What follows belongs to an exercise in optimizing a design on an open flow for small area and a short achievable clock period; a production flow would make more cautious choices. Only simulation tests tie the RTL to the original design; equivalence was not proved. Some runs may be left out. An edit can pass the tests and still lose a function that they never use. Power figures rest on the tool's default switching activity, not on a simulated workload.

**flow/run.sh**
```bash
#!/bin/bash
# synth_recipe.tcl (not shown) runs the flow's synth.tcl, then flattens the netlist and writes it again
# the make line also repeats each setting of config.mk as NAME=value (left out here)
make -C /OpenROAD-flow-scripts/flow DESIGN_CONFIG=/design/flow/config.mk WORK_HOME=/design/flow/orfs CLKGATE_MAP_FILE= SYNTH_SCRIPT=/design/flow/synth_recipe.tcl finish
```
**flow/design.v**
```verilog
`default_nettype none
`default_nettype none
`default_nettype none
module alu
  ( 
   alu_data_out, alu_flags_out,
   alu_data0_in, alu_data1_in, alu_op, alu_flags_in, alu_size
   );
   parameter
     F_Z = 3, F_N = 2, F_H = 1, F_C = 0;
   output reg [7:0] alu_data_out;
   output reg [3:0] alu_flags_out;
   input [7:0]      alu_data0_in, alu_data1_in;
   input [4:0]      alu_op;
   input [3:0]      alu_flags_in;
   input [1:0]      alu_size;
   reg [8:0]        intermediate_result1, intermediate_result2;
   reg [4:0]        result_low;
   reg [4:0]        result_high;
   wire [2:0]       bit_index;
   reg              carry;
   assign bit_index = alu_data0_in[5:3];
   always @(*) begin
      alu_flags_out = 4'd0;
      carry = 1'b0;
      result_low = 5'd0;
      result_high = 5'd0;
      intermediate_result1 = 9'd0;
      intermediate_result2 = 9'd0;
      case (alu_op)
        5'd0, 5'd1: begin
           carry = (alu_op == 5'd1) ? alu_flags_in[F_C] : 1'b0;
           result_low = {1'b0, alu_data1_in[3:0]} + {1'b0, alu_data0_in[3:0]} + 
                        {4'b0, carry};
           alu_flags_out[F_H] = result_low[4];
           result_high = {1'b0, alu_data1_in[7:4]} + 
                         {1'b0, alu_data0_in[7:4]} + 
                         result_low[4];
           alu_flags_out[F_C] = result_high[4];
           alu_data_out = {result_high[3:0], result_low[3:0]};
           if (alu_size == 2'd1) begin
              alu_flags_out[F_Z] = alu_flags_in[F_Z];
           end else if (alu_size == 2'd2) begin
              alu_flags_out[F_Z] = 1'b0;
           end else begin
              alu_flags_out[F_Z] = (alu_data_out == 8'd0) ? 1'b1 : 1'b0;
           end
        end
        5'd2, 5'd3: begin
           alu_flags_out[F_N] = 1'b1;
           carry = (alu_op == 5'd3) ? alu_flags_in[F_C] : 1'b0;
           result_low = {1'b0, alu_data1_in[3:0]} + 
                        ~({1'b0, alu_data0_in[3:0]} + 
                          {4'b0, carry}) + 5'b1;
           alu_flags_out[F_H] = result_low[4];
           result_high = {1'b0, alu_data1_in[7:4]} + 
                         ~({1'b0, alu_data0_in[7:4]}) +
                         {4'b0, ~result_low[4]};
           alu_flags_out[F_C] = result_high[4];
           alu_data_out = {result_high[3:0], result_low[3:0]};
           alu_flags_out[F_Z] = (alu_data_out == 8'd0) ? 1'b1 : 1'b0;
        end
        5'd4: begin
           alu_flags_out[F_H] = 1'b1;
           alu_data_out = alu_data1_in & alu_data0_in;
           alu_flags_out[F_Z] = (alu_data_out == 8'd0) ? 1'b1 : 1'b0;
        end
        5'd5: begin
           alu_data_out = alu_data1_in | alu_data0_in;
           alu_flags_out[F_Z] = (alu_data_out == 8'd0) ? 1'b1 : 1'b0;
        end
        5'd6: begin
           alu_data_out = alu_data1_in ^ alu_data0_in;
           alu_flags_out[F_Z] = (alu_data_out == 8'd0) ? 1'b1 : 1'b0;
        end
        5'd8: begin
           alu_flags_out[F_C] = alu_flags_in[F_C];
           result_low = {1'b0, alu_data1_in[3:0]} + 5'd1;
           alu_flags_out[F_H] = result_low[4];
           result_high = {1'b0, alu_data1_in[7:4]} + result_low[4];
           alu_data_out = {result_high[3:0], result_low[3:0]};
           if (alu_size == 2'd1) begin
              alu_flags_out = alu_flags_in;
           end else begin
              alu_flags_out[F_Z] = (alu_data_out == 8'd0) ? 1'b1 : 1'b0;
           end
        end  
        5'd7: begin
           alu_flags_out[F_C] = alu_flags_in[F_C];
           result_low = {1'b0, alu_data1_in[3:0]} + 
                        ~({1'b0, 4'd1}) + 5'b1;
           alu_flags_out[F_H] = result_low[4];
           result_high = {1'b0, alu_data1_in[7:4]} + 
                         ~({1'b0, 4'd0}) +
                         {4'b0, ~result_low[4]};
           alu_flags_out[F_N] = 1'b1;
           alu_data_out = {result_high[3:0], result_low[3:0]};
           if (alu_size == 2'd1) begin
              alu_flags_out = alu_flags_in;
           end else begin
              alu_flags_out[F_Z] = (alu_data_out == 8'd0) ? 1'b1 : 1'b0;
           end
        end  
        5'd9: begin
           if (~alu_flags_in[F_N]) begin
              if (alu_flags_in[F_H] | 
                  ((alu_data1_in & 8'h0f) > 8'h9)) begin
                 intermediate_result1 = {1'b0, alu_data1_in} + 9'h6;
              end
              else begin
                 intermediate_result1 = {1'b0, alu_data1_in};
              end
              if (alu_flags_in[F_C] | (intermediate_result1 > 9'h9f)) begin
                 intermediate_result2 = intermediate_result1 + 9'h60;
              end
              else begin
                 intermediate_result2 = intermediate_result1;
              end
           end
           else begin
              if (alu_flags_in[F_H]) begin
                 intermediate_result1 = {1'b0, (alu_data1_in - 8'h6)};
              end
              else begin
                 intermediate_result1 = {1'b0, alu_data1_in};
              end
              if (alu_flags_in[F_C]) begin
                 intermediate_result2 = intermediate_result1 - 9'h60;
              end
              else begin
                 intermediate_result2 = intermediate_result1;
              end
           end  
           alu_data_out = intermediate_result2[7:0];
           alu_flags_out[F_N] = alu_flags_in[F_N];
           alu_flags_out[F_H] = 1'b0;
           alu_flags_out[F_C] = intermediate_result2[8] ? 1'b1 : 
                                alu_flags_in[F_C];
           alu_flags_out[F_Z] = (intermediate_result2[7:0] == 8'd0) ? 
                                1'b1 : 1'b0;
        end
        5'd10: begin
           alu_flags_out[F_Z] = alu_flags_in[F_Z];
           alu_flags_out[F_N] = 1'b1;
           alu_flags_out[F_H] = 1'b1;
           alu_flags_out[F_C] = alu_flags_in[F_C];
           alu_data_out = ~alu_data1_in;
        end
        5'd11: begin
           alu_flags_out[F_Z] = alu_flags_in[F_Z];
           alu_flags_out[F_C] = ~alu_flags_in[F_C];
           alu_data_out = alu_data0_in;
        end
        5'd12: begin
           alu_flags_out[F_Z] = alu_flags_in[F_Z];
           alu_flags_out[F_C] = 1'b1;
           alu_data_out = alu_data0_in;
        end
        5'd13: begin
           alu_data_out[0] = alu_data1_in[7];
           alu_data_out[7:1] = alu_data1_in[6:0];
           alu_flags_out[F_C] = alu_data1_in[7];
           if (alu_size == 2'd2) begin
              alu_flags_out[F_Z] = 1'b0;
           end else begin
              alu_flags_out[F_Z] = (alu_data_out == 8'd0) ? 1'b1 : 1'b0;
           end
        end
        5'd14: begin
           alu_data_out[0] = alu_flags_in[F_C];
           alu_data_out[7:1] = alu_data1_in[6:0];
           alu_flags_out[F_C] = alu_data1_in[7];
           if (alu_size == 2'd2) begin
              alu_flags_out[F_Z] = 1'b0;
           end else begin
              alu_flags_out[F_Z] = (alu_data_out == 8'd0) ? 1'b1 : 1'b0;
           end
        end
        5'd15: begin
           alu_data_out[7] = alu_data1_in[0];
           alu_data_out[6:0] = alu_data1_in[7:1];
           alu_flags_out[F_C] = alu_data1_in[0];
           if (alu_size == 2'd2) begin
              alu_flags_out[F_Z] = 1'b0;
           end else begin
              alu_flags_out[F_Z] = (alu_data_out == 8'd0) ? 1'b1 : 1'b0;
           end
        end
        5'd16: begin
           alu_data_out[7] = alu_flags_in[F_C];
           alu_data_out[6:0] = alu_data1_in[7:1];
           alu_flags_out[F_C] = alu_data1_in[0];
           if (alu_size == 2'd2) begin
              alu_flags_out[F_Z] = 1'b0;
           end else begin
              alu_flags_out[F_Z] = (alu_data_out == 8'd0) ? 1'b1 : 1'b0;
           end
        end
        5'd17: begin
           alu_data_out[7:1] = alu_data1_in[6:0];
           alu_data_out[0] = 1'b0;
           alu_flags_out[F_C] = alu_data1_in[7];
           alu_flags_out[F_Z] = (alu_data_out == 8'd0) ? 1'b1 : 1'b0;
        end
        5'd18: begin
           alu_data_out[7] = alu_data1_in[7];
           alu_data_out[6:0] = alu_data1_in[7:1];
           alu_flags_out[F_C] = alu_data1_in[0];
           alu_flags_out[F_Z] = (alu_data_out == 8'd0) ? 1'b1 : 1'b0;
        end
        5'd19: begin
           alu_data_out[7] = 1'b0;
           alu_data_out[6:0] = alu_data1_in[7:1];
           alu_flags_out[F_C] = alu_data1_in[0];
           alu_flags_out[F_Z] = (alu_data_out == 8'd0) ? 1'b1 : 1'b0;
        end
        5'd20: begin
           alu_data_out = alu_data0_in;
           alu_flags_out = alu_flags_in;
        end
        5'd21: begin
           alu_data_out = alu_data1_in;
           alu_flags_out = alu_flags_in;
        end
        5'd22: begin
           alu_data_out = alu_data0_in;
           alu_flags_out = alu_data0_in[7:4];
        end
        5'd23: begin
           alu_flags_out[F_C] = alu_flags_in[F_C];
           alu_flags_out[F_H] = 1'b1;
           alu_flags_out[F_N] = 1'b0;
           alu_flags_out[F_Z] = ~alu_data1_in[bit_index];
           alu_data_out = alu_data0_in;
        end
        5'd24: begin
           alu_flags_out = alu_flags_in;
           alu_data_out = alu_data1_in;
           alu_data_out[bit_index] = 1'b1;
        end
        5'd25: begin
           alu_flags_out = alu_flags_in;
           alu_data_out = alu_data1_in;
           alu_data_out[bit_index] = 1'b0;
        end
        5'd26: begin
           alu_flags_out[F_Z] = (alu_data_out == 8'd0) ? 1'd1: 1'd0;
           alu_flags_out[F_H] = 1'b0;
           alu_flags_out[F_C] = 1'b0;
           alu_flags_out[F_N] = 1'b0;
           alu_data_out = {alu_data1_in[3:0], alu_data1_in[7:4]};
        end
        default: begin
           alu_data_out = alu_data0_in;
           alu_flags_out = alu_flags_in;
        end
      endcase
   end
endmodule  
`default_nettype none
`default_nettype none
module regfile( 
   regs_data, regfile_data_out,
   regfile_data_in, regfile_rn_in, regfile_rn_out, regfile_we,
   regfile_change16, regfile_inc, regfile_jp_hl, reset, clock, halt
   );
   output wire [79:0] regs_data;
   output wire [15:0] regfile_data_out;
   input [7:0]        regfile_data_in;
   input [4:0]        regfile_rn_in, regfile_rn_out;
   input              regfile_we, regfile_change16, regfile_inc, regfile_jp_hl;
   input              reset, clock;
   input              halt;
   reg [15:0]         mem[0:4];
   integer            i;
   wire [2:0]         ri_in, ri_out;
   wire               full_in, hi_in, full_out, hi_out;
   wire [7:0]         data_out8;
   assign regs_data[79:64] = mem[0];
   assign regs_data[63:48] = mem[1];
   assign regs_data[47:32] = mem[2];
   assign regs_data[31:16] = mem[3];
   assign regs_data[15:0] = mem[4];
   assign full_out = regfile_rn_out[4];
   assign hi_out = regfile_rn_out[3];
   assign ri_out = regfile_rn_out[2:0];
   assign full_in = regfile_rn_in[4];
   assign hi_in = regfile_rn_in[3];
   assign ri_in = regfile_rn_in[2:0];
   always @(posedge clock or posedge reset) begin
      if (reset) begin
         mem[0] <= 16'h0013;  
         mem[1] <= 16'h00D8;  
         mem[2] <= 16'h014D;  
         mem[3] <= 16'hFFFE;  
         mem[4] <= 16'h0100;  
      end
      else if (regfile_we) begin
         if (regfile_jp_hl) begin
            mem[4] <= mem[2];
         end else if (full_in & regfile_change16 & regfile_inc) begin
            mem[ri_in] <= mem[ri_in] + 16'd1;
         end else if (full_in & regfile_change16 & ~regfile_inc) begin
            mem[ri_in] <= mem[ri_in] - 16'd1;
         end else if (hi_in) begin
            mem[ri_in][15:8] <= regfile_data_in;
         end else begin
            mem[ri_in][7:0] <= regfile_data_in;
         end
      end
   end
   assign data_out8 = (hi_out) ? mem[ri_out][15:8] : mem[ri_out][7:0];
   assign regfile_data_out = (full_out) ? mem[ri_out] : {8'd0, data_out8};
endmodule  
`default_nettype none
`default_nettype none
module decode( 
   regfile_rn_in, regfile_rn_out, regfile_we, regfile_change16,
   regfile_inc, regfile_jp_hl, addr_buf_load, addr_buf_write,
   data_buf_load, data_buf_write, addr_buf_load_ext,
   addr_buf_write_ext, data_buf_load_ext, data_buf_write_ext,
   inst_reg_load, A_load, F_load, temp1_load, temp0_load, IF_load_l,
   IME_set, IME_reset, regfile_data_gate, A_data_gate, F_data_gate,
   alu_data_gate, regfile_addr_gate, interrupt_data_gate,
   alu_data1_in_sel, alu_data0_in_sel, addr_ff00_sel, alu_op,
   alu_size, halt, debug_halt,
   bp_step, bp_continue, bp_pc, instruction, taken, interrupt,
   IME_data, clock, reset, ext_halt
   );
   parameter
     F_Z = 3, F_N = 2, F_H = 1, F_C = 0;
   output wire [4:0]  regfile_rn_in, regfile_rn_out;
   output wire        regfile_we;
   output wire        regfile_change16, regfile_inc;
   output reg         regfile_jp_hl;
   output reg         addr_buf_load, addr_buf_write;
   output reg         data_buf_load, data_buf_write;
   output reg         addr_buf_load_ext, addr_buf_write_ext;
   output reg         data_buf_load_ext, data_buf_write_ext;
   output reg         inst_reg_load, A_load, F_load, temp1_load, temp0_load;
   output reg         IF_load_l, IME_set, IME_reset;
   output reg         regfile_data_gate, A_data_gate, F_data_gate;
   output reg         alu_data_gate;
   output reg         regfile_addr_gate, interrupt_data_gate;
   output reg [1:0]   alu_data1_in_sel, alu_data0_in_sel;
   output reg         addr_ff00_sel;
   output reg [4:0]   alu_op;
   output reg [1:0]   alu_size;
   output reg         halt;
   output reg         debug_halt;        
   input              bp_step, bp_continue, bp_pc;
   input [7:0]        instruction;
   input              taken, interrupt, IME_data;
   input              clock, reset;
   input              ext_halt;
   reg                 next_debug_halt;
   reg                step_inst, next_step_inst;
   reg                step_pressed, next_step_pressed;
   reg                continue_pressed, next_continue_pressed;
   reg                cb, next_cb;
   reg                branch_taken, next_branch_taken;
   reg [4:0]          cycle, next_cycle;
   reg [3:0]          m_cycles;
   wire [2:0]         m_cycle;
   wire [1:0]         t_cycle;
   reg                halted;
   reg                interrupt_handle, next_interrupt_handle;
   assign m_cycle = cycle[4:2];
   assign t_cycle = cycle[1:0];
   reg [4:0]          rn_in, rn_out;
   reg [2:0]          nin_rn_in, nin_rn_out;
   reg                rn16_in, rn16_out, rn16_in_lo, rn16_in_hi, rn16_out_lo;
   reg                rn16_out_hi;
   wire [4:0]         rn_in_inter;
   rn_decode rgf_in_decoder(.rgf_rn_out(regfile_rn_in),
                            .rgf_rn_in(rn_in_inter),
                            .rn(nin_rn_in),
                            .rn16(rn16_in),
                            .hi(rn16_in_hi),
                            .lo(rn16_in_lo));
   rn_decode rgf_out_decoder(.rgf_rn_out(regfile_rn_out),
                             .rgf_rn_in(rn_out),
                             .rn(nin_rn_out),
                             .rn16(rn16_out),
                             .hi(rn16_out_hi),
                             .lo(rn16_out_lo));
   reg                regfile_change16_l, regfile_inc_l, regfile_inc_pc;
   reg                regfile_we_l;
   assign rn_in_inter = (regfile_inc_pc) ? 5'b10_100 : rn_in;
   assign regfile_we = regfile_inc_pc | regfile_we_l;
   assign regfile_change16 = regfile_inc_pc | regfile_change16_l;
   assign regfile_inc = regfile_inc_pc | regfile_inc_l;
   wire [5:0]         next_cycle_high;
   assign next_cycle_high = {1'b0, cycle} + 6'b1;
   always @(posedge clock or posedge reset) begin
      if (reset) begin
         cycle <= 5'd0;
         cb <= 1'b0;
         branch_taken <= 1'b0;
         halted <= 1'd0;
         interrupt_handle <= 1'b0;
         debug_halt <= 1'b0;
         step_inst <= 1'b0;
         step_pressed <= 1'b0;
         continue_pressed <= 1'b0;
      end else if (ext_halt) begin
      end else begin
         cycle <= next_cycle;
         cb <= next_cb;
         branch_taken <= next_branch_taken;
         interrupt_handle <= next_interrupt_handle;
         halted <= halt;
         debug_halt <= next_debug_halt;
         step_inst <= next_step_inst;
         step_pressed <= next_step_pressed;
         continue_pressed <= next_continue_pressed;
      end
   end
   always @(*) begin
      {regfile_we_l, regfile_change16_l, regfile_inc_l, regfile_inc_pc} = 4'd0;
      regfile_jp_hl = 1'd0;
      {addr_buf_load, addr_buf_write} = 2'd0;
      {data_buf_load, data_buf_write} = 2'd0;
      {addr_buf_load_ext, addr_buf_write_ext} = 2'd0;
      {data_buf_load_ext, data_buf_write_ext} = 2'd0;
      {inst_reg_load, A_load, F_load, temp1_load, temp0_load} = 5'd0;
      {regfile_data_gate, A_data_gate, F_data_gate, alu_data_gate} = 4'd0;
      regfile_addr_gate = 1'd0;
      alu_data1_in_sel = 2'd0;
      {alu_data0_in_sel, addr_ff00_sel} = 2'd0;
      alu_op = 5'd0;
      alu_size = 2'd0;
      next_cb = cb;
      m_cycles = 4'd1;
      next_interrupt_handle = interrupt_handle;
      next_branch_taken = branch_taken;
      rn_in = 5'b11_111;
      rn_out = 5'b11_111;
      nin_rn_in = 3'd0;
      nin_rn_out = 3'd0;
      {rn16_in, rn16_out} = 2'd0;
      {rn16_in_hi, rn16_in_lo, rn16_out_hi, rn16_out_lo} = 4'd0;
      {IF_load_l, interrupt_data_gate, IME_set, IME_reset} = 4'd0;
      halt = halted;
      next_step_pressed = step_pressed | bp_step;
      next_continue_pressed = continue_pressed | bp_continue;
      next_debug_halt = debug_halt;
      next_step_inst = step_inst;
      if (cycle == 5'd0 & bp_pc & ~debug_halt & ~ext_halt) begin
         m_cycles = 4'd1;
         next_debug_halt = 1'b1;
      end else if (ext_halt | ( debug_halt & ~step_inst)) begin
         m_cycles = 4'd1;
      end else if (~debug_halt & interrupt & IME_data & cycle == 5'd0) begin
         m_cycles = 4'd5;
         next_interrupt_handle = 1'b1;
         if (halted) begin
            halt = 1'b0;
         end
         IME_reset = 1'b1;
         regfile_we_l = 1'b1;
         regfile_change16_l = 1'b1;
         regfile_inc_l = 1'b0;
         rn_in = 5'b10_011;
         interrupt_data_gate = 1'b1;
         temp1_load = 1'b1;
      end else if (interrupt_handle) begin
         m_cycles = 4'd5;
         case (cycle)
           5'd1: begin
              rn_out = 5'b01_100;
              regfile_data_gate = 1'b1;
              data_buf_load = 1'b1;
           end
           5'd2: begin
              rn_out = 5'b10_011;
              regfile_addr_gate = 1'b1;
              addr_buf_load = 1'b1;
           end
           5'd3: begin
              addr_buf_write_ext = 1'b1;
              data_buf_write_ext = 1'b1;
              rn_in = 5'b10_011;
              regfile_we_l = 1'b1;
              regfile_change16_l = 1'b1;
              regfile_inc_l = 1'b0;
           end
           5'd4: begin
              rn_out = 5'b00_100;
              regfile_data_gate = 1'b1;
              data_buf_load = 1'b1;
           end
           5'd5: begin
              rn_out = 5'b10_011;
              regfile_addr_gate = 1'b1;
              addr_buf_load = 1'b1;
           end
           5'd6: begin
              addr_buf_write_ext = 1'b1;
              data_buf_write_ext = 1'b1;
              alu_data1_in_sel = 2'd3;
              alu_op = 5'd21;
              alu_data_gate = 1'b1;
              data_buf_load = 1'b1;
              temp0_load = 1'b1;
           end
           5'd7: begin
              alu_data1_in_sel = 2'd3;
              alu_data0_in_sel = 2'd1;
              alu_op = 5'd6;
              alu_data_gate = 1'b1;
              temp1_load = 1'b1;
           end
           5'd8: begin
              alu_data1_in_sel = 2'd3;
              alu_op = 5'd21;
              alu_data_gate = 1'b1;
              regfile_we_l = 1'b1;
              rn_in = 5'b01_100;
           end
           5'd9: begin
              data_buf_write = 1'b1;
              regfile_we_l = 1'b1;
              rn_in = 5'b00_100;
              IF_load_l = 1'b1;
           end
         endcase
      end else if ((halted) & ~(~IME_data & interrupt)) begin
         m_cycles = 4'd1;
         halt = 1'b1;
      end else if (cycle == 5'd0) begin
         m_cycles = 4'd1;
         rn_out = 5'b10_100;
         regfile_addr_gate = 1'b1;
         addr_buf_load = 1'b1;
      end else if (cycle == 5'd1) begin
         m_cycles = 4'd1;
         if (halted & ~IME_data & interrupt) begin
            halt = 1'b0;
         end else begin
            regfile_inc_pc = 1'b1;
         end
         addr_buf_write_ext = 1'b1;
         data_buf_load_ext = 1'b1;
      end else if (cycle == 5'd2) begin
         m_cycles = 4'd1;
         data_buf_write = 1'b1;
         inst_reg_load = 1'b1;
         rn_out = 5'b10_100;
         regfile_addr_gate = 1'b1;
         addr_buf_load = 1'b1;
      end else if ((cycle == 5'd3) && (instruction == 8'hCB)) begin
         m_cycles = 4'd2;
         next_cb = 1'b1;
         regfile_inc_pc = 1'b1;
         addr_buf_write_ext = 1'b1;
         data_buf_load_ext = 1'b1;
      end else if ((cycle == 5'd4) && (cb)) begin
         m_cycles = 4'd2;
         data_buf_write = 1'b1;
         inst_reg_load = 1'b1;
      end
      else if (~cb) begin
         casex (instruction)
           8'b0: begin
              m_cycles = 4'd1;
           end
           8'b01_110_110: begin
              halt = 1'b1;
           end
           8'b01_xxx_xxx: begin
              if (instruction[2:0] == 3'b110) begin
                 m_cycles = 4'd2;
                 case (cycle)
                   5'd3: begin
                      rn_out = 5'b10_010;
                      regfile_addr_gate = 1'b1;
                      addr_buf_load = 1'b1;
                   end
                   5'd4: begin
                      addr_buf_write_ext = 1'b1;
                      data_buf_load_ext = 1'b1;
                   end
                   5'd5: begin
                      data_buf_write = 1'b1;
                      nin_rn_in = instruction[5:3];
                      if (nin_rn_in == 3'b111) begin
                         A_load = 1'b1;
                         alu_op = 5'd20;
                      end else begin
                         regfile_we_l = 1'b1;
                      end
                   end
                 endcase
              end else if (instruction[5:3] == 3'b110) begin
                 m_cycles = 4'd2;
                 case (cycle)
                   5'd3: begin
                      rn_out = 5'b10_010;
                      regfile_addr_gate = 1'b1;
                      addr_buf_load = 1'b1;
                   end
                   5'd4: begin
                      nin_rn_out = instruction[2:0];
                      if (nin_rn_out == 3'b111) begin
                         A_data_gate = 1'b1;
                      end else begin
                         regfile_data_gate = 1'b1;
                      end
                      data_buf_load = 1'b1;
                   end
                   5'd5: begin
                      addr_buf_write_ext = 1'b1;
                      data_buf_write_ext = 1'b1;
                   end
                 endcase
              end else begin
                 m_cycles = 4'd1;
                 if (cycle == 5'd3) begin
                    nin_rn_in = instruction[5:3];
                    nin_rn_out = instruction[2:0];
                    if (nin_rn_in == 3'b111) begin
                       A_load = 1'b1;
                       alu_op = 5'd20;
                    end else begin
                       regfile_we_l = 1'b1;
                    end
                    if (nin_rn_out == 3'b111) begin
                       A_data_gate = 1'b1;
                    end else begin
                       regfile_data_gate = 1'b1;
                    end
                 end
              end
           end  
           8'b00_xxx_110: begin
              if (instruction[5:3] == 3'b110) begin
                 m_cycles = 4'd3;
                 case (cycle)
                   5'd3: begin
                      regfile_inc_pc = 1'b1;
                      addr_buf_write_ext = 1'b1;
                      data_buf_load_ext = 1'b1;
                      regfile_addr_gate = 1'b1;
                      rn_out = 5'b10_010;
                      addr_buf_load = 1'b1;
                   end
                   5'd4: begin
                      addr_buf_write_ext = 1'b1;
                      data_buf_write_ext = 1'b1;
                   end
                 endcase
              end else begin
                 m_cycles = 4'd2;
                 case (cycle)
                   5'd3: begin
                      rn_out = 5'b10_100;
                      regfile_addr_gate = 1'b1;
                      addr_buf_load = 1'b1;
                   end
                   5'd4: begin
                      regfile_inc_pc = 1'b1;
                      addr_buf_write_ext = 1'b1;
                      data_buf_load_ext = 1'b1;
                   end
                   5'd5: begin
                      data_buf_write = 1'b1;
                      nin_rn_in = instruction[5:3];
                      if (nin_rn_in == 3'b111) begin
                         A_load = 1'b1;
                         alu_op = 5'd20;
                      end else begin
                         regfile_we_l = 1'b1;
                      end
                   end
                 endcase
              end
           end  
           8'b00_001_010: begin
              m_cycles = 4'd2;
              case (cycle)
                5'd3: begin
                   regfile_addr_gate = 1'b1;
                   rn_out = 5'b10_000;
                   addr_buf_load = 1'b1;
                end
                5'd4: begin
                   data_buf_load_ext = 1'b1;
                   addr_buf_write_ext = 1'b1;
                end
                5'd5: begin
                   data_buf_write = 1'b1;
                   A_load = 1'b1;
                   alu_op = 5'd20;
                end
              endcase
           end
           8'b00_011_010: begin
              m_cycles = 4'd2;
              case (cycle)
                5'd3: begin
                   regfile_addr_gate = 1'b1;
                   rn_out = 5'b10_001;
                   addr_buf_load = 1'b1;
                end
                5'd4: begin
                   data_buf_load_ext = 1'b1;
                   addr_buf_write_ext = 1'b1;
                end
                5'd5: begin
                   data_buf_write = 1'b1;
                   A_load = 1'b1;
                   alu_op = 5'd20;
                end
              endcase
           end
           8'b11_110_010: begin
              m_cycles = 4'd2;
              case (cycle)
                5'd3: begin
                   rn_out = 5'b00_000;
                   addr_ff00_sel = 1'b1;
                   regfile_addr_gate = 1'b1;
                   addr_buf_load = 1'b1;
                end
                5'd4: begin
                   addr_buf_write_ext = 1'b1;
                   data_buf_load_ext = 1'b1;
                end
                5'd5: begin
                   data_buf_write = 1'b1;
                   A_load = 1'b1;
                   alu_op = 5'd20;
                end
              endcase
           end
           8'b11_100_010: begin
              m_cycles = 4'd2;
              case (cycle)
                5'd3: begin
                   rn_out = 5'b00_000;
                   addr_ff00_sel = 1'b1;
                   regfile_addr_gate = 1'b1;
                   addr_buf_load = 1'b1;
                end
                5'd4: begin
                   A_data_gate = 1'b1;
                   data_buf_load = 1'b1;
                end
                5'd5: begin
                   addr_buf_write_ext = 1'b1;
                   data_buf_write_ext = 1'b1;
                end
              endcase
           end
           8'b11_110_000, 8'b11_100_000: begin
              m_cycles = 4'd3;
              case (cycle)
                5'd3: begin
                   addr_buf_write_ext = 1'b1;
                   data_buf_load_ext = 1'b1;
                   rn_out = 5'b00_000;
                   regfile_data_gate = 1'b1;
                   temp0_load = 1'b1;
                end
                5'd4: begin
                   rn_in = 5'b00_000;
                   regfile_we_l = 1'b1;
                   data_buf_write = 1'b1;
                end
                5'd5: begin
                   rn_out = 5'b00_000;
                   regfile_addr_gate = 1'b1;
                   addr_buf_load = 1'b1;
                   addr_ff00_sel = 1'b1;
                   rn_in = 5'b00_000;
                   regfile_we_l = 1'b1;
                   alu_data0_in_sel = 2'd1;
                   alu_op = 5'd20;
                   alu_data_gate = 1'b1;
                end  
                5'd6: begin
                   if (instruction[4]) begin
                      addr_buf_write_ext = 1'b1;
                      data_buf_load_ext = 1'b1;
                   end else begin
                      A_data_gate = 1'b1;
                      data_buf_load = 1'b1;
                   end
                   regfile_inc_pc = 1'b1;
                end
                5'd7: begin
                   if (instruction[4]) begin
                      data_buf_write = 1'b1;
                      alu_op = 5'd20;
                      A_load = 1'b1;
                   end else begin
                      addr_buf_write_ext = 1'b1;
                      data_buf_write_ext = 1'b1;
                   end
                end
              endcase
           end
           8'b11_111_010, 8'b11_101_010: begin
              m_cycles = 4'd4;
              case (cycle)
                5'd3: begin
                   addr_buf_write_ext = 1'b1;
                   data_buf_load_ext = 1'b1;
                   regfile_inc_pc = 1'b1;
                end
                5'd4: begin
                   rn_out = 5'b10_100;
                   regfile_addr_gate = 1'b1;
                   addr_buf_load = 1'b1;
                   data_buf_write = 1'b1;
                   temp0_load = 1'b1;
                end
                5'd5: begin
                   addr_buf_write_ext = 1'b1;
                   data_buf_load_ext = 1'b1;
                   regfile_inc_pc = 1'b1;
                end
                5'd6: begin
                   data_buf_write = 1'b1;
                   temp1_load = 1'b1;
                end
                5'd7: begin
                   rn_out = 5'b00_000;
                   regfile_data_gate = 1'b1;
                   data_buf_load = 1'b1;
                end
                5'd8: begin
                   alu_data0_in_sel = 2'd1;
                   alu_op = 5'd20;
                   alu_data_gate = 1'b1;
                   rn_in = 5'b00_000;
                   regfile_we_l = 1'b1;
                end
                5'd9: begin
                   rn_out = 5'b01_000;
                   regfile_data_gate = 1'b1;
                   temp0_load = 1'b1;
                end
                5'd10: begin
                   alu_data1_in_sel = 2'd3;
                   alu_op = 5'd21;
                   alu_data_gate = 1'd1;
                   rn_in = 5'b01_000;
                   regfile_we_l = 1'b1;
                end
                5'd11: begin
                   rn_out = 5'b10_000;
                   regfile_addr_gate = 1'b1;
                   addr_buf_load = 1'b1;
                   data_buf_write = 1'b1;
                   rn_in = 5'b00_000;
                   regfile_we_l = 1'b1;
                end
                5'd12: begin
                   alu_data0_in_sel = 2'd1;
                   alu_op = 5'd20;
                   alu_data_gate = 1'b1;
                   rn_in = 5'b01_000;
                   regfile_we_l = 1'b1;
                   if (instruction[4]) begin
                      addr_buf_write_ext = 1'b1;
                      data_buf_load_ext = 1'b1;
                   end
                end
                5'd13: begin
                   if (instruction[4]) begin
                      data_buf_write = 1'b1;
                      alu_op = 5'd20;
                      A_load = 1'b1;
                   end else begin
                      A_data_gate = 1'b1;
                      data_buf_load = 1'b1;
                   end
                end  
                5'd14: begin
                   if (~instruction[4]) begin
                      addr_buf_write_ext = 1'b1;
                      data_buf_write_ext = 1'b1;
                   end
                end
              endcase
           end
           8'b00_101_010, 8'b00_111_010: begin
              m_cycles = 4'd2;
              case (cycle)
                5'd3: begin
                   regfile_addr_gate = 1'b1;
                   rn_out = 5'b10_010;
                   addr_buf_load = 1'b1;
                end
                5'd4: begin
                   data_buf_load_ext = 1'b1;
                   addr_buf_write_ext = 1'b1;
                   regfile_we_l = 1'b1;
                   regfile_change16_l = 1'b1;
                   if (instruction[4]) begin
                      regfile_inc_l = 1'b0;
                   end else begin
                      regfile_inc_l = 1'b1;
                   end
                   rn_in = 5'b10_010;
                end
                5'd5: begin
                   A_load = 1'b1;
                   alu_op = 5'd20;
                   data_buf_write = 1'b1;
                end
              endcase
           end
           8'b00_000_010: begin
              m_cycles = 4'd2;
              case (cycle)
                5'd3: begin
                   rn_out = 5'b10_000;
                   regfile_addr_gate = 1'b1;
                   addr_buf_load = 1'b1;
                end
                5'd4: begin
                   A_data_gate = 1'b1;
                   data_buf_load = 1'b1;
                end
                5'd5: begin
                   data_buf_write_ext = 1'b1;
                   addr_buf_write_ext = 1'b1;
                end
              endcase
           end
           8'b00_010_010: begin
              m_cycles = 4'd2;
              case (cycle)
                5'd3: begin
                   rn_out = 5'b10_001;
                   regfile_addr_gate = 1'b1;
                   addr_buf_load = 1'b1;
                end
                5'd4: begin
                   A_data_gate = 1'b1;
                   data_buf_load = 1'b1;
                end
                5'd5: begin
                   data_buf_write_ext = 1'b1;
                   addr_buf_write_ext = 1'b1;
                end
              endcase
           end  
           8'b00_100_010, 8'b00_110_010: begin
              m_cycles = 4'd2;
              case (cycle)
                5'd3: begin
                   rn_out = 5'b10_010;
                   regfile_addr_gate = 1'b1;
                   addr_buf_load = 1'b1;
                   A_data_gate = 1'b1;
                   data_buf_load = 1'b1;
                end
                5'd4: begin
                   data_buf_write_ext = 1'b1;
                   addr_buf_write_ext = 1'b1;
                   regfile_we_l = 1'b1;
                   regfile_change16_l = 1'b1;
                   if (instruction[4]) begin
                      regfile_inc_l = 1'b0;
                   end else begin
                      regfile_inc_l = 1'b1;
                   end
                   rn_in = 5'b10_010;
                end
              endcase
           end
           8'b00_xx0_001: begin
              m_cycles = 4'd3;
              case (cycle)
                5'd3: begin
                   addr_buf_write_ext = 1'b1;
                   data_buf_load_ext = 1'b1;
                   regfile_inc_pc = 1'b1;
                end
                5'd4: begin
                   regfile_we_l = 1'b1;
                   nin_rn_in = instruction[5:4];
                   rn16_in = 1'b1;
                   rn16_in_lo = 1'b1;
                   data_buf_write = 1'b1;
                   regfile_addr_gate = 1'b1;
                   rn_out = 5'b10_100;
                   addr_buf_load = 1'b1;
                end
                5'd5: begin
                   addr_buf_write_ext = 1'b1;
                   data_buf_load_ext = 1'b1;
                   regfile_inc_pc = 1'b1;
                end
                5'd6: begin
                   data_buf_write = 1'b1;
                   regfile_we_l = 1'b1;
                   nin_rn_in = instruction[5:4];
                   rn16_in = 1'b1;
                   rn16_in_hi = 1'b1;
                end
              endcase
           end
           8'b11_111_001: begin
              m_cycles = 4'd2;
              case (cycle)
                5'd3: begin
                   regfile_data_gate = 1'b1;
                   regfile_we_l = 1'b1;
                   rn_in = 5'b01_011;
                   rn_out = 5'b01_010;
                end
                5'd4: begin
                   regfile_data_gate = 1'b1;
                   regfile_we_l = 1'b1;
                   rn_in = 5'b00_011;
                   rn_out = 5'b00_010;
                end
              endcase
           end
           8'b11_xx0_101: begin
              m_cycles = 4'd4;
              case (cycle)
                5'd3: begin
                   regfile_we_l = 1'b1;
                   regfile_change16_l = 1'b1;
                   rn_in = 5'b10_011;
                   if (instruction[5:4] == 2'b11) begin
                      A_data_gate = 1'b1;
                   end else begin
                      regfile_data_gate = 1'b1;
                      nin_rn_out = instruction[5:4];
                      rn16_out = 1'b1;
                      rn16_out_hi = 1'b1;
                   end
                   data_buf_load = 1'b1;
                end
                5'd4: begin
                   rn_out = 5'b10_011;
                   regfile_addr_gate = 1'b1;
                   addr_buf_load = 1'b1;
                   regfile_we_l = 1'b1;
                   regfile_change16_l = 1'b1;
                   rn_in = 5'b10_011;
                end
                5'd5: begin
                   addr_buf_write_ext = 1'b1;
                   data_buf_write_ext = 1'b1;
                   addr_buf_load = 1'b1;
                   rn_out = 5'b10_011;
                   regfile_addr_gate = 1'b1;
                end
                5'd6: begin
                   if (instruction[5:4] == 2'b11) begin
                      F_data_gate = 1'b1;
                   end else begin
                      regfile_data_gate = 1'b1;
                      nin_rn_out = instruction[5:4];
                      rn16_out = 1'b1;
                      rn16_out_lo = 1'b1;
                   end
                   data_buf_load = 1'b1;
                end
                5'd7: begin
                   addr_buf_write_ext = 1'b1;
                   data_buf_write_ext = 1'b1;
                end
              endcase
           end
           8'b11_xx0_001: begin
              m_cycles = 4'd3;
              case (cycle)
                5'd3: begin
                   rn_out = 5'b10_011;
                   regfile_addr_gate = 1'b1;
                   addr_buf_load = 1'b1;
                   rn_in = 5'b10_011;
                   regfile_we_l = 1'b1;
                   regfile_change16_l = 1'b1;
                   regfile_inc_l = 1'b1;
                end
                5'd4: begin
                   data_buf_load_ext = 1'b1;
                   addr_buf_write_ext = 1'b1;
                   rn_out = 5'b10_011;
                   regfile_addr_gate = 1'b1;
                   addr_buf_load = 1'b1;
                   rn_in = 5'b10_011;
                   regfile_we_l = 1'b1;
                   regfile_change16_l = 1'b1;
                   regfile_inc_l = 1'b1;
                end  
                5'd5: begin
                   data_buf_write = 1'b1;
                   if (instruction[5:4] == 2'b11) begin
                      alu_data0_in_sel = 2'd0;
                      alu_op = 5'd22;
                      F_load = 1'b1;
                   end else begin
                      nin_rn_in = instruction[5:4];
                      rn16_in = 1'b1;
                      rn16_in_lo = 1'b1;
                      regfile_we_l = 1'b1;
                   end
                   data_buf_load_ext = 1'b1;
                   addr_buf_write_ext = 1'b1;
                end
                5'd6: begin
                   data_buf_write = 1'b1;
                   if (instruction[5:4] == 2'b11) begin
                      alu_data0_in_sel = 2'd0;
                      alu_op = 5'd20;
                      A_load = 1'b1;
                   end else begin
                      nin_rn_in = instruction[5:4];
                      rn16_in = 1'b1;
                      rn16_in_hi = 1'b1;
                      regfile_we_l = 1'b1;
                   end
                end
              endcase
           end  
           8'b11_111_000: begin
              m_cycles = 4'd3;
              case (cycle)
                5'd3: begin
                   addr_buf_write_ext = 1'b1;
                   data_buf_load_ext = 1'b1;
                   regfile_inc_pc = 1'b1;
                end
                5'd4: begin
                   data_buf_write = 1'b1;
                   temp0_load = 1'b1;
                end
                5'd5: begin
                   rn_out = 5'b00_011;
                   regfile_data_gate = 1'b1;
                   temp1_load = 1'b1;
                end
                5'd6: begin
                   alu_data1_in_sel = 2'd3;
                   alu_data0_in_sel = 2'd1;
                   alu_op = 5'd0;
                   alu_data_gate = 1'b1;
                   F_load = 1'b1;
                   alu_size = 2'd2;
                   rn_in = 5'b00_010;
                   regfile_we_l = 1'b1;
                end
                5'd7: begin
                   rn_out = 5'b01_011;
                   regfile_data_gate = 1'b1;
                   temp1_load = 1'b1;
                end
                5'd8: begin
                   alu_data1_in_sel = 2'd3;
                   alu_data0_in_sel = 2'd3;
                   alu_op = 5'd1;
                   alu_data_gate = 1'b1;
                   alu_size = 2'd1;
                   rn_in = 5'b01_010;
                   regfile_we_l = 1'b1;
                end
              endcase
           end
           8'b00_001_000: begin
              m_cycles = 4'd5;
              case (cycle)
                5'd3: begin
                   regfile_data_gate = 1'b1;
                   temp0_load = 1'b1;
                   rn_out = 5'b00_000;
                   addr_buf_write_ext = 1'b1;
                   data_buf_load_ext = 1'b1;
                   regfile_inc_pc = 1'b1;
                end
                5'd4: begin
                   regfile_data_gate = 1'b1;
                   temp1_load = 1'b1;
                   rn_out = 5'b01_000;
                end
                5'd5: begin
                   regfile_we_l = 1'b1;
                   rn_in = 5'b00_000;
                   data_buf_write = 1'b1;
                end
                5'd6: begin
                   addr_buf_load = 1'b1;
                   regfile_addr_gate = 1'b1;
                   rn_out = 5'b10_100;
                   regfile_inc_pc = 1'b1;
                end
                5'd7: begin
                   addr_buf_write_ext = 1'b1;
                   data_buf_load_ext = 1'b1;
                end
                5'd8: begin
                   data_buf_write = 1'b1;
                   regfile_we_l = 1'b1;
                   rn_in = 5'b01_000;
                end
                5'd9: begin
                   regfile_addr_gate = 1'b1;
                   addr_buf_load = 1'b1;
                   rn_out = 5'b10_000;
                end
                5'd10: begin
                   regfile_data_gate = 1'b1;
                   data_buf_load = 1'b1;
                   rn_out = 5'b00_011;
                   regfile_we_l = 1'b1;
                   regfile_change16_l = 1'b1;
                   regfile_inc_l = 1'b1;
                   rn_in = 5'b10_000;
                end  
                5'd11: begin
                   data_buf_write_ext = 1'b1;
                   addr_buf_write_ext = 1'b1;
                   addr_buf_load = 1'b1;
                   regfile_addr_gate = 1'b1;
                   rn_out = 5'b10_000;
                end
                5'd12: begin
                   regfile_data_gate = 1'b1;
                   data_buf_load = 1'b1;
                   rn_out = 5'b01_011;
                end
                5'd13: begin
                   data_buf_write_ext = 1'b1;
                   addr_buf_write_ext = 1'b1;
                   alu_data_gate = 1'b1;
                   alu_op = 5'd21;
                   alu_data1_in_sel = 2'd3;
                   regfile_we_l = 1'b1;
                   rn_in = 5'b01_000;
                end
                5'd14: begin
                   alu_data_gate = 1'b1;
                   alu_op = 5'd20;
                   alu_data0_in_sel = 2'd1;
                   regfile_we_l = 1'b1;
                   rn_in = 5'b00_000;
                end
              endcase
           end
           8'b10_xxx_xxx: begin
              if (instruction[2:0] == 3'b110) begin
                 m_cycles = 4'd2;
                 case (cycle)
                   5'd3: begin
                      rn_out = 5'b10_010;
                      regfile_addr_gate = 1'b1;
                      addr_buf_load = 1'b1;
                   end
                   5'd4: begin
                      addr_buf_write_ext = 1'b1;
                      data_buf_load_ext = 1'b1;
                   end
                   5'd5: begin
                      data_buf_write = 1'b1;
                      if (instruction[5:3] != 3'b111) begin
                         A_load = 1'b1;
                      end
                      F_load = 1'b1;
                      case (instruction[5:3])
                        3'b000: alu_op = 5'd0;
                        3'b001: alu_op = 5'd1;
                        3'b010: alu_op = 5'd2;
                        3'b011: alu_op = 5'd3;
                        3'b100: alu_op = 5'd4;
                        3'b110: alu_op = 5'd5;
                        3'b101: alu_op = 5'd6;
                        3'b111: alu_op = 5'd2;
                      endcase  
                   end
                 endcase
              end else begin
                 m_cycles = 4'd1;
                 if (cycle == 5'd3) begin
                    nin_rn_out = instruction[2:0];
                    if (nin_rn_out == 3'b111) begin
                       A_data_gate = 1'b1;
                    end else begin
                       regfile_data_gate = 1'b1;
                    end
                    if (instruction[5:3] != 3'b111) begin
                       A_load = 1'b1;
                    end
                    F_load = 1'b1;
                    case (instruction[5:3])
                      3'b000: alu_op = 5'd0;
                      3'b001: alu_op = 5'd1;
                      3'b010: alu_op = 5'd2;
                      3'b011: alu_op = 5'd3;
                      3'b100: alu_op = 5'd4;
                      3'b110: alu_op = 5'd5;
                      3'b101: alu_op = 5'd6;
                      3'b111: alu_op = 5'd2;
                    endcase  
                 end
              end
           end
           8'b11_xxx_110: begin
              m_cycles = 4'd2;
              case (cycle)
                5'd3: begin
                   addr_buf_write_ext = 1'b1;
                   data_buf_load_ext = 1'b1;
                   regfile_inc_pc = 1'b1;
                end
                5'd4: begin
                   data_buf_write = 1'b1;
                   if (instruction[5:3] != 3'b111) begin
                      A_load = 1'b1;
                   end
                   F_load = 1'b1;
                   case (instruction[5:3])
                     3'b000: alu_op = 5'd0;
                     3'b001: alu_op = 5'd1;
                     3'b010: alu_op = 5'd2;
                     3'b011: alu_op = 5'd3;
                     3'b100: alu_op = 5'd4;
                     3'b110: alu_op = 5'd5;
                     3'b101: alu_op = 5'd6;
                     3'b111: alu_op = 5'd2;
                   endcase  
                end
              endcase  
           end
           8'b00_xxx_10x: begin
              if (instruction[5:3] == 3'b110) begin
                 m_cycles = 4'd3;
                 case (cycle)
                   5'd3: begin
                      rn_out = 5'b10_010;
                      regfile_addr_gate = 1'b1;
                      addr_buf_load = 1'b1;
                   end
                   5'd4: begin
                      addr_buf_write_ext = 1'b1;
                      data_buf_load_ext = 1'b1;
                   end
                   5'd5: begin
                      data_buf_write = 1'b1;
                      temp1_load = 1'b1;
                   end
                   5'd6: begin
                      alu_data1_in_sel = 2'd3;
                      if (instruction[0]) begin
                         alu_op = 5'd7;
                      end else begin
                         alu_op = 5'd8;
                      end
                      F_load = 1'b1;
                      alu_data_gate = 1'b1;
                      data_buf_load = 1'b1;
                   end
                   5'd7: begin
                      addr_buf_write_ext = 1'b1;
                      data_buf_write_ext = 1'b1;
                   end
                 endcase
              end else begin
                 m_cycles = 4'd1;
                 case (cycle)
                   5'd3: begin
                      nin_rn_in = instruction[5:3];
                      nin_rn_out = instruction[5:3];
                      if (instruction[5:3] == 3'b111) begin
                         A_load = 1'b1;
                         alu_data1_in_sel = 2'd0;
                      end else begin
                         regfile_we_l = 1'b1;
                         alu_data1_in_sel = 2'd2;
                         alu_data_gate = 1'b1;
                      end
                      if (instruction[0]) begin
                         alu_op = 5'd7;
                      end else begin
                         alu_op = 5'd8;
                      end
                      F_load = 1'b1;
                   end
                 endcase  
              end
           end
           8'b00_xx1_001: begin
              m_cycles = 4'd2;
              case (cycle)
                5'd3: begin
                   nin_rn_out = instruction[5:4];
                   rn16_out = 1'b1;
                   rn16_out_lo = 1'b1;
                   regfile_data_gate = 1'b1;
                   temp1_load = 1'b1;
                end
                5'd4: begin
                   rn_out = 5'b00_010;
                   regfile_data_gate = 1'b1;
                   temp0_load = 1'b1;
                end
                5'd5: begin
                   alu_data0_in_sel = 2'd1;
                   alu_data1_in_sel = 2'd3;
                   alu_op = 5'd0;
                   alu_size = 2'd1;
                   F_load = 1'b1;
                   alu_data_gate = 1'b1;
                   regfile_we_l = 1'b1;
                   rn_in = 5'b00_010;
                end
                5'd6: begin
                   nin_rn_out = instruction[5:4];
                   rn16_out = 1'b1;
                   rn16_out_hi = 1'b1;
                   regfile_data_gate = 1'b1;
                   temp0_load = 1'b1;
                end
                5'd7: begin
                   rn_out = 5'b01_010;
                   alu_data0_in_sel = 2'd1;
                   alu_data1_in_sel = 2'd2;
                   alu_op = 5'd1;
                   alu_size = 2'd1;
                   F_load = 1'b1;
                   alu_data_gate = 1'b1;
                   regfile_we_l = 1'b1;
                   rn_in = 5'b01_010;
                end
              endcase
           end
           8'b11_101_000: begin
              m_cycles = 4'd4;
              case (cycle)
                5'd3: begin
                   addr_buf_write_ext = 1'b1;
                   data_buf_load_ext = 1'b1;
                   regfile_inc_pc = 1'b1;
                end
                5'd4: begin
                   data_buf_write = 1'b1;
                   temp0_load = 1'b1;
                end
                5'd5: begin
                   rn_out = 5'b00_011;
                   regfile_data_gate = 1'b1;
                   temp1_load = 1'b1;
                end
                5'd6: begin
                   alu_data1_in_sel = 2'd3;
                   alu_data0_in_sel = 2'd1;
                   alu_op = 5'd0;
                   F_load = 1'b1;
                   alu_size = 2'd2;
                   alu_data_gate = 1'b1;
                   rn_in = 5'b00_011;
                   regfile_we_l = 1'b1;
                end
                5'd7: begin
                   rn_out = 5'b01_011;
                   regfile_data_gate = 1'b1;
                   temp1_load = 1'b1;
                end
                5'd8: begin
                   alu_data1_in_sel = 2'd3;
                   alu_data0_in_sel = 2'd3;
                   alu_op = 5'd1;
                   alu_size = 2'd1;
                   alu_data_gate = 1'b1;
                   rn_in = 5'b01_011;
                   regfile_we_l = 1'b1;
                end
              endcase
           end
           8'b00_xx0_011, 8'b00_xx1_011: begin
              m_cycles = 4'd2;
              case (cycle)
                5'd3: begin
                   regfile_we_l = 1'b1;
                   regfile_change16_l = 1'b1;
                   if (instruction[3]) begin
                      regfile_inc_l = 1'b0;
                   end else begin
                      regfile_inc_l = 1'b1;
                   end
                   rn16_in = 1'b1;
                   nin_rn_in = instruction[5:4];
                end
              endcase
           end
           8'b00_000_111, 8'b00_010_111, 8'b00_001_111, 8'b00_011_111: begin
              m_cycles = 4'd1;
              case (cycle)
                5'd3: begin
                   case (instruction[4:3])
                     2'b00: alu_op = 5'd13;
                     2'b01: alu_op = 5'd15;
                     2'b10: alu_op = 5'd14;
                     2'b11: alu_op = 5'd16;
                   endcase  
                   alu_data1_in_sel = 2'd0;
                   alu_size = 2'd2;
                   A_load = 1'b1;
                   F_load = 1'b1;
                end  
              endcase
           end
           8'b11_000_011, 8'b11_0xx_010: begin
              if (instruction[0] | taken | branch_taken) begin
                 m_cycles = 4'd3;
                 case (cycle)
                   5'd3: begin
                      next_branch_taken = 1'b1;
                      regfile_inc_pc = 1'b1;
                      addr_buf_write_ext = 1'b1;
                      data_buf_load_ext = 1'b1;
                   end
                   5'd4: begin
                      data_buf_write = 1'b1;
                      temp0_load = 1'b1;
                      rn_out = 5'b10_100;
                      regfile_addr_gate = 1'b1;
                      addr_buf_load = 1'b1;
                   end
                   5'd5: begin
                      addr_buf_write_ext = 1'b1;
                      data_buf_load_ext = 1'b1;
                      A_data_gate = 1'b1;
                      temp1_load = 1'b1;
                   end
                   5'd6: begin
                      A_load = 1'b1;
                      alu_op = 5'd20;
                      alu_data0_in_sel = 2'd1;
                      data_buf_write = 1'b1;
                      regfile_we_l = 1'b1;
                      rn_in = 5'b01_100;
                   end
                   5'd7: begin
                      A_data_gate = 1'b1;
                      regfile_we_l = 1'b1;
                      rn_in = 5'b00_100;
                      A_load = 1'b1;
                      alu_data1_in_sel = 2'd3;
                      alu_op = 5'd21;
                   end
                 endcase  
              end else begin  
                 m_cycles = 4'd2;
                 case (cycle)
                   5'd3: begin
                      regfile_inc_pc = 1'b1;
                   end
                   5'd4: begin
                      regfile_inc_pc = 1'b1;
                   end
                 endcase
              end
           end
           8'b00_011_000, 8'b00_1xx_000: begin
              if ((~instruction[5]) | taken | branch_taken) begin
                 m_cycles = 4'd3;
                 case (cycle)
                   5'd3: begin
                      next_branch_taken = 1'b1;
                      data_buf_load_ext = 1'b1;
                      addr_buf_write_ext = 1'b1;
                      regfile_inc_pc = 1'b1;
                   end
                   5'd4: begin
                      data_buf_write = 1'b1;
                      temp0_load = 1'b1;
                   end
                   5'd5: begin
                      F_data_gate = 1'b1;
                      data_buf_load = 1'b1;
                   end
                   5'd6: begin
                      rn_out = 5'b00_100;
                      regfile_data_gate = 1'b1;
                      temp1_load = 1'b1;                   
                   end
                   5'd7: begin
                      alu_data1_in_sel = 2'd3;
                      alu_data0_in_sel = 2'd1;
                      alu_op = 5'd0;
                      F_load = 1'b1;
                      alu_data_gate = 1'b1;
                      regfile_we_l = 1'b1;
                      rn_in = 5'b00_100;
                   end
                   5'd8: begin
                      rn_out = 5'b01_100;
                      regfile_data_gate = 1'b1;
                      temp1_load = 1'b1;
                   end
                   5'd9: begin
                      alu_data1_in_sel = 2'd3;
                      alu_data0_in_sel = 2'd3;
                      alu_op = 5'd1;
                      rn_in = 5'b01_100;
                      alu_data_gate = 1'b1;
                      regfile_we_l = 1'b1;
                   end
                   5'd10: begin
                      data_buf_write = 1'b1;
                      alu_data0_in_sel = 2'd0;
                      alu_op = 5'd22;
                      F_load = 1'b1;
                   end
                 endcase  
              end else begin  
                 m_cycles = 4'd2;
                 case (cycle)
                   5'd3: begin
                      regfile_inc_pc = 1'b1;
                   end
                 endcase
              end
           end
           8'b11_101_001: begin
              m_cycles = 4'd1;
              if (cycle == 5'd3) begin
                 regfile_we_l = 1'b1;
                 regfile_jp_hl = 1'b1;
              end
           end
           8'b11_001_101, 8'b11_0xx_100: begin
              if (instruction[0] | taken | branch_taken) begin
                 m_cycles = 4'd6;
                 case (cycle)
                   5'd3: begin
                      next_branch_taken = 1'b1;
                      regfile_inc_pc = 1'b1;
                      data_buf_load_ext = 1'b1;
                      addr_buf_write_ext = 1'b1;
                   end
                   5'd4: begin
                      rn_out = 5'b10_100;
                      regfile_addr_gate = 1'b1;
                      addr_buf_load = 1'b1;
                      data_buf_write = 1'b1;
                      temp0_load = 1'b1;
                   end
                   5'd5: begin
                      regfile_inc_pc = 1'b1;
                      data_buf_load_ext = 1'b1;
                      addr_buf_write_ext = 1'b1;
                   end
                   5'd6: begin
                      data_buf_write = 1'b1;
                      temp1_load = 1'b1;
                      regfile_we_l = 1'b1;
                      regfile_change16_l = 1'b1;
                      rn_in = 5'b10_011;
                   end
                   5'd7: begin
                      regfile_we_l = 1'b1;
                      regfile_change16_l = 1'b1;
                      rn_in = 5'b10_011;
                      addr_buf_load = 1'b1;
                      regfile_addr_gate = 1'b1;
                      rn_out = 5'b10_011;
                   end
                   5'd8: begin
                      data_buf_load = 1'b1;
                      regfile_data_gate = 1'b1;
                      rn_out = 5'b01_100;
                   end
                   5'd9: begin
                      addr_buf_write_ext = 1'b1;
                      data_buf_write_ext = 1'b1;
                   end
                   5'd10: begin
                      data_buf_load = 1'b1;
                      regfile_data_gate = 1'b1;
                      rn_out = 5'b00_100;
                   end
                   5'd11: begin
                      addr_buf_load = 1'b1;
                      regfile_addr_gate = 1'b1;
                      rn_out = 5'b10_011;
                   end
                   5'd12: begin
                      addr_buf_write_ext = 1'b1;
                      data_buf_write_ext = 1'b1;
                   end
                   5'd13: begin
                      alu_data1_in_sel = 2'd3;
                      alu_op = 5'd21;
                      alu_data_gate = 1'b1;
                      regfile_we_l = 1'b1;
                      rn_in = 5'b01_100;
                   end
                   5'd14: begin
                      alu_data0_in_sel = 2'd1;
                      alu_op = 5'd20;
                      alu_data_gate = 1'b1;
                      regfile_we_l = 1'b1;
                      rn_in = 5'b00_100;
                   end
                 endcase  
              end else begin  
                 m_cycles = 4'd3;
                 case (cycle)
                   5'd3: begin
                      regfile_inc_pc = 1'b1;
                   end
                   5'd4: begin
                      regfile_inc_pc = 1'b1;
                   end
                 endcase
              end
           end  
           8'b11_001_001, 8'b11_011_001, 8'b11_0xx_000: begin
              if (instruction[0] | taken | branch_taken) begin
                 if(instruction != 8'b11_001_001 && instruction != 8'b11_011_001)
                   m_cycles = 4'd5;
                 else
                   m_cycles = 4'd4;
                 case (cycle)
                   5'd3: begin
                      next_branch_taken = 1'b1;
                      rn_out = 5'b10_011;
                      regfile_addr_gate = 1'b1;
                      addr_buf_load = 1'b1;
                      rn_in = 5'b10_011;
                      regfile_change16_l = 1'b1;
                      regfile_inc_l = 1'b1;
                      regfile_we_l = 1'b1;
                   end
                   5'd4: begin
                      addr_buf_write_ext = 1'b1;
                      data_buf_load_ext = 1'b1;
                      rn_out = 5'b10_011;
                      regfile_addr_gate = 1'b1;
                      addr_buf_load = 1'b1;
                   end
                   5'd5: begin
                      data_buf_write = 1'b1;
                      regfile_we_l = 1'b1;
                      rn_in = 5'b00_100;
                      addr_buf_write_ext = 1'b1;
                      data_buf_load_ext = 1'b1;
                   end
                   5'd6: begin
                      data_buf_write = 1'b1;
                      regfile_we_l = 1'b1;
                      rn_in = 5'b01_100;
                   end
                   5'd7: begin
                      rn_in = 5'b10_011;
                      regfile_change16_l = 1'b1;
                      regfile_inc_l = 1'b1;
                      regfile_we_l = 1'b1;
                      if (instruction[0] & instruction[4]) begin
                         IME_set = 1'b1;
                      end
                   end
                 endcase  
              end else begin
                 m_cycles = 4'd2;
              end
           end
           8'b11_xxx_111: begin
              m_cycles = 4'd4;
              case (cycle)
                5'd3: begin
                   regfile_we_l = 1'b1;
                   regfile_change16_l = 1'b1;
                   rn_in = 5'b10_011;
                   data_buf_write = 1'b1;
                   temp1_load = 1'b1;
                end
                5'd4: begin
                   regfile_addr_gate = 1'b1;
                   rn_out = 5'b10_011;
                   addr_buf_load = 1'b1;
                   regfile_we_l = 1'b1;
                   rn_in = 5'b10_011;
                   regfile_change16_l = 1'b1;
                   alu_data0_in_sel = 2'd2;
                   alu_op = 5'd20;
                   alu_data_gate = 1'b1;
                   temp1_load = 1'b1;
                end
                5'd5: begin
                   data_buf_load = 1'b1;
                   rn_out = 5'b01_100;
                   regfile_data_gate = 1'b1;
                end
                5'd6: begin
                   data_buf_write_ext = 1'b1;
                   addr_buf_write_ext = 1'b1;
                   data_buf_load = 1'b1;
                   rn_out = 5'b00_100;
                   regfile_data_gate = 1'b1;
                end
                5'd7: begin
                   addr_buf_load = 1'b1;
                   regfile_addr_gate = 1'b1;
                   rn_out = 5'b10_011;
                   rn_in = 5'b00_100;
                   alu_data1_in_sel = 2'd3;
                   alu_op = 5'd21;
                   alu_data_gate = 1'b1;
                   regfile_we_l = 1'b1;
                end
                5'd8: begin
                   alu_data_gate = 1'b1;
                   alu_op = 5'd21;
                   alu_data1_in_sel = 2'd3;
                   temp0_load = 1'b1;
                   addr_buf_write_ext = 1'b1;
                   data_buf_write_ext = 1'b1;
                end
                5'd9: begin
                   alu_data_gate = 1'b1;
                   alu_op = 5'd6;
                   alu_data1_in_sel = 2'd3;
                   alu_data0_in_sel = 2'd1;
                   temp1_load = 1'b1;
                end
                5'd10: begin
                   regfile_we_l = 1'b1;
                   rn_in = 5'b01_100;
                   alu_op = 5'd21;
                   alu_data1_in_sel = 2'd3;
                   alu_data_gate = 1'b1;
                end
              endcase
           end  
           8'b00_100_111: begin
              m_cycles = 4'd1;
              case(cycle)
                5'd3: begin
                   alu_data1_in_sel = 2'd0;
                   alu_op = 5'd9;
                   A_load = 1'b1;
                   F_load = 1'b1;
                end
              endcase
           end
           8'b00_101_111: begin
              m_cycles = 4'd1;
              case(cycle)
                5'd3: begin
                   alu_data1_in_sel = 2'd0;
                   alu_op = 5'd10;
                   A_load = 1'b1;
                   F_load = 1'b1;
                end
              endcase
           end
           8'b00_111_111: begin
              m_cycles = 4'd1;
              case(cycle)
                5'd3: begin
                   alu_op = 5'd11;
                   F_load = 1'b1;
                end
              endcase
           end
           8'b00_110_111: begin
              m_cycles = 4'd1;
              case(cycle)
                5'd3: begin
                   alu_op = 5'd12;
                   F_load = 1'b1;
                end
              endcase
           end
           8'b11_110_011: begin
              m_cycles = 4'd1;
              case(cycle)
                 5'd3: begin
                    IME_reset = 1'b1;
                 end
              endcase
           end
           8'b11_111_011: begin
              m_cycles = 4'd1;
              case(cycle)
                 5'd3: begin
                    IME_set = 1'b1;
                 end
              endcase
           end
         endcase  
      end else begin
         casex (instruction)
           8'b00_xxx_xxx: begin
              case (instruction[5:3])
                3'b000: alu_op = 5'd13;
                3'b001: alu_op = 5'd15;
                3'b010: alu_op = 5'd14;
                3'b011: alu_op = 5'd16;
                3'b100: alu_op = 5'd17;
                3'b101: alu_op = 5'd18;
                3'b110: alu_op = 5'd26;
                3'b111: alu_op = 5'd19;
              endcase
              if (instruction[2:0] == 3'b110) begin
                 m_cycles = 4'd4;
                 case (cycle)
                   5'd5: begin
                      rn_out = 5'b10_010;
                      regfile_addr_gate = 1'b1;
                      addr_buf_load = 1'b1;
                   end
                   5'd6: begin
                      addr_buf_write_ext = 1'b1;
                      data_buf_load_ext = 1'b1;
                   end
                   5'd7: begin
                      data_buf_write = 1'b1;
                      temp1_load = 1'b1;
                   end
                   5'd8: begin
                      alu_data1_in_sel = 2'd3;
                      alu_data_gate = 1'b1;
                      data_buf_load = 1'b1;
                      F_load = 1'b1;
                   end
                   5'd9: begin
                      addr_buf_write_ext = 1'b1;
                      data_buf_write_ext = 1'b1;
                   end
                 endcase
              end else begin
                 m_cycles = 4'd2;
                 case (cycle)
                   5'd5: begin
                      if (instruction[2:0] == 3'b111) begin
                         A_data_gate = 1'b1;
                      end else begin
                         nin_rn_out = instruction[2:0];
                         regfile_data_gate = 1'b1;
                      end
                      temp1_load = 1'b1;
                   end
                   5'd6: begin
                      alu_data1_in_sel = 2'd3;
                      if (instruction[2:0] == 3'b111) begin
                         A_load = 1'b1;
                      end else begin
                         alu_data_gate = 1'b1;
                         nin_rn_in = instruction[2:0];
                         regfile_we_l = 1'b1;
                      end
                      F_load = 1'b1;
                   end
                 endcase
              end
           end
           8'b01_xxx_xxx, 8'b11_xxx_xxx, 8'b10_xxx_xxx: begin
              if (instruction[2:0] == 3'b110) begin
                 m_cycles = 4'd3;
                 case (cycle)
                   5'd5: begin
                      data_buf_write = 1'b1;
                      temp0_load = 1'b1;
                   end
                   5'd6: begin
                      rn_out = 5'b10_010;
                      regfile_addr_gate = 1'b1;
                      addr_buf_load = 1'b1;
                   end
                   5'd7: begin
                      addr_buf_write_ext = 1'b1;
                      data_buf_load_ext = 1'b1;
                   end
                   5'd8: begin
                      data_buf_write = 1'b1;
                      temp1_load = 1'b1;
                   end
                   5'd9: begin
                      alu_data1_in_sel = 2'd3;
                      alu_data0_in_sel = 2'd1;
                      if (instruction[7:6] == 2'b01) begin
                         alu_op = 5'd23;
                         F_load = 1'b1;
                      end else begin
                         alu_data_gate = 1'b1;
                         data_buf_load = 1'b1;
                         if (instruction[7:6] == 2'b11) begin
                            alu_op = 5'd24;
                         end else begin
                            alu_op = 5'd25;
                         end
                      end
                   end  
                   5'd10: begin
                      if (instruction[7:6] != 2'b01) begin
                         addr_buf_write_ext = 1'b1;
                         data_buf_write_ext = 1'b1;
                      end
                   end
                 endcase
              end else begin
                 m_cycles = 4'd2;
                 case (cycle)
                   5'd5: begin
                      data_buf_write = 1'b1;
                      temp0_load = 1'b1;
                   end
                   5'd6: begin
                      nin_rn_out = instruction[2:0];
                      if (nin_rn_out == 3'b111) begin
                         A_data_gate = 1'b1;
                      end else begin
                         regfile_data_gate = 1'b1;
                      end
                      temp1_load = 1'b1;
                   end
                   5'd7: begin
                      alu_data0_in_sel = 2'd1;
                      alu_data1_in_sel = 2'd3;
                      nin_rn_in = instruction[2:0];
                      if (instruction[7:6] == 2'b01) begin
                         alu_op = 5'd23;
                         F_load = 1'b1;
                      end else begin
                         if (nin_rn_in == 3'b111) begin
                            A_load = 1'b1;
                         end else begin
                            regfile_we_l = 1'b1;
                         end
                         alu_data_gate = 1'b1;
                         if (instruction[7:6] == 2'b11) begin
                            alu_op = 5'd24;
                         end else begin
                            alu_op = 5'd25;
                         end
                      end
                   end
                 endcase
              end  
           end  
         endcase  
      end  
      if (next_cycle_high[5:2] == m_cycles) begin
         next_cycle = 5'b0;
         next_cb = 1'b0;
         next_interrupt_handle = 1'b0;
         next_branch_taken = 1'b0;
         if (step_pressed | bp_step) begin
            next_step_inst = 1'b1;
         end else begin
            next_step_inst = 1'b0;
         end
         if (continue_pressed | bp_continue) begin
            next_debug_halt = 1'b0;
         end else begin
            next_debug_halt = debug_halt;
         end
         next_step_pressed = 1'b0;
         next_continue_pressed = 1'b0;
      end else begin
         next_cycle = next_cycle_high[4:0];
      end
   end
endmodule  
`default_nettype none
`default_nettype none
module gb80_cpu(
   F_data, A_data, instruction, IF_data,
   IE_data, regs_data, mem_we_l, mem_re_l, halt, debug_halt,
   cpu_addr_out, data_out,
   data_in,
   IF_in, IE_in, IF_load, IE_load, cpu_mem_disable, clock, reset,
   bp_addr, bp_step, bp_continue, ext_halt
   );
   output wire [15:0] cpu_addr_out;
   output wire [7:0]  data_out;
   input [7:0]        data_in;
   output wire [7:0] F_data;
   output wire [7:0] A_data, instruction;
   output wire [79:0] regs_data;
   output wire [4:0] IF_data, IE_data;
   output wire  mem_we_l, mem_re_l;
   output wire  halt;
   output wire  debug_halt;
   input [4:0]  IF_in, IE_in;
   input        IF_load, IE_load;
   input        cpu_mem_disable;
   input        clock, reset, ext_halt;
   input [15:0] bp_addr;
   input        bp_step, bp_continue;
   parameter
     F_Z = 3, F_N = 2, F_H = 1, F_C = 0,
     I_HILO = 4, I_SERIAL = 3, I_TIMA = 2, I_LCDC = 1, I_VBLANK = 0;
   wire [15:0]  addr_bus;
   wire [7:0]   data_bus;
   wire         bp_pc;
   assign bp_pc = regs_data[15:0] == bp_addr;
   wire        addr_buf_load_ext, addr_buf_write_ext;
   wire        data_buf_load_ext, data_buf_write_ext;
   wire [7:0]   data_ext_out, data_ext_in;
   wire [15:0]  addr_ext_out, addr_ext_in;
	assign cpu_addr_out = addr_ext_out; 
   wire         high_mem = (16'hff80 <= addr_ext_out) & 
                (addr_ext_out <= 16'hfffe); 
   wire [7:0]   high_mem_data, high_mem_rdata;
   wire [15:0]  high_mem_addr;
   assign high_mem_addr = addr_ext_out - 16'hff80;
   assign high_mem_data = (data_buf_write_ext & high_mem) ? data_ext_out :
                          high_mem_rdata;
   assign data_ext_in = (high_mem) ? high_mem_data :
                        (cpu_mem_disable) ? 8'h0 : data_in;
   assign addr_ext_in = 16'h0;
   assign data_out = data_ext_out;
   hram #(127) high_mmmod(.rdata(high_mem_rdata),
                          .wdata(high_mem_data),
                          .addr(high_mem_addr[6:0]),
                          .mem_we(addr_buf_write_ext & high_mem & ~ext_halt),
                          .reset(reset),
                          .clock(clock));
   wire [7:0]    temp1_data, temp0_data;
   wire [4:0]   IF_in_l, IE_in_l;
   wire         IME_data;
   wire         IE_load_l;
   reg [4:0]   interrupt_mask;  
   reg [2:0]   interrupt_sel;  
   reg [3:0]   interrupt_addr_bits;  
   wire         IF_load_l;  
   wire         interrupt_data_gate;  
   wire         interrupt;  
   assign interrupt = ~((IF_data & IE_data) == 5'd0);
   assign IF_in_l = (IF_load_l) ? IF_in | (IF_data & interrupt_mask) : IF_in;
   assign IE_load_l = (~mem_we_l) ? addr_ext_out == 16'hffff : 1'b0;
   assign IE_in_l = (IE_load_l) ? data_ext_out[4:0] : IE_in;
   always @(*) begin
      casex (IF_data & IE_data)
        5'bxx_xx1: begin
           interrupt_sel = 3'd0;
           interrupt_mask = 5'b11_110;
        end
        5'bxx_x10: begin
           interrupt_sel = 3'd1;
           interrupt_mask = 5'b11_101;
        end
        5'bxx_100: begin
           interrupt_sel = 3'd2;
           interrupt_mask = 5'b11_011;
        end
        5'bx1_000: begin
           interrupt_sel = 3'd3;
           interrupt_mask = 5'b10_111;
        end
        5'b10_000: begin
           interrupt_sel = 3'd4;
           interrupt_mask = 5'b01_111;
        end
        5'b00_000: begin
           interrupt_sel = 3'd0;
           interrupt_mask = 5'b11_111;
        end
      endcase  
      case (interrupt_sel)
        3'd0: interrupt_addr_bits = 4'b1000;
        3'd1: interrupt_addr_bits = 4'b1001;
        3'd2: interrupt_addr_bits = 4'b1010;
        3'd3: interrupt_addr_bits = 4'b1011;
        3'd4: interrupt_addr_bits = 4'b1100;
        default: interrupt_addr_bits = 4'd0;
      endcase  
   end
   wire [7:0]   alu_data_out;
   reg [7:0]    alu_data1_in, alu_data0_in;
   wire [3:0]   alu_flags_in, alu_flags_out;
   assign alu_flags_in = F_data[7:4];
   wire [15:0]  regfile_data_out, regfile_data_addr;
   wire [7:0]   regfile_data_in;
   wire        addr_buf_load, addr_buf_write;
   wire        data_buf_load, data_buf_write;
   assign mem_we_l = ~(data_buf_write_ext & ~high_mem & ~cpu_mem_disable & ~ext_halt);
   assign mem_re_l = ~(data_buf_load_ext & ~high_mem & ~cpu_mem_disable & ~ext_halt);
   wire        inst_reg_load, A_load, F_load, temp1_load, temp0_load;
   wire        IME_set, IME_reset;
   wire        regfile_data_gate, A_data_gate, F_data_gate, regfile_addr_gate;
   wire        alu_data_gate;
   wire [1:0]  alu_data1_in_sel, alu_data0_in_sel;
   wire        addr_ff00_sel;
   wire [4:0]  alu_op;
   wire [1:0]  alu_size;
   wire [4:0]  regfile_rn_in, regfile_rn_out;
   wire        regfile_we, regfile_change16, regfile_inc, regfile_jp_hl;
   reg         taken;
   wire [3:0]  flags;
   assign flags = F_data[7:4];
   always @(*) begin
      case (instruction[4:3])
        2'b00: taken = ~flags[F_Z];
        2'b01: taken = flags[F_Z];
        2'b10: taken = ~flags[F_C];
        2'b11: taken = flags[F_C];
      endcase
   end
   assign regfile_data_addr = (addr_ff00_sel) ? {8'hff, regfile_data_out[7:0]} :
                              regfile_data_out;
   always @(*) begin
      case (alu_data0_in_sel)
         2'd0: alu_data0_in = data_bus_src;
         2'd1: alu_data0_in = temp0_data;
         2'd2: alu_data0_in = {2'd0, instruction[5:3], 3'd0};
         2'd3: alu_data0_in = (temp0_data[7]) ? 8'hff : 8'h00;
      endcase
   end
   always @(*) begin
      case (alu_data1_in_sel)
        2'd0: alu_data1_in = A_data;
        2'd1: alu_data1_in = data_bus_src;
        2'd2: alu_data1_in = regfile_data_out;
        2'd3: alu_data1_in = temp1_data;
      endcase
   end
   assign regfile_data_in = data_bus;
   nobus_buffer #(8, 0) data_buf(.bus_in(data_bus),
                                 .bus_out(data_buf_q),
                                 .bus_ext_out(data_ext_out),
                                 .bus_ext_in(data_ext_in),
                                 .bus_read(data_buf_load & ~ext_halt),
                                 .bus_write(data_buf_write),
                                 .bus_ext_read(data_buf_load_ext & ~ext_halt),
                                 .clock(clock),
                                 .reset(reset));
   nobus_buffer #(16, 0) addr_buf(.bus_in(addr_bus),
                                  .bus_out(addr_buf_q),
                                  .bus_ext_out(addr_ext_out),
                                  .bus_ext_in(addr_ext_in),
                                  .bus_read(addr_buf_load & ~ext_halt),
                                  .bus_write(addr_buf_write),
                                  .bus_ext_read(addr_buf_load_ext & ~ext_halt),
                                  .clock(clock),
                                  .reset(reset));
   register #(8, 0) inst_reg(.q(instruction),
                             .d(data_bus),
                             .load(inst_reg_load & ~ext_halt),
                             .clock(clock),
                             .reset(reset));
   register #(8, 8'h11) A_reg(.q(A_data),
                          .d(alu_data_out),
                          .load(A_load & ~ext_halt),
                          .clock(clock),
                          .reset(reset));
   register #(8, 8'hB0) F_reg(.q(F_data),
                          .d({alu_flags_out, 4'b0}),
                          .load(F_load & ~ext_halt),
                          .clock(clock),
                          .reset(reset));
   register #(8, 0) temp1_reg(.q(temp1_data),
                              .d(data_bus),
                              .load(temp1_load & ~ext_halt),
                              .clock(clock),
                              .reset(reset));
   register #(8, 0) temp0_reg(.q(temp0_data),
                              .d(data_bus),
                              .load(temp0_load & ~ext_halt),
                              .clock(clock),
                              .reset(reset));
   register #(5, 0) IF_reg(.q(IF_data),
                           .d(IF_in_l),
                           .load(IF_load_l | IF_load),
                           .clock(clock),
                           .reset(reset));
   register #(5, 0) IE_reg(.q(IE_data),
                           .d(IE_in_l),
                           .load((IE_load_l | IE_load) & ~ext_halt),
                           .clock(clock),
                           .reset(reset));
   register #(1, 1) IME_reg(.q(IME_data),
                            .d(IME_set),
                            .load((IME_set | IME_reset) & ~ext_halt),
                            .clock(clock),
                            .reset(reset));
   wire [7:0]   data_buf_q;
   wire [15:0]  addr_buf_q;
   wire [7:0]   data_bus_src;
   assign data_bus_src = ({8{data_buf_write}} & data_buf_q) |
                         ({8{regfile_data_gate}} & regfile_data_out[7:0]) |
                         ({8{A_data_gate}} & A_data) |
                         ({8{F_data_gate}} & F_data) |
                         ({8{interrupt_data_gate}} &
                          {1'd0, interrupt_addr_bits, 3'd0});
   assign data_bus = data_bus_src | ({8{alu_data_gate}} & alu_data_out);
   assign addr_bus = ({16{addr_buf_write}} & addr_buf_q) |
                     ({16{regfile_addr_gate}} & regfile_data_addr[15:0]);
   alu gb80_alu( 
                .alu_data_out           (alu_data_out[7:0]),
                .alu_flags_out          (alu_flags_out[3:0]),
                .alu_data0_in           (alu_data0_in[7:0]),
                .alu_data1_in           (alu_data1_in[7:0]),
                .alu_op                 (alu_op[4:0]),
                .alu_flags_in           (alu_flags_in[3:0]),
                .alu_size               (alu_size[1:0]));
   regfile gb80_regfile( 
                        .regs_data      (regs_data[79:0]),
                        .regfile_data_out(regfile_data_out[15:0]),
                        .regfile_data_in(regfile_data_in[7:0]),
                        .regfile_rn_in  (regfile_rn_in[4:0]),
                        .regfile_rn_out (regfile_rn_out[4:0]),
                        .regfile_we     (regfile_we & ~ext_halt),
                        .regfile_change16(regfile_change16),
                        .regfile_inc    (regfile_inc),
                        .regfile_jp_hl  (regfile_jp_hl),
                        .reset          (reset),
                        .clock          (clock),
                        .halt           (halt));
   decode gb80_decode( 
                      .regfile_rn_in    (regfile_rn_in[4:0]),
                      .regfile_rn_out   (regfile_rn_out[4:0]),
                      .regfile_we       (regfile_we),
                      .regfile_change16 (regfile_change16),
                      .regfile_inc      (regfile_inc),
                      .regfile_jp_hl    (regfile_jp_hl),
                      .addr_buf_load    (addr_buf_load),
                      .addr_buf_write   (addr_buf_write),
                      .data_buf_load    (data_buf_load),
                      .data_buf_write   (data_buf_write),
                      .addr_buf_load_ext(addr_buf_load_ext),
                      .addr_buf_write_ext(addr_buf_write_ext),
                      .data_buf_load_ext(data_buf_load_ext),
                      .data_buf_write_ext(data_buf_write_ext),
                      .inst_reg_load    (inst_reg_load),
                      .A_load           (A_load),
                      .F_load           (F_load),
                      .temp1_load       (temp1_load),
                      .temp0_load       (temp0_load),
                      .IF_load_l        (IF_load_l),
                      .IME_set          (IME_set),
                      .IME_reset        (IME_reset),
                      .regfile_data_gate(regfile_data_gate),
                      .A_data_gate      (A_data_gate),
                      .F_data_gate      (F_data_gate),
                      .alu_data_gate    (alu_data_gate),
                      .regfile_addr_gate(regfile_addr_gate),
                      .interrupt_data_gate(interrupt_data_gate),
                      .alu_data1_in_sel (alu_data1_in_sel[1:0]),
                      .alu_data0_in_sel (alu_data0_in_sel[1:0]),
                      .addr_ff00_sel    (addr_ff00_sel),
                      .alu_op           (alu_op[4:0]),
                      .alu_size         (alu_size[1:0]),
                      .halt             (halt),
                      .ext_halt         (ext_halt),
                      .debug_halt       (debug_halt),
                      .bp_step          (bp_step),
                      .bp_continue      (bp_continue),
                      .bp_pc            (bp_pc), 
                      .instruction      (instruction[7:0]),
                      .taken            (taken),
                      .interrupt        (interrupt),
                      .IME_data         (IME_data),
                      .clock            (clock),
                      .reset            (reset));
endmodule  
module rn_decode( 
   rgf_rn_out,
   rgf_rn_in, rn, rn16, lo, hi
   );
   output reg [4:0]   rgf_rn_out;
   input [4:0]        rgf_rn_in;
   input [2:0]        rn;
   input              rn16, lo, hi;
   always @(*) begin
      if (rgf_rn_in == 5'b11_111) begin
         if (~rn16) begin
            case (rn)
              3'b000: rgf_rn_out = 5'b01_000;
              3'b001: rgf_rn_out = 5'b00_000;
              3'b010: rgf_rn_out = 5'b01_001;
              3'b011: rgf_rn_out = 5'b00_001;
              3'b100: rgf_rn_out = 5'b01_010;
              3'b101: rgf_rn_out = 5'b00_010;
              default: rgf_rn_out = 5'b01_000;
            endcase
         end else if (hi) begin
            case (rn)
              3'b000: rgf_rn_out = 5'b01_000;
              3'b001: rgf_rn_out = 5'b01_001;
              3'b010: rgf_rn_out = 5'b01_010;
              3'b011: rgf_rn_out = 5'b01_011;
              default: rgf_rn_out = 5'b01_000;
            endcase
         end else if (lo) begin
            case (rn)
              3'b000: rgf_rn_out = 5'b00_000;
              3'b001: rgf_rn_out = 5'b00_001;
              3'b010: rgf_rn_out = 5'b00_010;
              3'b011: rgf_rn_out = 5'b00_011;
              default: rgf_rn_out = 5'b01_000;
            endcase
         end else begin
            case(rn)
              3'b000: rgf_rn_out = 5'b10_000;
              3'b001: rgf_rn_out = 5'b10_001;
              3'b010: rgf_rn_out = 5'b10_010;
              3'b011: rgf_rn_out = 5'b10_011;
              default: rgf_rn_out = 5'b01_000;
            endcase
         end
      end else begin
         rgf_rn_out = rgf_rn_in;
      end
   end
endmodule  
module register( 
   q,
   d, load, clock, reset
   );
   parameter
     width = 8,
     reset_value = 0;
   output reg [(width - 1):0] q;
   input [(width - 1):0]      d;
   input                      load;
   input                      clock, reset;
   always @(posedge clock or posedge reset) begin
      if (reset) begin
         q <= reset_value;
      end
      else if (load) begin
         q <= d;
      end
   end
endmodule  
module nobus_buffer(
   bus_out, bus_ext_out,
   bus_in, bus_ext_in, bus_read, bus_write, bus_ext_read, clock, reset
   );
   parameter
     width = 8,
     reset_value = 0;
   input [width-1:0]         bus_in;
   output wire [width-1:0]   bus_out;
   output wire [(width-1):0] bus_ext_out;
   input [(width-1):0]       bus_ext_in;
   input                     bus_read, bus_write, bus_ext_read;
   input                     clock, reset;
   reg [(width - 1):0] q;
   assign bus_out = q;
   assign bus_ext_out = q;
   always @(posedge clock or posedge reset) begin
      if (reset) begin
         q <= reset_value;
      end
      else if (bus_read) begin
         q <= bus_in;
      end
      else if (bus_ext_read) begin
         q <= bus_ext_in;
      end
   end
endmodule
module hram(
   rdata,
   wdata, addr, mem_we, reset, clock
   );
   parameter size = 127;  
   output wire [7:0] rdata;
   input [7:0]       wdata;
   input [6:0]       addr;
   input             mem_we;
   input             reset, clock;
   reg [7:0]         data[0:size-1];
   integer           i;
   always @(posedge clock or posedge reset) begin
      if (reset) begin
         for (i = 0; i < size; i = i + 1) begin
            data[i] <= 8'hee;
         end
      end else if (mem_we && addr < size) begin
         data[addr] <= wdata;
      end
   end
   assign rdata = (addr < size) ? data[addr] : 8'h00;
endmodule
```
**flow/config.mk**
```make
export PLATFORM = sky130hd
export DESIGN_NAME = gb80_cpu
export DESIGN_NICKNAME = gb80_cpu
export VERILOG_FILES = /design/flow/design.v
export SDC_FILE = /design/flow/constraint.sdc
export NUM_CORES = 4
export LEC_CHECK = 0
export CAP_MARGIN = 20
export CORE_MARGIN = 2
export CORE_UTILIZATION = 40
export PLACE_DENSITY = 0.55
export SLEW_MARGIN = 20
```
**flow/constraint.sdc**
```tcl
create_clock -name core_clock -period 10.0 [get_ports {clock}]
set_input_delay 2.0000 -clock core_clock [delete_from_list [all_inputs] [get_ports {clock}]]
set_output_delay 2.0000 -clock core_clock [all_outputs]
set_load 0.01 [all_outputs]
```
==> run_1/pinout.png <==
(1 px per µm) Pins as bars across the die edge, other pins in grey.
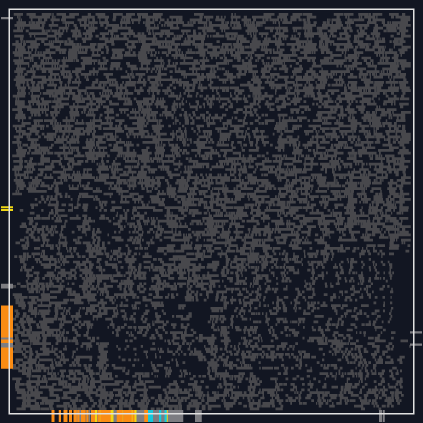
legend:
  `regs_data`:
    colour: orange
    pins: 80
    direction: output
    edge: 40 bottom, 40 left
  `bp_continue`:
    colour: purple
    pins: 1
    direction: input
    edge: bottom
  `cpu_addr_out`:
    colour: yellow
    pins: 16
    direction: output
    edge: 14 bottom, 2 left
  `IE_in`:
    colour: cyan
    pins: 5
    direction: input
    edge: bottom

==> run_1/congestion_map.png <==
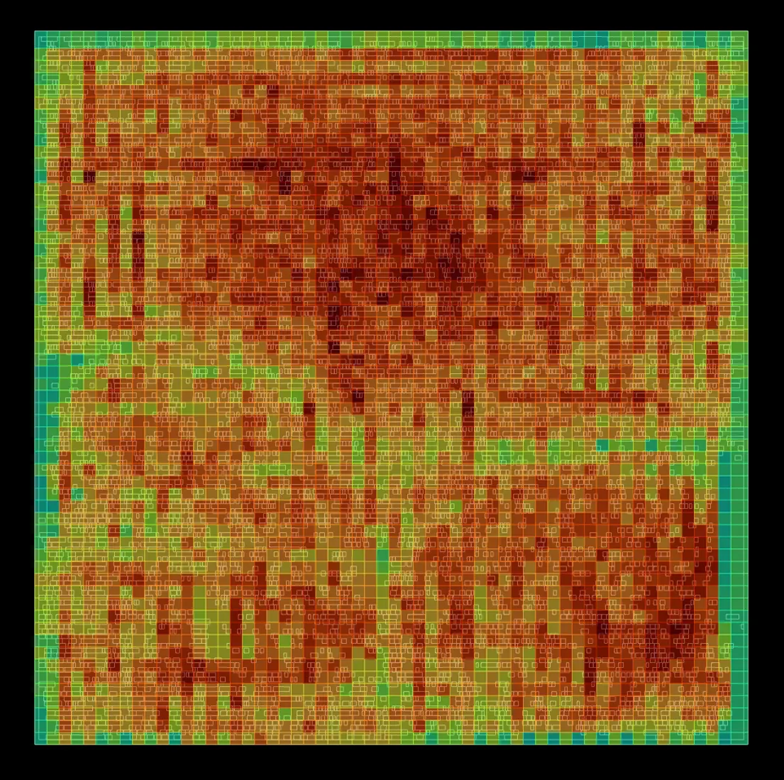
Top Usage Layer GRT: met1
gr usage total: 45.9%
global routing usage on met1: 64.7%
Final Util: 49.2%

==> results.sh, run 1 <==
export IMPL_setup_viol=0
export IMPL_ys_types=134
export IMPL_die_w_um=403
export IMPL_htreeDepth=4
export IMPL_ir_drop_mv=0.179
export IMPL_grt_start_max_net_pins=160
export IMPL_post_drt_wl_per_cell_um=38.4
export IMPL_slowest_stage="o41ai_1"
export IMPL_antenna_found_initial=23
export IMPL_syn_area_per_cell_um2=9.05
export IMPL_ys_flop_type="dfstp_2"
export IMPL_ys_ff_latch=1180
export IMPL_first_pass_iters=9
export IMPL_cts_inserted_buffers=134
export IMPL_clock_skew_ns=0.0783
export IMPL_cp_max_fo=12
export IMPL_slowest_delay_ns=0.67
export IMPL_route_vias_total=66700
export IMPL_synth_seq_area_share_pct=47.9
export IMPL_nFillCells=15200
export IMPL_finalMaxSlewViolations=0
export IMPL_leakagePower_nw=30.0
export IMPL_rsz0062_at_grt="false"
export IMPL_drc=0
export IMPL_cts_tree="built"
export IMPL_post_route_period_util_pct=97.9
export IMPL_place_gp_congestion=1.10
export IMPL_clk_insertion_delay_late_ns=0.82
export IMPL_cts_buffer_depth=3
export IMPL_dieArea_um2=162000
export IMPL_syn_inst=7034
export IMPL_min_period_ns=9.79
export IMPL_io_buffers=179
export IMPL_root_buffer="clkbuf_16"
export IMPL_clock_sinks=1180
export IMPL_placementRows=146
export IMPL_max_clock_freq_ghz=0.102
export IMPL_synth_top_area_share_pct=32.9
export IMPL_synth_area_leaders="dfstp_2, dfrtp_1, o21ai_0, nand2_1, a22oi_1"
export IMPL_required_ns=10.69
export IMPL_ant_nets=0
export IMPL_slew_headroom_pct=14.0
export IMPL_layout_commonest_cell="nand2_1"
export IMPL_grt_ovfl_total=0
export IMPL_drive_gt1_share_pct=27.4
export IMPL_report_power_total_w=0.0184
export IMPL_holdWs_ns=0.476
export IMPL_endpoint_kind="flip-flop"
export IMPL_fin_nets=7840
export IMPL_ys_warn_count=15
export IMPL_crit_type="reg2reg"
export IMPL_startpoint_type="flip-flop"
export IMPL_hold_viol=0
export IMPL_synth_edf_count=0
export IMPL_start_util_pct=40.2
export IMPL_clk_pin_slew_ns=0.07
export IMPL_synth_top_area_cell="dfstp_2"
export IMPL_cpMostUsedCell="buf_4"
export IMPL_synthesis_area_um2=63700
export IMPL_fp_coreArea_um2=158000
export IMPL_finalWirelength_mm=381
export IMPL_grt_pass1_wl_mm=519
export IMPL_p_per_area_nw_per_um2=236
export IMPL_hold_path_class="reg2reg"
export IMPL_cap_violations=0
export IMPL_status="no timing/DRC/antenna violations"
export IMPL_dp_hpwl_mm=286
export IMPL_crit_arrival_ns=10.47
export IMPL_boundaryPins=184
export IMPL_worstMarginPinSlew_ns=1.29
export IMPL_syn_to_final_growth_pct=22.1
export IMPL_die_y_um=403
export IMPL_drt_iter0_markers=10500
export IMPL_vias_per_cell=6.72
export IMPL_async_reset_ff_share_pct=100
export IMPL_layout_common_cells="nand2_1, o21ai_0, buf_4, dfstp_2, dfrtp_1"
export IMPL_grt_pass1_vias=61600
==> run_1/floorplan.png <==
(1 px per µm) Pins as bars on the die edge. Tap cells in grey.
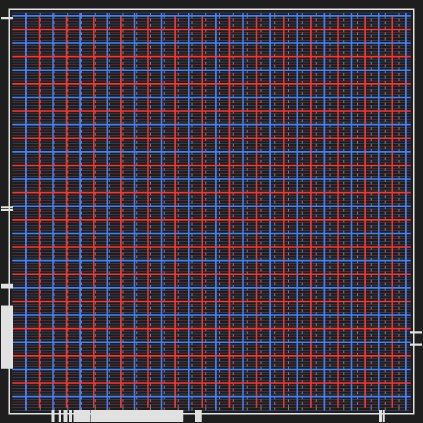
legend:
  VDD:
    colour: red
  VSS:
    colour: blue
signal pins: 184
met4 straps: 29
met5 straps: 29
rows: 146

[run 1: layout make-up]
cell class	instances	area, µm²	area share [%]
Antenna cell	8	20.0	0.0257
Clock inverter	46	567	0.729
Timing Repair Buffer	1016	8420	10.8
Tap cell	2072	2590	3.33
Multi-Input combinational cell	5315	31400	40.4
Clock buffer	202	3900	5.02
Sequential cell	1180	30500	39.3
Inverter	84	324	0.417
[run 1: synth_stat cells (97+ instances only)]
master and count:
mux2_2 97, nand4_1 124, clkbuf_1 366, a221oi_1 159, nor3_1 104, nand2_1 1420, a22o_1 175, nor2_1 379
dfrtp_1 384, a22oi_1 246, a21oi_1 190, dfstp_2 796, nand3_1 126, o21ai_0 1184
[run 1: worst max-delay path, delay by kind of cell, from the launching register on]
kind | cells | cell delay [ns]
AO/OA/AOI/OAI | 16 | 4.00
XOR/XNOR | 1 | 0.12
adder cells (fa/ha/maj) | 6 | 1.91
buffers and inverters | 10 | 1.66
flip-flops | 1 | 0.46
multiplexers | 1 | 0.32
AND/OR/NAND/NOR | 8 | 1.18
[run 1: per-stage QoR]
step	area [µm²]	worst slack [ns]	util [%]	TNS (ns)	instances
4_1_cts	77400	0.0392	48.9	0	9903
6_report	77800	0.213	49.2	0	9923
3_3_place_gp	72900	-1.05	46.1	-47.28	9652
3_5_place_dp	72900	-1.02	46.1	-47.70	9655
5_1_grt	77700	0.000965	49.1	0	9916
2_1_floorplan	63700	-7.65	-	-5440.12	7037
[run 1: state kept, by name, indices dropped and copies added, names as in the netlist, 8 cells and up]
name              cells
gb80_regfile.mem     80
high_mmmod.data    1016
addr_buf.q           16
temp1_reg.q           8
data_buf.q            8
A_reg.q               8
inst_reg.q            8
temp0_reg.q           8
[run 1: power breakdown]
part           total (W)  internal, W  switching [W]
Sequential       0.00531      0.00495       0.000363
Combinational    0.00801      0.00296        0.00505
Clock            0.00506      0.00282        0.00224
Total             0.0184       0.0107        0.00764
[run 1: path summary, 6_finish.rpt]
kind                                         from  slack, ns                endpoint  cells past startpoint
min in group asynchronous                   reset       1.77   high_mmmod.data[9][4]                      2
max reg2reg                         inst_reg.q[6]       0.21  gb80_regfile.mem[0][6]                     42
max in group asynchronous                   reset       6.00  high_mmmod.data[88][5]                      5
max                                 inst_reg.q[6]       0.21  gb80_regfile.mem[0][6]                     42
min                        high_mmmod.data[85][6]       0.48  high_mmmod.data[85][6]                      2
min reg2reg                high_mmmod.data[85][6]       0.48  high_mmmod.data[85][6]                      2
[run 1: routing by layer]
metal,wire [µm],share of wire [%],vias to the layer above,GRT usage [%]
li1,-,-,27400,-
met1,159000,42,33500,64.7
met2,146000,38,4861,60.4
met3,55900,15,945,19.8
met4,19800,5.2,12,19.3
met5,508,0.13,-,0.922
[run 1: cell families (layout without fill, tap and decap cells)]
logic type                 Yosys count  count (layout)  share of synthesized area, %
buffers and inverters              542            1348                          3.52
other                                1              12                       0.00589
DFF                               1180            1180                          47.9
muxes                              150             150                          2.55
and+or+nand+nor                   2504            2504                          17.7
adders and majority gates           67              67                          1.40
AOI/OAI and AO/OA                 2524            2524                          25.9
xor gates and xnor gates            66              66                         0.943
[run 1: timing repair]
action	CTS	global route
hold buffers	0	0
setup buffers	0	5
gates cloned	0	0
pin swaps	0	15
gates resized for setup	3	34
endpoints found under the setup margin	32	52
==> run_1/routed.png <==
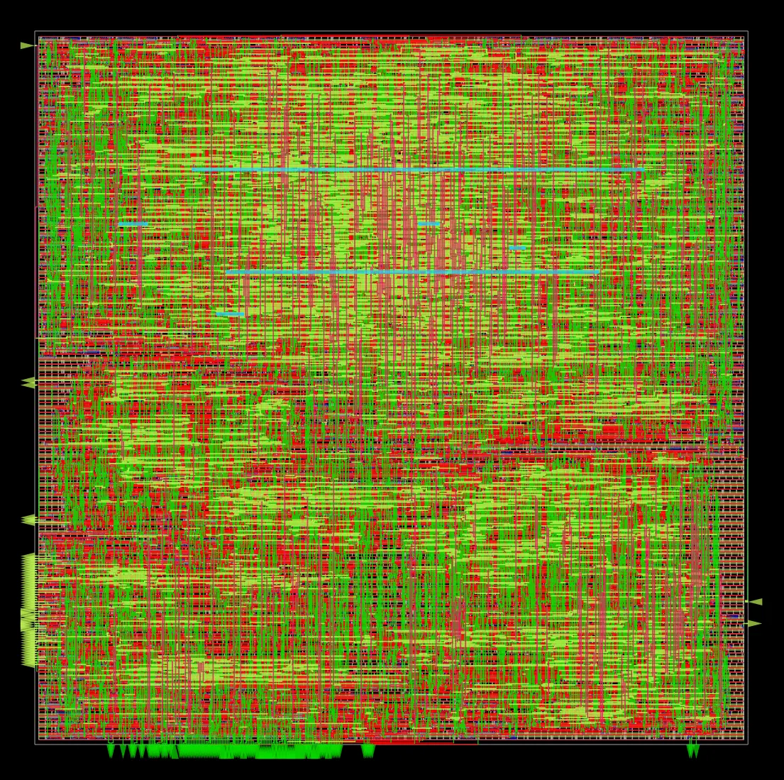

==> run 1 -> run 2 <==
--- a/flow/design.v
+++ b/flow/design.v
@@ -323,7 +323,7 @@
    IME_set, IME_reset, regfile_data_gate, A_data_gate, F_data_gate,
    alu_data_gate, regfile_addr_gate, interrupt_data_gate,
    alu_data1_in_sel, alu_data0_in_sel, addr_ff00_sel, alu_op,
-   alu_size, halt, debug_halt,
+   alu_size, halt, debug_halt, bp_hit,
    bp_step, bp_continue, bp_pc, instruction, taken, interrupt,
    IME_data, clock, reset, ext_halt
    );
@@ -346,8 +346,9 @@
    output reg         addr_ff00_sel;
    output reg [4:0]   alu_op;
    output reg [1:0]   alu_size;
-   output reg         halt;
-   output reg         debug_halt;        
+   output wire        halt;
+   output reg         debug_halt;
+   output wire        bp_hit;        
    input              bp_step, bp_continue, bp_pc;
    input [7:0]        instruction;
    input              taken, interrupt, IME_data;
@@ -390,6 +391,9 @@
    assign regfile_we = regfile_inc_pc | regfile_we_l;
    assign regfile_change16 = regfile_inc_pc | regfile_change16_l;
    assign regfile_inc = regfile_inc_pc | regfile_inc_l;
+   reg                halt_d;
+   assign halt = ext_halt ? halted : halt_d;
+   assign bp_hit = (cycle == 5'd0) & bp_pc & ~debug_halt;
    wire [5:0]         next_cycle_high;
    assign next_cycle_high = {1'b0, cycle} + 6'b1;
    always @(posedge clock or posedge reset) begin
@@ -409,7 +413,7 @@
          cb <= next_cb;
          branch_taken <= next_branch_taken;
          interrupt_handle <= next_interrupt_handle;
-         halted <= halt;
+         halted <= halt_d;
          debug_halt <= next_debug_halt;
          step_inst <= next_step_inst;
          step_pressed <= next_step_pressed;
@@ -441,21 +445,18 @@
       {rn16_in, rn16_out} = 2'd0;
       {rn16_in_hi, rn16_in_lo, rn16_out_hi, rn16_out_lo} = 4'd0;
       {IF_load_l, interrupt_data_gate, IME_set, IME_reset} = 4'd0;
-      halt = halted;
+      halt_d = halted;
       next_step_pressed = step_pressed | bp_step;
       next_continue_pressed = continue_pressed | bp_continue;
       next_debug_halt = debug_halt;
       next_step_inst = step_inst;
-      if (cycle == 5'd0 & bp_pc & ~debug_halt & ~ext_halt) begin
-         m_cycles = 4'd1;
-         next_debug_halt = 1'b1;
-      end else if (ext_halt | ( debug_halt & ~step_inst)) begin
+      if (debug_halt & ~step_inst) begin
          m_cycles = 4'd1;
       end else if (~debug_halt & interrupt & IME_data & cycle == 5'd0) begin
          m_cycles = 4'd5;
          next_interrupt_handle = 1'b1;
          if (halted) begin
-            halt = 1'b0;
+            halt_d = 1'b0;
          end
          IME_reset = 1'b1;
          regfile_we_l = 1'b1;
@@ -527,7 +528,7 @@
          endcase
       end else if ((halted) & ~(~IME_data & interrupt)) begin
          m_cycles = 4'd1;
-         halt = 1'b1;
+         halt_d = 1'b1;
       end else if (cycle == 5'd0) begin
          m_cycles = 4'd1;
          rn_out = 5'b10_100;
@@ -536,7 +537,7 @@
       end else if (cycle == 5'd1) begin
          m_cycles = 4'd1;
          if (halted & ~IME_data & interrupt) begin
-            halt = 1'b0;
+            halt_d = 1'b0;
          end else begin
             regfile_inc_pc = 1'b1;
          end
@@ -566,7 +567,7 @@
               m_cycles = 4'd1;
            end
            8'b01_110_110: begin
-              halt = 1'b1;
+              halt_d = 1'b1;
            end
            8'b01_xxx_xxx: begin
               if (instruction[2:0] == 3'b110) begin
@@ -2043,6 +2044,14 @@
            end  
          endcase  
       end  
+      if (bp_hit) begin
+         m_cycles = 4'd1;
+         next_debug_halt = 1'b1;
+         next_interrupt_handle = interrupt_handle;
+         next_branch_taken = branch_taken;
+         next_cb = cb;
+         halt_d = halted;
+      end
       if (next_cycle_high[5:2] == m_cycles) begin
          next_cycle = 5'b0;
          next_cb = 1'b0;
@@ -2105,19 +2114,18 @@
 	assign cpu_addr_out = addr_ext_out; 
    wire         high_mem = (16'hff80 <= addr_ext_out) & 
                 (addr_ext_out <= 16'hfffe); 
-   wire [7:0]   high_mem_data, high_mem_rdata;
-   wire [15:0]  high_mem_addr;
-   assign high_mem_addr = addr_ext_out - 16'hff80;
-   assign high_mem_data = (data_buf_write_ext & high_mem) ? data_ext_out :
-                          high_mem_rdata;
-   assign data_ext_in = (high_mem) ? high_mem_data :
+   wire         bp_hit;
+   wire         kill = ext_halt | bp_hit;
+   wire [7:0]   high_mem_rdata;
+   assign data_ext_in = (high_mem) ? high_mem_rdata :
                         (cpu_mem_disable) ? 8'h0 : data_in;
    assign addr_ext_in = 16'h0;
    assign data_out = data_ext_out;
    hram #(127) high_mmmod(.rdata(high_mem_rdata),
-                          .wdata(high_mem_data),
-                          .addr(high_mem_addr[6:0]),
-                          .mem_we(addr_buf_write_ext & high_mem & ~ext_halt),
+                          .wdata(data_ext_out),
+                          .addr(addr_ext_out[6:0]),
+                          .mem_we(addr_buf_write_ext & data_buf_write_ext &
+                                  high_mem & ~kill),
                           .reset(reset),
                           .clock(clock));
    wire [7:0]    temp1_data, temp0_data;
@@ -2131,7 +2139,7 @@
    wire         interrupt_data_gate;  
    wire         interrupt;  
    assign interrupt = ~((IF_data & IE_data) == 5'd0);
-   assign IF_in_l = (IF_load_l) ? IF_in | (IF_data & interrupt_mask) : IF_in;
+   assign IF_in_l = (IF_load_l & ~kill) ? IF_in | (IF_data & interrupt_mask) : IF_in;
    assign IE_load_l = (~mem_we_l) ? addr_ext_out == 16'hffff : 1'b0;
    assign IE_in_l = (IE_load_l) ? data_ext_out[4:0] : IE_in;
    always @(*) begin
@@ -2178,8 +2186,8 @@
    wire [7:0]   regfile_data_in;
    wire        addr_buf_load, addr_buf_write;
    wire        data_buf_load, data_buf_write;
-   assign mem_we_l = ~(data_buf_write_ext & ~high_mem & ~cpu_mem_disable & ~ext_halt);
-   assign mem_re_l = ~(data_buf_load_ext & ~high_mem & ~cpu_mem_disable & ~ext_halt);
+   assign mem_we_l = ~(data_buf_write_ext & ~high_mem & ~cpu_mem_disable & ~kill);
+   assign mem_re_l = ~(data_buf_load_ext & ~high_mem & ~cpu_mem_disable & ~kill);
    wire        inst_reg_load, A_load, F_load, temp1_load, temp0_load;
    wire        IME_set, IME_reset;
    wire        regfile_data_gate, A_data_gate, F_data_gate, regfile_addr_gate;
@@ -2224,48 +2232,48 @@
                                  .bus_out(data_buf_q),
                                  .bus_ext_out(data_ext_out),
                                  .bus_ext_in(data_ext_in),
-                                 .bus_read(data_buf_load & ~ext_halt),
+                                 .bus_read(data_buf_load & ~kill),
                                  .bus_write(data_buf_write),
-                                 .bus_ext_read(data_buf_load_ext & ~ext_halt),
+                                 .bus_ext_read(data_buf_load_ext & ~kill),
                                  .clock(clock),
                                  .reset(reset));
    nobus_buffer #(16, 0) addr_buf(.bus_in(addr_bus),
                                   .bus_out(addr_buf_q),
                                   .bus_ext_out(addr_ext_out),
                                   .bus_ext_in(addr_ext_in),
-                                  .bus_read(addr_buf_load & ~ext_halt),
+                                  .bus_read(addr_buf_load & ~kill),
                                   .bus_write(addr_buf_write),
-                                  .bus_ext_read(addr_buf_load_ext & ~ext_halt),
+                                  .bus_ext_read(addr_buf_load_ext & ~kill),
                                   .clock(clock),
                                   .reset(reset));
    register #(8, 0) inst_reg(.q(instruction),
                              .d(data_bus),
-                             .load(inst_reg_load & ~ext_halt),
+                             .load(inst_reg_load & ~kill),
                              .clock(clock),
                              .reset(reset));
    register #(8, 8'h11) A_reg(.q(A_data),
                           .d(alu_data_out),
-                          .load(A_load & ~ext_halt),
+                          .load(A_load & ~kill),
                           .clock(clock),
                           .reset(reset));
    register #(8, 8'hB0) F_reg(.q(F_data),
                           .d({alu_flags_out, 4'b0}),
-                          .load(F_load & ~ext_halt),
+                          .load(F_load & ~kill),
                           .clock(clock),
                           .reset(reset));
    register #(8, 0) temp1_reg(.q(temp1_data),
                               .d(data_bus),
-                              .load(temp1_load & ~ext_halt),
+                              .load(temp1_load & ~kill),
                               .clock(clock),
                               .reset(reset));
    register #(8, 0) temp0_reg(.q(temp0_data),
                               .d(data_bus),
-                              .load(temp0_load & ~ext_halt),
+                              .load(temp0_load & ~kill),
                               .clock(clock),
                               .reset(reset));
    register #(5, 0) IF_reg(.q(IF_data),
                            .d(IF_in_l),
-                           .load(IF_load_l | IF_load),
+                           .load((IF_load_l & ~kill) | IF_load),
                            .clock(clock),
                            .reset(reset));
    register #(5, 0) IE_reg(.q(IE_data),
@@ -2275,7 +2283,7 @@
                            .reset(reset));
    register #(1, 1) IME_reg(.q(IME_data),
                             .d(IME_set),
-                            .load((IME_set | IME_reset) & ~ext_halt),
+                            .load((IME_set | IME_reset) & ~kill),
                             .clock(clock),
                             .reset(reset));
    wire [7:0]   data_buf_q;
@@ -2304,7 +2312,7 @@
                         .regfile_data_in(regfile_data_in[7:0]),
                         .regfile_rn_in  (regfile_rn_in[4:0]),
                         .regfile_rn_out (regfile_rn_out[4:0]),
-                        .regfile_we     (regfile_we & ~ext_halt),
+                        .regfile_we     (regfile_we & ~kill),
                         .regfile_change16(regfile_change16),
                         .regfile_inc    (regfile_inc),
                         .regfile_jp_hl  (regfile_jp_hl),
@@ -2348,6 +2356,7 @@
                       .halt             (halt),
                       .ext_halt         (ext_halt),
                       .debug_halt       (debug_halt),
+                      .bp_hit           (bp_hit),
                       .bp_step          (bp_step),
                       .bp_continue      (bp_continue),
                       .bp_pc            (bp_pc), 
@@ -2467,15 +2476,18 @@
    input             mem_we;
    input             reset, clock;
    reg [7:0]         data[0:size-1];
-   integer           i;
+   reg [size-1:0]    written;
+   always @(posedge clock) begin
+      if (mem_we) begin
+         data[addr] <= wdata;
+      end
+   end
    always @(posedge clock or posedge reset) begin
       if (reset) begin
-         for (i = 0; i < size; i = i + 1) begin
-            data[i] <= 8'hee;
-         end
-      end else if (mem_we && addr < size) begin
-         data[addr] <= wdata;
+         written <= {size{1'b0}};
+      end else if (mem_we) begin
+         written[addr] <= 1'b1;
       end
    end
-   assign rdata = (addr < size) ? data[addr] : 8'h00;
+   assign rdata = written[addr] ? data[addr] : 8'hee;
 endmodule
--- a/flow/config.mk
+++ b/flow/config.mk
@@ -9,4 +9,5 @@
 export CORE_MARGIN = 2
 export CORE_UTILIZATION = 40
 export PLACE_DENSITY = 0.55
+export SETUP_SLACK_MARGIN = 1.5
 export SLEW_MARGIN = 20
==> run_2/routed.png <==
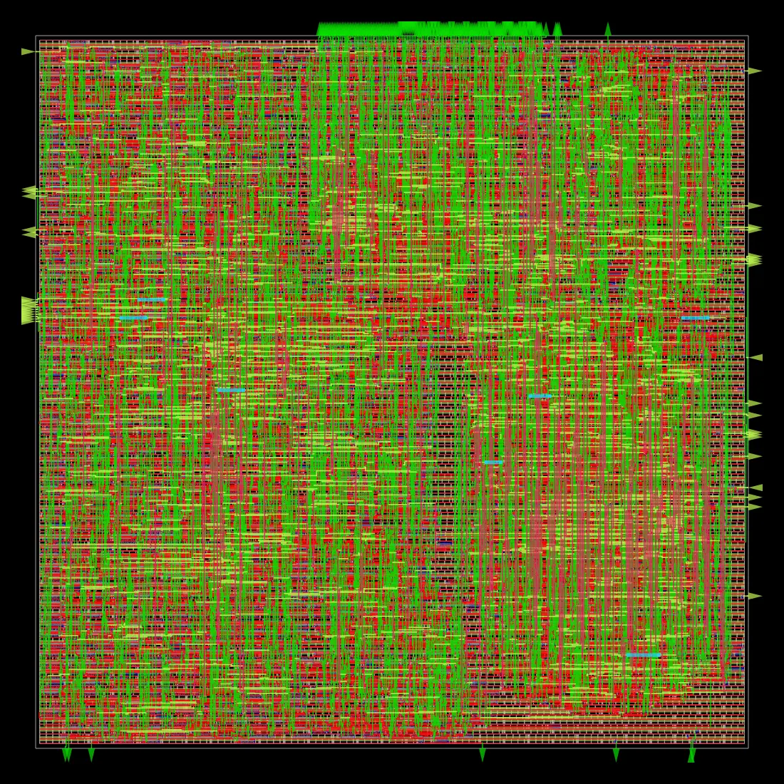
Met2 Routed Length: 140 mm
drt total wl: 297 mm
DR vias: 52300
gr usage total: 36.0%
metal3 WL: 22.1 mm

==> run_2/pinout.png <==
(1 px per µm) Pins as bars across the die edge, other pins in grey.
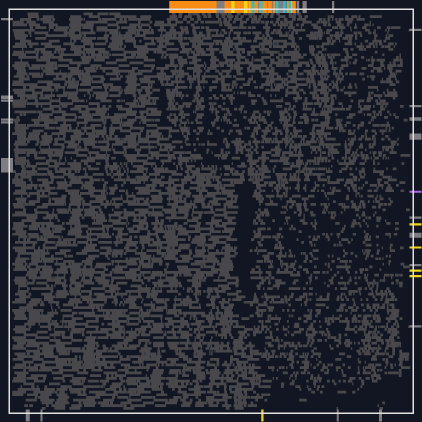
legend:
  `regs_data`:
    colour: orange
    pins: 80
    direction: output
    edge: top
  `bp_continue`:
    colour: purple
    pins: 1
    direction: input
    edge: right
  `IE_in`:
    colour: cyan
    pins: 5
    direction: input
    edge: top
  `cpu_addr_out`:
    colour: yellow
    pins: 16
    direction: output
    edge: 11 top, 4 right, 1 bottom
all pins by edge: 142 top, 19 right, 16 left, 7 bottom

==> results.sh, run 2 <==
export IMPL_status="no timing/DRC/antenna violations"
export IMPL_synth_seq_area_share_pct=59.6
export IMPL_grt_pass1_wl_mm=412
export IMPL_cts_inserted_buffers=143
export IMPL_slowest_stage="or4_4"
export IMPL_pre_cts_slack_ns=0.00461
export IMPL_synth_area_leaders="edfxtp_1, dfrtp_1, a22oi_1, nand2_1, nor2_1"
export IMPL_final_cell_area_um2=76700
export IMPL_netSwitchingFraction_pct=44.3
export IMPL_ys_flop_type="edfxtp_1"
export IMPL_report_power_total_w=0.0242
export IMPL_place_gp_congestion=1.04
export IMPL_boundaryPins=184
export IMPL_cts_buffer_depth=3
export IMPL_synth_edf_count=1016
export IMPL_leakagePower_nw=26.6
export IMPL_power_frac_comb_pct=48.9
export IMPL_reg2reg_slack_ns=1.16
export IMPL_nFillCells=14200
export IMPL_fin_nets=5862
export IMPL_ys_types=131
export IMPL_slew_headroom_pct=15.7
export IMPL_finalMaxSlewViolations=0
export IMPL_hold_viol=0
export IMPL_htreeDepth=4
export IMPL_start_util_pct=40.2
export IMPL_crit_arrival_ns=9.51
export IMPL_placementRows=146
export IMPL_synthesis_area_um2=63500
export IMPL_grt_ovfl_total=0
export IMPL_hold_path_class="reg2reg"
export IMPL_syn_area_per_cell_um2=12.0
export IMPL_synth_top_area_cell="edfxtp_1"
export IMPL_async_reset_ff_share_pct=22.3
export IMPL_reg_largest_list="high_mmmod.data (1016), high_mmmod.written (127), gb80_regfile.mem (80)"
export IMPL_grt_start_max_net_pins=118
export IMPL_setup_viol=0
export IMPL_largest_register="high_mmmod.data"
export IMPL_r2r_cells=37
export IMPL_vias_per_cell=6.59
export IMPL_min_period_ns=8.84
export IMPL_placed_area_um2=70000
export IMPL_critPathCapture="gb80_regfile.mem[2][14]"
export IMPL_required_ns=10.67
export IMPL_dieArea_um2=162000
export IMPL_die_w_um=402
export IMPL_switchingPower_w=0.0108
export IMPL_worstSetupStartpoint="inst_reg.q[3]"
export IMPL_dp_hpwl_mm=208
export IMPL_ys_ff_latch=1307
export IMPL_rsz0062_at_grt="true"
export IMPL_cap_violations=0
export IMPL_ctsHoldBuffers=0
export IMPL_synth_common_cells="edfxtp_1, a22oi_1, nand2_1"
export IMPL_p_per_area_nw_per_um2=316
export IMPL_r2r_end="gb80_regfile.mem[2][14]"
export IMPL_power_internal_w=0.0135
export IMPL_worstMarginPinSlew_ns=1.26
export IMPL_ys_warn_count=14
export IMPL_layout_commonest_cell="edfxtp_1"
export IMPL_ir_drop_mv=0.260
export IMPL_syn_inst=5289
export IMPL_syn_to_final_growth_pct=20.7
export IMPL_clk_pin_slew_ns=0.07
export IMPL_root_buffer="clkbuf_16"
export IMPL_post_route_period_util_pct=88.4
export IMPL_startpoint_type="flip-flop"
export IMPL_cp_max_fo=19
==> run_2/congestion_map.png <==
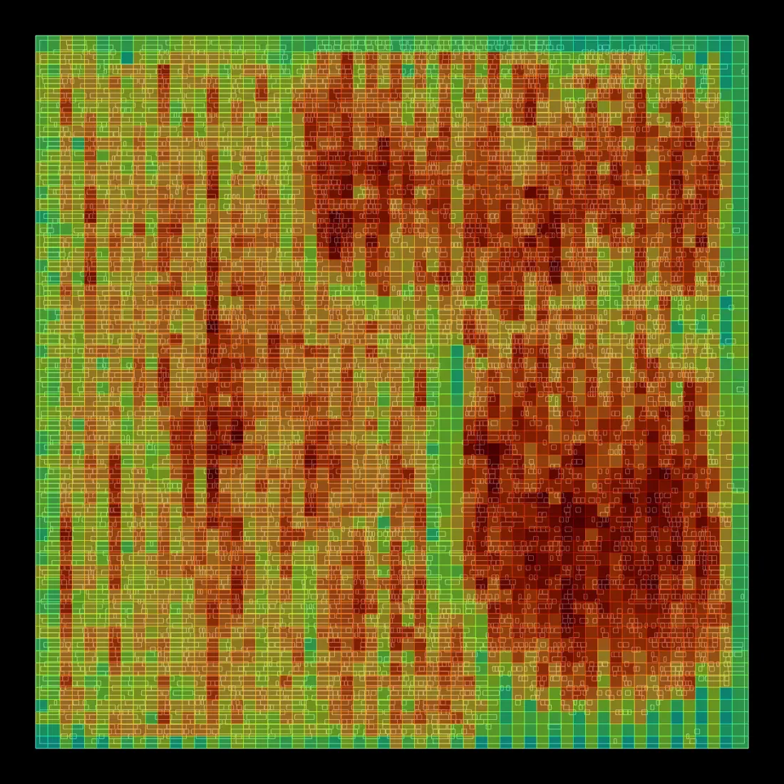
global routing usage on met1: 45.1%
GR Layer Usage met3: 6.41%

[run 2: how the worst min path moves through the flow]
stage	startpoint	to	slack, ns	cells after the start
2_1_floorplan	high_mmmod.written[52]	high_mmmod.written[52]	0.43	1
3_3_place_gp	high_mmmod.written[116]	high_mmmod.written[116]	0.45	1
3_5_place_dp	high_mmmod.written[120]	high_mmmod.written[120]	0.46	1
4_1_cts	high_mmmod.written[120]	high_mmmod.written[120]	0.47	1
5_1_grt	high_mmmod.written[79]	high_mmmod.written[79]	0.48	1
6_report	high_mmmod.written[53]	high_mmmod.written[53]	0.47	1
[run 2: worst max-delay path, delay by kind of cell (launching register included)]
| kind | cells | cell delay (ns) |
|---|---|---|
| AND/OR/NAND/NOR | 6 | 1.36 |
| multiplexers | 2 | 0.59 |
| adder cells (fa/ha/maj) | 4 | 1.40 |
| AO/OA/AOI/OAI | 17 | 3.62 |
| flip-flops | 1 | 0.48 |
| XOR/XNOR | 3 | 0.43 |
| buffers and inverters | 5 | 0.77 |
[run 2: metrics by stage]
| step | std cells | util [%] | setup TNS, ns |
|---|---|---|---|
| floorplan | 5292 | - | 0 |
| global route | 7939 | 48.5 | 0 |
| detailed placement | 7585 | 44.3 | 0 |
| CTS | 7919 | 48.1 | 0 |
| global placement | 7583 | 44.3 | -0.522 |
| finish | 7943 | 48.5 | 0 |
[run 2: kinds of logic (layout without fill, tap and decap cells)]
| kind of cell | count (synthesis) | in the layout | share of synthesized area [%] |
|---|---|---|---|
| mux | 172 | 172 | 3.02 |
| flops | 1307 | 1307 | 59.6 |
| buf+inv | 473 | 1047 | 3.06 |
| compound gates | 1798 | 1798 | 21.0 |
| fa+ha+maj | 71 | 71 | 1.48 |
| other cells | 1 | 9 | 0.00591 |
| simple gates | 1396 | 1396 | 10.9 |
| xor+xnor | 71 | 71 | 1.00 |
[run 2: routing by layer]
| metal | up-vias | track usage, % | part of all wire (%) |
|---|---|---|---|
| met4 | 14 | 21.9 | 7.1 |
| met3 | 789 | 6.41 | 7.4 |
| li1 | 21900 | - | - |
| met2 | 2760 | 58.2 | 47 |
| met5 | - | 0 | 0.031 |
| met1 | 26800 | 45.1 | 38 |
[run 2: repair_timing]
item                                    CTS  global route
endpoints found under the setup margin   91            82
endpoints found under the hold margin     0             0
resized for setup                       166           111
cloned                                    2             0
pin swaps                                67            26
setup buffers                            70            18
[run 2: power groups by stage]
stage          clock (W)  combinational [W]  sequential (W)
2_1_floorplan          0            0.00524         0.00715
3_3_place_gp           0             0.0107         0.00713
3_5_place_dp           0             0.0106         0.00714
4_1_cts          0.00540             0.0112         0.00701
5_1_grt          0.00562             0.0122         0.00703
6_report         0.00535             0.0119         0.00704
[run 2: layout make-up]
cell class,instances,area (µm²),area share [%]
inverters,92,353,0.460
repair buffers,693,6100,7.95
diodes,5,12.5,0.0163
clock buffers,178,3830,5.00
well taps,2072,2590,3.38
multi-input cells,3512,25000,32.6
clock inverters,84,887,1.16
flip-flops and latches,1307,37900,49.4
==> run_2/floorplan.png <==
(1 px per µm) Pins as bars on the die edge. Tap cells in grey.
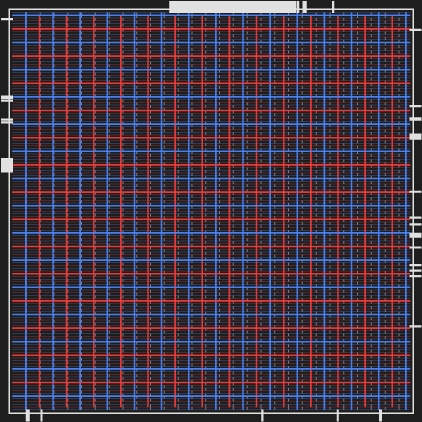

==> run 2 -> run 3 <==
--- a/flow/design.v
+++ b/flow/design.v
@@ -15,50 +15,66 @@
    input [3:0]      alu_flags_in;
    input [1:0]      alu_size;
    reg [8:0]        intermediate_result1, intermediate_result2;
-   reg [4:0]        result_low;
-   reg [4:0]        result_high;
    wire [2:0]       bit_index;
-   reg              carry;
    assign bit_index = alu_data0_in[5:3];
+   wire             op_add = (alu_op == 5'd0) | (alu_op == 5'd1);
+   wire             op_sub = (alu_op == 5'd2) | (alu_op == 5'd3);
+   wire             op_carry = (alu_op == 5'd1) | (alu_op == 5'd3);
+   wire             op_inc = (alu_op == 5'd8);
+   wire             op_dec = (alu_op == 5'd7);
+   wire             sub = op_sub | op_dec;
+   wire [7:0]       add_b = op_inc ? 8'h00 : op_dec ? 8'hff :
+                    (sub ? ~alu_data0_in : alu_data0_in);
+   wire             add_cin = op_inc ? 1'b1 : op_dec ? 1'b0 :
+                    (op_carry ? alu_flags_in[F_C] : 1'b0) ^ sub;
+   wire [7:0]       add_a = alu_data1_in;
+   wire [7:0]       g = add_a & add_b;
+   wire [7:0]       p = add_a | add_b;
+   wire [7:0]       x = add_a ^ add_b;
+   wire [8:0]       c;
+   assign c[0] = add_cin;
+   genvar           i, j;
+   generate
+      for (i = 0; i < 8; i = i + 1) begin : carry
+         wire [i:0] terms;
+         for (j = 0; j <= i; j = j + 1) begin : term
+            if (j == i) begin : last
+               assign terms[j] = g[j];
+            end else begin : chain
+               assign terms[j] = g[j] & (&p[i:j+1]);
+            end
+         end
+         assign c[i+1] = (|terms) | (add_cin & (&p[i:0]));
+      end
+   endgenerate
+   wire [7:0]       sum = x ^ c[7:0];
+   wire             half = c[4] ^ sub;
+   wire             full = c[8] ^ sub;
+   wire             sum_zero = (sum == 8'd0);
    always @(*) begin
       alu_flags_out = 4'd0;
-      carry = 1'b0;
-      result_low = 5'd0;
-      result_high = 5'd0;
+      alu_data_out = alu_data0_in;
       intermediate_result1 = 9'd0;
       intermediate_result2 = 9'd0;
       case (alu_op)
         5'd0, 5'd1: begin
-           carry = (alu_op == 5'd1) ? alu_flags_in[F_C] : 1'b0;
-           result_low = {1'b0, alu_data1_in[3:0]} + {1'b0, alu_data0_in[3:0]} + 
-                        {4'b0, carry};
-           alu_flags_out[F_H] = result_low[4];
-           result_high = {1'b0, alu_data1_in[7:4]} + 
-                         {1'b0, alu_data0_in[7:4]} + 
-                         result_low[4];
-           alu_flags_out[F_C] = result_high[4];
-           alu_data_out = {result_high[3:0], result_low[3:0]};
+           alu_flags_out[F_H] = half;
+           alu_flags_out[F_C] = full;
+           alu_data_out = sum;
            if (alu_size == 2'd1) begin
               alu_flags_out[F_Z] = alu_flags_in[F_Z];
            end else if (alu_size == 2'd2) begin
               alu_flags_out[F_Z] = 1'b0;
            end else begin
-              alu_flags_out[F_Z] = (alu_data_out == 8'd0) ? 1'b1 : 1'b0;
+              alu_flags_out[F_Z] = sum_zero;
            end
         end
         5'd2, 5'd3: begin
            alu_flags_out[F_N] = 1'b1;
-           carry = (alu_op == 5'd3) ? alu_flags_in[F_C] : 1'b0;
-           result_low = {1'b0, alu_data1_in[3:0]} + 
-                        ~({1'b0, alu_data0_in[3:0]} + 
-                          {4'b0, carry}) + 5'b1;
-           alu_flags_out[F_H] = result_low[4];
-           result_high = {1'b0, alu_data1_in[7:4]} + 
-                         ~({1'b0, alu_data0_in[7:4]}) +
-                         {4'b0, ~result_low[4]};
-           alu_flags_out[F_C] = result_high[4];
-           alu_data_out = {result_high[3:0], result_low[3:0]};
-           alu_flags_out[F_Z] = (alu_data_out == 8'd0) ? 1'b1 : 1'b0;
+           alu_flags_out[F_H] = half;
+           alu_flags_out[F_C] = full;
+           alu_data_out = sum;
+           alu_flags_out[F_Z] = sum_zero;
         end
         5'd4: begin
            alu_flags_out[F_H] = 1'b1;
@@ -74,31 +90,24 @@
            alu_flags_out[F_Z] = (alu_data_out == 8'd0) ? 1'b1 : 1'b0;
         end
         5'd8: begin
-           alu_flags_out[F_C] = alu_flags_in[F_C];
-           result_low = {1'b0, alu_data1_in[3:0]} + 5'd1;
-           alu_flags_out[F_H] = result_low[4];
-           result_high = {1'b0, alu_data1_in[7:4]} + result_low[4];
-           alu_data_out = {result_high[3:0], result_low[3:0]};
+           alu_data_out = sum;
            if (alu_size == 2'd1) begin
               alu_flags_out = alu_flags_in;
            end else begin
-              alu_flags_out[F_Z] = (alu_data_out == 8'd0) ? 1'b1 : 1'b0;
+              alu_flags_out[F_C] = alu_flags_in[F_C];
+              alu_flags_out[F_H] = half;
+              alu_flags_out[F_Z] = sum_zero;
            end
         end  
         5'd7: begin
-           alu_flags_out[F_C] = alu_flags_in[F_C];
-           result_low = {1'b0, alu_data1_in[3:0]} + 
-                        ~({1'b0, 4'd1}) + 5'b1;
-           alu_flags_out[F_H] = result_low[4];
-           result_high = {1'b0, alu_data1_in[7:4]} + 
-                         ~({1'b0, 4'd0}) +
-                         {4'b0, ~result_low[4]};
-           alu_flags_out[F_N] = 1'b1;
-           alu_data_out = {result_high[3:0], result_low[3:0]};
+           alu_data_out = sum;
            if (alu_size == 2'd1) begin
               alu_flags_out = alu_flags_in;
            end else begin
-              alu_flags_out[F_Z] = (alu_data_out == 8'd0) ? 1'b1 : 1'b0;
+              alu_flags_out[F_C] = alu_flags_in[F_C];
+              alu_flags_out[F_H] = half;
+              alu_flags_out[F_N] = 1'b1;
+              alu_flags_out[F_Z] = sum_zero;
            end
         end  
         5'd9: begin
@@ -244,11 +253,11 @@
            alu_data_out[bit_index] = 1'b0;
         end
         5'd26: begin
+           alu_data_out = {alu_data1_in[3:0], alu_data1_in[7:4]};
            alu_flags_out[F_Z] = (alu_data_out == 8'd0) ? 1'd1: 1'd0;
            alu_flags_out[F_H] = 1'b0;
            alu_flags_out[F_C] = 1'b0;
            alu_flags_out[F_N] = 1'b0;
-           alu_data_out = {alu_data1_in[3:0], alu_data1_in[7:4]};
         end
         default: begin
            alu_data_out = alu_data0_in;
@@ -324,8 +333,211 @@
    alu_data_gate, regfile_addr_gate, interrupt_data_gate,
    alu_data1_in_sel, alu_data0_in_sel, addr_ff00_sel, alu_op,
    alu_size, halt, debug_halt, bp_hit,
-   bp_step, bp_continue, bp_pc, instruction, taken, interrupt,
-   IME_data, clock, reset, ext_halt
+   bp_step, bp_continue, bp_pc, instruction, next_instruction, flags,
+   interrupt, IME_data, clock, reset, ext_halt
+   );
+   output wire [4:0]  regfile_rn_in, regfile_rn_out;
+   output wire        regfile_we;
+   output wire        regfile_change16, regfile_inc;
+   output wire        regfile_jp_hl;
+   output wire        addr_buf_load, addr_buf_write;
+   output wire        data_buf_load, data_buf_write;
+   output wire        addr_buf_load_ext, addr_buf_write_ext;
+   output wire        data_buf_load_ext, data_buf_write_ext;
+   output wire        inst_reg_load, A_load, F_load, temp1_load, temp0_load;
+   output wire        IF_load_l, IME_set, IME_reset;
+   output wire        regfile_data_gate, A_data_gate, F_data_gate;
+   output wire        alu_data_gate;
+   output wire        regfile_addr_gate, interrupt_data_gate;
+   output wire [1:0]  alu_data1_in_sel, alu_data0_in_sel;
+   output wire        addr_ff00_sel;
+   output wire [4:0]  alu_op;
+   output wire [1:0]  alu_size;
+   output wire        halt;
+   output reg         debug_halt;
+   output wire        bp_hit;
+   input              bp_step, bp_continue, bp_pc;
+   input [7:0]        instruction;
+   input [7:0]        next_instruction;
+   input [3:0]        flags;
+   input              interrupt, IME_data;
+   input              clock, reset;
+   input              ext_halt;
+   reg                step_inst, step_pressed, continue_pressed;
+   reg                cb, branch_taken, halted, interrupt_handle;
+   reg [4:0]          cycle;
+   localparam CW_W = 55;
+   reg [CW_W-1:0]     cw;
+   wire [4:0]         cw_rn_in, cw_rn_out;
+   wire               cw_we, cw_change16, cw_inc, cw_jp_hl;
+   wire               cw_addr_buf_load, cw_addr_buf_write;
+   wire               cw_data_buf_load, cw_data_buf_write;
+   wire               cw_addr_buf_load_ext, cw_addr_buf_write_ext;
+   wire               cw_data_buf_load_ext, cw_data_buf_write_ext;
+   wire               cw_inst_reg_load, cw_A_load, cw_F_load;
+   wire               cw_temp1_load, cw_temp0_load;
+   wire               cw_IF_load_l, cw_IME_set, cw_IME_reset;
+   wire               cw_regfile_data_gate, cw_A_data_gate, cw_F_data_gate;
+   wire               cw_alu_data_gate, cw_regfile_addr_gate;
+   wire               cw_interrupt_data_gate;
+   wire [1:0]         cw_alu_data1_in_sel, cw_alu_data0_in_sel;
+   wire               cw_addr_ff00_sel;
+   wire [4:0]         cw_alu_op;
+   wire [1:0]         cw_alu_size;
+   wire [3:0]         cw_m_cycles;
+   wire               cw_set_cb, cw_set_bt, cw_halt_set;
+   assign {cw_rn_in, cw_rn_out, cw_we, cw_change16, cw_inc, cw_jp_hl, cw_addr_buf_load, cw_addr_buf_write, cw_data_buf_load, cw_data_buf_write, cw_addr_buf_load_ext, cw_addr_buf_write_ext, cw_data_buf_load_ext, cw_data_buf_write_ext, cw_inst_reg_load, cw_A_load, cw_F_load, cw_temp1_load, cw_temp0_load, cw_IF_load_l, cw_IME_set, cw_IME_reset, cw_regfile_data_gate, cw_A_data_gate, cw_F_data_gate, cw_alu_data_gate, cw_regfile_addr_gate, cw_interrupt_data_gate, cw_alu_data1_in_sel, cw_alu_data0_in_sel, cw_addr_ff00_sel, cw_alu_op, cw_alu_size, cw_m_cycles, cw_set_cb, cw_set_bt, cw_halt_set} = cw;
+   wire               stall = debug_halt & ~step_inst;
+   wire               int_entry = ~debug_halt & interrupt & IME_data &
+                                  (cycle == 5'd0);
+   wire               idle = ~stall & ~int_entry & ~interrupt_handle &
+                             halted & ~(~IME_data & interrupt);
+   wire               run = ~stall & ~int_entry & ~idle;
+   wire               halt_bug = run & ~interrupt_handle & (cycle == 5'd1) &
+                                 halted & ~IME_data & interrupt;
+   assign bp_hit = (cycle == 5'd0) & bp_pc & ~debug_halt;
+   assign regfile_rn_in = cw_rn_in;
+   assign regfile_rn_out = cw_rn_out;
+   assign regfile_we = (run & cw_we & ~halt_bug) | int_entry;
+   assign regfile_change16 = cw_change16;
+   assign regfile_inc = cw_inc;
+   assign regfile_jp_hl = cw_jp_hl;
+   assign addr_buf_load = run & cw_addr_buf_load;
+   assign addr_buf_write = cw_addr_buf_write;
+   assign data_buf_load = run & cw_data_buf_load;
+   assign data_buf_write = cw_data_buf_write;
+   assign addr_buf_load_ext = run & cw_addr_buf_load_ext;
+   assign addr_buf_write_ext = run & cw_addr_buf_write_ext;
+   assign data_buf_load_ext = run & cw_data_buf_load_ext;
+   assign data_buf_write_ext = run & cw_data_buf_write_ext;
+   assign inst_reg_load = run & cw_inst_reg_load;
+   assign A_load = run & cw_A_load;
+   assign F_load = run & cw_F_load;
+   assign temp1_load = (run & cw_temp1_load) | int_entry;
+   assign temp0_load = run & cw_temp0_load;
+   assign IF_load_l = run & cw_IF_load_l;
+   assign IME_set = run & cw_IME_set;
+   assign IME_reset = (run & cw_IME_reset) | int_entry;
+   assign regfile_data_gate = cw_regfile_data_gate;
+   assign A_data_gate = cw_A_data_gate;
+   assign F_data_gate = cw_F_data_gate;
+   assign alu_data_gate = cw_alu_data_gate;
+   assign regfile_addr_gate = cw_regfile_addr_gate;
+   assign interrupt_data_gate = cw_interrupt_data_gate;
+   assign alu_data1_in_sel = cw_alu_data1_in_sel;
+   assign alu_data0_in_sel = cw_alu_data0_in_sel;
+   assign addr_ff00_sel = cw_addr_ff00_sel;
+   assign alu_op = cw_alu_op;
+   assign alu_size = cw_alu_size;
+   wire               halt_d = (halted & ~int_entry & ~halt_bug) |
+                               (run & cw_halt_set);
+   assign halt = (ext_halt | bp_hit) ? halted : halt_d;
+   wire [3:0]         m_cycles = (stall | idle) ? 4'd1 : cw_m_cycles;
+   wire [5:0]         next_cycle_high = {1'b0, cycle} + 6'b1;
+   wire               last = next_cycle_high[5:2] == m_cycles;
+   wire [4:0]         next_cycle = last ? 5'd0 : next_cycle_high[4:0];
+   wire               next_cb = ~last & (cb | (run & cw_set_cb));
+   wire               next_branch_taken = ~last &
+                                          (branch_taken | (run & cw_set_bt));
+   wire               next_interrupt_handle = ~last & interrupt_handle;
+   wire               entering = int_entry & ~bp_hit;
+   wire [7:0]         next_inst = (run & cw_inst_reg_load) ? next_instruction :
+                      instruction;
+   always @(posedge clock or posedge reset) begin
+      if (reset) begin
+         cycle <= 5'd0;
+         cb <= 1'b0;
+         branch_taken <= 1'b0;
+         halted <= 1'd0;
+         interrupt_handle <= 1'b0;
+         debug_halt <= 1'b0;
+         step_inst <= 1'b0;
+         step_pressed <= 1'b0;
+         continue_pressed <= 1'b0;
+      end else if (ext_halt) begin
+      end else begin
+         cycle <= next_cycle;
+         cb <= next_cb;
+         branch_taken <= next_branch_taken;
+         interrupt_handle <= next_interrupt_handle | entering;
+         halted <= halt;
+         if (last) begin
+            step_inst <= step_pressed | bp_step;
+            debug_halt <= (continue_pressed | bp_continue) ? 1'b0 : debug_halt;
+            step_pressed <= 1'b0;
+            continue_pressed <= 1'b0;
+         end else begin
+            debug_halt <= debug_halt | bp_hit;
+            step_pressed <= step_pressed | bp_step;
+            continue_pressed <= continue_pressed | bp_continue;
+         end
+      end
+   end
+   wire [CW_W-1:0]    cw_next, cw_int1, cw_reset;
+   ucode ucode_next(
+      .regfile_rn_in(cw_next[54:50]),
+      .regfile_rn_out(cw_next[49:45]),
+      .regfile_we(cw_next[44]),
+      .regfile_change16(cw_next[43]),
+      .regfile_inc(cw_next[42]),
+      .regfile_jp_hl(cw_next[41]),
+      .addr_buf_load(cw_next[40]),
+      .addr_buf_write(cw_next[39]),
+      .data_buf_load(cw_next[38]),
+      .data_buf_write(cw_next[37]),
+      .addr_buf_load_ext(cw_next[36]),
+      .addr_buf_write_ext(cw_next[35]),
+      .data_buf_load_ext(cw_next[34]),
+      .data_buf_write_ext(cw_next[33]),
+      .inst_reg_load(cw_next[32]),
+      .A_load(cw_next[31]),
+      .F_load(cw_next[30]),
+      .temp1_load(cw_next[29]),
+      .temp0_load(cw_next[28]),
+      .IF_load_l(cw_next[27]),
+      .IME_set(cw_next[26]),
+      .IME_reset(cw_next[25]),
+      .regfile_data_gate(cw_next[24]),
+      .A_data_gate(cw_next[23]),
+      .F_data_gate(cw_next[22]),
+      .alu_data_gate(cw_next[21]),
+      .regfile_addr_gate(cw_next[20]),
+      .interrupt_data_gate(cw_next[19]),
+      .alu_data1_in_sel(cw_next[18:17]),
+      .alu_data0_in_sel(cw_next[16:15]),
+      .addr_ff00_sel(cw_next[14]),
+      .alu_op(cw_next[13:9]),
+      .alu_size(cw_next[8:7]),
+      .m_cycles(cw_next[6:3]),
+      .set_cb(cw_next[2]),
+      .set_bt(cw_next[1]),
+      .halt_set(cw_next[0]),
+      .regfile_inc_pc(),
+      .cycle(next_cycle), .instruction(next_inst), .cb(next_cb),
+      .branch_taken(next_branch_taken),
+      .interrupt_handle(next_interrupt_handle),
+      .flags(flags));
+   localparam [CW_W-1:0] CW_INT1 = 55'h21804001000028;
+   localparam [CW_W-1:0] CW_RESET = 55'h4e890000180008;
+   always @(posedge clock or posedge reset) begin
+      if (reset) begin
+         cw <= CW_RESET;
+      end else if (~ext_halt) begin
+         cw <= entering ? CW_INT1 : cw_next;
+      end
+   end
+endmodule  
+module ucode(
+   regfile_rn_in, regfile_rn_out, regfile_we, regfile_change16,
+   regfile_inc, regfile_jp_hl, addr_buf_load, addr_buf_write,
+   data_buf_load, data_buf_write, addr_buf_load_ext,
+   addr_buf_write_ext, data_buf_load_ext, data_buf_write_ext,
+   inst_reg_load, A_load, F_load, temp1_load, temp0_load, IF_load_l,
+   IME_set, IME_reset, regfile_data_gate, A_data_gate, F_data_gate,
+   alu_data_gate, regfile_addr_gate, interrupt_data_gate,
+   alu_data1_in_sel, alu_data0_in_sel, addr_ff00_sel, alu_op,
+   alu_size, m_cycles, set_cb, set_bt, halt_set, regfile_inc_pc,
+   cycle, instruction, cb, branch_taken, interrupt_handle, flags
    );
    parameter
      F_Z = 3, F_N = 2, F_H = 1, F_C = 0;
@@ -346,28 +558,22 @@
    output reg         addr_ff00_sel;
    output reg [4:0]   alu_op;
    output reg [1:0]   alu_size;
-   output wire        halt;
-   output reg         debug_halt;
-   output wire        bp_hit;        
-   input              bp_step, bp_continue, bp_pc;
+   output reg [3:0]   m_cycles;
+   output reg         set_cb, set_bt, halt_set;
+   output reg         regfile_inc_pc;
+   input [4:0]        cycle;
    input [7:0]        instruction;
-   input              taken, interrupt, IME_data;
-   input              clock, reset;
-   input              ext_halt;
-   reg                 next_debug_halt;
-   reg                step_inst, next_step_inst;
-   reg                step_pressed, next_step_pressed;
-   reg                continue_pressed, next_continue_pressed;
-   reg                cb, next_cb;
-   reg                branch_taken, next_branch_taken;
-   reg [4:0]          cycle, next_cycle;
-   reg [3:0]          m_cycles;
-   wire [2:0]         m_cycle;
-   wire [1:0]         t_cycle;
-   reg                halted;
-   reg                interrupt_handle, next_interrupt_handle;
-   assign m_cycle = cycle[4:2];
-   assign t_cycle = cycle[1:0];
+   input              cb, branch_taken, interrupt_handle;
+   input [3:0]        flags;
+   reg                taken;
+   always @(*) begin
+      case (instruction[4:3])
+        2'b00: taken = ~flags[F_Z];
+        2'b01: taken = flags[F_Z];
+        2'b10: taken = ~flags[F_C];
+        2'b11: taken = flags[F_C];
+      endcase
+   end
    reg [4:0]          rn_in, rn_out;
    reg [2:0]          nin_rn_in, nin_rn_out;
    reg                rn16_in, rn16_out, rn16_in_lo, rn16_in_hi, rn16_out_lo;
@@ -385,41 +591,12 @@
                              .rn16(rn16_out),
                              .hi(rn16_out_hi),
                              .lo(rn16_out_lo));
-   reg                regfile_change16_l, regfile_inc_l, regfile_inc_pc;
+   reg                regfile_change16_l, regfile_inc_l;
    reg                regfile_we_l;
    assign rn_in_inter = (regfile_inc_pc) ? 5'b10_100 : rn_in;
    assign regfile_we = regfile_inc_pc | regfile_we_l;
    assign regfile_change16 = regfile_inc_pc | regfile_change16_l;
    assign regfile_inc = regfile_inc_pc | regfile_inc_l;
-   reg                halt_d;
-   assign halt = ext_halt ? halted : halt_d;
-   assign bp_hit = (cycle == 5'd0) & bp_pc & ~debug_halt;
-   wire [5:0]         next_cycle_high;
-   assign next_cycle_high = {1'b0, cycle} + 6'b1;
-   always @(posedge clock or posedge reset) begin
-      if (reset) begin
-         cycle <= 5'd0;
-         cb <= 1'b0;
-         branch_taken <= 1'b0;
-         halted <= 1'd0;
-         interrupt_handle <= 1'b0;
-         debug_halt <= 1'b0;
-         step_inst <= 1'b0;
-         step_pressed <= 1'b0;
-         continue_pressed <= 1'b0;
-      end else if (ext_halt) begin
-      end else begin
-         cycle <= next_cycle;
-         cb <= next_cb;
-         branch_taken <= next_branch_taken;
-         interrupt_handle <= next_interrupt_handle;
-         halted <= halt_d;
-         debug_halt <= next_debug_halt;
-         step_inst <= next_step_inst;
-         step_pressed <= next_step_pressed;
-         continue_pressed <= next_continue_pressed;
-      end
-   end
    always @(*) begin
       {regfile_we_l, regfile_change16_l, regfile_inc_l, regfile_inc_pc} = 4'd0;
       regfile_jp_hl = 1'd0;
@@ -434,10 +611,9 @@
       {alu_data0_in_sel, addr_ff00_sel} = 2'd0;
       alu_op = 5'd0;
       alu_size = 2'd0;
-      next_cb = cb;
+      set_cb = 1'b0;
       m_cycles = 4'd1;
-      next_interrupt_handle = interrupt_handle;
-      next_branch_taken = branch_taken;
+      set_bt = 1'b0;
       rn_in = 5'b11_111;
       rn_out = 5'b11_111;
       nin_rn_in = 3'd0;
@@ -445,27 +621,8 @@
       {rn16_in, rn16_out} = 2'd0;
       {rn16_in_hi, rn16_in_lo, rn16_out_hi, rn16_out_lo} = 4'd0;
       {IF_load_l, interrupt_data_gate, IME_set, IME_reset} = 4'd0;
-      halt_d = halted;
-      next_step_pressed = step_pressed | bp_step;
-      next_continue_pressed = continue_pressed | bp_continue;
-      next_debug_halt = debug_halt;
-      next_step_inst = step_inst;
-      if (debug_halt & ~step_inst) begin
-         m_cycles = 4'd1;
-      end else if (~debug_halt & interrupt & IME_data & cycle == 5'd0) begin
-         m_cycles = 4'd5;
-         next_interrupt_handle = 1'b1;
-         if (halted) begin
-            halt_d = 1'b0;
-         end
-         IME_reset = 1'b1;
-         regfile_we_l = 1'b1;
-         regfile_change16_l = 1'b1;
-         regfile_inc_l = 1'b0;
-         rn_in = 5'b10_011;
-         interrupt_data_gate = 1'b1;
-         temp1_load = 1'b1;
-      end else if (interrupt_handle) begin
+      halt_set = 1'b0;
+      if (interrupt_handle) begin
          m_cycles = 4'd5;
          case (cycle)
            5'd1: begin
@@ -526,21 +683,18 @@
               IF_load_l = 1'b1;
            end
          endcase
-      end else if ((halted) & ~(~IME_data & interrupt)) begin
-         m_cycles = 4'd1;
-         halt_d = 1'b1;
       end else if (cycle == 5'd0) begin
          m_cycles = 4'd1;
          rn_out = 5'b10_100;
          regfile_addr_gate = 1'b1;
          addr_buf_load = 1'b1;
+         regfile_change16_l = 1'b1;
+         regfile_inc_l = 1'b0;
+         rn_in = 5'b10_011;
+         interrupt_data_gate = 1'b1;
       end else if (cycle == 5'd1) begin
          m_cycles = 4'd1;
-         if (halted & ~IME_data & interrupt) begin
-            halt_d = 1'b0;
-         end else begin
-            regfile_inc_pc = 1'b1;
-         end
+         regfile_inc_pc = 1'b1;
          addr_buf_write_ext = 1'b1;
          data_buf_load_ext = 1'b1;
       end else if (cycle == 5'd2) begin
@@ -552,7 +706,7 @@
          addr_buf_load = 1'b1;
       end else if ((cycle == 5'd3) && (instruction == 8'hCB)) begin
          m_cycles = 4'd2;
-         next_cb = 1'b1;
+         set_cb = 1'b1;
          regfile_inc_pc = 1'b1;
          addr_buf_write_ext = 1'b1;
          data_buf_load_ext = 1'b1;
@@ -567,7 +721,7 @@
               m_cycles = 4'd1;
            end
            8'b01_110_110: begin
-              halt_d = 1'b1;
+              halt_set = 1'b1;
            end
            8'b01_xxx_xxx: begin
               if (instruction[2:0] == 3'b110) begin
@@ -1515,7 +1669,7 @@
                  m_cycles = 4'd3;
                  case (cycle)
                    5'd3: begin
-                      next_branch_taken = 1'b1;
+                      set_bt = 1'b1;
                       regfile_inc_pc = 1'b1;
                       addr_buf_write_ext = 1'b1;
                       data_buf_load_ext = 1'b1;
@@ -1567,7 +1721,7 @@
                  m_cycles = 4'd3;
                  case (cycle)
                    5'd3: begin
-                      next_branch_taken = 1'b1;
+                      set_bt = 1'b1;
                       data_buf_load_ext = 1'b1;
                       addr_buf_write_ext = 1'b1;
                       regfile_inc_pc = 1'b1;
@@ -1635,7 +1789,7 @@
                  m_cycles = 4'd6;
                  case (cycle)
                    5'd3: begin
-                      next_branch_taken = 1'b1;
+                      set_bt = 1'b1;
                       regfile_inc_pc = 1'b1;
                       data_buf_load_ext = 1'b1;
                       addr_buf_write_ext = 1'b1;
@@ -1725,7 +1879,7 @@
                    m_cycles = 4'd4;
                  case (cycle)
                    5'd3: begin
-                      next_branch_taken = 1'b1;
+                      set_bt = 1'b1;
                       rn_out = 5'b10_011;
                       regfile_addr_gate = 1'b1;
                       addr_buf_load = 1'b1;
@@ -2044,34 +2198,6 @@
            end  
          endcase  
       end  
-      if (bp_hit) begin
-         m_cycles = 4'd1;
-         next_debug_halt = 1'b1;
-         next_interrupt_handle = interrupt_handle;
-         next_branch_taken = branch_taken;
-         next_cb = cb;
-         halt_d = halted;
-      end
-      if (next_cycle_high[5:2] == m_cycles) begin
-         next_cycle = 5'b0;
-         next_cb = 1'b0;
-         next_interrupt_handle = 1'b0;
-         next_branch_taken = 1'b0;
-         if (step_pressed | bp_step) begin
-            next_step_inst = 1'b1;
-         end else begin
-            next_step_inst = 1'b0;
-         end
-         if (continue_pressed | bp_continue) begin
-            next_debug_halt = 1'b0;
-         end else begin
-            next_debug_halt = debug_halt;
-         end
-         next_step_pressed = 1'b0;
-         next_continue_pressed = 1'b0;
-      end else begin
-         next_cycle = next_cycle_high[4:0];
-      end
    end
 endmodule  
 `default_nettype none
@@ -2198,17 +2324,6 @@
    wire [1:0]  alu_size;
    wire [4:0]  regfile_rn_in, regfile_rn_out;
    wire        regfile_we, regfile_change16, regfile_inc, regfile_jp_hl;
-   reg         taken;
-   wire [3:0]  flags;
-   assign flags = F_data[7:4];
-   always @(*) begin
-      case (instruction[4:3])
-        2'b00: taken = ~flags[F_Z];
-        2'b01: taken = flags[F_Z];
-        2'b10: taken = ~flags[F_C];
-        2'b11: taken = flags[F_C];
-      endcase
-   end
    assign regfile_data_addr = (addr_ff00_sel) ? {8'hff, regfile_data_out[7:0]} :
                               regfile_data_out;
    always @(*) begin
@@ -2361,7 +2476,8 @@
                       .bp_continue      (bp_continue),
                       .bp_pc            (bp_pc), 
                       .instruction      (instruction[7:0]),
-                      .taken            (taken),
+                      .next_instruction (data_buf_q),
+                      .flags            (F_data[7:4]),
                       .interrupt        (interrupt),
                       .IME_data         (IME_data),
                       .clock            (clock),
--- a/flow/config.mk
+++ b/flow/config.mk
@@ -9,5 +9,5 @@
 export CORE_MARGIN = 2
 export CORE_UTILIZATION = 40
 export PLACE_DENSITY = 0.55
-export SETUP_SLACK_MARGIN = 1.5
+export SETUP_SLACK_MARGIN = 4.5
 export SLEW_MARGIN = 20
==> run_3/floorplan.png <==
(1 px per µm) Pins as bars on the die edge. Tap cells in grey.
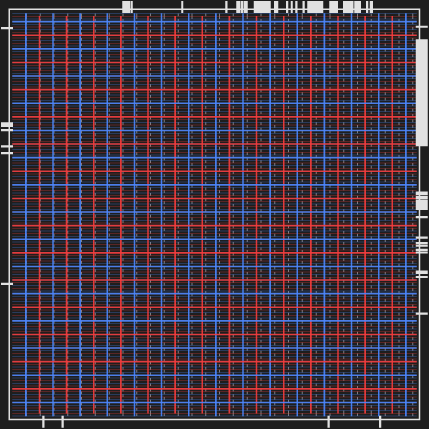
legend:
  VDD:
    colour: red
  VSS:
    colour: blue
met5 straps: 29
signal pins: 184
met4 straps: 29
rows: 148
tap cells: 2175

==> run_3/routed.png <==
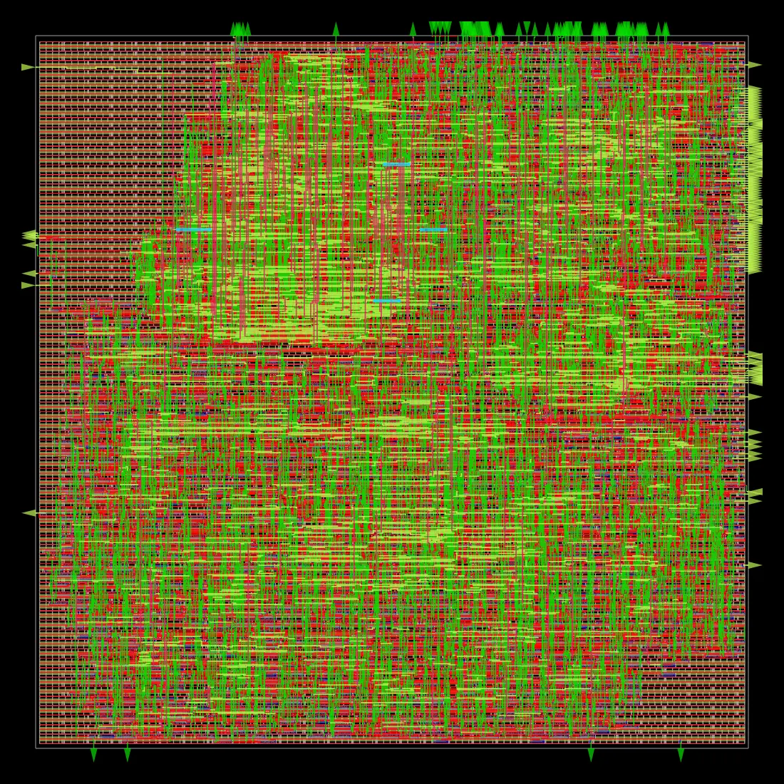
DR WL/cell: 33.4 µm
met1 WL: 116 mm
drt total wl: 273 mm
Met2 Routed Length: 119 mm
gr usage total: 31.7%

==> run_3/pinout.png <==
(1 px per µm) Pins as bars across the die edge, other pins in grey.
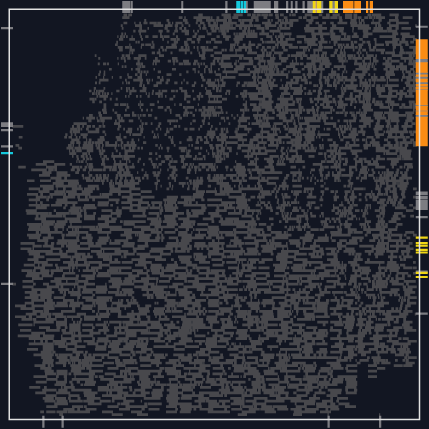
legend:
  `cpu_addr_out`:
    colour: yellow
    pins: 16
    direction: output
    edge: 9 top, 7 right
  `bp_continue`:
    colour: purple
    pins: 1
    direction: input
    edge: top
  `regs_data`:
    colour: orange
    pins: 80
    direction: output
    edge: 63 right, 17 top
  `IE_in`:
    colour: cyan
    pins: 5
    direction: input
    edge: 4 top, 1 left
all pins by edge: 100 right, 72 top, 8 left, 4 bottom

==> results.sh, run 3 <==
export IMPL_crit_arrival_ns=3.76
export IMPL_synth_seq_area_share_pct=59.7
export IMPL_ir_drop_mv=0.362
export IMPL_route_vias_total=53800
export IMPL_synth_edf_count=1016
export IMPL_slowest_delay_ns=0.47
export IMPL_async_reset_ff_share_pct=25.2
export IMPL_fin_ws_ns=4.24
export IMPL_hp_start="high_mmmod.written[77]"
export IMPL_ant_nets=0
export IMPL_clk_pin_slew_ns=0.06
export IMPL_switchingPower_w=0.0120
export IMPL_synth_common_cells="edfxtp_1, nor2_1, a22oi_1"
export IMPL_place_gp_congestion=1.06
export IMPL_power_internal_w=0.0144
export IMPL_vias_per_cell=6.56
export IMPL_p_per_area_nw_per_um2=341
export IMPL_crit_family="simple AND/OR/NAND/NOR gates"
export IMPL_cts_buffer_depth=3
export IMPL_largest_register="high_mmmod.data"
export IMPL_ys_ff_latch=1358
export IMPL_antenna_found_initial=5
export IMPL_worst_path_buf_inv=3
export IMPL_hold_path_class="reg2reg"
export IMPL_largest_reg_flops=1016
export IMPL_slew_headroom_pct=19.1
export IMPL_htreeDepth=4
export IMPL_r2r_start="gb80_decode.cw[47]"
export IMPL_drc=0
export IMPL_clock_skew_ns=0.0584
export IMPL_p_clk_share_pct=20.7
export IMPL_post_route_period_util_pct=57.6
export IMPL_setup_viol=0
export IMPL_io_buffers=179
export IMPL_rsz0062_at_grt="true"
export IMPL_worstSetupStartpoint="bp_addr[1]"
export IMPL_synthesis_area_um2=65500
export IMPL_drt_iter0_markers=7259
export IMPL_cts_tree="built"
export IMPL_grt_pass1_wl_mm=387
export IMPL_setup_tns_final_ns=0
export IMPL_path_cells="clkdlybuf4s15_1, xor2_1, nor4_4, nand3_2, o21ai_4, nor2_4, buf_12, nand2_8, nand2_4, buf_6"
export IMPL_multi_input_area_um2=26000
export IMPL_synthAdderAreaFrac_pct=1.25
export IMPL_synth_simple_area_share_pct=11.4
export IMPL_grt_pass1_vias=50900
export IMPL_grt_start_max_net_pins=128
export IMPL_status="no timing/DRC/antenna violations"
export IMPL_dieArea_um2=167000
export IMPL_nFillCells=14700
export IMPL_cap_violations=0
export IMPL_synth_xor_area_share_pct=0.962
export IMPL_die_y_um=409
export IMPL_synth_top_area_share_pct=46.6
export IMPL_endpoint_kind="primary output"
export IMPL_layout_common_cells="edfxtp_1, a22oi_1, nor2_1, nand2_1, o21ai_0"
export IMPL_synth_compound_area_share_pct=21.1
export IMPL_hold_viol=0
export IMPL_worstMarginPinSlew_ns=1.20
export IMPL_ys_types=123
export IMPL_seq_power_share_pct=29.2
export IMPL_startpoint_type="input pin"
export IMPL_ctsHoldBuffers=0
export IMPL_power_frac_comb_pct=50.1
export IMPL_synth_top_area_cell="edfxtp_1"
export IMPL_min_period_ns=5.76
export IMPL_syn_to_final_growth_pct=18.2
export IMPL_synthMuxAreaShare_pct=2.62
export IMPL_start_util_pct=40.3
export IMPL_dp_hpwl_mm=182
export IMPL_reg_largest_list="high_mmmod.data (1016), high_mmmod.written (127), gb80_regfile.mem (80)"
export IMPL_leakagePower_nw=26.7
export IMPL_cts_inserted_buffers=148
export IMPL_crit_type="in2out"
export IMPL_slowest_stage="nor4_4"
export IMPL_syn_area_per_cell_um2=11.6
export IMPL_pre_cts_slack_ns=2.03
export IMPL_ys_warn_count=15
export IMPL_regArea_um2=39200
export IMPL_cp_max_fo=6
export IMPL_root_buffer="clkbuf_16"
export IMPL_layout_commonest_cell="edfxtp_1"
export IMPL_die_w_um=409
export IMPL_drive_gt1_share_pct=16.2
export IMPL_clock_sinks=1358
export IMPL_synth_area_leaders="edfxtp_1, dfrtp_1, a22oi_1, nor2_1, nand2_1"
export IMPL_clk_insertion_delay_late_ns=0.81
export IMPL_max_clock_freq_ghz=0.174
export IMPL_yosysMostFrequentCell="edfxtp_1"
export IMPL_first_pass_iters=9
export IMPL_placementRows=148
export IMPL_grt_ovfl_total=0
export IMPL_boundaryPins=184
export IMPL_synth_top_family_by_area="compound AO/OA/AOI/OAI gates"
export IMPL_fin_nets=6010
export IMPL_netSwitchingFraction_pct=45.6
export IMPL_syn_inst=5664
export IMPL_ys_flop_type="edfxtp_1"
export IMPL_fp_coreArea_um2=163000
export IMPL_required_ns=8.00
export IMPL_finalMaxSlewViolations=0
## run 3: final timing paths
check                                               to  slack (ns)  cells after the start
worst max-delay path                              halt        4.24                     10
worst min-delay path            high_mmmod.written[77]        0.46                      1
worst max register to register           data_buf.q[6]        4.48                     22
worst min register to register  high_mmmod.written[77]        0.46                      1
max in group asynchronous         gb80_decode.cycle[3]        6.07                      4
min in group asynchronous       high_mmmod.written[22]        1.73                      2
## run 3: worst register-to-register path, cell delays in order, from the launching register on
cell and delay, ns:
dfstp_4 0.70, buf_4 0.15, buf_4 0.12, o32ai_1 0.09
o22a_1 0.29, or4_4 0.54, nand2_4 0.14, inv_4 0.12
ha_4 0.21, a21o_4 0.19, a211o_1 0.31, xnor2_2 0.16
buf_4 0.17, ha_1 0.23, o41a_1 0.13, a31o_1 0.25
or4b_4 0.56, o22ai_4 0.19, o31ai_4 0.13, a22oi_4 0.29
buf_12 0.15, a21o_4 0.16, o221a_1 0.19
## run 3: metrics by stage
step                std cells  util [%]  cell area [µm²]  power, W  hold WS [ns]
detailed placement       7792      43.0            70000    0.0191         0.444
finish                   8195      47.6            77500    0.0264         0.455
global route             8192      47.6            77500    0.0272         0.467
floorplan                5667         -            65600    0.0140         0.422
CTS                      8130      46.9            76300    0.0253         0.456
global placement         7791      43.0            69900    0.0192         0.438
## run 3: layout make-up
cell class | instances | share of cell area [%]
Sequential cell | 1358 | 50.6
Antenna cell | 3 | 0.00969
Clock buffer | 209 | 5.43
Clock inverter | 55 | 0.775
Timing Repair Buffer | 480 | 5.65
Multi-Input combinational cell | 3827 | 33.6
Inverter | 88 | 0.476
Tap cell | 2175 | 3.51
## run 3: power by group through the flow
stage               sequential [W]  combinational, W  clock (W)
floorplan                  0.00767           0.00630          0
global placement           0.00779            0.0114          0
detailed placement         0.00779            0.0113          0
CTS                        0.00768            0.0122    0.00550
global route               0.00774            0.0137    0.00572
finish                     0.00772            0.0132    0.00545
## run 3: what timing repair did
action                     4_1_cts  5_1_grt
pin swaps                       56       69
gates resized for setup        268      148
gates cloned                     4        2
setup buffers                   70       60
setup endpoints to repair     1048      118
hold endpoints to repair         0        0
## run 3: cell families after synthesis
group	count (synthesis)
flops	1358
mux	150
simple gates	1590
buf+inv	483
fa+ha+maj	65
compound gates	1949
other cells	1
xor+xnor	68
## run 3: metal layers
| metal | track usage [%] | part of all wire, % | wire (µm) | up-vias |
|---|---|---|---|---|
| li1 | - | - | - | 22700 |
| met4 | 10.9 | 3.8 | 10300 | 8 |
| met3 | 7.80 | 10 | 28400 | 565 |
| met2 | 46.6 | 43 | 119000 | 3310 |
| met1 | 45.5 | 42 | 116000 | 27200 |
| met5 | 0 | 0.022 | 59 | - |
==> run_3/congestion_map.png <==
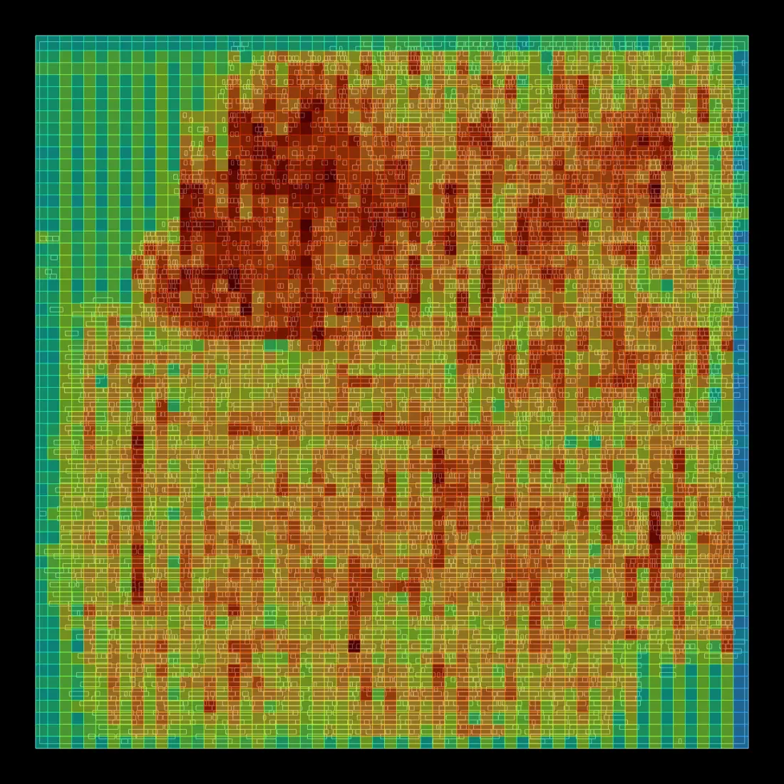

==> run 3 -> run 4 <==
--- a/flow/design.v
+++ b/flow/design.v
@@ -2605,5 +2605,30 @@
          written[addr] <= 1'b1;
       end
    end
-   assign rdata = written[addr] ? data[addr] : 8'hee;
+   wire [3:0]        lsel;
+   wire [31:0]       hsel;
+   genvar            k;
+   generate
+      for (k = 0; k < 4; k = k + 1) begin : ldec
+         assign lsel[k] = (addr[1:0] == k);
+      end
+      for (k = 0; k < 32; k = k + 1) begin : hdec
+         assign hsel[k] = (addr[6:2] == k);
+      end
+   endgenerate
+   reg [8:0]         grp, rd;
+   integer           h, l;
+   always @(*) begin
+      rd = 9'd0;
+      for (h = 0; h < 32; h = h + 1) begin
+         grp = 9'd0;
+         for (l = 0; l < 4; l = l + 1) begin
+            if (h * 4 + l < size) begin
+               grp = grp | ({9{lsel[l]}} & {written[h*4+l], data[h*4+l]});
+            end
+         end
+         rd = rd | ({9{hsel[h]}} & grp);
+      end
+   end
+   assign rdata = rd[8] ? rd[7:0] : 8'hee;
 endmodule
--- a/flow/config.mk
+++ b/flow/config.mk
@@ -7,7 +7,8 @@
 export LEC_CHECK = 0
 export CAP_MARGIN = 20
 export CORE_MARGIN = 2
-export CORE_UTILIZATION = 40
-export PLACE_DENSITY = 0.55
+export CORE_UTILIZATION = 55
+export CTS_BUF_LIST = sky130_fd_sc_hd__clkbuf_4 sky130_fd_sc_hd__clkbuf_8
+export PLACE_DENSITY = 0.65
 export SETUP_SLACK_MARGIN = 4.5
 export SLEW_MARGIN = 20
==> run_4/congestion_map.png <==
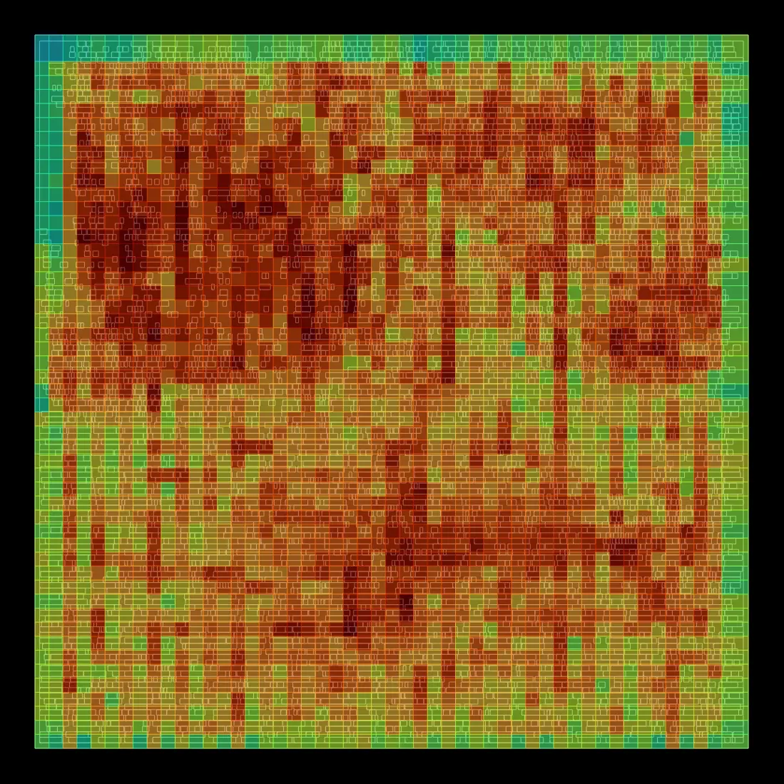
Final Util: 67.0%
GR Layer Usage met3: 16.0%
DR WL/cell: 34.8 µm
M2 GR Usage: 60.8%
Top Usage Layer GRT: met2

==> run_4/pinout.png <==
(1.5 px per µm) Pins as bars across the die edge, other pins in grey.
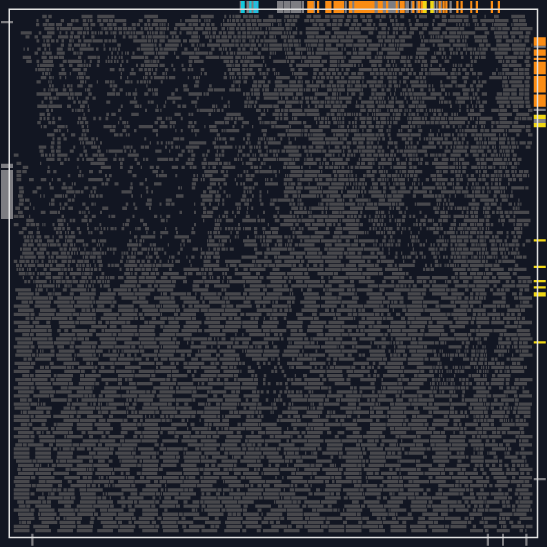
legend:
  `cpu_addr_out`:
    colour: yellow
    pins: 16
    direction: output
    edge: 11 right, 5 top
  `bp_continue`:
    colour: purple
    pins: 1
    direction: input
    edge: top
  `regs_data`:
    colour: orange
    pins: 80
    direction: output
    edge: 52 top, 28 right
  `IE_in`:
    colour: cyan
    pins: 5
    direction: input
    edge: top

==> run_4/m3.png <==
(1.5 px per µm)
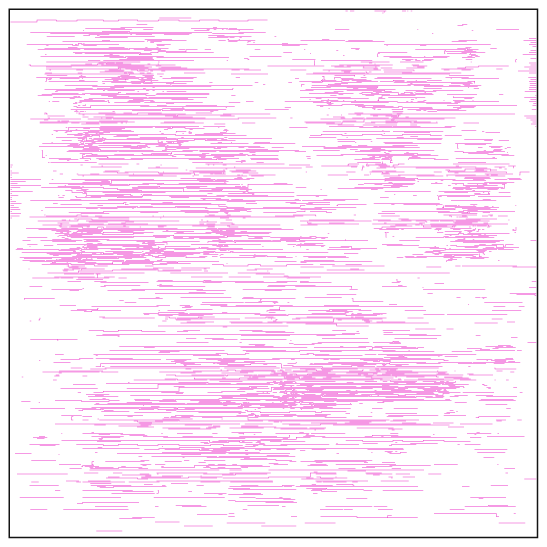
share of all routed wire: 15%
main direction: horizontal
longest straight run: 180 µm

==> results.sh, run 4 <==
export IMPL_synth_seq_area_share_pct=59.0
export IMPL_worstMarginPinSlew_ns=1.34
export IMPL_post_route_period_util_pct=60.8
export IMPL_finalMaxSlewViolations=0
export IMPL_largest_register="high_mmmod.data"
export IMPL_dieArea_um2=123000
export IMPL_fin_cells=7870
export IMPL_yosysMostFrequentCell="edfxtp_1"
export IMPL_first_pass_iters=9
export IMPL_slowest_delay_ns=0.44
export IMPL_leakagePower_nw=28.3
export IMPL_status="no timing/DRC/antenna violations"
export IMPL_p_clk_share_pct=16.8
export IMPL_root_buffer="clkbuf_8"
export IMPL_synth_edf_count=1016
export IMPL_largest_reg_flops=1016
export IMPL_htreeDepth=4
export IMPL_synth_top_area_share_pct=46.0
export IMPL_synth_area_leaders="edfxtp_1, dfrtp_1, a22o_1, a221oi_1, nand2_1"
export IMPL_hold_path_class="reg2reg"
export IMPL_grt_util_all_layers_pct=43.3
export IMPL_ant_nets=0
export IMPL_power_frac_comb_pct=56.2
export IMPL_ys_warn_count=15
export IMPL_die_y_um=351
export IMPL_holdWs_ns=0.459
export IMPL_slowest_stage="or3_4"
export IMPL_cts_tree="built"
export IMPL_drive_gt1_share_pct=23.2
export IMPL_cp_max_fo=3
export IMPL_seq_power_share_pct=27.0
export IMPL_vias_per_cell=7.29
export IMPL_netSwitchingFraction_pct=47.3
export IMPL_layout_commonest_cell="edfxtp_1"
export IMPL_syn_inst=5644
export IMPL_r2r_start="gb80_decode.cycle[3]"
export IMPL_min_period_ns=6.08
export IMPL_async_reset_ff_share_pct=25.2
export IMPL_layout_common_cells="edfxtp_1, nand2_1, nor2_1, buf_4, a22o_1"
export IMPL_setup_tns_final_ns=0
export IMPL_placedCellCount=7184
export IMPL_clk_pin_slew_ns=0.06
export IMPL_syn_to_final_growth_pct=20.9
export IMPL_worstSetupStartpoint="bp_addr[3]"
export IMPL_path_cells="buf_8, xnor2_4, nand4_1, or3_4, or3_4, nor2_4, nor3_4, buf_6, a22o_1, buf_2"
export IMPL_drt_iter0_markers=9850
export IMPL_grt_start_max_net_pins=152
export IMPL_hp_start="high_mmmod.written[8]"
export IMPL_die_w_um=351
export IMPL_fin_nets=6189
export IMPL_setup_viol=0
export IMPL_place_gp_congestion=1.07
export IMPL_r2r_end="gb80_decode.cw[17]"
export IMPL_startpoint_type="input pin"
export IMPL_pre_cts_slack_ns=1.87
export IMPL_route_vias_total=57400
export IMPL_endpoint_kind="primary output"
export IMPL_finalWirelength_mm=274
export IMPL_min_to="high_mmmod.written[8]"
export IMPL_switchingPower_w=0.0136
export IMPL_ys_flop_type="edfxtp_1"
export IMPL_hold_viol=0
export IMPL_grt_pass1_wl_mm=384
export IMPL_clock_sinks=1358
export IMPL_ys_ff_latch=1358
export IMPL_dp_hpwl_mm=182
export IMPL_synthesis_area_um2=66300
export IMPL_synth_top_area_cell="edfxtp_1"
export IMPL_antenna_found_initial=11
export IMPL_slew_headroom_pct=10.6
export IMPL_synth_common_cells="edfxtp_1, nand2_1, nor2_1"
export IMPL_reg2reg_slack_ns=3.97
export IMPL_placementRows=127
export IMPL_cap_violations=0
export IMPL_reg_largest_list="high_mmmod.data (1016), high_mmmod.written (127), gb80_regfile.mem (80)"
export IMPL_cpMostUsedCell="or3_4"
export IMPL_cts_inserted_buffers=210
export IMPL_cts_buffer_depth=3
export IMPL_crit_type="in2out"
export IMPL_power_internal_w=0.0152
export IMPL_required_ns=8.00
export IMPL_fin_ws_ns=3.92
export IMPL_syn_area_per_cell_um2=11.7
export IMPL_min_path_cells=1
export IMPL_ir_drop_mv=0.237
export IMPL_boundaryPins=184
export IMPL_p_per_area_nw_per_um2=360
export IMPL_grt_pass1_vias=53200
export IMPL_rsz0062_at_grt="true"
export IMPL_r2r_cells=26
export IMPL_grt_ovfl_total=0
export IMPL_max_clock_freq_ghz=0.164
export IMPL_fp_coreArea_um2=120000
export IMPL_crit_arrival_ns=4.08
export IMPL_clock_skew_ns=0.0785
export IMPL_io_buffers=179
export IMPL_clk_insertion_delay_late_ns=0.97
export IMPL_ys_types=119
export IMPL_start_util_pct=55.4
export IMPL_drc=0
[run 4: cell types whose count changed after synthesis, sizes merged, moves of 21 or more]
cell    change
a41oi      -47
a22oi     -447
nor2       -67
nor4       +46
o211ai     -21
nand4      -46
o21ai      -60
a21oi      -32
a22o      +230
a221oi    +214
o22ai     +137
[run 4: worst max path at each step]
stage / end / slack, ns / cells past startpoint
CTS: halt / 3.99 / 10
global placement: gb80_decode.cw[52] / 2.02 / 17
detailed placement: gb80_decode.cw[52] / 1.87 / 17
finish: halt / 3.92 / 10
floorplan: A_reg.q[1] / 3.46 / 1
global route: gb80_decode.halted / 3.88 / 40
[run 4: layout make-up]
class	count	area, µm²
Clock buffer	286	3540
Antenna cell	4	10.0
Timing Repair Buffer	608	5600
Sequential cell	1358	39200
Fill cell	8809	39500
Clock inverter	99	880
Multi-Input combinational cell	3804	28500
Tap cell	1612	2020
Inverter	99	418
[run 4: cells by family after synthesis]
group           count (synthesis)  share of synthesized area, %
compound gates               1964                          22.0
simple gates                 1544                          11.2
flops                        1358                          59.0
buf+inv                       487                          3.03
mux                           155                          2.55
xor+xnor                       69                         0.933
fa+ha+maj                      66                          1.26
other cells                     1                       0.00566
[run 4: repair_timing]
action                     4_1_cts  5_1_grt
pin swaps                      111      152
setup endpoints to repair     1242      692
hold buffers                     0        0
setup buffers                  209       81
cloned                           6        0
resized for setup              442      357
[run 4: per-layer routing]
layer	track usage [%]	wire length, µm
met2	60.8	114000
met1	60.6	104000
met4	17.6	14200
met5	0	130
met3	16.0	41100
[run 4: per-stage QoR]
stage | util (%) | area [µm²] | power [W]
after CTS | 65.1 | 77900 | 0.0267
after global routing | 67.0 | 80100 | 0.0295
after global placement | 58.5 | 70000 | 0.0202
after detailed placement | 58.5 | 70000 | 0.0202
final | 67.0 | 80100 | 0.0289
after floorplan | - | 66700 | 0.0150
[run 4: power groups by stage]
stage          clock (W)  sequential [W]  combinational [W]
4_1_cts          0.00485         0.00773             0.0142
5_1_grt          0.00510         0.00779             0.0166
6_report         0.00485         0.00778             0.0162
3_5_place_dp           0         0.00785             0.0123
2_1_floorplan          0         0.00780            0.00723
3_3_place_gp           0         0.00784             0.0124
[run 4: critical path: cells and delay by family]
| family | cells | cell delay [ns] |
|---|---|---|
| xor+xnor | 1 | 0.17 |
| buf+inv | 3 | 0.41 |
| simple gates | 5 | 1.28 |
| compound gates | 1 | 0.21 |
==> run_4/routed.png <==
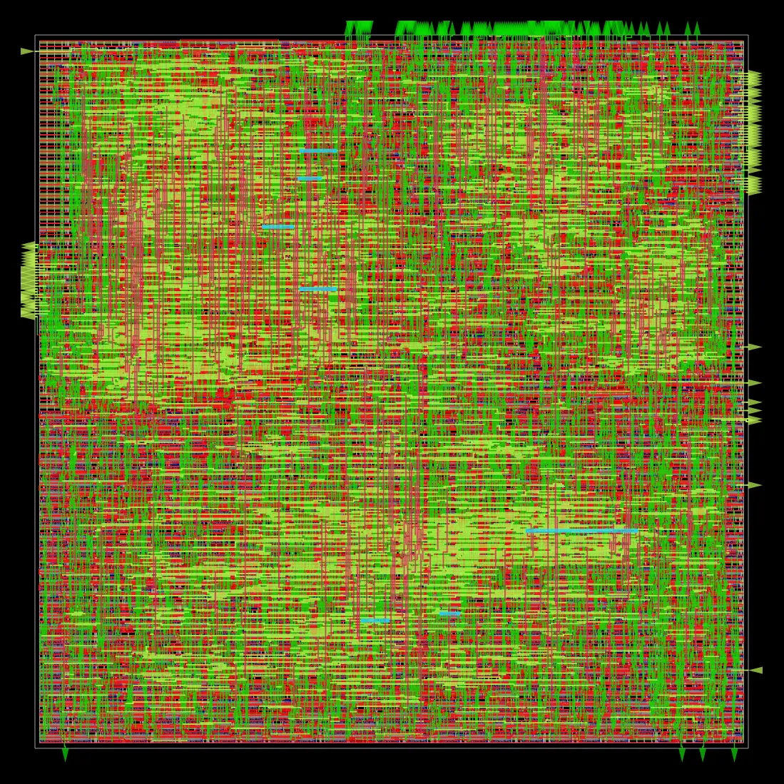

==> run 4 -> run 5 <==
--- a/flow/design.v
+++ b/flow/design.v
@@ -429,9 +429,9 @@
    assign addr_ff00_sel = cw_addr_ff00_sel;
    assign alu_op = cw_alu_op;
    assign alu_size = cw_alu_size;
-   wire               halt_d = (halted & ~int_entry & ~halt_bug) |
-                               (run & cw_halt_set);
-   assign halt = (ext_halt | bp_hit) ? halted : halt_d;
+   assign halt = ext_halt ? halted :
+                 ((halted & ~(int_entry & ~bp_pc) & ~halt_bug) |
+                  (run & cw_halt_set));
    wire [3:0]         m_cycles = (stall | idle) ? 4'd1 : cw_m_cycles;
    wire [5:0]         next_cycle_high = {1'b0, cycle} + 6'b1;
    wire               last = next_cycle_high[5:2] == m_cycles;
@@ -2251,7 +2251,7 @@
                           .wdata(data_ext_out),
                           .addr(addr_ext_out[6:0]),
                           .mem_we(addr_buf_write_ext & data_buf_write_ext &
-                                  high_mem & ~kill),
+                                  high_mem & ~ext_halt),
                           .reset(reset),
                           .clock(clock));
    wire [7:0]    temp1_data, temp0_data;
@@ -2265,7 +2265,7 @@
    wire         interrupt_data_gate;  
    wire         interrupt;  
    assign interrupt = ~((IF_data & IE_data) == 5'd0);
-   assign IF_in_l = (IF_load_l & ~kill) ? IF_in | (IF_data & interrupt_mask) : IF_in;
+   assign IF_in_l = (IF_load_l & ~ext_halt) ? IF_in | (IF_data & interrupt_mask) : IF_in;
    assign IE_load_l = (~mem_we_l) ? addr_ext_out == 16'hffff : 1'b0;
    assign IE_in_l = (IE_load_l) ? data_ext_out[4:0] : IE_in;
    always @(*) begin
@@ -2312,8 +2312,8 @@
    wire [7:0]   regfile_data_in;
    wire        addr_buf_load, addr_buf_write;
    wire        data_buf_load, data_buf_write;
-   assign mem_we_l = ~(data_buf_write_ext & ~high_mem & ~cpu_mem_disable & ~kill);
-   assign mem_re_l = ~(data_buf_load_ext & ~high_mem & ~cpu_mem_disable & ~kill);
+   assign mem_we_l = ~(data_buf_write_ext & ~high_mem & ~cpu_mem_disable & ~ext_halt);
+   assign mem_re_l = ~(data_buf_load_ext & ~high_mem & ~cpu_mem_disable & ~ext_halt);
    wire        inst_reg_load, A_load, F_load, temp1_load, temp0_load;
    wire        IME_set, IME_reset;
    wire        regfile_data_gate, A_data_gate, F_data_gate, regfile_addr_gate;
@@ -2347,9 +2347,9 @@
                                  .bus_out(data_buf_q),
                                  .bus_ext_out(data_ext_out),
                                  .bus_ext_in(data_ext_in),
-                                 .bus_read(data_buf_load & ~kill),
+                                 .bus_read(data_buf_load & ~ext_halt),
                                  .bus_write(data_buf_write),
-                                 .bus_ext_read(data_buf_load_ext & ~kill),
+                                 .bus_ext_read(data_buf_load_ext & ~ext_halt),
                                  .clock(clock),
                                  .reset(reset));
    nobus_buffer #(16, 0) addr_buf(.bus_in(addr_bus),
@@ -2358,22 +2358,22 @@
                                   .bus_ext_in(addr_ext_in),
                                   .bus_read(addr_buf_load & ~kill),
                                   .bus_write(addr_buf_write),
-                                  .bus_ext_read(addr_buf_load_ext & ~kill),
+                                  .bus_ext_read(addr_buf_load_ext & ~ext_halt),
                                   .clock(clock),
                                   .reset(reset));
    register #(8, 0) inst_reg(.q(instruction),
                              .d(data_bus),
-                             .load(inst_reg_load & ~kill),
+                             .load(inst_reg_load & ~ext_halt),
                              .clock(clock),
                              .reset(reset));
    register #(8, 8'h11) A_reg(.q(A_data),
                           .d(alu_data_out),
-                          .load(A_load & ~kill),
+                          .load(A_load & ~ext_halt),
                           .clock(clock),
                           .reset(reset));
    register #(8, 8'hB0) F_reg(.q(F_data),
                           .d({alu_flags_out, 4'b0}),
-                          .load(F_load & ~kill),
+                          .load(F_load & ~ext_halt),
                           .clock(clock),
                           .reset(reset));
    register #(8, 0) temp1_reg(.q(temp1_data),
@@ -2383,12 +2383,12 @@
                               .reset(reset));
    register #(8, 0) temp0_reg(.q(temp0_data),
                               .d(data_bus),
-                              .load(temp0_load & ~kill),
+                              .load(temp0_load & ~ext_halt),
                               .clock(clock),
                               .reset(reset));
    register #(5, 0) IF_reg(.q(IF_data),
                            .d(IF_in_l),
-                           .load((IF_load_l & ~kill) | IF_load),
+                           .load((IF_load_l & ~ext_halt) | IF_load),
                            .clock(clock),
                            .reset(reset));
    register #(5, 0) IE_reg(.q(IE_data),
@@ -2605,30 +2605,5 @@
          written[addr] <= 1'b1;
       end
    end
-   wire [3:0]        lsel;
-   wire [31:0]       hsel;
-   genvar            k;
-   generate
-      for (k = 0; k < 4; k = k + 1) begin : ldec
-         assign lsel[k] = (addr[1:0] == k);
-      end
-      for (k = 0; k < 32; k = k + 1) begin : hdec
-         assign hsel[k] = (addr[6:2] == k);
-      end
-   endgenerate
-   reg [8:0]         grp, rd;
-   integer           h, l;
-   always @(*) begin
-      rd = 9'd0;
-      for (h = 0; h < 32; h = h + 1) begin
-         grp = 9'd0;
-         for (l = 0; l < 4; l = l + 1) begin
-            if (h * 4 + l < size) begin
-               grp = grp | ({9{lsel[l]}} & {written[h*4+l], data[h*4+l]});
-            end
-         end
-         rd = rd | ({9{hsel[h]}} & grp);
-      end
-   end
-   assign rdata = rd[8] ? rd[7:0] : 8'hee;
+   assign rdata = written[addr] ? data[addr] : 8'hee;
 endmodule
--- a/flow/config.mk
+++ b/flow/config.mk
@@ -7,8 +7,7 @@
 export LEC_CHECK = 0
 export CAP_MARGIN = 20
 export CORE_MARGIN = 2
-export CORE_UTILIZATION = 55
-export CTS_BUF_LIST = sky130_fd_sc_hd__clkbuf_4 sky130_fd_sc_hd__clkbuf_8
-export PLACE_DENSITY = 0.65
+export CORE_UTILIZATION = 40
+export PLACE_DENSITY = 0.55
 export SETUP_SLACK_MARGIN = 4.5
 export SLEW_MARGIN = 20
==> run_5/routed.png <==
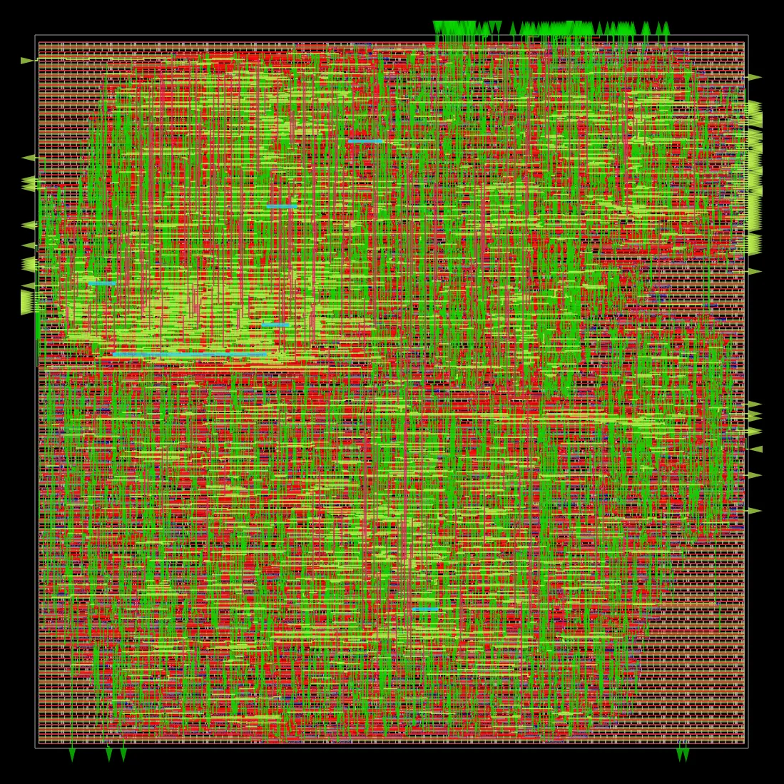
met1 WL: 123 mm
DR WL/cell: 34.5 µm
gr usage total: 33.3%
DR vias: 54500
top layer in use: met5

==> run_5/floorplan.png <==
(1 px per µm) Pins as bars on the die edge. Tap cells in grey.
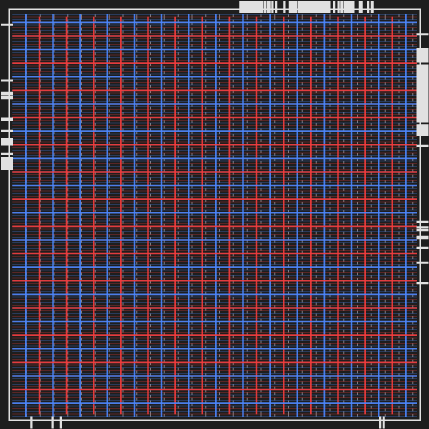
legend:
  VDD:
    colour: red
  VSS:
    colour: blue
tap cells: 2175
signal pins: 184
rows: 148
met5 straps: 29

==> run_5/closeup.png <==
Window x 292 to 322, y 292 to 322 µm. Cells in grey, sequential cells in the stronger grey; small squares are vias.
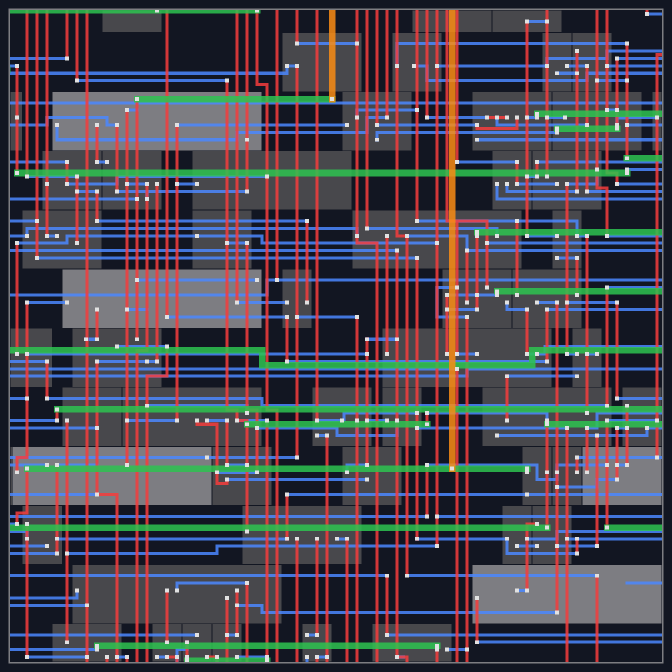
legend:
  M3:
    colour: green
  M4:
    colour: orange
  M1:
    colour: blue
  M2:
    colour: red
sequential cells in the window: 4
cells with their middle in the window: 48
netlist names of flops here include: `A_reg.q` (3), `gb80_regfile.mem` (1)
most frequent: nor2_1 (8), buf_4 (5), a21oi_1 (4)

==> results.sh, run 5 <==
export IMPL_die_w_um=409
export IMPL_ir_drop_mv=0.243
export IMPL_cts_buffer_depth=3
export IMPL_grt_pass1_vias=51500
export IMPL_slowest_delay_ns=0.43
export IMPL_cap_violations=0
export IMPL_synth_top_area_share_pct=46.4
export IMPL_syn_to_final_growth_pct=20.1
export IMPL_finalCoreUtilization_pct=48.5
export IMPL_path_cells="clkbuf_2, xor2_2, nor4_4, nand4_1, buf_6, and2_4, nor2_4, o21ai_2, nand2_2, buf_6"
export IMPL_switchingPower_w=0.0131
export IMPL_crit_type="in2out"
export IMPL_first_pass_iters=8
export IMPL_report_power_total_w=0.0281
export IMPL_die_y_um=409
export IMPL_p_per_area_nw_per_um2=356
export IMPL_synth_area_leaders="edfxtp_1, dfrtp_1, a22oi_1, nor2_1, nand2_1"
export IMPL_synth_top_area_cell="edfxtp_1"
export IMPL_cts_tree="built"
export IMPL_post_route_period_util_pct=55.2
export IMPL_htreeDepth=4
export IMPL_largest_reg_flops=1016
export IMPL_drt_iter0_markers=7260
export IMPL_dp_hpwl_mm=190
export IMPL_synth_seq_area_share_pct=59.5
export IMPL_cts_inserted_buffers=147
export IMPL_syn_area_per_cell_um2=11.5
export IMPL_endpoint_kind="primary output"
export IMPL_regArea_um2=39200
export IMPL_io_buffers=179
export IMPL_min_period_ns=5.52
export IMPL_worst_path_buf_inv=3
export IMPL_fin_nets=6123
export IMPL_dieArea_um2=168000
export IMPL_clock_skew_ns=0.0556
export IMPL_antenna_cells=0
export IMPL_cpMostUsedCell="buf_6"
export IMPL_drive_gt1_share_pct=18.5
export IMPL_antenna_found_initial=9
export IMPL_vias_per_cell=6.57
export IMPL_startpoint_type="input pin"
export IMPL_status="no timing/DRC/antenna violations"
export IMPL_required_ns=8.00
export IMPL_ctsHoldBuffers=0
export IMPL_ys_flop_type="edfxtp_1"
export IMPL_max_clock_freq_ghz=0.181
export IMPL_root_buffer="clkbuf_16"
export IMPL_power_internal_w=0.0149
export IMPL_ys_types=115
export IMPL_largest_register="high_mmmod.data"
export IMPL_grt_pass1_wl_mm=402
export IMPL_hold_path_class="reg2reg"
export IMPL_ys_warn_count=15
export IMPL_ant_nets=0
export IMPL_seq_power_share_pct=28.1
export IMPL_layout_commonest_cell="edfxtp_1"
export IMPL_crit_arrival_ns=3.52
export IMPL_drc=0
export IMPL_nFillCells=14700
export IMPL_yosysMostFrequentCell="edfxtp_1"
export IMPL_fin_ws_ns=4.48
export IMPL_syn_inst=5714
==> run 5: cell types whose count changed after synthesis, moves of 58 or more <==
cell,previous run,this run
a21oi_1,224,316
a221oi_1,294,98
a22o_1,300,85
a22oi_1,39,412
a31oi_1,57,115
nor2_1,420,518
o22ai_1,183,57
==> run 5: area by class of cell <==
class | instances | area share, %
timing repair buffer | 556 | 6.45
tap | 2175 | 3.45
clock buffer | 202 | 5.03
multi-input combinational | 3858 | 34.1
clock inverter | 62 | 0.890
sequential | 1358 | 49.6
inverter | 95 | 0.502
==> run 5: logic make-up (layout without fill, tap and decap cells) <==
logic type	count (synthesis)	in the layout	share of synthesized area [%]
flip-flops	1358	1358	59.5
adder cells (fa/ha/maj)	65	65	1.25
XOR/XNOR	64	64	0.873
AO/OA/AOI/OAI	1942	1943	20.9
other	1	4	0.00570
multiplexers	160	160	2.74
AND/OR/NAND/NOR	1620	1622	11.7
buffers and inverters	504	915	3.10
==> run 5: path summary, 6_finish.rpt <==
path                                         start                 endpoint  slack, ns  depth (start not counted)
hold reg to reg            high_mmmod.written[118]  high_mmmod.written[118]       0.45                          1
setup / recovery                        bp_addr[8]                     halt       4.48                         10
max in group asynchronous                    reset            data_buf.q[4]       6.76                          3
hold / removal             high_mmmod.written[118]  high_mmmod.written[118]       0.45                          1
setup reg to reg              gb80_decode.cycle[1]       gb80_decode.cw[44]       4.51                         22
min in group asynchronous                    reset    high_mmmod.written[8]       1.74                          2
==> run 5: layer usage <==
layer  global-route usage, %  wire [µm]  vias up
li1                        -          -    22900
met1                    48.4     123000    27800
met2                    48.0     122000     3200
met3                    8.50      29900      578
met4                    11.4      11000       12
met5                       0        160        -
==> run 5: power by group through the flow <==
stage	sequential, W	clock [W]	combinational, W
3_5_place_dp	0.00796	0	0.0125
4_1_cts	0.00786	0.00539	0.0137
5_1_grt	0.00793	0.00561	0.0154
3_3_place_gp	0.00795	0	0.0125
6_report	0.00789	0.00532	0.0149
2_1_floorplan	0.00791	0	0.00671
==> run 5: repair_timing <==
| item | in CTS | in global routing |
|---|---|---|
| setup buffers | 113 | 73 |
| cloned | 6 | 0 |
| endpoints found under the hold margin | 0 | 0 |
| setup endpoints to repair | 1230 | 126 |
| pin swaps | 76 | 95 |
| resized for setup | 385 | 184 |
==> run 5: worst register-to-register path, cell delays in order (launching register included) <==
cell and delay (ns):
dfrtp_2 0.41, inv_2 0.08, ha_4 0.13, nor4b_2 0.30
o311ai_2 0.16, buf_4 0.19, nand2_1 0.11, buf_8 0.22
nor2_4 0.08, buf_12 0.15, buf_6 0.12, buf_8 0.12
mux2i_4 0.18, buf_4 0.18, ha_4 0.19, buf_4 0.16
nand2_1 0.54, nor2_1 0.28, a21oi_1 0.53, nand4_1 0.25
nor4_4 0.31, a31oi_2 0.18, or4_1 0.48
==> run 5: metrics by stage <==
step	hold slack (ns)	cell area, µm²	instances
5_1_grt	0.467	79000	8306
2_1_floorplan	0.428	65900	5717
4_1_cts	0.457	77600	8233
3_5_place_dp	0.444	70400	7850
6_report	0.455	79000	8306
3_3_place_gp	0.438	70300	7850
==> run_5/congestion_map.png <==
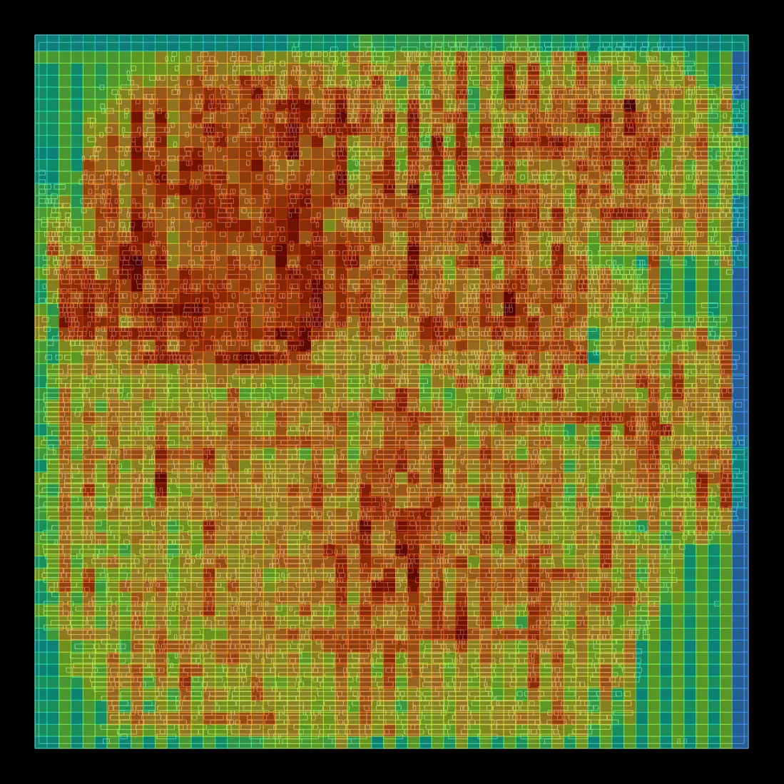

==> run 5 -> run 6 <==
--- a/flow/config.mk
+++ b/flow/config.mk
@@ -9,5 +9,5 @@
 export CORE_MARGIN = 2
 export CORE_UTILIZATION = 40
 export PLACE_DENSITY = 0.55
-export SETUP_SLACK_MARGIN = 4.5
+export SETUP_SLACK_MARGIN = 5.0
 export SLEW_MARGIN = 20
==> run_6/congestion_map.png <==
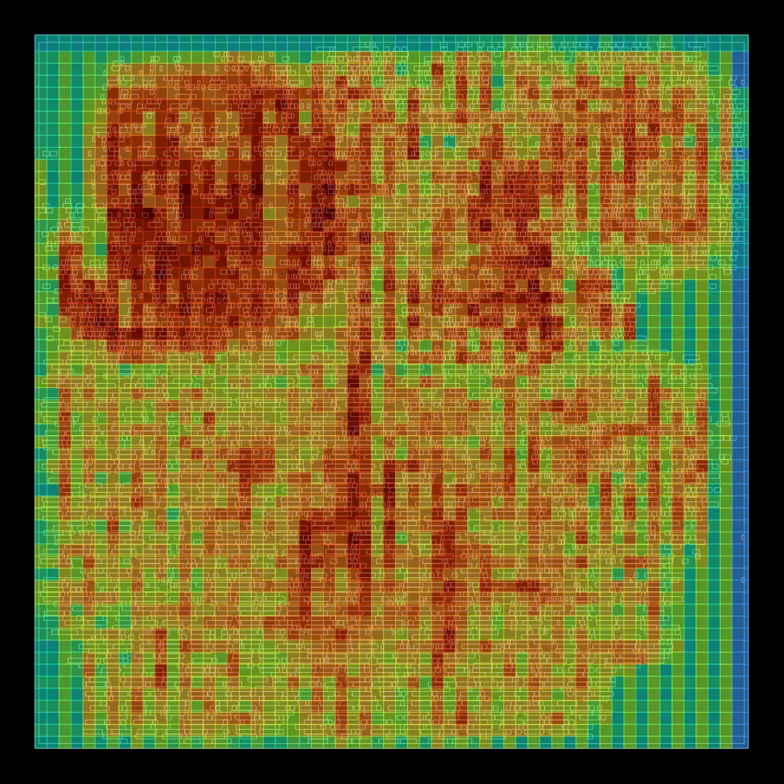
Final Util: 49.8%
Top Usage Layer GRT: met1
M2 GR Usage: 47.5%

==> run_6/m3.png <==
(1.5 px per µm)
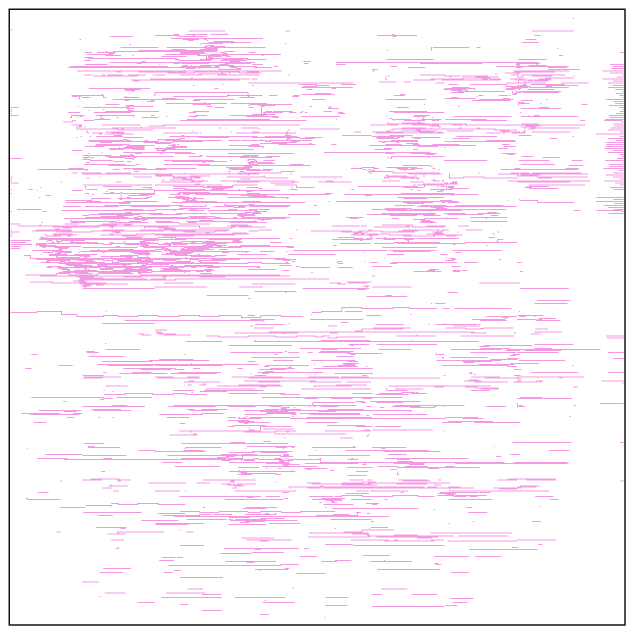
main direction: horizontal
wire length on this layer: 31.8 mm

==> run_6/pinout.png <==
(1 px per µm) Pins as bars across the die edge, other pins in grey.
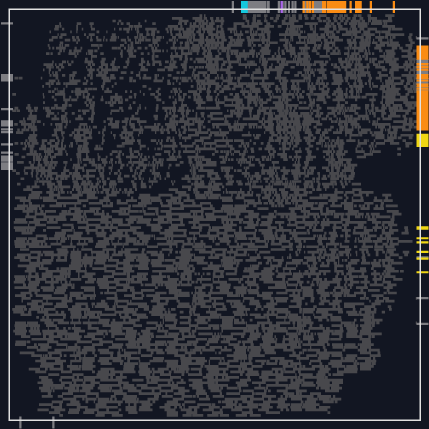
legend:
  `IE_in`:
    colour: cyan
    pins: 5
    direction: input
    edge: top
  `cpu_addr_out`:
    colour: yellow
    pins: 16
    direction: output
    edge: right
  `bp_continue`:
    colour: purple
    pins: 1
    direction: input
    edge: top
  `regs_data`:
    colour: orange
    pins: 80
    direction: output
    edge: 49 right, 31 top

==> results.sh, run 6 <==
export IMPL_cts_inserted_buffers=147
export IMPL_cts_tree="built"
export IMPL_reg_largest_list="high_mmmod.data (1016), high_mmmod.written (127), gb80_regfile.mem (80)"
export IMPL_async_reset_ff_share_pct=25.2
export IMPL_hold_path_class="reg2reg"
export IMPL_ys_types=115
export IMPL_setup_viol=0
export IMPL_seq_power_share_pct=27.4
export IMPL_largest_register="high_mmmod.data"
export IMPL_slowest_stage="nor4_2"
export IMPL_power_internal_w=0.0157
export IMPL_place_gp_congestion=1.04
export IMPL_netSwitchingFraction_pct=46.6
export IMPL_grt_pass1_wl_mm=403
export IMPL_cp_max_fo=2
export IMPL_drive_gt1_share_pct=22.1
export IMPL_r2r_start="gb80_decode.cycle[1]"
export IMPL_crit_type="in2out"
export IMPL_root_buffer="clkbuf_16"
export IMPL_cap_violations=0
export IMPL_grt_util_all_layers_pct=33.2
export IMPL_synth_top_area_share_pct=46.4
export IMPL_endpoint_kind="primary output"
export IMPL_min_period_ns=5.56
export IMPL_crit_arrival_ns=3.56
export IMPL_syn_area_per_cell_um2=11.5
export IMPL_max_clock_freq_ghz=0.180
export IMPL_vias_per_cell=6.67
export IMPL_synth_edf_count=1016
export IMPL_slew_headroom_pct=13.9
export IMPL_path_cells="buf_2, xor2_1, nor4_2, nand4_1, buf_6, and2_4, nor2_4, o21ai_2, nand2_1, buf_2"
export IMPL_fin_nets=6199
export IMPL_largest_reg_flops=1016
export IMPL_drc=0
export IMPL_layout_commonest_cell="edfxtp_1"
export IMPL_hold_viol=0
export IMPL_status="no timing/DRC/antenna violations"
export IMPL_startpoint_type="input pin"
export IMPL_crit_family="simple AND/OR/NAND/NOR gates"
export IMPL_ys_ff_latch=1358
export IMPL_final_cell_area_um2=81200
export IMPL_dp_hpwl_mm=187
export IMPL_synth_seq_area_share_pct=59.5
export IMPL_die_y_um=409
export IMPL_placed_area_um2=70300
export IMPL_antenna_found_initial=7
export IMPL_p_clk_share_pct=18.2
export IMPL_hp_start="high_mmmod.written[18]"
export IMPL_post_route_period_util_pct=55.6
export IMPL_dieArea_um2=168000
export IMPL_drt_iter0_markers=7808
export IMPL_worst_path_buf_inv=3
export IMPL_syn_to_final_growth_pct=23.5
export IMPL_ant_nets=0
export IMPL_post_drt_wl_per_cell_um=34.3
export IMPL_slowest_delay_ns=0.41
export IMPL_worstMarginPinSlew_ns=1.28
export IMPL_synth_common_cells="edfxtp_1, nor2_1, nand2_1"
export IMPL_clk_pin_slew_ns=0.06
export IMPL_fp_coreArea_um2=163000
export IMPL_grt_ovfl_total=0
export IMPL_grt_start_max_net_pins=143
export IMPL_power_frac_comb_pct=54.4
export IMPL_cpMostUsedCell="buf_2"
export IMPL_nFillCells=14600
export IMPL_clock_skew_ns=0.0867
export IMPL_setup_tns_final_ns=0
export IMPL_regArea_um2=39200
export IMPL_ir_drop_mv=0.245
export IMPL_synth_area_leaders="edfxtp_1, dfrtp_1, a22oi_1, nor2_1, nand2_1"
export IMPL_ys_flop_type="edfxtp_1"
export IMPL_start_util_pct=40.4
export IMPL_finalMaxSlewViolations=0
export IMPL_layout_common_cells="edfxtp_1, nor2_1, a22oi_1, nand2_1, buf_4"
export IMPL_synth_top_area_cell="edfxtp_1"
export IMPL_finalWirelength_mm=288
export IMPL_synthesis_area_um2=65800
export IMPL_leakagePower_nw=28.1
export IMPL_yosysMostFrequentCell="edfxtp_1"
export IMPL_required_ns=8.00
export IMPL_rsz0062_at_grt="true"
export IMPL_p_per_area_nw_per_um2=361
export IMPL_ctsHoldBuffers=0
export IMPL_clk_insertion_delay_late_ns=0.82
export IMPL_switchingPower_w=0.0137
export IMPL_syn_inst=5714
export IMPL_grt_pass1_vias=52300
export IMPL_ys_warn_count=15
export IMPL_htreeDepth=4
export IMPL_first_pass_iters=8
export IMPL_route_vias_total=56000
export IMPL_worstSetupStartpoint="bp_addr[1]"
export IMPL_placementRows=148
export IMPL_die_w_um=409
export IMPL_multi_input_area_um2=28200
export IMPL_clock_sinks=1358
export IMPL_io_buffers=179
export IMPL_boundaryPins=184
export IMPL_cts_buffer_depth=3
[run 6: cell count changes in the layout (fill, tap and decap cells not counted), moves of 11 or more]
cell      change
nor2_2       +22
o21ai_0      -27
buf_4        +22
buf_6        +37
mux2_2       -15
nor2_1       -31
a21oi_2      +47
o21ai_1      +13
nor3_1       -11
mux2_4       +15
a21oi_1      -53
clkinv_1     +12
[run 6: layout make-up]
cell class	count	share of cell area, %
flip-flops and latches	1358	48.3
multi-input cells	3860	34.7
repair buffers	630	7.31
clock buffers	190	4.80
well taps	2175	3.35
clock inverters	78	1.06
inverters	95	0.538
diodes	2	0.00616
[run 6: path summary, 6_finish.rpt]
kind | to | slack [ns] | depth (start not counted)
setup / recovery | halt | 4.44 | 10
max in group asynchronous | gb80_decode.cw[46] | 6.34 | 4
min in group asynchronous | high_mmmod.written[28] | 1.52 | 2
setup reg to reg | gb80_decode.cw[49] | 4.50 | 27
hold reg to reg | high_mmmod.written[18] | 0.45 | 1
hold / removal | high_mmmod.written[18] | 0.45 | 1
[run 6: worst reg2reg max path: stages, from the launching register on]
cell,delay (ns)
dfrtp_2,0.40
inv_2,0.08
ha_4,0.14
or4b_4,0.48
a311oi_4,0.24
buf_6,0.18
nand2_8,0.07
nor2_4,0.20
buf_12,0.17
mux2i_4,0.25
buf_6,0.15
inv_8,0.04
ha_4,0.15
a22o_1,0.23
a211oi_2,0.28
a21oi_4,0.12
nor4_4,0.26
buf_4,0.19
o21ai_4,0.07
buf_6,0.20
buf_6,0.12
a31oi_4,0.21
nor4bb_4,0.08
nand4_1,0.20
o211ai_1,0.12
buf_4,0.17
or3_4,0.38
a32o_1,0.26
[run 6: logic make-up (layout without fill, tap and decap cells)]
group | after synthesis | after routing | share of synthesized area, %
xor+xnor | 64 | 64 | 0.873
flops | 1358 | 1358 | 59.5
other cells | 1 | 6 | 0.00570
buf+inv | 504 | 993 | 3.10
compound gates | 1942 | 1943 | 20.9
simple gates | 1620 | 1624 | 11.7
mux | 160 | 160 | 2.74
fa+ha+maj | 65 | 65 | 1.25
[run 6: power groups by stage]
stage                     Combinational (W)  Sequential, W  Clock (W)
after global placement               0.0121        0.00815          0
after CTS                            0.0142        0.00799    0.00541
after detailed placement             0.0121        0.00815          0
final                                0.0160        0.00803    0.00535
after global routing                 0.0164        0.00806    0.00562
after floorplan                     0.00677        0.00791          0
[run 6: layer usage]
layer | routed length (µm) | track usage [%]
met2 | 122000 | 47.5
met4 | 12900 | 12.1
met5 | 13 | 0
met1 | 121000 | 48.7
met3 | 31800 | 7.81
[run 6: through the flow]
stage               hold WS, ns  utilization, %  instances  total power [W]  setup slack [ns]
floorplan                 0.428               -       5717           0.0147              3.46
global placement          0.437            43.1       7822           0.0203              2.66
detailed placement        0.444            43.1       7822           0.0202              2.56
CTS                       0.457            48.5       8290           0.0276              4.39
global route              0.466            49.8       8386           0.0301              4.36
finish                    0.453            49.8       8388           0.0293              4.44
[run 6: repair_timing]
action	CTS	global route
pin swaps	148	150
gates cloned	7	4
setup buffers	193	90
setup endpoints to repair	1289	323
gates resized for setup	546	310
==> run_6/floorplan.png <==
(1 px per µm) Pins as bars on the die edge. Tap cells in grey.
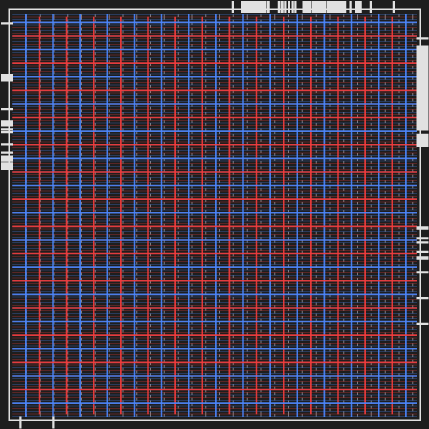

==> run 6 -> run 7 <==
--- a/flow/config.mk
+++ b/flow/config.mk
@@ -9,5 +9,5 @@
 export CORE_MARGIN = 2
 export CORE_UTILIZATION = 40
 export PLACE_DENSITY = 0.55
-export SETUP_SLACK_MARGIN = 5.0
+export SETUP_SLACK_MARGIN = 4.0
 export SLEW_MARGIN = 20
==> run_7/floorplan.png <==
(1 px per µm) Pins as bars on the die edge. Tap cells in grey.
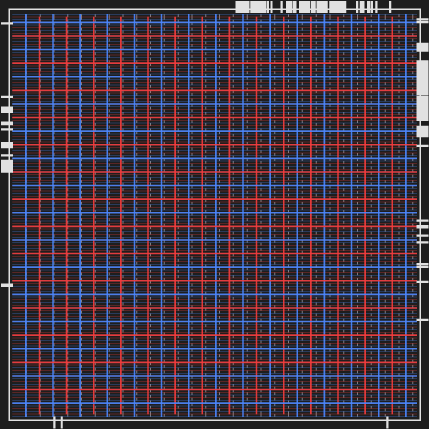
legend:
  VDD:
    colour: red
  VSS:
    colour: blue
met1 rails: 149
signal pins: 184
rows: 148
met5 straps: 29
met4 straps: 29

==> run_7/congestion_map.png <==
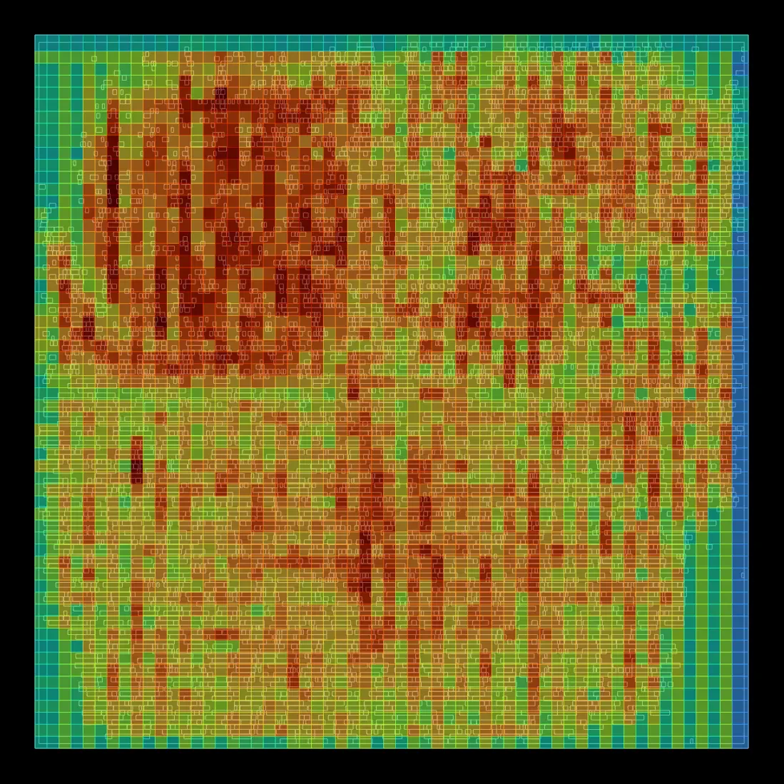
Final Util: 47.2%
DR WL/cell: 34.8 µm
GR Layer Usage met3: 6.44%

==> results.sh, run 7 <==
export IMPL_status="no timing/DRC/antenna violations"
export IMPL_synth_common_cells="edfxtp_1, nor2_1, nand2_1"
export IMPL_cts_inserted_buffers=148
export IMPL_fp_coreArea_um2=163000
export IMPL_synth_top_family_by_area="compound AO/OA/AOI/OAI gates"
export IMPL_fin_cells=8194
export IMPL_drive_gt1_share_pct=14.3
export IMPL_first_pass_iters=9
export IMPL_placementRows=148
export IMPL_reg_largest_list="high_mmmod.data (1016), high_mmmod.written (127), gb80_regfile.mem (80)"
export IMPL_place_gp_congestion=1.02
export IMPL_ys_flop_type="edfxtp_1"
export IMPL_synthesis_area_um2=65800
export IMPL_clock_sinks=1358
export IMPL_synth_edf_count=1016
export IMPL_required_ns=10.67
export IMPL_endpoint_kind="flip-flop"
export IMPL_layout_commonest_cell="edfxtp_1"
export IMPL_slowest_stage="o21ai_0"
export IMPL_crit_arrival_ns=6.71
export IMPL_largest_register="high_mmmod.data"
export IMPL_io_buffers=179
export IMPL_hp_start="high_mmmod.written[82]"
export IMPL_synth_compound_area_share_pct=20.9
export IMPL_setup_tns_final_ns=0
export IMPL_ir_drop_mv=0.257
export IMPL_finalWirelength_mm=285
export IMPL_post_route_period_util_pct=60.5
export IMPL_clk_insertion_delay_late_ns=0.81
export IMPL_hold_path_class="reg2reg"
export IMPL_syn_inst=5714
export IMPL_regArea_um2=39200
export IMPL_grt_pass1_wl_mm=399
export IMPL_die_w_um=409
export IMPL_yosysMostFrequentCell="edfxtp_1"
export IMPL_synthAdderAreaFrac_pct=1.25
export IMPL_grt_util_all_layers_pct=33.0
export IMPL_placedCellCount=7854
export IMPL_ys_types=115
export IMPL_cts_tree="built"
export IMPL_synth_top_area_share_pct=46.4
export IMPL_worstSetupStartpoint="gb80_decode.cycle[0]"
export IMPL_max_clock_freq_ghz=0.165
export IMPL_drt_iter0_markers=8178
export IMPL_route_vias_total=54200
export IMPL_r2r_start="gb80_decode.cycle[0]"
export IMPL_htreeDepth=4
export IMPL_synth_xor_area_share_pct=0.873
export IMPL_synthMuxAreaShare_pct=2.74
export IMPL_grt_pass1_vias=51000
export IMPL_ctsHoldBuffers=0
export IMPL_multi_input_area_um2=25800
export IMPL_leakagePower_nw=26.4
export IMPL_grt_ovfl_total=0
export IMPL_synth_simple_area_share_pct=11.7
export IMPL_reg2reg_slack_ns=3.95
export IMPL_largest_reg_flops=1016
export IMPL_nFillCells=14900
export IMPL_cp_max_fo=14
export IMPL_ys_warn_count=15
export IMPL_setup_viol=0
export IMPL_clock_skew_ns=0.0558
export IMPL_grt_start_max_net_pins=145
export IMPL_synth_seq_area_share_pct=59.5
export IMPL_ant_nets=0
export IMPL_root_buffer="clkbuf_16"
export IMPL_syn_area_per_cell_um2=11.5
export IMPL_clk_pin_slew_ns=0.06
export IMPL_ys_ff_latch=1358
export IMPL_dieArea_um2=168000
export IMPL_startpoint_type="flip-flop"
export IMPL_slowest_delay_ns=0.85
export IMPL_synth_top_area_cell="edfxtp_1"
export IMPL_slew_headroom_pct=19.4
export IMPL_antenna_found_initial=14
export IMPL_boundaryPins=184
export IMPL_dp_hpwl_mm=192
export IMPL_cts_buffer_depth=3
export IMPL_p_per_area_nw_per_um2=351
export IMPL_layout_common_cells="edfxtp_1, nor2_1, nand2_1, a22oi_1, a21oi_1"
export IMPL_path_cells="inv_1, ha_1, or4b_4, a311oi_4, buf_4, nand2_2, nor2_4, buf_12, mux2i_4, inv_1, ha_4, nor4bb_1, nand2_1, mux2_2, nand2_1, nor2_1, and3_1, nand4_1, o21ai_0, a21oi_1, a21o_1"
export IMPL_crit_type="reg2reg"
export IMPL_drc=0
export IMPL_worstMarginPinSlew_ns=1.18
export IMPL_synth_area_leaders="edfxtp_1, dfrtp_1, a22oi_1, nor2_1, nand2_1"
export IMPL_start_util_pct=40.4
export IMPL_rsz0062_at_grt="true"
export IMPL_min_period_ns=6.05
export IMPL_async_reset_ff_share_pct=25.2
export IMPL_die_y_um=409
export IMPL_finalMaxSlewViolations=0
export IMPL_fin_nets=6009
export IMPL_cap_violations=0
export IMPL_vias_per_cell=6.62
export IMPL_syn_to_final_growth_pct=16.9
export IMPL_hold_viol=0
==> run_7/m3.png <==
(1.5 px per µm)
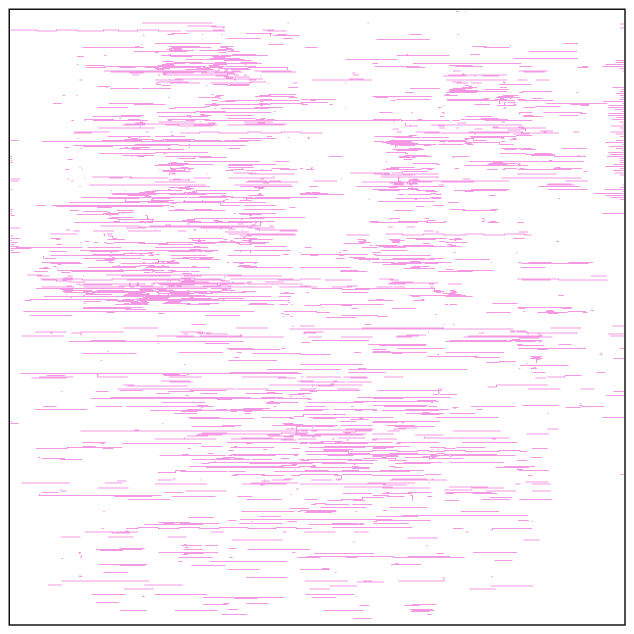
longest straight run: 154 µm
share of all routed wire: 10%

## run 7: cell counts after synthesis
Identical to the previous run, type by type.
## run 7: cell families (layout without fill, tap and decap cells)
kind of cell / Yosys count / in the layout
AOI/OAI and AO/OA: 1942 / 1942
buffers and inverters: 504 / 800
and+or+nand+nor: 1620 / 1622
other: 1 / 8
muxes: 160 / 160
xor gates and xnor gates: 64 / 64
DFF: 1358 / 1358
adders and majority gates: 65 / 65
## run 7: worst paths after layout
check	endpoint	cells past startpoint
worst max-delay path	gb80_decode.cw[4]	21
max in group asynchronous	gb80_regfile.mem[2][1]	4
min in group asynchronous	high_mmmod.written[43]	3
worst min register to register	high_mmmod.written[82]	1
worst min-delay path	high_mmmod.written[82]	1
worst max register to register	gb80_decode.cw[4]	21
## run 7: report_power, final
part / switching (W) / internal (W)
Sequential: 0.000920 / 0.00709
Combinational: 0.00942 / 0.00418
Clock: 0.00235 / 0.00305
Total: 0.0127 / 0.0143
## run 7: final cells by class
type	instances	area share, %
inverter	95	0.498
tap	2175	3.54
clock inverter	71	1.04
sequential	1358	50.9
timing repair buffer	442	5.28
antenna	4	0.0130
clock buffer	192	5.17
multi-input combinational	3857	33.5
## run 7: repair_timing
action                                  CTS  global route
cloned                                    2             2
setup buffers                            25            42
endpoints found under the setup margin  195           112
gates resized for setup                 143            99
pin swaps                                14            26
## run 7: routing by layer
layer | track usage [%] | routed length [µm] | vias to the layer above
met3 | 6.44 | 28500 | 529
met1 | 49.1 | 124000 | 27600
li1 | - | - | 22800
met4 | 10.7 | 10600 | 2
met2 | 48.0 | 122000 | 3348
met5 | 0 | 13 | -
## run 7: through the flow
step           power (W)  cell area (µm²)  hold WS, ns  worst slack (ns)  utilization [%]
2_1_floorplan     0.0146            65800        0.428              3.46                -
3_3_place_gp      0.0204            70300        0.438              2.31             43.1
3_5_place_dp      0.0203            70300        0.444              2.36             43.1
4_1_cts           0.0261            75900        0.456              4.01             46.6
5_1_grt           0.0278            76900        0.462              3.96             47.2
6_report          0.0270            76900        0.453              3.95             47.2
## run 7: critical path: cells and delay by family (launching register included)
family	cells	cell delay, ns
buf+inv	4	0.64
flops	1	0.43
compound gates	4	1.58
fa+ha+maj	2	0.43
simple gates	9	2.15
mux	2	0.65
==> run_7/closeup.png <==
Window x 292 to 322, y 292 to 322 µm. Cells in grey, sequential cells in the stronger grey; small squares are vias.
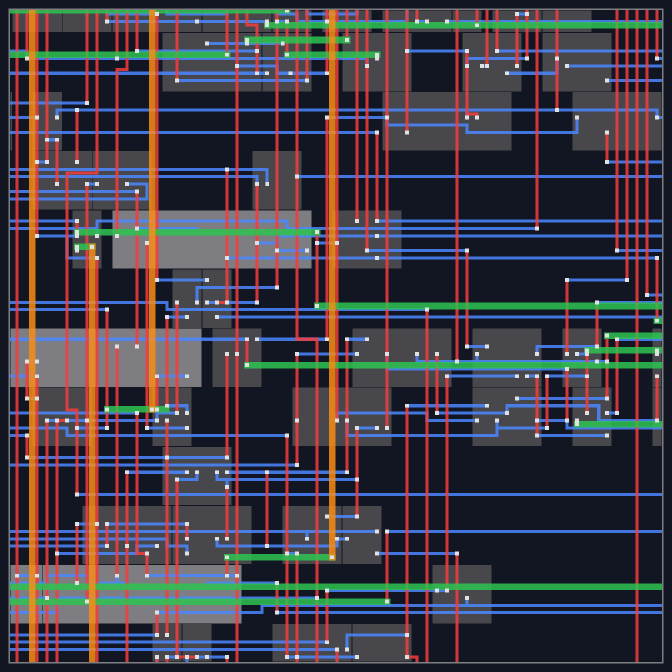

==> run 7 -> run 8 <==
--- a/flow/design.v
+++ b/flow/design.v
@@ -332,7 +332,7 @@
    IME_set, IME_reset, regfile_data_gate, A_data_gate, F_data_gate,
    alu_data_gate, regfile_addr_gate, interrupt_data_gate,
    alu_data1_in_sel, alu_data0_in_sel, addr_ff00_sel, alu_op,
-   alu_size, halt, debug_halt, bp_hit,
+   alu_size, halt, debug_halt, bp_hit, regfile_byte_sel,
    bp_step, bp_continue, bp_pc, instruction, next_instruction, flags,
    interrupt, IME_data, clock, reset, ext_halt
    );
@@ -356,6 +356,7 @@
    output wire        halt;
    output reg         debug_halt;
    output wire        bp_hit;
+   output reg [9:0]   regfile_byte_sel;
    input              bp_step, bp_continue, bp_pc;
    input [7:0]        instruction;
    input [7:0]        next_instruction;
@@ -519,11 +520,20 @@
       .flags(flags));
    localparam [CW_W-1:0] CW_INT1 = 55'h21804001000028;
    localparam [CW_W-1:0] CW_RESET = 55'h4e890000180008;
+   wire [CW_W-1:0]    cw_load = entering ? CW_INT1 : cw_next;
+   function [9:0] byte_sel;
+      input [4:0] rn;
+      begin
+         byte_sel = 10'd1 << {rn[2:0], rn[3] & ~rn[4]};
+      end
+   endfunction
    always @(posedge clock or posedge reset) begin
       if (reset) begin
          cw <= CW_RESET;
+         regfile_byte_sel <= 10'b01_0000_0000;  
       end else if (~ext_halt) begin
-         cw <= entering ? CW_INT1 : cw_next;
+         cw <= cw_load;
+         regfile_byte_sel <= byte_sel(cw_load[49:45]);
       end
    end
 endmodule  
@@ -2324,6 +2334,16 @@
    wire [1:0]  alu_size;
    wire [4:0]  regfile_rn_in, regfile_rn_out;
    wire        regfile_we, regfile_change16, regfile_inc, regfile_jp_hl;
+   wire [9:0]   regfile_byte_sel;
+   reg [7:0]    regfile_byte;
+   integer      rb;
+   always @(*) begin
+      regfile_byte = 8'd0;
+      for (rb = 0; rb < 10; rb = rb + 1) begin
+         regfile_byte = regfile_byte |
+                        ({8{regfile_byte_sel[rb]}} & regs_data[(79 - 16 * (rb / 2) - 8 * (1 - rb % 2)) -: 8]);
+      end
+   end
    assign regfile_data_addr = (addr_ff00_sel) ? {8'hff, regfile_data_out[7:0]} :
                               regfile_data_out;
    always @(*) begin
@@ -2338,7 +2358,7 @@
       case (alu_data1_in_sel)
         2'd0: alu_data1_in = A_data;
         2'd1: alu_data1_in = data_bus_src;
-        2'd2: alu_data1_in = regfile_data_out;
+        2'd2: alu_data1_in = regfile_byte;
         2'd3: alu_data1_in = temp1_data;
       endcase
    end
@@ -2405,7 +2425,7 @@
    wire [15:0]  addr_buf_q;
    wire [7:0]   data_bus_src;
    assign data_bus_src = ({8{data_buf_write}} & data_buf_q) |
-                         ({8{regfile_data_gate}} & regfile_data_out[7:0]) |
+                         ({8{regfile_data_gate}} & regfile_byte) |
                          ({8{A_data_gate}} & A_data) |
                          ({8{F_data_gate}} & F_data) |
                          ({8{interrupt_data_gate}} &
@@ -2472,6 +2492,7 @@
                       .ext_halt         (ext_halt),
                       .debug_halt       (debug_halt),
                       .bp_hit           (bp_hit),
+                      .regfile_byte_sel (regfile_byte_sel),
                       .bp_step          (bp_step),
                       .bp_continue      (bp_continue),
                       .bp_pc            (bp_pc), 
--- a/flow/config.mk
+++ b/flow/config.mk
@@ -9,5 +9,5 @@
 export CORE_MARGIN = 2
 export CORE_UTILIZATION = 40
 export PLACE_DENSITY = 0.55
-export SETUP_SLACK_MARGIN = 4.0
+export SETUP_SLACK_MARGIN = 4.5
 export SLEW_MARGIN = 20
==> run_8/closeup.png <==
Window x 296 to 326, y 296 to 326 µm. Cells in grey, sequential cells in the stronger grey; small squares are vias.
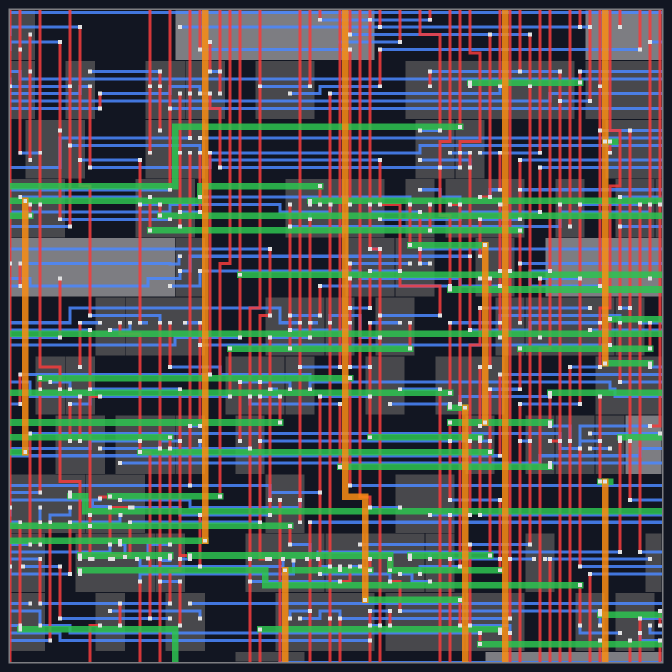
legend:
  M3:
    colour: green
  M2:
    colour: red
  M4:
    colour: orange
  M1:
    colour: blue
sequential cells in the window: 3
netlist names of flops here include: `temp1_reg.q` (2), `temp0_reg.q` (1)
most frequent: nand2_1 (12), nor2_1 (9), o21ai_0 (7)
cells with their middle in the window: 67

==> run_8/pinout.png <==
(1 px per µm) Pins as bars across the die edge, other pins in grey.
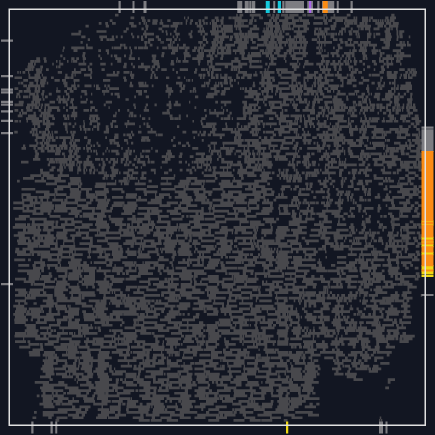
legend:
  `IE_in`:
    colour: cyan
    pins: 5
    direction: input
    edge: top
  `regs_data`:
    colour: orange
    pins: 80
    direction: output
    edge: 76 right, 4 top
  `bp_continue`:
    colour: purple
    pins: 1
    direction: input
    edge: top
  `cpu_addr_out`:
    colour: yellow
    pins: 16
    direction: output
    edge: 15 right, 1 bottom

==> results.sh, run 8 <==
export IMPL_post_route_period_util_pct=58.9
export IMPL_ys_types=121
export IMPL_startpoint_type="input pin"
export IMPL_finalWirelength_mm=303
export IMPL_hold_viol=0
export IMPL_drt_iter0_markers=8087
export IMPL_status="no timing/DRC/antenna violations"
export IMPL_grtUsageMet1_pct=50.7
export IMPL_worstMarginPinSlew_ns=1.32
export IMPL_place_gp_congestion=1.05
export IMPL_boundaryPins=184
export IMPL_clk_pin_slew_ns=0.06
export IMPL_max_clock_freq_ghz=0.170
export IMPL_ys_flop_type="edfxtp_1"
export IMPL_slowest_delay_ns=0.42
export IMPL_placementRows=150
export IMPL_slew_headroom_pct=11.6
export IMPL_rsz0062_at_grt="true"
export IMPL_first_pass_iters=7
export IMPL_start_util_pct=40.3
export IMPL_grt_pass1_wl_mm=424
export IMPL_cap_violations=0
export IMPL_async_reset_ff_share_pct=25.7
export IMPL_fp_coreArea_um2=167000
export IMPL_clk_insertion_delay_late_ns=0.80
export IMPL_r2r_start="IF_reg.q[0]"
export IMPL_crit_arrival_ns=3.89
export IMPL_ys_warn_count=15
export IMPL_drive_gt1_share_pct=15.8
export IMPL_p_clk_share_pct=24.3
export IMPL_power_frac_comb_pct=43.3
export IMPL_switchingPower_w=0.0103
export IMPL_antenna_found_initial=15
export IMPL_layout_commonest_cell="edfxtp_1"
export IMPL_seq_power_share_pct=32.4
export IMPL_synthesis_area_um2=67400
export IMPL_grt_start_max_net_pins=130
export IMPL_placed_area_um2=71900
export IMPL_grt_ovfl_total=0
export IMPL_pre_cts_slack_ns=2.17
export IMPL_fin_ws_ns=4.11
export IMPL_synth_area_leaders="edfxtp_1, dfrtp_1, a22oi_1, nor2_1, nand2_1"
export IMPL_synth_seq_area_share_pct=58.4
export IMPL_syn_to_final_growth_pct=17.5
export IMPL_root_buffer="clkbuf_16"
export IMPL_power_internal_w=0.0134
export IMPL_fin_nets=6234
export IMPL_largest_reg_flops=1016
export IMPL_min_period_ns=5.89
export IMPL_r2r_end="gb80_decode.regfile_byte_sel[1]"
export IMPL_required_ns=8.00
export IMPL_hold_path_class="reg2reg"
export IMPL_largest_register="high_mmmod.data"
export IMPL_io_buffers=179
export IMPL_grtUsageMet3_pct=8.19
export IMPL_finalMaxSlewViolations=0
export IMPL_die_y_um=415
export IMPL_synth_top_area_cell="edfxtp_1"
export IMPL_synth_edf_count=1016
export IMPL_nFillCells=15300
export IMPL_ant_nets=0
export IMPL_htreeDepth=4
export IMPL_synth_top_area_share_pct=45.3
export IMPL_final_cell_area_um2=79200
export IMPL_dp_hpwl_mm=208
export IMPL_yosysMostFrequentCell="edfxtp_1"
export IMPL_syn_area_per_cell_um2=11.4
export IMPL_reg_largest_list="high_mmmod.data (1016), high_mmmod.written (127), gb80_regfile.mem (80)"
export IMPL_layout_common_cells="edfxtp_1, nor2_1, nand2_1, a22oi_1, dfrtp_1"
export IMPL_path_cells="buf_8, xor2_4, nor4_4, nand2_2, nor4_4, nor2_1, a31oi_1, o21ai_1, buf_4, nand2_2, buf_6"
export IMPL_p_per_area_nw_per_um2=299
export IMPL_critPathCapture="halt"
export IMPL_ir_drop_mv=0.347
export IMPL_cts_buffer_depth=3
export IMPL_vias_per_cell=6.74
export IMPL_cts_inserted_buffers=149
export IMPL_setup_tns_final_ns=0
export IMPL_reg2reg_slack_ns=4.27
export IMPL_busiest_layer="met1"
export IMPL_dieArea_um2=172000
export IMPL_syn_inst=5930
export IMPL_worstSetupStartpoint="bp_addr[6]"
export IMPL_crit_type="in2out"
export IMPL_route_vias_total=57000
export IMPL_clock_skew_ns=0.0459
==> run_8/congestion_map.png <==
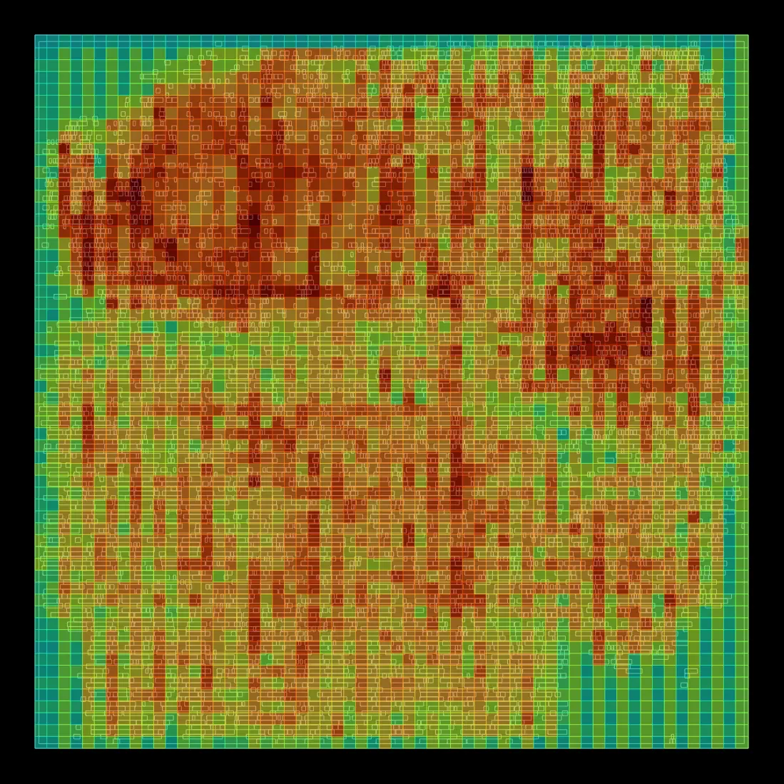
gr usage total: 34.2%
Final Util: 47.4%

==> run 8: power by group through the flow <==
stage                     sequential [W]  combinational (W)  clock, W
final                            0.00768             0.0103   0.00577
after global routing             0.00768             0.0106   0.00605
after CTS                        0.00763            0.00970   0.00584
after detailed placement         0.00776            0.00922         0
after global placement           0.00776            0.00923         0
after floorplan                  0.00768            0.00498         0
==> run 8: cell families (layout without fill, tap and decap cells) <==
family	after synthesis	count (layout)	synth area share, %
AOI/OAI and AO/OA	2044	2044	21.7
and+or+nand+nor	1669	1669	11.6
DFF	1368	1368	58.4
buffers and inverters	528	848	3.14
muxes	195	195	3.19
adders and majority gates	64	64	1.20
xor gates and xnor gates	61	61	0.792
other	1	5	0.00556
==> run 8: final cells by class <==
class                      instances  area, µm²  area share, %
antenna                            1       2.50        0.00316
clock buffer                     188       4030           5.09
clock inverter                    88       1120           1.42
inverter                         104        400          0.505
multi-input combinational       4037      27400           34.5
sequential                      1368      39400           49.8
tap                             2204       2760           3.48
timing repair buffer             468       4120           5.20
==> run 8: worst min path at each step <==
stage                            startpoint  cells after the start                       to  slack, ns
floorplan           high_mmmod.written[125]                      1  high_mmmod.written[125]       0.42
global placement     high_mmmod.written[93]                      1   high_mmmod.written[93]       0.44
detailed placement   high_mmmod.written[58]                      1   high_mmmod.written[58]       0.44
CTS                  high_mmmod.written[58]                      1   high_mmmod.written[58]       0.46
global route         high_mmmod.written[61]                      1   high_mmmod.written[61]       0.47
finish              high_mmmod.written[122]                      1  high_mmmod.written[122]       0.45
==> run 8: metal layers <==
metal  vias to the layer above  part of all wire, %  wire length [µm]
met5                         -                0.033               101
met4                        16                  3.7             11200
met3                       649                   11             34100
met2                      3684                   42            128000
met1                     29000                   43            130000
li1                      23700                    -                 -
==> run 8: metrics by stage <==
stage               std cells  hold WS, ns  util, %  total power (W)
finish                   8458        0.455     47.4           0.0237
detailed placement       8074        0.444     43.0           0.0170
global route             8457        0.472     47.4           0.0243
floorplan                5933        0.422        -           0.0127
global placement         8073        0.438     43.0           0.0170
CTS                      8434        0.457     46.9           0.0232
==> run 8: worst max-delay path, delay by kind of cell <==
kind | cells | cell delay (ns)
xor gates and xnor gates | 1 | 0.18
buffers and inverters | 3 | 0.35
AOI/OAI and AO/OA | 2 | 0.31
and+or+nand+nor | 5 | 1.04
==> run 8: what timing repair did <==
action / CTS / global route
hold buffers: 0 / 0
gates cloned: 1 / 0
buffers inserted: 83 / 23
setup endpoints to repair: 147 / 104
pin swaps: 44 / 26
resized for setup: 241 / 112
==> run 8 -> run 9 <==
--- a/flow/config.mk
+++ b/flow/config.mk
@@ -8,6 +8,7 @@
 export CAP_MARGIN = 20
 export CORE_MARGIN = 2
 export CORE_UTILIZATION = 40
+export CTS_CLUSTER_SIZE = 28
 export PLACE_DENSITY = 0.55
 export SETUP_SLACK_MARGIN = 4.5
 export SLEW_MARGIN = 20
==> run_9/routed.png <==
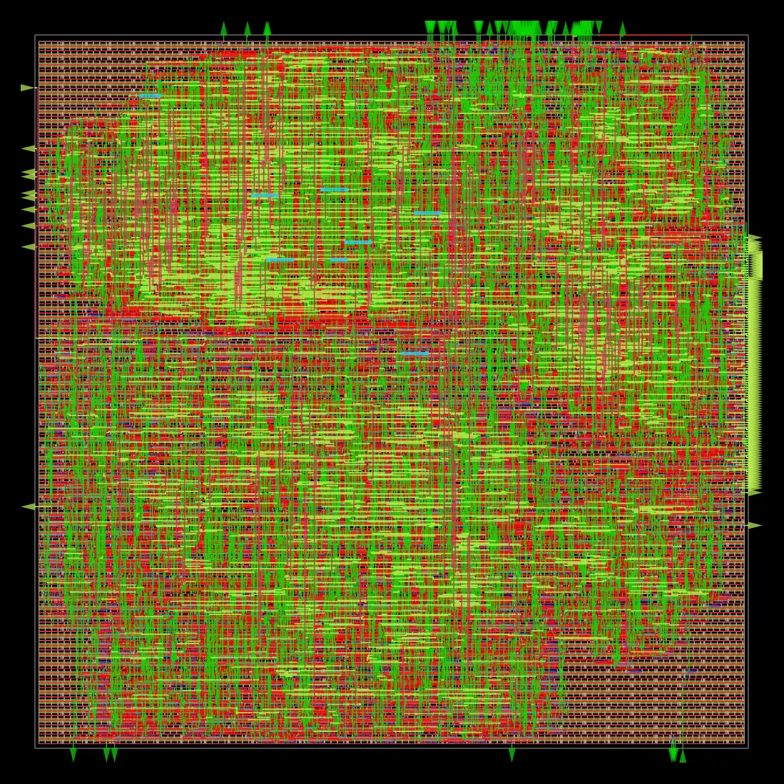
drt total wl: 303 mm
DR vias: 57000
metal3 WL: 34.1 mm
DR WL/cell: 35.8 µm
met1 WL: 130 mm

==> run_9/floorplan.png <==
(1 px per µm) Pins as bars on the die edge. Tap cells in grey.
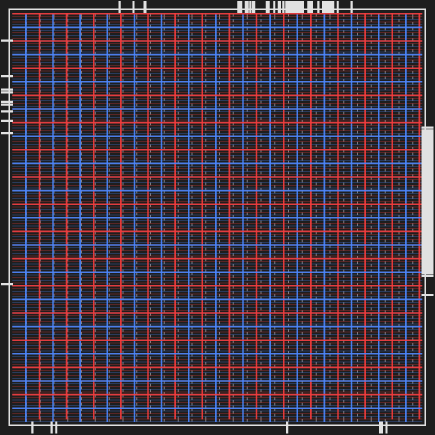
legend:
  VDD:
    colour: red
  VSS:
    colour: blue
met4 straps: 30
met1 rails: 151
rows: 150
tap cells: 2204
met5 straps: 30

==> results.sh, run 9 <==
export IMPL_status="no timing/DRC/antenna violations"
export IMPL_cap_violations=0
export IMPL_drc=0
export IMPL_clk_insertion_delay_late_ns=0.80
export IMPL_worstSetupStartpoint="bp_addr[6]"
export IMPL_largest_register="high_mmmod.data"
export IMPL_rsz0062_at_grt="true"
export IMPL_boundaryPins=184
export IMPL_largest_reg_flops=1016
export IMPL_cts_inserted_buffers=149
export IMPL_layout_common_cells="edfxtp_1, nor2_1, nand2_1, a22oi_1, dfrtp_1"
export IMPL_leakagePower_nw=27.2
export IMPL_place_gp_congestion=1.05
export IMPL_r2r_start="IF_reg.q[0]"
export IMPL_hold_path_class="reg2reg"
export IMPL_cts_tree="built"
export IMPL_crit_arrival_ns=3.89
export IMPL_reg2reg_slack_ns=4.27
export IMPL_synth_top_area_cell="edfxtp_1"
export IMPL_r2r_cells=16
export IMPL_slew_headroom_pct=11.6
export IMPL_first_pass_iters=7
export IMPL_cts_buffer_depth=3
export IMPL_die_w_um=415
export IMPL_ys_warn_count=15
export IMPL_grt_util_all_layers_pct=34.2
export IMPL_synth_edf_count=1016
export IMPL_clk_pin_slew_ns=0.06
export IMPL_start_util_pct=40.3
export IMPL_worst_path_buf_inv=3
export IMPL_slowest_delay_ns=0.42
export IMPL_synth_top_area_share_pct=45.3
export IMPL_crit_type="in2out"
export IMPL_finalMaxSlewViolations=0
export IMPL_reg_largest_list="high_mmmod.data (1016), high_mmmod.written (127), gb80_regfile.mem (80)"
export IMPL_antenna_found_initial=15
export IMPL_pre_cts_slack_ns=2.17
export IMPL_ys_types=121
export IMPL_min_period_ns=5.89
export IMPL_setup_viol=0
export IMPL_critPathCapture="halt"
export IMPL_clock_sinks=1368
export IMPL_drt_iter0_markers=8087
export IMPL_path_cells="buf_8, xor2_4, nor4_4, nand2_2, nor4_4, nor2_1, a31oi_1, o21ai_1, buf_4, nand2_2, buf_6"
export IMPL_post_route_period_util_pct=58.9
export IMPL_htreeDepth=4
export IMPL_required_ns=8.00
export IMPL_async_reset_ff_share_pct=25.7
export IMPL_report_power_total_w=0.0237
export IMPL_io_buffers=179
export IMPL_worstMarginPinSlew_ns=1.32
export IMPL_syn_area_per_cell_um2=11.4
export IMPL_ctsHoldBuffers=0
export IMPL_placed_area_um2=71900
export IMPL_crit_family="simple AND/OR/NAND/NOR gates"
export IMPL_dp_hpwl_mm=208
export IMPL_ys_ff_latch=1368
export IMPL_dieArea_um2=172000
export IMPL_startpoint_type="input pin"
export IMPL_vias_per_cell=6.74
export IMPL_root_buffer="clkbuf_16"
export IMPL_slowest_stage="nor4_4"
export IMPL_setup_tns_final_ns=0
export IMPL_ant_nets=0
export IMPL_final_cell_area_um2=79200
export IMPL_synth_area_leaders="edfxtp_1, dfrtp_1, a22oi_1, nor2_1, nand2_1"
export IMPL_synth_seq_area_share_pct=58.4
export IMPL_finalCoreUtilization_pct=47.4
export IMPL_cp_max_fo=2
export IMPL_cp_depth=11
export IMPL_fin_ws_ns=4.11
export IMPL_placementRows=150
export IMPL_grt_pass1_wl_mm=424
export IMPL_r2r_end="gb80_decode.regfile_byte_sel[1]"
export IMPL_die_y_um=415
export IMPL_syn_inst=5930
export IMPL_ys_flop_type="edfxtp_1"
export IMPL_layout_commonest_cell="edfxtp_1"
export IMPL_syn_to_final_growth_pct=17.5
export IMPL_p_per_area_nw_per_um2=299
export IMPL_endpoint_kind="primary output"
export IMPL_yosysMostFrequentCell="edfxtp_1"
export IMPL_synthesis_area_um2=67400
export IMPL_ir_drop_mv=0.347
export IMPL_drive_gt1_share_pct=15.8
export IMPL_grt_start_max_net_pins=130
export IMPL_max_clock_freq_ghz=0.170
export IMPL_fp_coreArea_um2=167000
export IMPL_fin_nets=6234
export IMPL_grt_ovfl_total=0
export IMPL_synth_common_cells="edfxtp_1, nor2_1, nand2_1"
export IMPL_clock_skew_ns=0.0459
export IMPL_grt_pass1_vias=53300
export IMPL_hold_viol=0
==> run_9/m3.png <==
(1.5 px per µm)
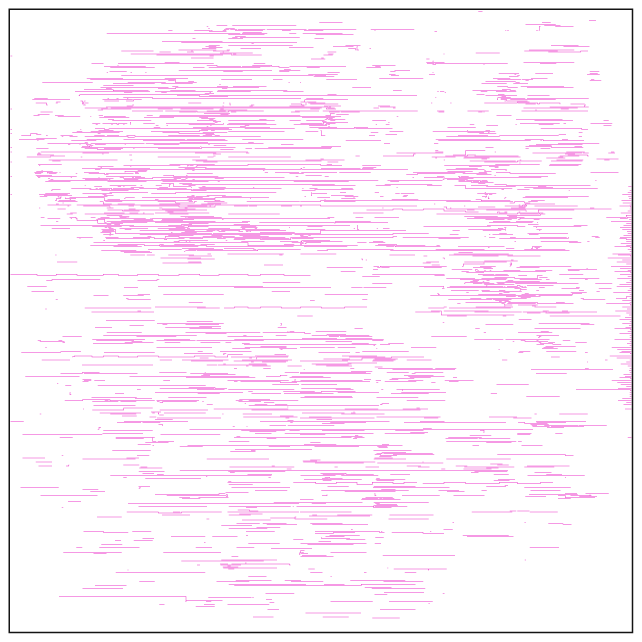
wire length on this layer: 34.1 mm
longest straight run: 229 µm
main direction: horizontal
share of all routed wire: 11%

==> run 9: where the power goes <==
group          internal, W  total, W  switching, W
clock              0.00336   0.00577       0.00240
sequential         0.00698   0.00768      0.000703
combinational      0.00305    0.0103       0.00722
==> run 9: worst min path at each step <==
| stage | from | to | slack (ns) | cells past startpoint |
|---|---|---|---|---|
| floorplan | high_mmmod.written[125] | high_mmmod.written[125] | 0.42 | 1 |
| global placement | high_mmmod.written[93] | high_mmmod.written[93] | 0.44 | 1 |
| detailed placement | high_mmmod.written[58] | high_mmmod.written[58] | 0.44 | 1 |
| CTS | high_mmmod.written[58] | high_mmmod.written[58] | 0.46 | 1 |
| global route | high_mmmod.written[61] | high_mmmod.written[61] | 0.47 | 1 |
| finish | high_mmmod.written[122] | high_mmmod.written[122] | 0.45 | 1 |
==> run 9: cells by family after synthesis <==
group           synth area share (%)
compound gates                  21.7
xor+xnor                       0.792
fa+ha+maj                       1.20
buf+inv                         3.14
flops                           58.4
mux                             3.19
other cells                  0.00556
simple gates                    11.6
==> run 9: stage by stage <==
stage | cells | hold slack (ns)
final | 8458 | 0.455
after global routing | 8457 | 0.472
after CTS | 8434 | 0.457
after detailed placement | 8074 | 0.444
after global placement | 8073 | 0.438
after floorplan | 5933 | 0.422
==> run 9: timing repair <==
action | CTS | global route
pin swaps | 44 | 26
setup endpoints to repair | 147 | 104
hold endpoints to repair | 0 | 0
setup buffers | 83 | 23
resized for setup | 241 | 112
cloned | 1 | 0
==> run 9: area by class of cell <==
cell class	instances	area, µm²
Fill cell	15300	88000
Clock buffer	188	4030
Multi-Input combinational cell	4037	27400
Clock inverter	88	1120
Sequential cell	1368	39400
Tap cell	2204	2760
Inverter	104	400
Antenna cell	1	2.50
Timing Repair Buffer	468	4120
==> run 9: per-layer routing <==
layer / up-vias / routed length [µm] / global-route usage [%]
li1: 23700 / - / -
met1: 29000 / 130000 / 50.7
met2: 3684 / 128000 / 48.9
met3: 649 / 34100 / 8.19
met4: 16 / 11200 / 11.2
met5: - / 101 / 0.167
==> run 9 -> run 10 <==
--- a/flow/design.v
+++ b/flow/design.v
@@ -433,9 +433,8 @@
    assign halt = ext_halt ? halted :
                  ((halted & ~(int_entry & ~bp_pc) & ~halt_bug) |
                   (run & cw_halt_set));
-   wire [3:0]         m_cycles = (stall | idle) ? 4'd1 : cw_m_cycles;
    wire [5:0]         next_cycle_high = {1'b0, cycle} + 6'b1;
-   wire               last = next_cycle_high[5:2] == m_cycles;
+   wire               last = (stall | idle) ? cw_last1 : cw_last;
    wire [4:0]         next_cycle = last ? 5'd0 : next_cycle_high[4:0];
    wire               next_cb = ~last & (cb | (run & cw_set_cb));
    wire               next_branch_taken = ~last &
@@ -521,6 +520,8 @@
    localparam [CW_W-1:0] CW_INT1 = 55'h21804001000028;
    localparam [CW_W-1:0] CW_RESET = 55'h4e890000180008;
    wire [CW_W-1:0]    cw_load = entering ? CW_INT1 : cw_next;
+   reg                cw_last, cw_last1;
+   wire [5:0]         next_cycle_high2 = {1'b0, next_cycle} + 6'b1;
    function [9:0] byte_sel;
       input [4:0] rn;
       begin
@@ -530,9 +531,13 @@
    always @(posedge clock or posedge reset) begin
       if (reset) begin
          cw <= CW_RESET;
+         cw_last <= 1'b0;
+         cw_last1 <= 1'b0;
          regfile_byte_sel <= 10'b01_0000_0000;  
       end else if (~ext_halt) begin
          cw <= cw_load;
+         cw_last <= next_cycle_high2[5:2] == cw_load[6:3];
+         cw_last1 <= next_cycle_high2[5:2] == 4'd1;
          regfile_byte_sel <= byte_sel(cw_load[49:45]);
       end
    end
--- a/flow/config.mk
+++ b/flow/config.mk
@@ -8,7 +8,6 @@
 export CAP_MARGIN = 20
 export CORE_MARGIN = 2
 export CORE_UTILIZATION = 40
-export CTS_CLUSTER_SIZE = 28
 export PLACE_DENSITY = 0.55
 export SETUP_SLACK_MARGIN = 4.5
 export SLEW_MARGIN = 20
==> run_10/m3.png <==
(1.5 px per µm)
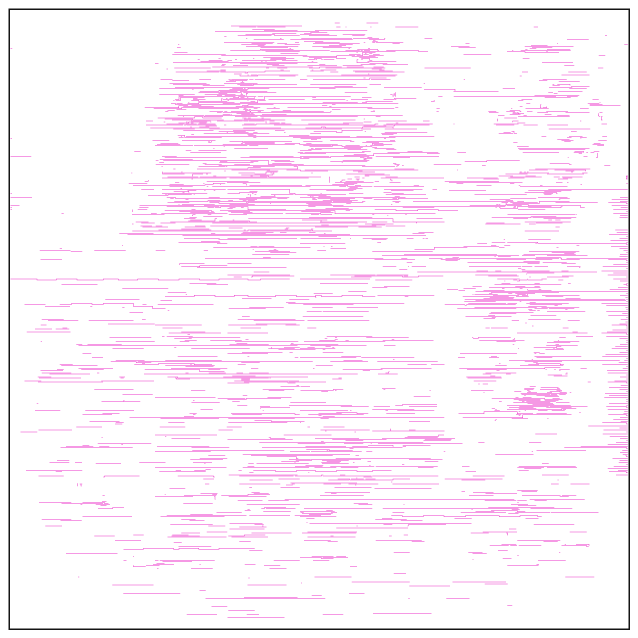
nets with wire on the layer: 1066
share of all routed wire: 11%
wire length on this layer: 31.8 mm
longest straight run: 210 µm

==> run_10/routed.png <==
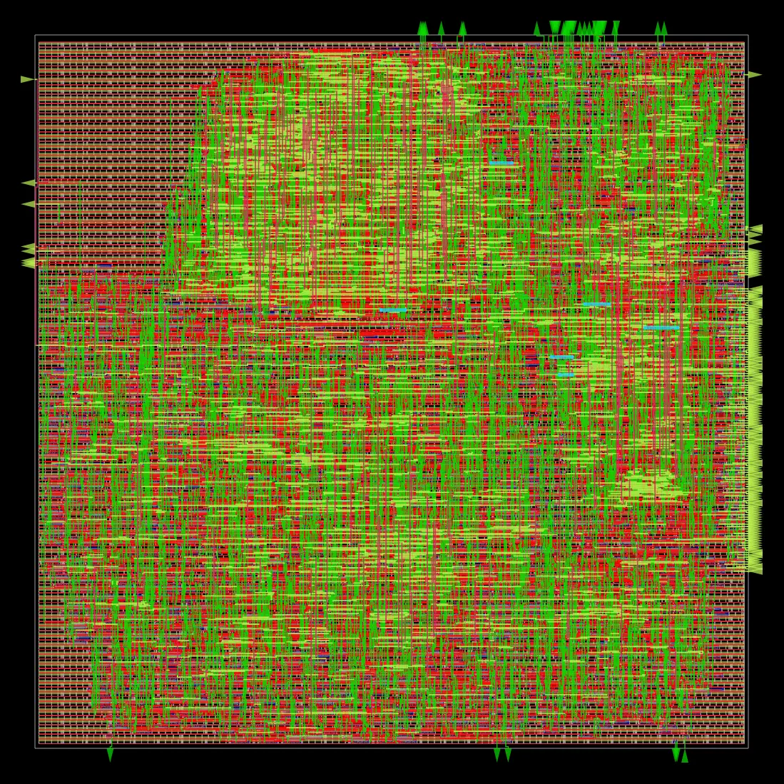
DR vias: 56100
gr usage total: 33.1%

==> run_10/congestion_map.png <==
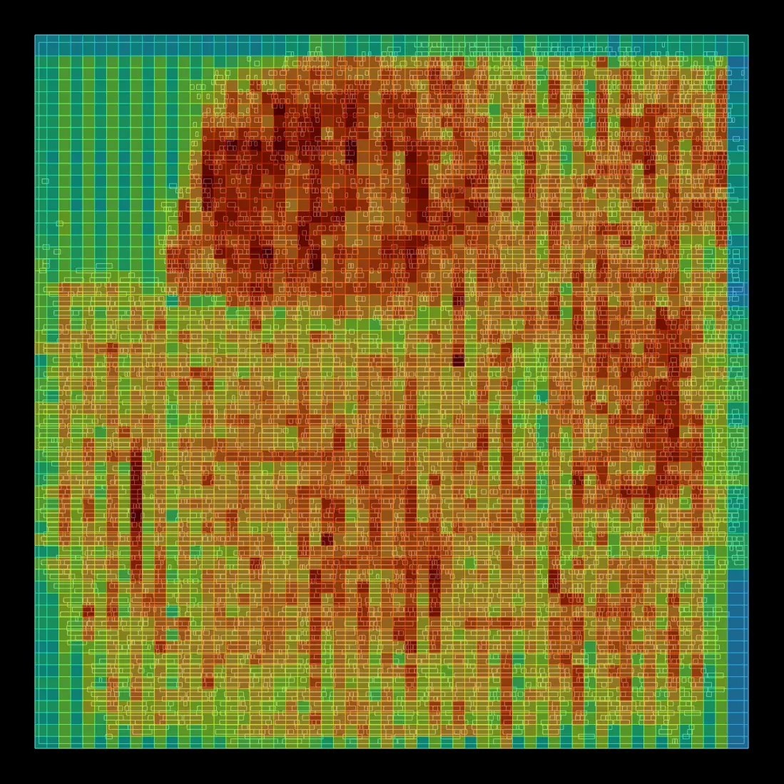
Top Usage Layer GRT: met2
DR WL/cell: 34.7 µm
GR Layer Usage met3: 7.72%
Final Util: 47.9%

==> results.sh, run 10 <==
export IMPL_grt_start_max_net_pins=170
export IMPL_boundaryPins=184
export IMPL_cap_violations=0
export IMPL_root_buffer="clkbuf_16"
export IMPL_post_route_period_util_pct=56.0
export IMPL_synth_area_leaders="edfxtp_1, dfrtp_1, a22oi_1, nor2_1, nand2_1"
export IMPL_slew_headroom_pct=19.3
export IMPL_synth_seq_area_share_pct=59.0
export IMPL_slowest_delay_ns=0.80
export IMPL_fp_coreArea_um2=165000
export IMPL_min_period_ns=5.60
export IMPL_power_internal_w=0.0152
export IMPL_ant_nets=0
export IMPL_largest_reg_flops=1016
export IMPL_required_ns=10.65
export IMPL_die_w_um=412
export IMPL_crit_type="reg2reg"
export IMPL_place_gp_congestion=1.04
export IMPL_r2r_end="gb80_decode.regfile_byte_sel[7]"
export IMPL_die_y_um=412
export IMPL_layout_common_cells="edfxtp_1, nor2_1, nand2_1, a22oi_1, buf_4"
export IMPL_synthesis_area_um2=66700
export IMPL_setup_viol=0
export IMPL_reg_largest_list="high_mmmod.data (1016), high_mmmod.written (127), gb80_regfile.mem (80)"
export IMPL_drc=0
export IMPL_worstMarginPinSlew_ns=1.20
export IMPL_drive_gt1_share_pct=16.8
export IMPL_largest_register="high_mmmod.data"
export IMPL_async_reset_ff_share_pct=25.7
export IMPL_start_util_pct=40.4
export IMPL_max_clock_freq_ghz=0.179
export IMPL_rsz0062_at_grt="true"
export IMPL_fin_ws_ns=4.40
export IMPL_p_clk_share_pct=18.6
export IMPL_status="no timing/DRC/antenna violations"
export IMPL_syn_inst=5782
export IMPL_hold_viol=0
export IMPL_ys_flop_type="edfxtp_1"
export IMPL_drt_iter0_markers=7378
export IMPL_slowest_stage="and3_1"
export IMPL_clock_skew_ns=0.0371
export IMPL_cpMostUsedCell="buf_4"
export IMPL_grt_ovfl_total=0
export IMPL_seq_power_share_pct=27.7
export IMPL_io_buffers=179
export IMPL_dieArea_um2=170000
export IMPL_path_cells="inv_4, ha_4, nor4b_4, o311ai_4, o2111a_2, buf_12, buf_4, o22ai_2, buf_4, and3_1, o21ai_0, nand3_1, and4bb_2, a211o_4, o31ai_4, o21bai_4, buf_4, o31ai_2"
export IMPL_syn_to_final_growth_pct=18.6
export IMPL_synth_edf_count=1016
export IMPL_clk_pin_slew_ns=0.07
export IMPL_startpoint_type="flip-flop"
export IMPL_netSwitchingFraction_pct=47.2
export IMPL_hp_start="high_mmmod.written[13]"
export IMPL_yosysMostFrequentCell="edfxtp_1"
export IMPL_antenna_found_initial=14
export IMPL_pre_cts_slack_ns=2.00
export IMPL_r2r_start="gb80_decode.cycle[0]"
export IMPL_synth_top_area_cell="edfxtp_1"
export IMPL_min_to="high_mmmod.written[13]"
export IMPL_leakagePower_nw=27.9
export IMPL_cts_tree="built"
export IMPL_r2r_cells=18
export IMPL_min_path_cells=1
export IMPL_ir_drop_mv=0.239
export IMPL_endpoint_kind="flip-flop"
export IMPL_ys_types=110
export IMPL_grt_pass1_wl_mm=404
export IMPL_worstSetupStartpoint="gb80_decode.cycle[0]"
export IMPL_cp_max_fo=36
export IMPL_htreeDepth=4
export IMPL_synth_top_area_share_pct=45.8
export IMPL_switchingPower_w=0.0136
export IMPL_placementRows=149
export IMPL_cts_buffer_depth=3
export IMPL_synth_common_cells="edfxtp_1, nor2_1, nand2_1"
export IMPL_dp_hpwl_mm=193
export IMPL_ys_warn_count=15
export IMPL_ys_ff_latch=1367
export IMPL_reg2reg_slack_ns=4.40
export IMPL_clk_insertion_delay_late_ns=0.80
export IMPL_p_per_area_nw_per_um2=364
export IMPL_syn_area_per_cell_um2=11.5
export IMPL_vias_per_cell=6.72
export IMPL_finalWirelength_mm=290
export IMPL_clock_sinks=1367
export IMPL_cts_inserted_buffers=147
export IMPL_fin_nets=6145
export IMPL_grt_pass1_vias=51800
export IMPL_power_frac_comb_pct=53.7
export IMPL_finalMaxSlewViolations=0
export IMPL_first_pass_iters=8
export IMPL_setup_tns_final_ns=0
export IMPL_layout_commonest_cell="edfxtp_1"
export IMPL_hold_path_class="reg2reg"
export IMPL_crit_arrival_ns=6.25
==> run 10: cell count changes in the layout (fill, tap and decap cells not counted), sizes merged, moves of 26 or more <==
cell / before / now
a221oi: 130 / 156
a22oi: 411 / 349
a21o: 51 / 105
buf: 306 / 345
nand2: 467 / 420
o21bai: 106 / 47
a22o: 113 / 144
nor2: 553 / 490
==> run 10: worst max-delay path by stage <==
| stage | end | slack [ns] | cells past startpoint |
|---|---|---|---|
| after floorplan | A_reg.q[1] | 3.33 | 1 |
| after global placement | gb80_decode.regfile_byte_sel[8] | 2.17 | 18 |
| after detailed placement | gb80_decode.regfile_byte_sel[0] | 2.00 | 18 |
| after CTS | halt | 4.40 | 10 |
| after global routing | halt | 4.37 | 10 |
| final | gb80_decode.regfile_byte_sel[7] | 4.40 | 18 |
==> run 10: what timing repair did <==
action	4_1_cts	5_1_grt
resized for setup	312	161
buffers inserted	78	67
cloned	4	4
setup endpoints to repair	166	130
pin swaps	59	56
hold buffers	0	0
==> run 10: cell families (layout without fill, tap and decap cells) <==
kind of cell    Yosys count  count (layout)  synth area share (%)
fa+ha+maj                69              69                  1.31
compound gates         2025            2027                  21.7
xor+xnor                 68              68                 0.914
flops                  1367            1367                  59.0
mux                     178             178                  2.97
simple gates           1564            1564                  11.1
other cells               1              10               0.00562
buf+inv                 510             866                  2.98
==> run 10: per-layer routing <==
metal	track usage [%]	share of wire (%)	vias to the layer above
li1	-	-	23300
met1	48.0	42	28500
met2	48.7	43	3598
met3	7.72	11	637
met4	10.7	3.9	12
met5	0	0.027	-
==> run 10: cell type report <==
cell class / instances / area (µm²)
multi-input cells: 3910 / 27100
inverters: 94 / 419
repair buffers: 514 / 4720
diodes: 6 / 15.0
fillers: 15100 / 86100
clock buffers: 189 / 3980
flip-flops and latches: 1367 / 39400
clock inverters: 69 / 701
well taps: 2189 / 2740
==> run 10: power by group through the flow <==
stage	sequential (W)	combinational [W]	clock (W)
floorplan	0.00793	0.00717	0
global placement	0.00809	0.0128	0
detailed placement	0.00810	0.0128	0
CTS	0.00796	0.0140	0.00540
global route	0.00802	0.0160	0.00562
finish	0.00800	0.0155	0.00535
==> run 10: critical path: cells and delay by family, from the launching register on <==
kind,cells,cell delay [ns]
AO/OA/AOI/OAI,8,2.09
AND/OR/NAND/NOR,4,1.64
buffers and inverters,5,1.06
flip-flops,1,0.50
adder cells (fa/ha/maj),1,0.12
==> run 10: metrics by stage <==
step | std cells | hold slack, ns | total power (W) | utilization (%) | cell area (µm²)
after CTS | 8261 | 0.457 | 0.0274 | 47.1 | 77800
after floorplan | 5785 | 0.428 | 0.0151 | - | 66900
final | 8338 | 0.454 | 0.0288 | 47.9 | 79100
after global placement | 7921 | 0.438 | 0.0209 | 43.2 | 71300
after detailed placement | 7921 | 0.444 | 0.0209 | 43.2 | 71300
after global routing | 8332 | 0.468 | 0.0296 | 47.9 | 79100
==> run_10/closeup.png <==
Window x 294 to 324, y 294 to 324 µm. Cells in grey, sequential cells in the stronger grey; small squares are vias.
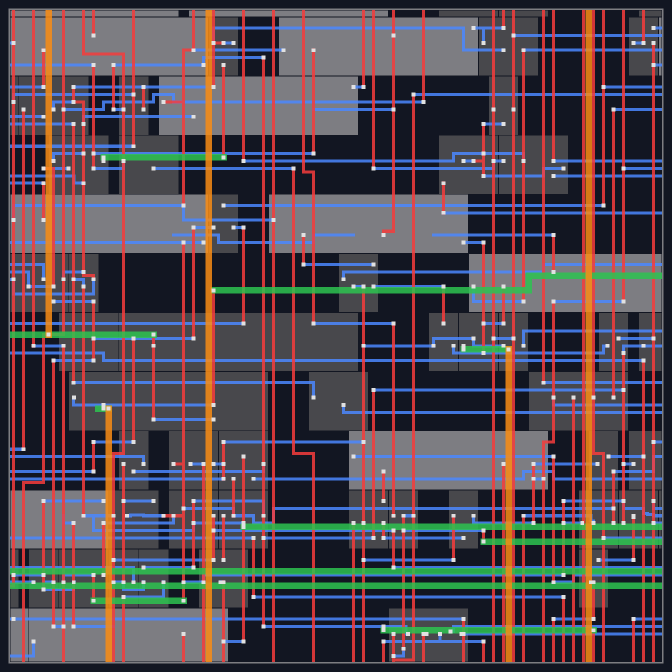

==> run 10 -> run 11 <==
--- a/flow/config.mk
+++ b/flow/config.mk
@@ -9,5 +9,5 @@
 export CORE_MARGIN = 2
 export CORE_UTILIZATION = 40
 export PLACE_DENSITY = 0.55
-export SETUP_SLACK_MARGIN = 4.5
+export SETUP_SLACK_MARGIN = 5.0
 export SLEW_MARGIN = 20
==> run_11/closeup.png <==
Window x 294 to 324, y 294 to 324 µm. Cells in grey, sequential cells in the stronger grey; small squares are vias.
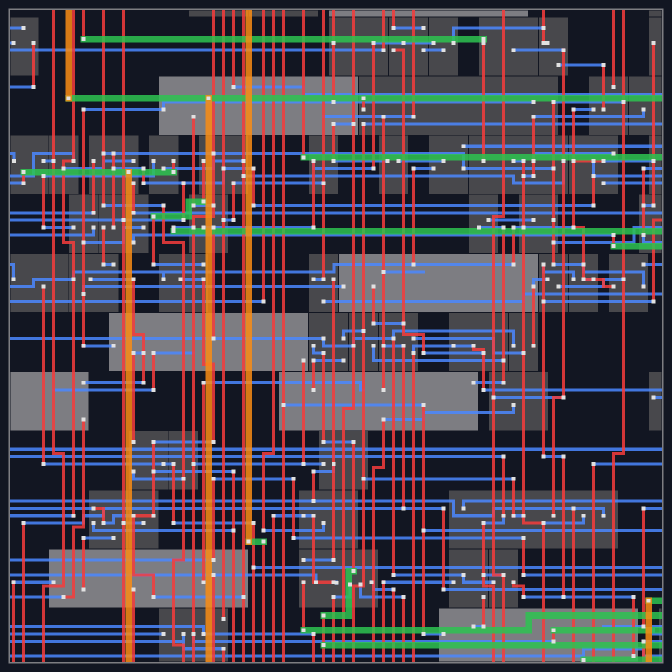
legend:
  M4:
    colour: orange
  M1:
    colour: blue
  M3:
    colour: green
  M2:
    colour: red
most frequent: o21ai_0 (10), nand2_1 (9), dfrtp_1 (6)
netlist names of flops here include: `temp0_reg.q` (5), `temp1_reg.q` (1)
cells with their middle in the window: 53
sequential cells in the window: 6

==> run_11/pinout.png <==
(1 px per µm) Pins as bars across the die edge, other pins in grey.
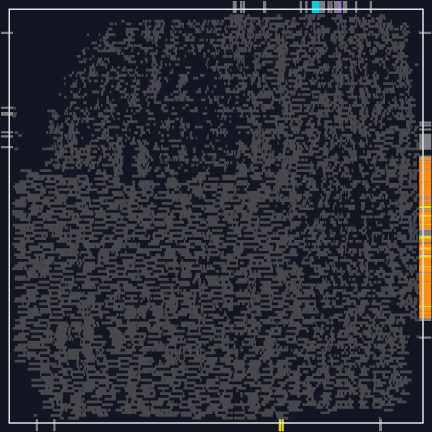
legend:
  `IE_in`:
    colour: cyan
    pins: 5
    direction: input
    edge: top
  `bp_continue`:
    colour: purple
    pins: 1
    direction: input
    edge: top
  `regs_data`:
    colour: orange
    pins: 80
    direction: output
    edge: right
  `cpu_addr_out`:
    colour: yellow
    pins: 16
    direction: output
    edge: 14 right, 2 bottom
all pins by edge: 137 right, 34 top, 7 left, 6 bottom

==> results.sh, run 11 <==
export IMPL_ant_nets=0
export IMPL_setup_viol=0
export IMPL_route_vias_total=56300
export IMPL_leakagePower_nw=28.6
export IMPL_grt_pass1_wl_mm=415
export IMPL_syn_to_final_growth_pct=22.1
export IMPL_placementRows=149
export IMPL_cts_inserted_buffers=147
export IMPL_grt_ovfl_total=0
export IMPL_pre_cts_slack_ns=2.25
export IMPL_yosysMostFrequentCell="edfxtp_1"
export IMPL_finalMaxSlewViolations=0
export IMPL_clk_pin_slew_ns=0.06
export IMPL_worstMarginPinSlew_ns=1.20
export IMPL_ys_ff_latch=1367
export IMPL_power_frac_comb_pct=56.1
export IMPL_drive_gt1_share_pct=21.5
export IMPL_seq_power_share_pct=26.5
export IMPL_startpoint_type="flip-flop"
export IMPL_drt_iter0_markers=7719
export IMPL_crit_arrival_ns=6.40
export IMPL_synth_common_cells="edfxtp_1, nor2_1, nand2_1"
export IMPL_syn_inst=5782
export IMPL_fin_ws_ns=4.28
export IMPL_required_ns=10.68
export IMPL_post_drt_wl_per_cell_um=35.2
export IMPL_synth_edf_count=1016
export IMPL_max_clock_freq_ghz=0.175
export IMPL_ctsHoldBuffers=0
export IMPL_post_route_period_util_pct=57.2
export IMPL_async_reset_ff_share_pct=25.7
export IMPL_cts_buffer_depth=3
export IMPL_reg_largest_list="high_mmmod.data (1016), high_mmmod.written (127), gb80_regfile.mem (80)"
export IMPL_vias_per_cell=6.67
export IMPL_grt_util_all_layers_pct=34.0
export IMPL_min_period_ns=5.72
export IMPL_boundaryPins=184
export IMPL_largest_reg_flops=1016
export IMPL_place_gp_congestion=1.03
export IMPL_p_per_area_nw_per_um2=371
export IMPL_syn_area_per_cell_um2=11.5
export IMPL_fp_coreArea_um2=165000
export IMPL_grt_start_max_net_pins=150
export IMPL_synthesis_area_um2=66700
export IMPL_fin_nets=6238
export IMPL_ys_warn_count=15
export IMPL_dieArea_um2=170000
export IMPL_ys_flop_type="edfxtp_1"
export IMPL_clk_insertion_delay_late_ns=0.80
export IMPL_synth_seq_area_share_pct=59.0
export IMPL_ys_types=110
export IMPL_endpoint_kind="flip-flop"
export IMPL_drc=0
export IMPL_dp_hpwl_mm=196
export IMPL_ir_drop_mv=0.247
export IMPL_path_cells="inv_2, ha_4, or4b_4, o22ai_4, buf_12, o2111ai_4, buf_12, buf_4, buf_4, mux2i_2, and3_2, o21ai_0, nand3_1, and4bb_2, a211o_4, buf_12, nor3_4, o21bai_4, buf_4, o41ai_2"
export IMPL_layout_common_cells="edfxtp_1, nor2_1, nand2_1, a22oi_1, buf_4"
export IMPL_crit_type="reg2reg"
export IMPL_synth_top_area_cell="edfxtp_1"
export IMPL_clock_skew_ns=0.0461
export IMPL_netSwitchingFraction_pct=47.1
export IMPL_slowest_stage="mux2i_2"
export IMPL_hold_path_class="reg2reg"
export IMPL_switchingPower_w=0.0142
export IMPL_htreeDepth=4
export IMPL_synth_top_area_share_pct=45.8
export IMPL_synth_area_leaders="edfxtp_1, dfrtp_1, a22oi_1, nor2_1, nand2_1"
export IMPL_largest_register="high_mmmod.data"
export IMPL_io_buffers=179
export IMPL_status="no timing/DRC/antenna violations"
export IMPL_clock_sinks=1367
export IMPL_layout_commonest_cell="edfxtp_1"
export IMPL_holdWs_ns=0.455
export IMPL_first_pass_iters=6
export IMPL_cts_tree="built"
export IMPL_start_util_pct=40.4
export IMPL_root_buffer="clkbuf_16"
export IMPL_setup_tns_final_ns=0
export IMPL_cp_max_fo=31
export IMPL_rsz0062_at_grt="true"
export IMPL_slowest_delay_ns=0.64
export IMPL_grt_pass1_vias=53000
export IMPL_slew_headroom_pct=20.1
export IMPL_p_clk_share_pct=17.3
export IMPL_fin_cells=8438
export IMPL_hold_viol=0
export IMPL_power_internal_w=0.0160
export IMPL_finalWirelength_mm=297
export IMPL_die_y_um=412
export IMPL_die_w_um=412
export IMPL_antenna_found_initial=11
export IMPL_cap_violations=0
export IMPL_placedCellCount=7907
==> run_11/congestion_map.png <==
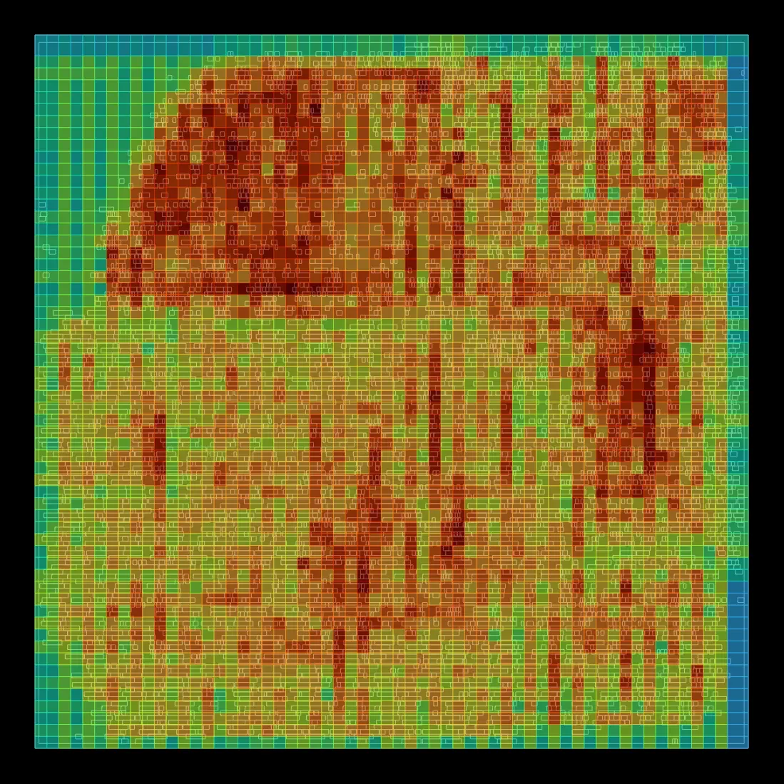
Final Util: 49.3%
global routing usage on met1: 49.6%

[run 11: layout make-up]
| type | count | area [µm²] |
|---|---|---|
| Clock inverter | 77 | 694 |
| Fill cell | 14800 | 83800 |
| Sequential cell | 1367 | 39400 |
| Inverter | 94 | 415 |
| Timing Repair Buffer | 609 | 5780 |
| Multi-Input combinational cell | 3908 | 28400 |
| Antenna cell | 6 | 15.0 |
| Clock buffer | 188 | 3900 |
| Tap cell | 2189 | 2740 |
[run 11: power by group through the flow]
stage	sequential (W)	clock [W]	combinational, W
finish	0.00800	0.00523	0.0169
global route	0.00801	0.00551	0.0175
CTS	0.00798	0.00529	0.0154
detailed placement	0.00811	0	0.0130
global placement	0.00811	0	0.0131
floorplan	0.00793	0	0.00728
[run 11: metal layers]
layer	vias up	share of wire, %	global-route usage, %
li1	23500	-	-
met1	28800	43	49.6
met2	3351	43	49.3
met3	622	10	8.37
met4	12	3.8	11.3
met5	-	0.050	0
[run 11: worst paths after layout]
| path | cells past startpoint | to | slack [ns] | from |
|---|---|---|---|---|
| max | 20 | gb80_decode.regfile_byte_sel[1] | 4.28 | gb80_decode.cycle[0] |
| min in group asynchronous | 2 | high_mmmod.written[35] | 1.72 | reset |
| min reg2reg | 1 | high_mmmod.written[119] | 0.45 | high_mmmod.written[119] |
| min | 1 | high_mmmod.written[119] | 0.45 | high_mmmod.written[119] |
| max reg2reg | 20 | gb80_decode.regfile_byte_sel[1] | 4.28 | gb80_decode.cycle[0] |
| max in group asynchronous | 4 | high_mmmod.written[57] | 6.52 | reset |
[run 11: worst max-delay path: cells and delay by family (launching register included)]
kind | cells | cell delay, ns
flip-flops | 1 | 0.49
adder cells (fa/ha/maj) | 1 | 0.12
AO/OA/AOI/OAI | 6 | 1.40
buffers and inverters | 7 | 1.15
AND/OR/NAND/NOR | 5 | 1.78
multiplexers | 1 | 0.64
[run 11: cells by family (layout without fill, tap and decap cells)]
| group | Yosys count | in the layout | synth area share, % |
|---|---|---|---|
| xor gates and xnor gates | 68 | 68 | 0.914 |
| and+or+nand+nor | 1564 | 1564 | 11.1 |
| muxes | 178 | 178 | 2.97 |
| other | 1 | 10 | 0.00562 |
| AOI/OAI and AO/OA | 2025 | 2025 | 21.7 |
| adders and majority gates | 69 | 69 | 1.31 |
| DFF | 1367 | 1367 | 59.0 |
| buffers and inverters | 510 | 968 | 2.98 |
[run 11: repair_timing]
action	4_1_cts	5_1_grt
resized for setup	604	177
cloned	4	0
pin swaps	129	111
endpoints found under the setup margin	878	143
buffers inserted	175	80
[run 11: stage by stage]
| step | area [µm²] | total power [W] |
|---|---|---|
| floorplan | 67000 | 0.0152 |
| global placement | 71400 | 0.0212 |
| detailed placement | 71500 | 0.0211 |
| CTS | 79900 | 0.0287 |
| global route | 81400 | 0.0310 |
| finish | 81400 | 0.0302 |
==> run_11/routed.png <==
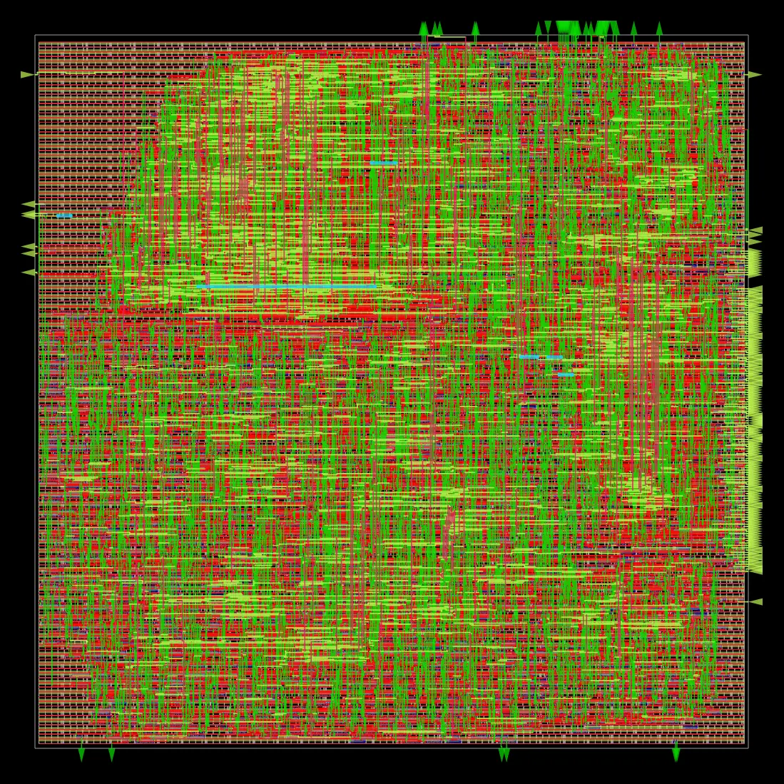

==> run 11 -> run 12 <==
--- a/flow/config.mk
+++ b/flow/config.mk
@@ -9,5 +9,5 @@
 export CORE_MARGIN = 2
 export CORE_UTILIZATION = 40
 export PLACE_DENSITY = 0.55
-export SETUP_SLACK_MARGIN = 5.0
+export SETUP_SLACK_MARGIN = 4.0
 export SLEW_MARGIN = 20
==> run_12/routed.png <==
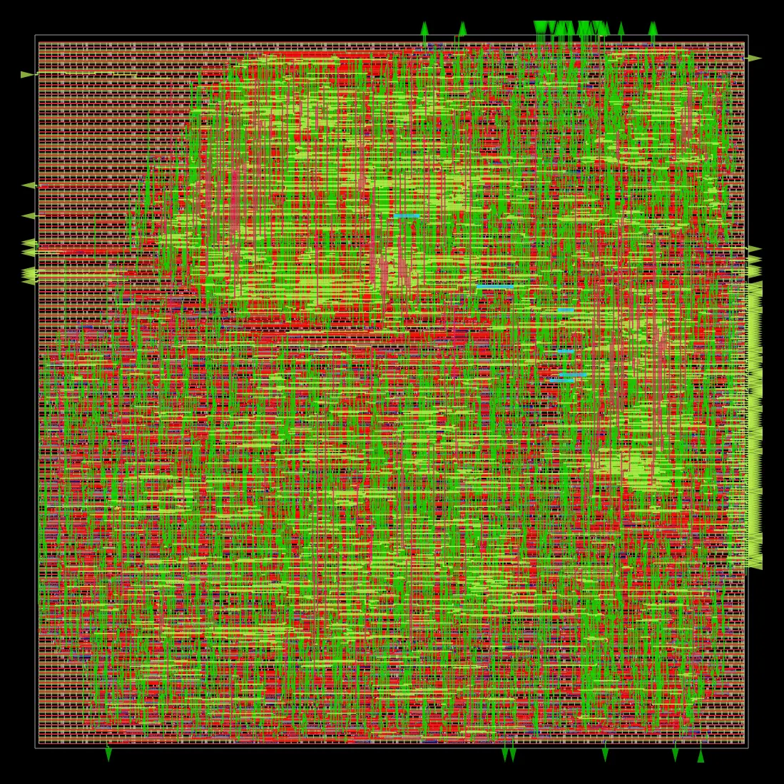
DR WL/cell: 34.6 µm
drt total wl: 286 mm
metal3 WL: 31.2 mm

==> run_12/congestion_map.png <==
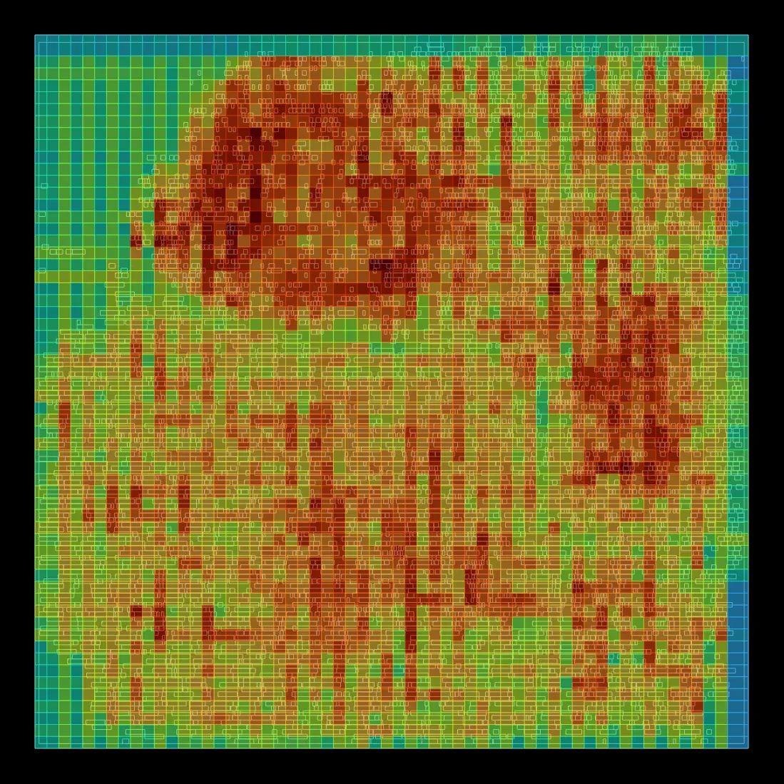
Top Usage Layer GRT: met1
Final Util: 47.0%
M2 GR Usage: 47.5%
GR Layer Usage met3: 8.56%

==> results.sh, run 12 <==
export IMPL_status="no timing/DRC/antenna violations"
export IMPL_drc=0
export IMPL_grt_util_all_layers_pct=32.7
export IMPL_vias_per_cell=6.69
export IMPL_first_pass_iters=11
export IMPL_hold_path_class="reg2reg"
export IMPL_syn_area_per_cell_um2=11.5
export IMPL_ys_types=110
export IMPL_cpMostUsedCell="nand2_1"
export IMPL_place_gp_congestion=1.05
export IMPL_layout_commonest_cell="edfxtp_1"
export IMPL_fin_nets=6058
export IMPL_ctsHoldBuffers=0
export IMPL_slew_headroom_pct=20.2
export IMPL_drt_iter0_markers=8254
export IMPL_netSwitchingFraction_pct=47.0
export IMPL_die_w_um=412
export IMPL_required_ns=10.67
export IMPL_die_y_um=412
export IMPL_path_cells="inv_1, ha_1, or4b_4, o22ai_4, o2111a_2, nand2_1, o21ai_4, ha_2, a22o_1, a211oi_2, a21oi_2, buf_4, a21o_1, a21oi_4, buf_12, a2111oi_0, a311oi_1, o2111ai_2, a221oi_1, o311ai_0, o2111ai_1, nand2_1"
export IMPL_crit_family="compound AO/OA/AOI/OAI gates"
export IMPL_layout_common_cells="edfxtp_1, nor2_1, nand2_1, a22oi_1, dfrtp_1"
export IMPL_max_clock_freq_ghz=0.165
export IMPL_worstMarginPinSlew_ns=1.19
export IMPL_ir_drop_mv=0.208
export IMPL_dieArea_um2=170000
export IMPL_ys_warn_count=15
export IMPL_placementRows=149
export IMPL_yosysMostFrequentCell="edfxtp_1"
export IMPL_min_period_ns=6.04
export IMPL_synth_seq_area_share_pct=59.0
export IMPL_ys_ff_latch=1367
export IMPL_rsz0062_at_grt="true"
export IMPL_switchingPower_w=0.0130
export IMPL_largest_register="high_mmmod.data"
export IMPL_fp_coreArea_um2=165000
export IMPL_grt_pass1_wl_mm=400
export IMPL_startpoint_type="flip-flop"
export IMPL_placedCellCount=7922
export IMPL_syn_inst=5782
export IMPL_crit_type="reg2reg"
export IMPL_async_reset_ff_share_pct=25.7
export IMPL_clock_skew_ns=0.0763
export IMPL_synth_top_area_cell="edfxtp_1"
export IMPL_pre_cts_slack_ns=2.43
export IMPL_worst_path_buf_inv=3
export IMPL_cts_tree="built"
export IMPL_boundaryPins=184
export IMPL_endpoint_kind="flip-flop"
export IMPL_cts_buffer_depth=3
export IMPL_clk_insertion_delay_late_ns=0.80
export IMPL_synth_top_area_share_pct=45.8
export IMPL_dp_hpwl_mm=191
export IMPL_p_per_area_nw_per_um2=356
export IMPL_grt_start_max_net_pins=130
export IMPL_route_vias_total=55300
export IMPL_ys_flop_type="edfxtp_1"
export IMPL_grt_ovfl_total=0
export IMPL_clk_pin_slew_ns=0.05
export IMPL_power_internal_w=0.0146
export IMPL_io_buffers=179
export IMPL_setup_tns_final_ns=0
export IMPL_slowest_delay_ns=0.98
export IMPL_crit_arrival_ns=6.72
export IMPL_slowest_stage="o311ai_0"
export IMPL_start_util_pct=40.4
export IMPL_drive_gt1_share_pct=13.4
export IMPL_p_clk_share_pct=20.2
export IMPL_cp_max_fo=9
export IMPL_synth_common_cells="edfxtp_1, nor2_1, nand2_1"
export IMPL_cts_inserted_buffers=149
export IMPL_leakagePower_nw=27.3
export IMPL_hold_viol=0
export IMPL_seq_power_share_pct=29.3
export IMPL_synth_edf_count=1016
export IMPL_cap_violations=0
export IMPL_htreeDepth=4
export IMPL_largest_reg_flops=1016
export IMPL_clock_sinks=1367
export IMPL_root_buffer="clkbuf_16"
export IMPL_fin_cells=8259
export IMPL_ant_nets=0
export IMPL_reg_largest_list="high_mmmod.data (1016), high_mmmod.written (127), gb80_regfile.mem (80)"
export IMPL_finalMaxSlewViolations=0
export IMPL_fin_ws_ns=3.96
export IMPL_syn_to_final_growth_pct=16.3
export IMPL_grt_pass1_vias=51500
export IMPL_power_frac_comb_pct=50.5
export IMPL_post_route_period_util_pct=60.4
export IMPL_antenna_found_initial=15
export IMPL_synth_area_leaders="edfxtp_1, dfrtp_1, a22oi_1, nor2_1, nand2_1"
export IMPL_setup_viol=0
export IMPL_synthesis_area_um2=66700
==> run_12/pinout.png <==
(1 px per µm) Pins as bars across the die edge, other pins in grey.
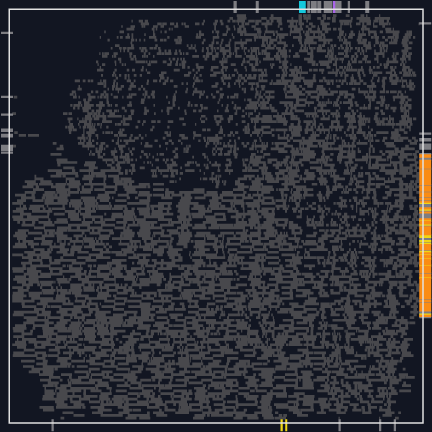
legend:
  `bp_continue`:
    colour: purple
    pins: 1
    direction: input
    edge: top
  `cpu_addr_out`:
    colour: yellow
    pins: 16
    direction: output
    edge: 14 right, 2 bottom
  `regs_data`:
    colour: orange
    pins: 80
    direction: output
    edge: right
  `IE_in`:
    colour: cyan
    pins: 5
    direction: input
    edge: top
all pins by edge: 129 right, 37 top, 12 left, 6 bottom

[run 12: cell counts after synthesis]
No cell type changed its count.
[run 12: area by class of cell]
type	instances	area [µm²]
flip-flops and latches	1367	39400
well taps	2189	2740
clock inverters	84	1010
diodes	6	15.0
repair buffers	427	3860
inverters	94	383
clock buffers	184	3930
multi-input cells	3908	26200
fillers	15200	87600
[run 12: final timing paths]
check | startpoint | endpoint | slack, ns | cells past startpoint
worst min register to register | high_mmmod.written[119] | high_mmmod.written[119] | 0.46 | 1
worst max register to register | gb80_decode.cycle[1] | gb80_decode.cw[33] | 3.96 | 22
worst min-delay path | high_mmmod.written[119] | high_mmmod.written[119] | 0.46 | 1
worst max-delay path | gb80_decode.cycle[1] | gb80_decode.cw[33] | 3.96 | 22
min in group asynchronous | reset | high_mmmod.written[10] | 1.67 | 2
max in group asynchronous | reset | gb80_decode.cycle[0] | 6.06 | 4
[run 12: kinds of logic (layout without fill, tap and decap cells)]
| family | count (synthesis) | in the layout | synth area share, % |
|---|---|---|---|
| simple gates | 1564 | 1564 | 11.1 |
| buf+inv | 510 | 789 | 2.98 |
| fa+ha+maj | 69 | 69 | 1.31 |
| other cells | 1 | 10 | 0.00562 |
| flops | 1367 | 1367 | 59.0 |
| mux | 178 | 178 | 2.97 |
| xor+xnor | 68 | 68 | 0.914 |
| compound gates | 2025 | 2025 | 21.7 |
[run 12: per-stage QoR]
step / power, W / hold slack (ns) / utilization [%] / area, µm²
floorplan: 0.0150 / 0.428 / - / 66700
global placement: 0.0207 / 0.438 / 43.1 / 71200
detailed placement: 0.0207 / 0.444 / 43.1 / 71300
CTS: 0.0267 / 0.458 / 46.5 / 76900
global route: 0.0285 / 0.467 / 46.9 / 77500
finish: 0.0276 / 0.455 / 47.0 / 77600
[run 12: per-layer routing]
layer / up-vias / track usage (%) / share of wire [%]
met2: 3474 / 47.5 / 43
met4: 12 / 9.96 / 3.3
li1: 23100 / - / -
met3: 581 / 8.56 / 11
met1: 28100 / 47.7 / 43
met5: - / 0 / 0.025
[run 12: power by group through the flow]
stage	clock network, W	logic [W]	registers (W)
after floorplan	0	0.00702	0.00793
after global placement	0	0.0125	0.00816
after detailed placement	0	0.0125	0.00817
after CTS	0.00564	0.0130	0.00805
after global routing	0.00585	0.0145	0.00812
final	0.00558	0.0139	0.00810
[run 12: repair_timing]
action,4_1_cts,5_1_grt
setup endpoints to repair,135,99
setup buffers,28,32
cloned,0,1
pin swaps,19,22
resized for setup,121,83

Re-timed with assumed drivers on the ports (clkbuf_16 on the clock, buf_2 on other inputs), run 12 has 3.956 ns of setup slack against 3.956 ns with ideal ports, and 3.956 ns once port delays also move by the mid clock arrival of 0.845 ns.
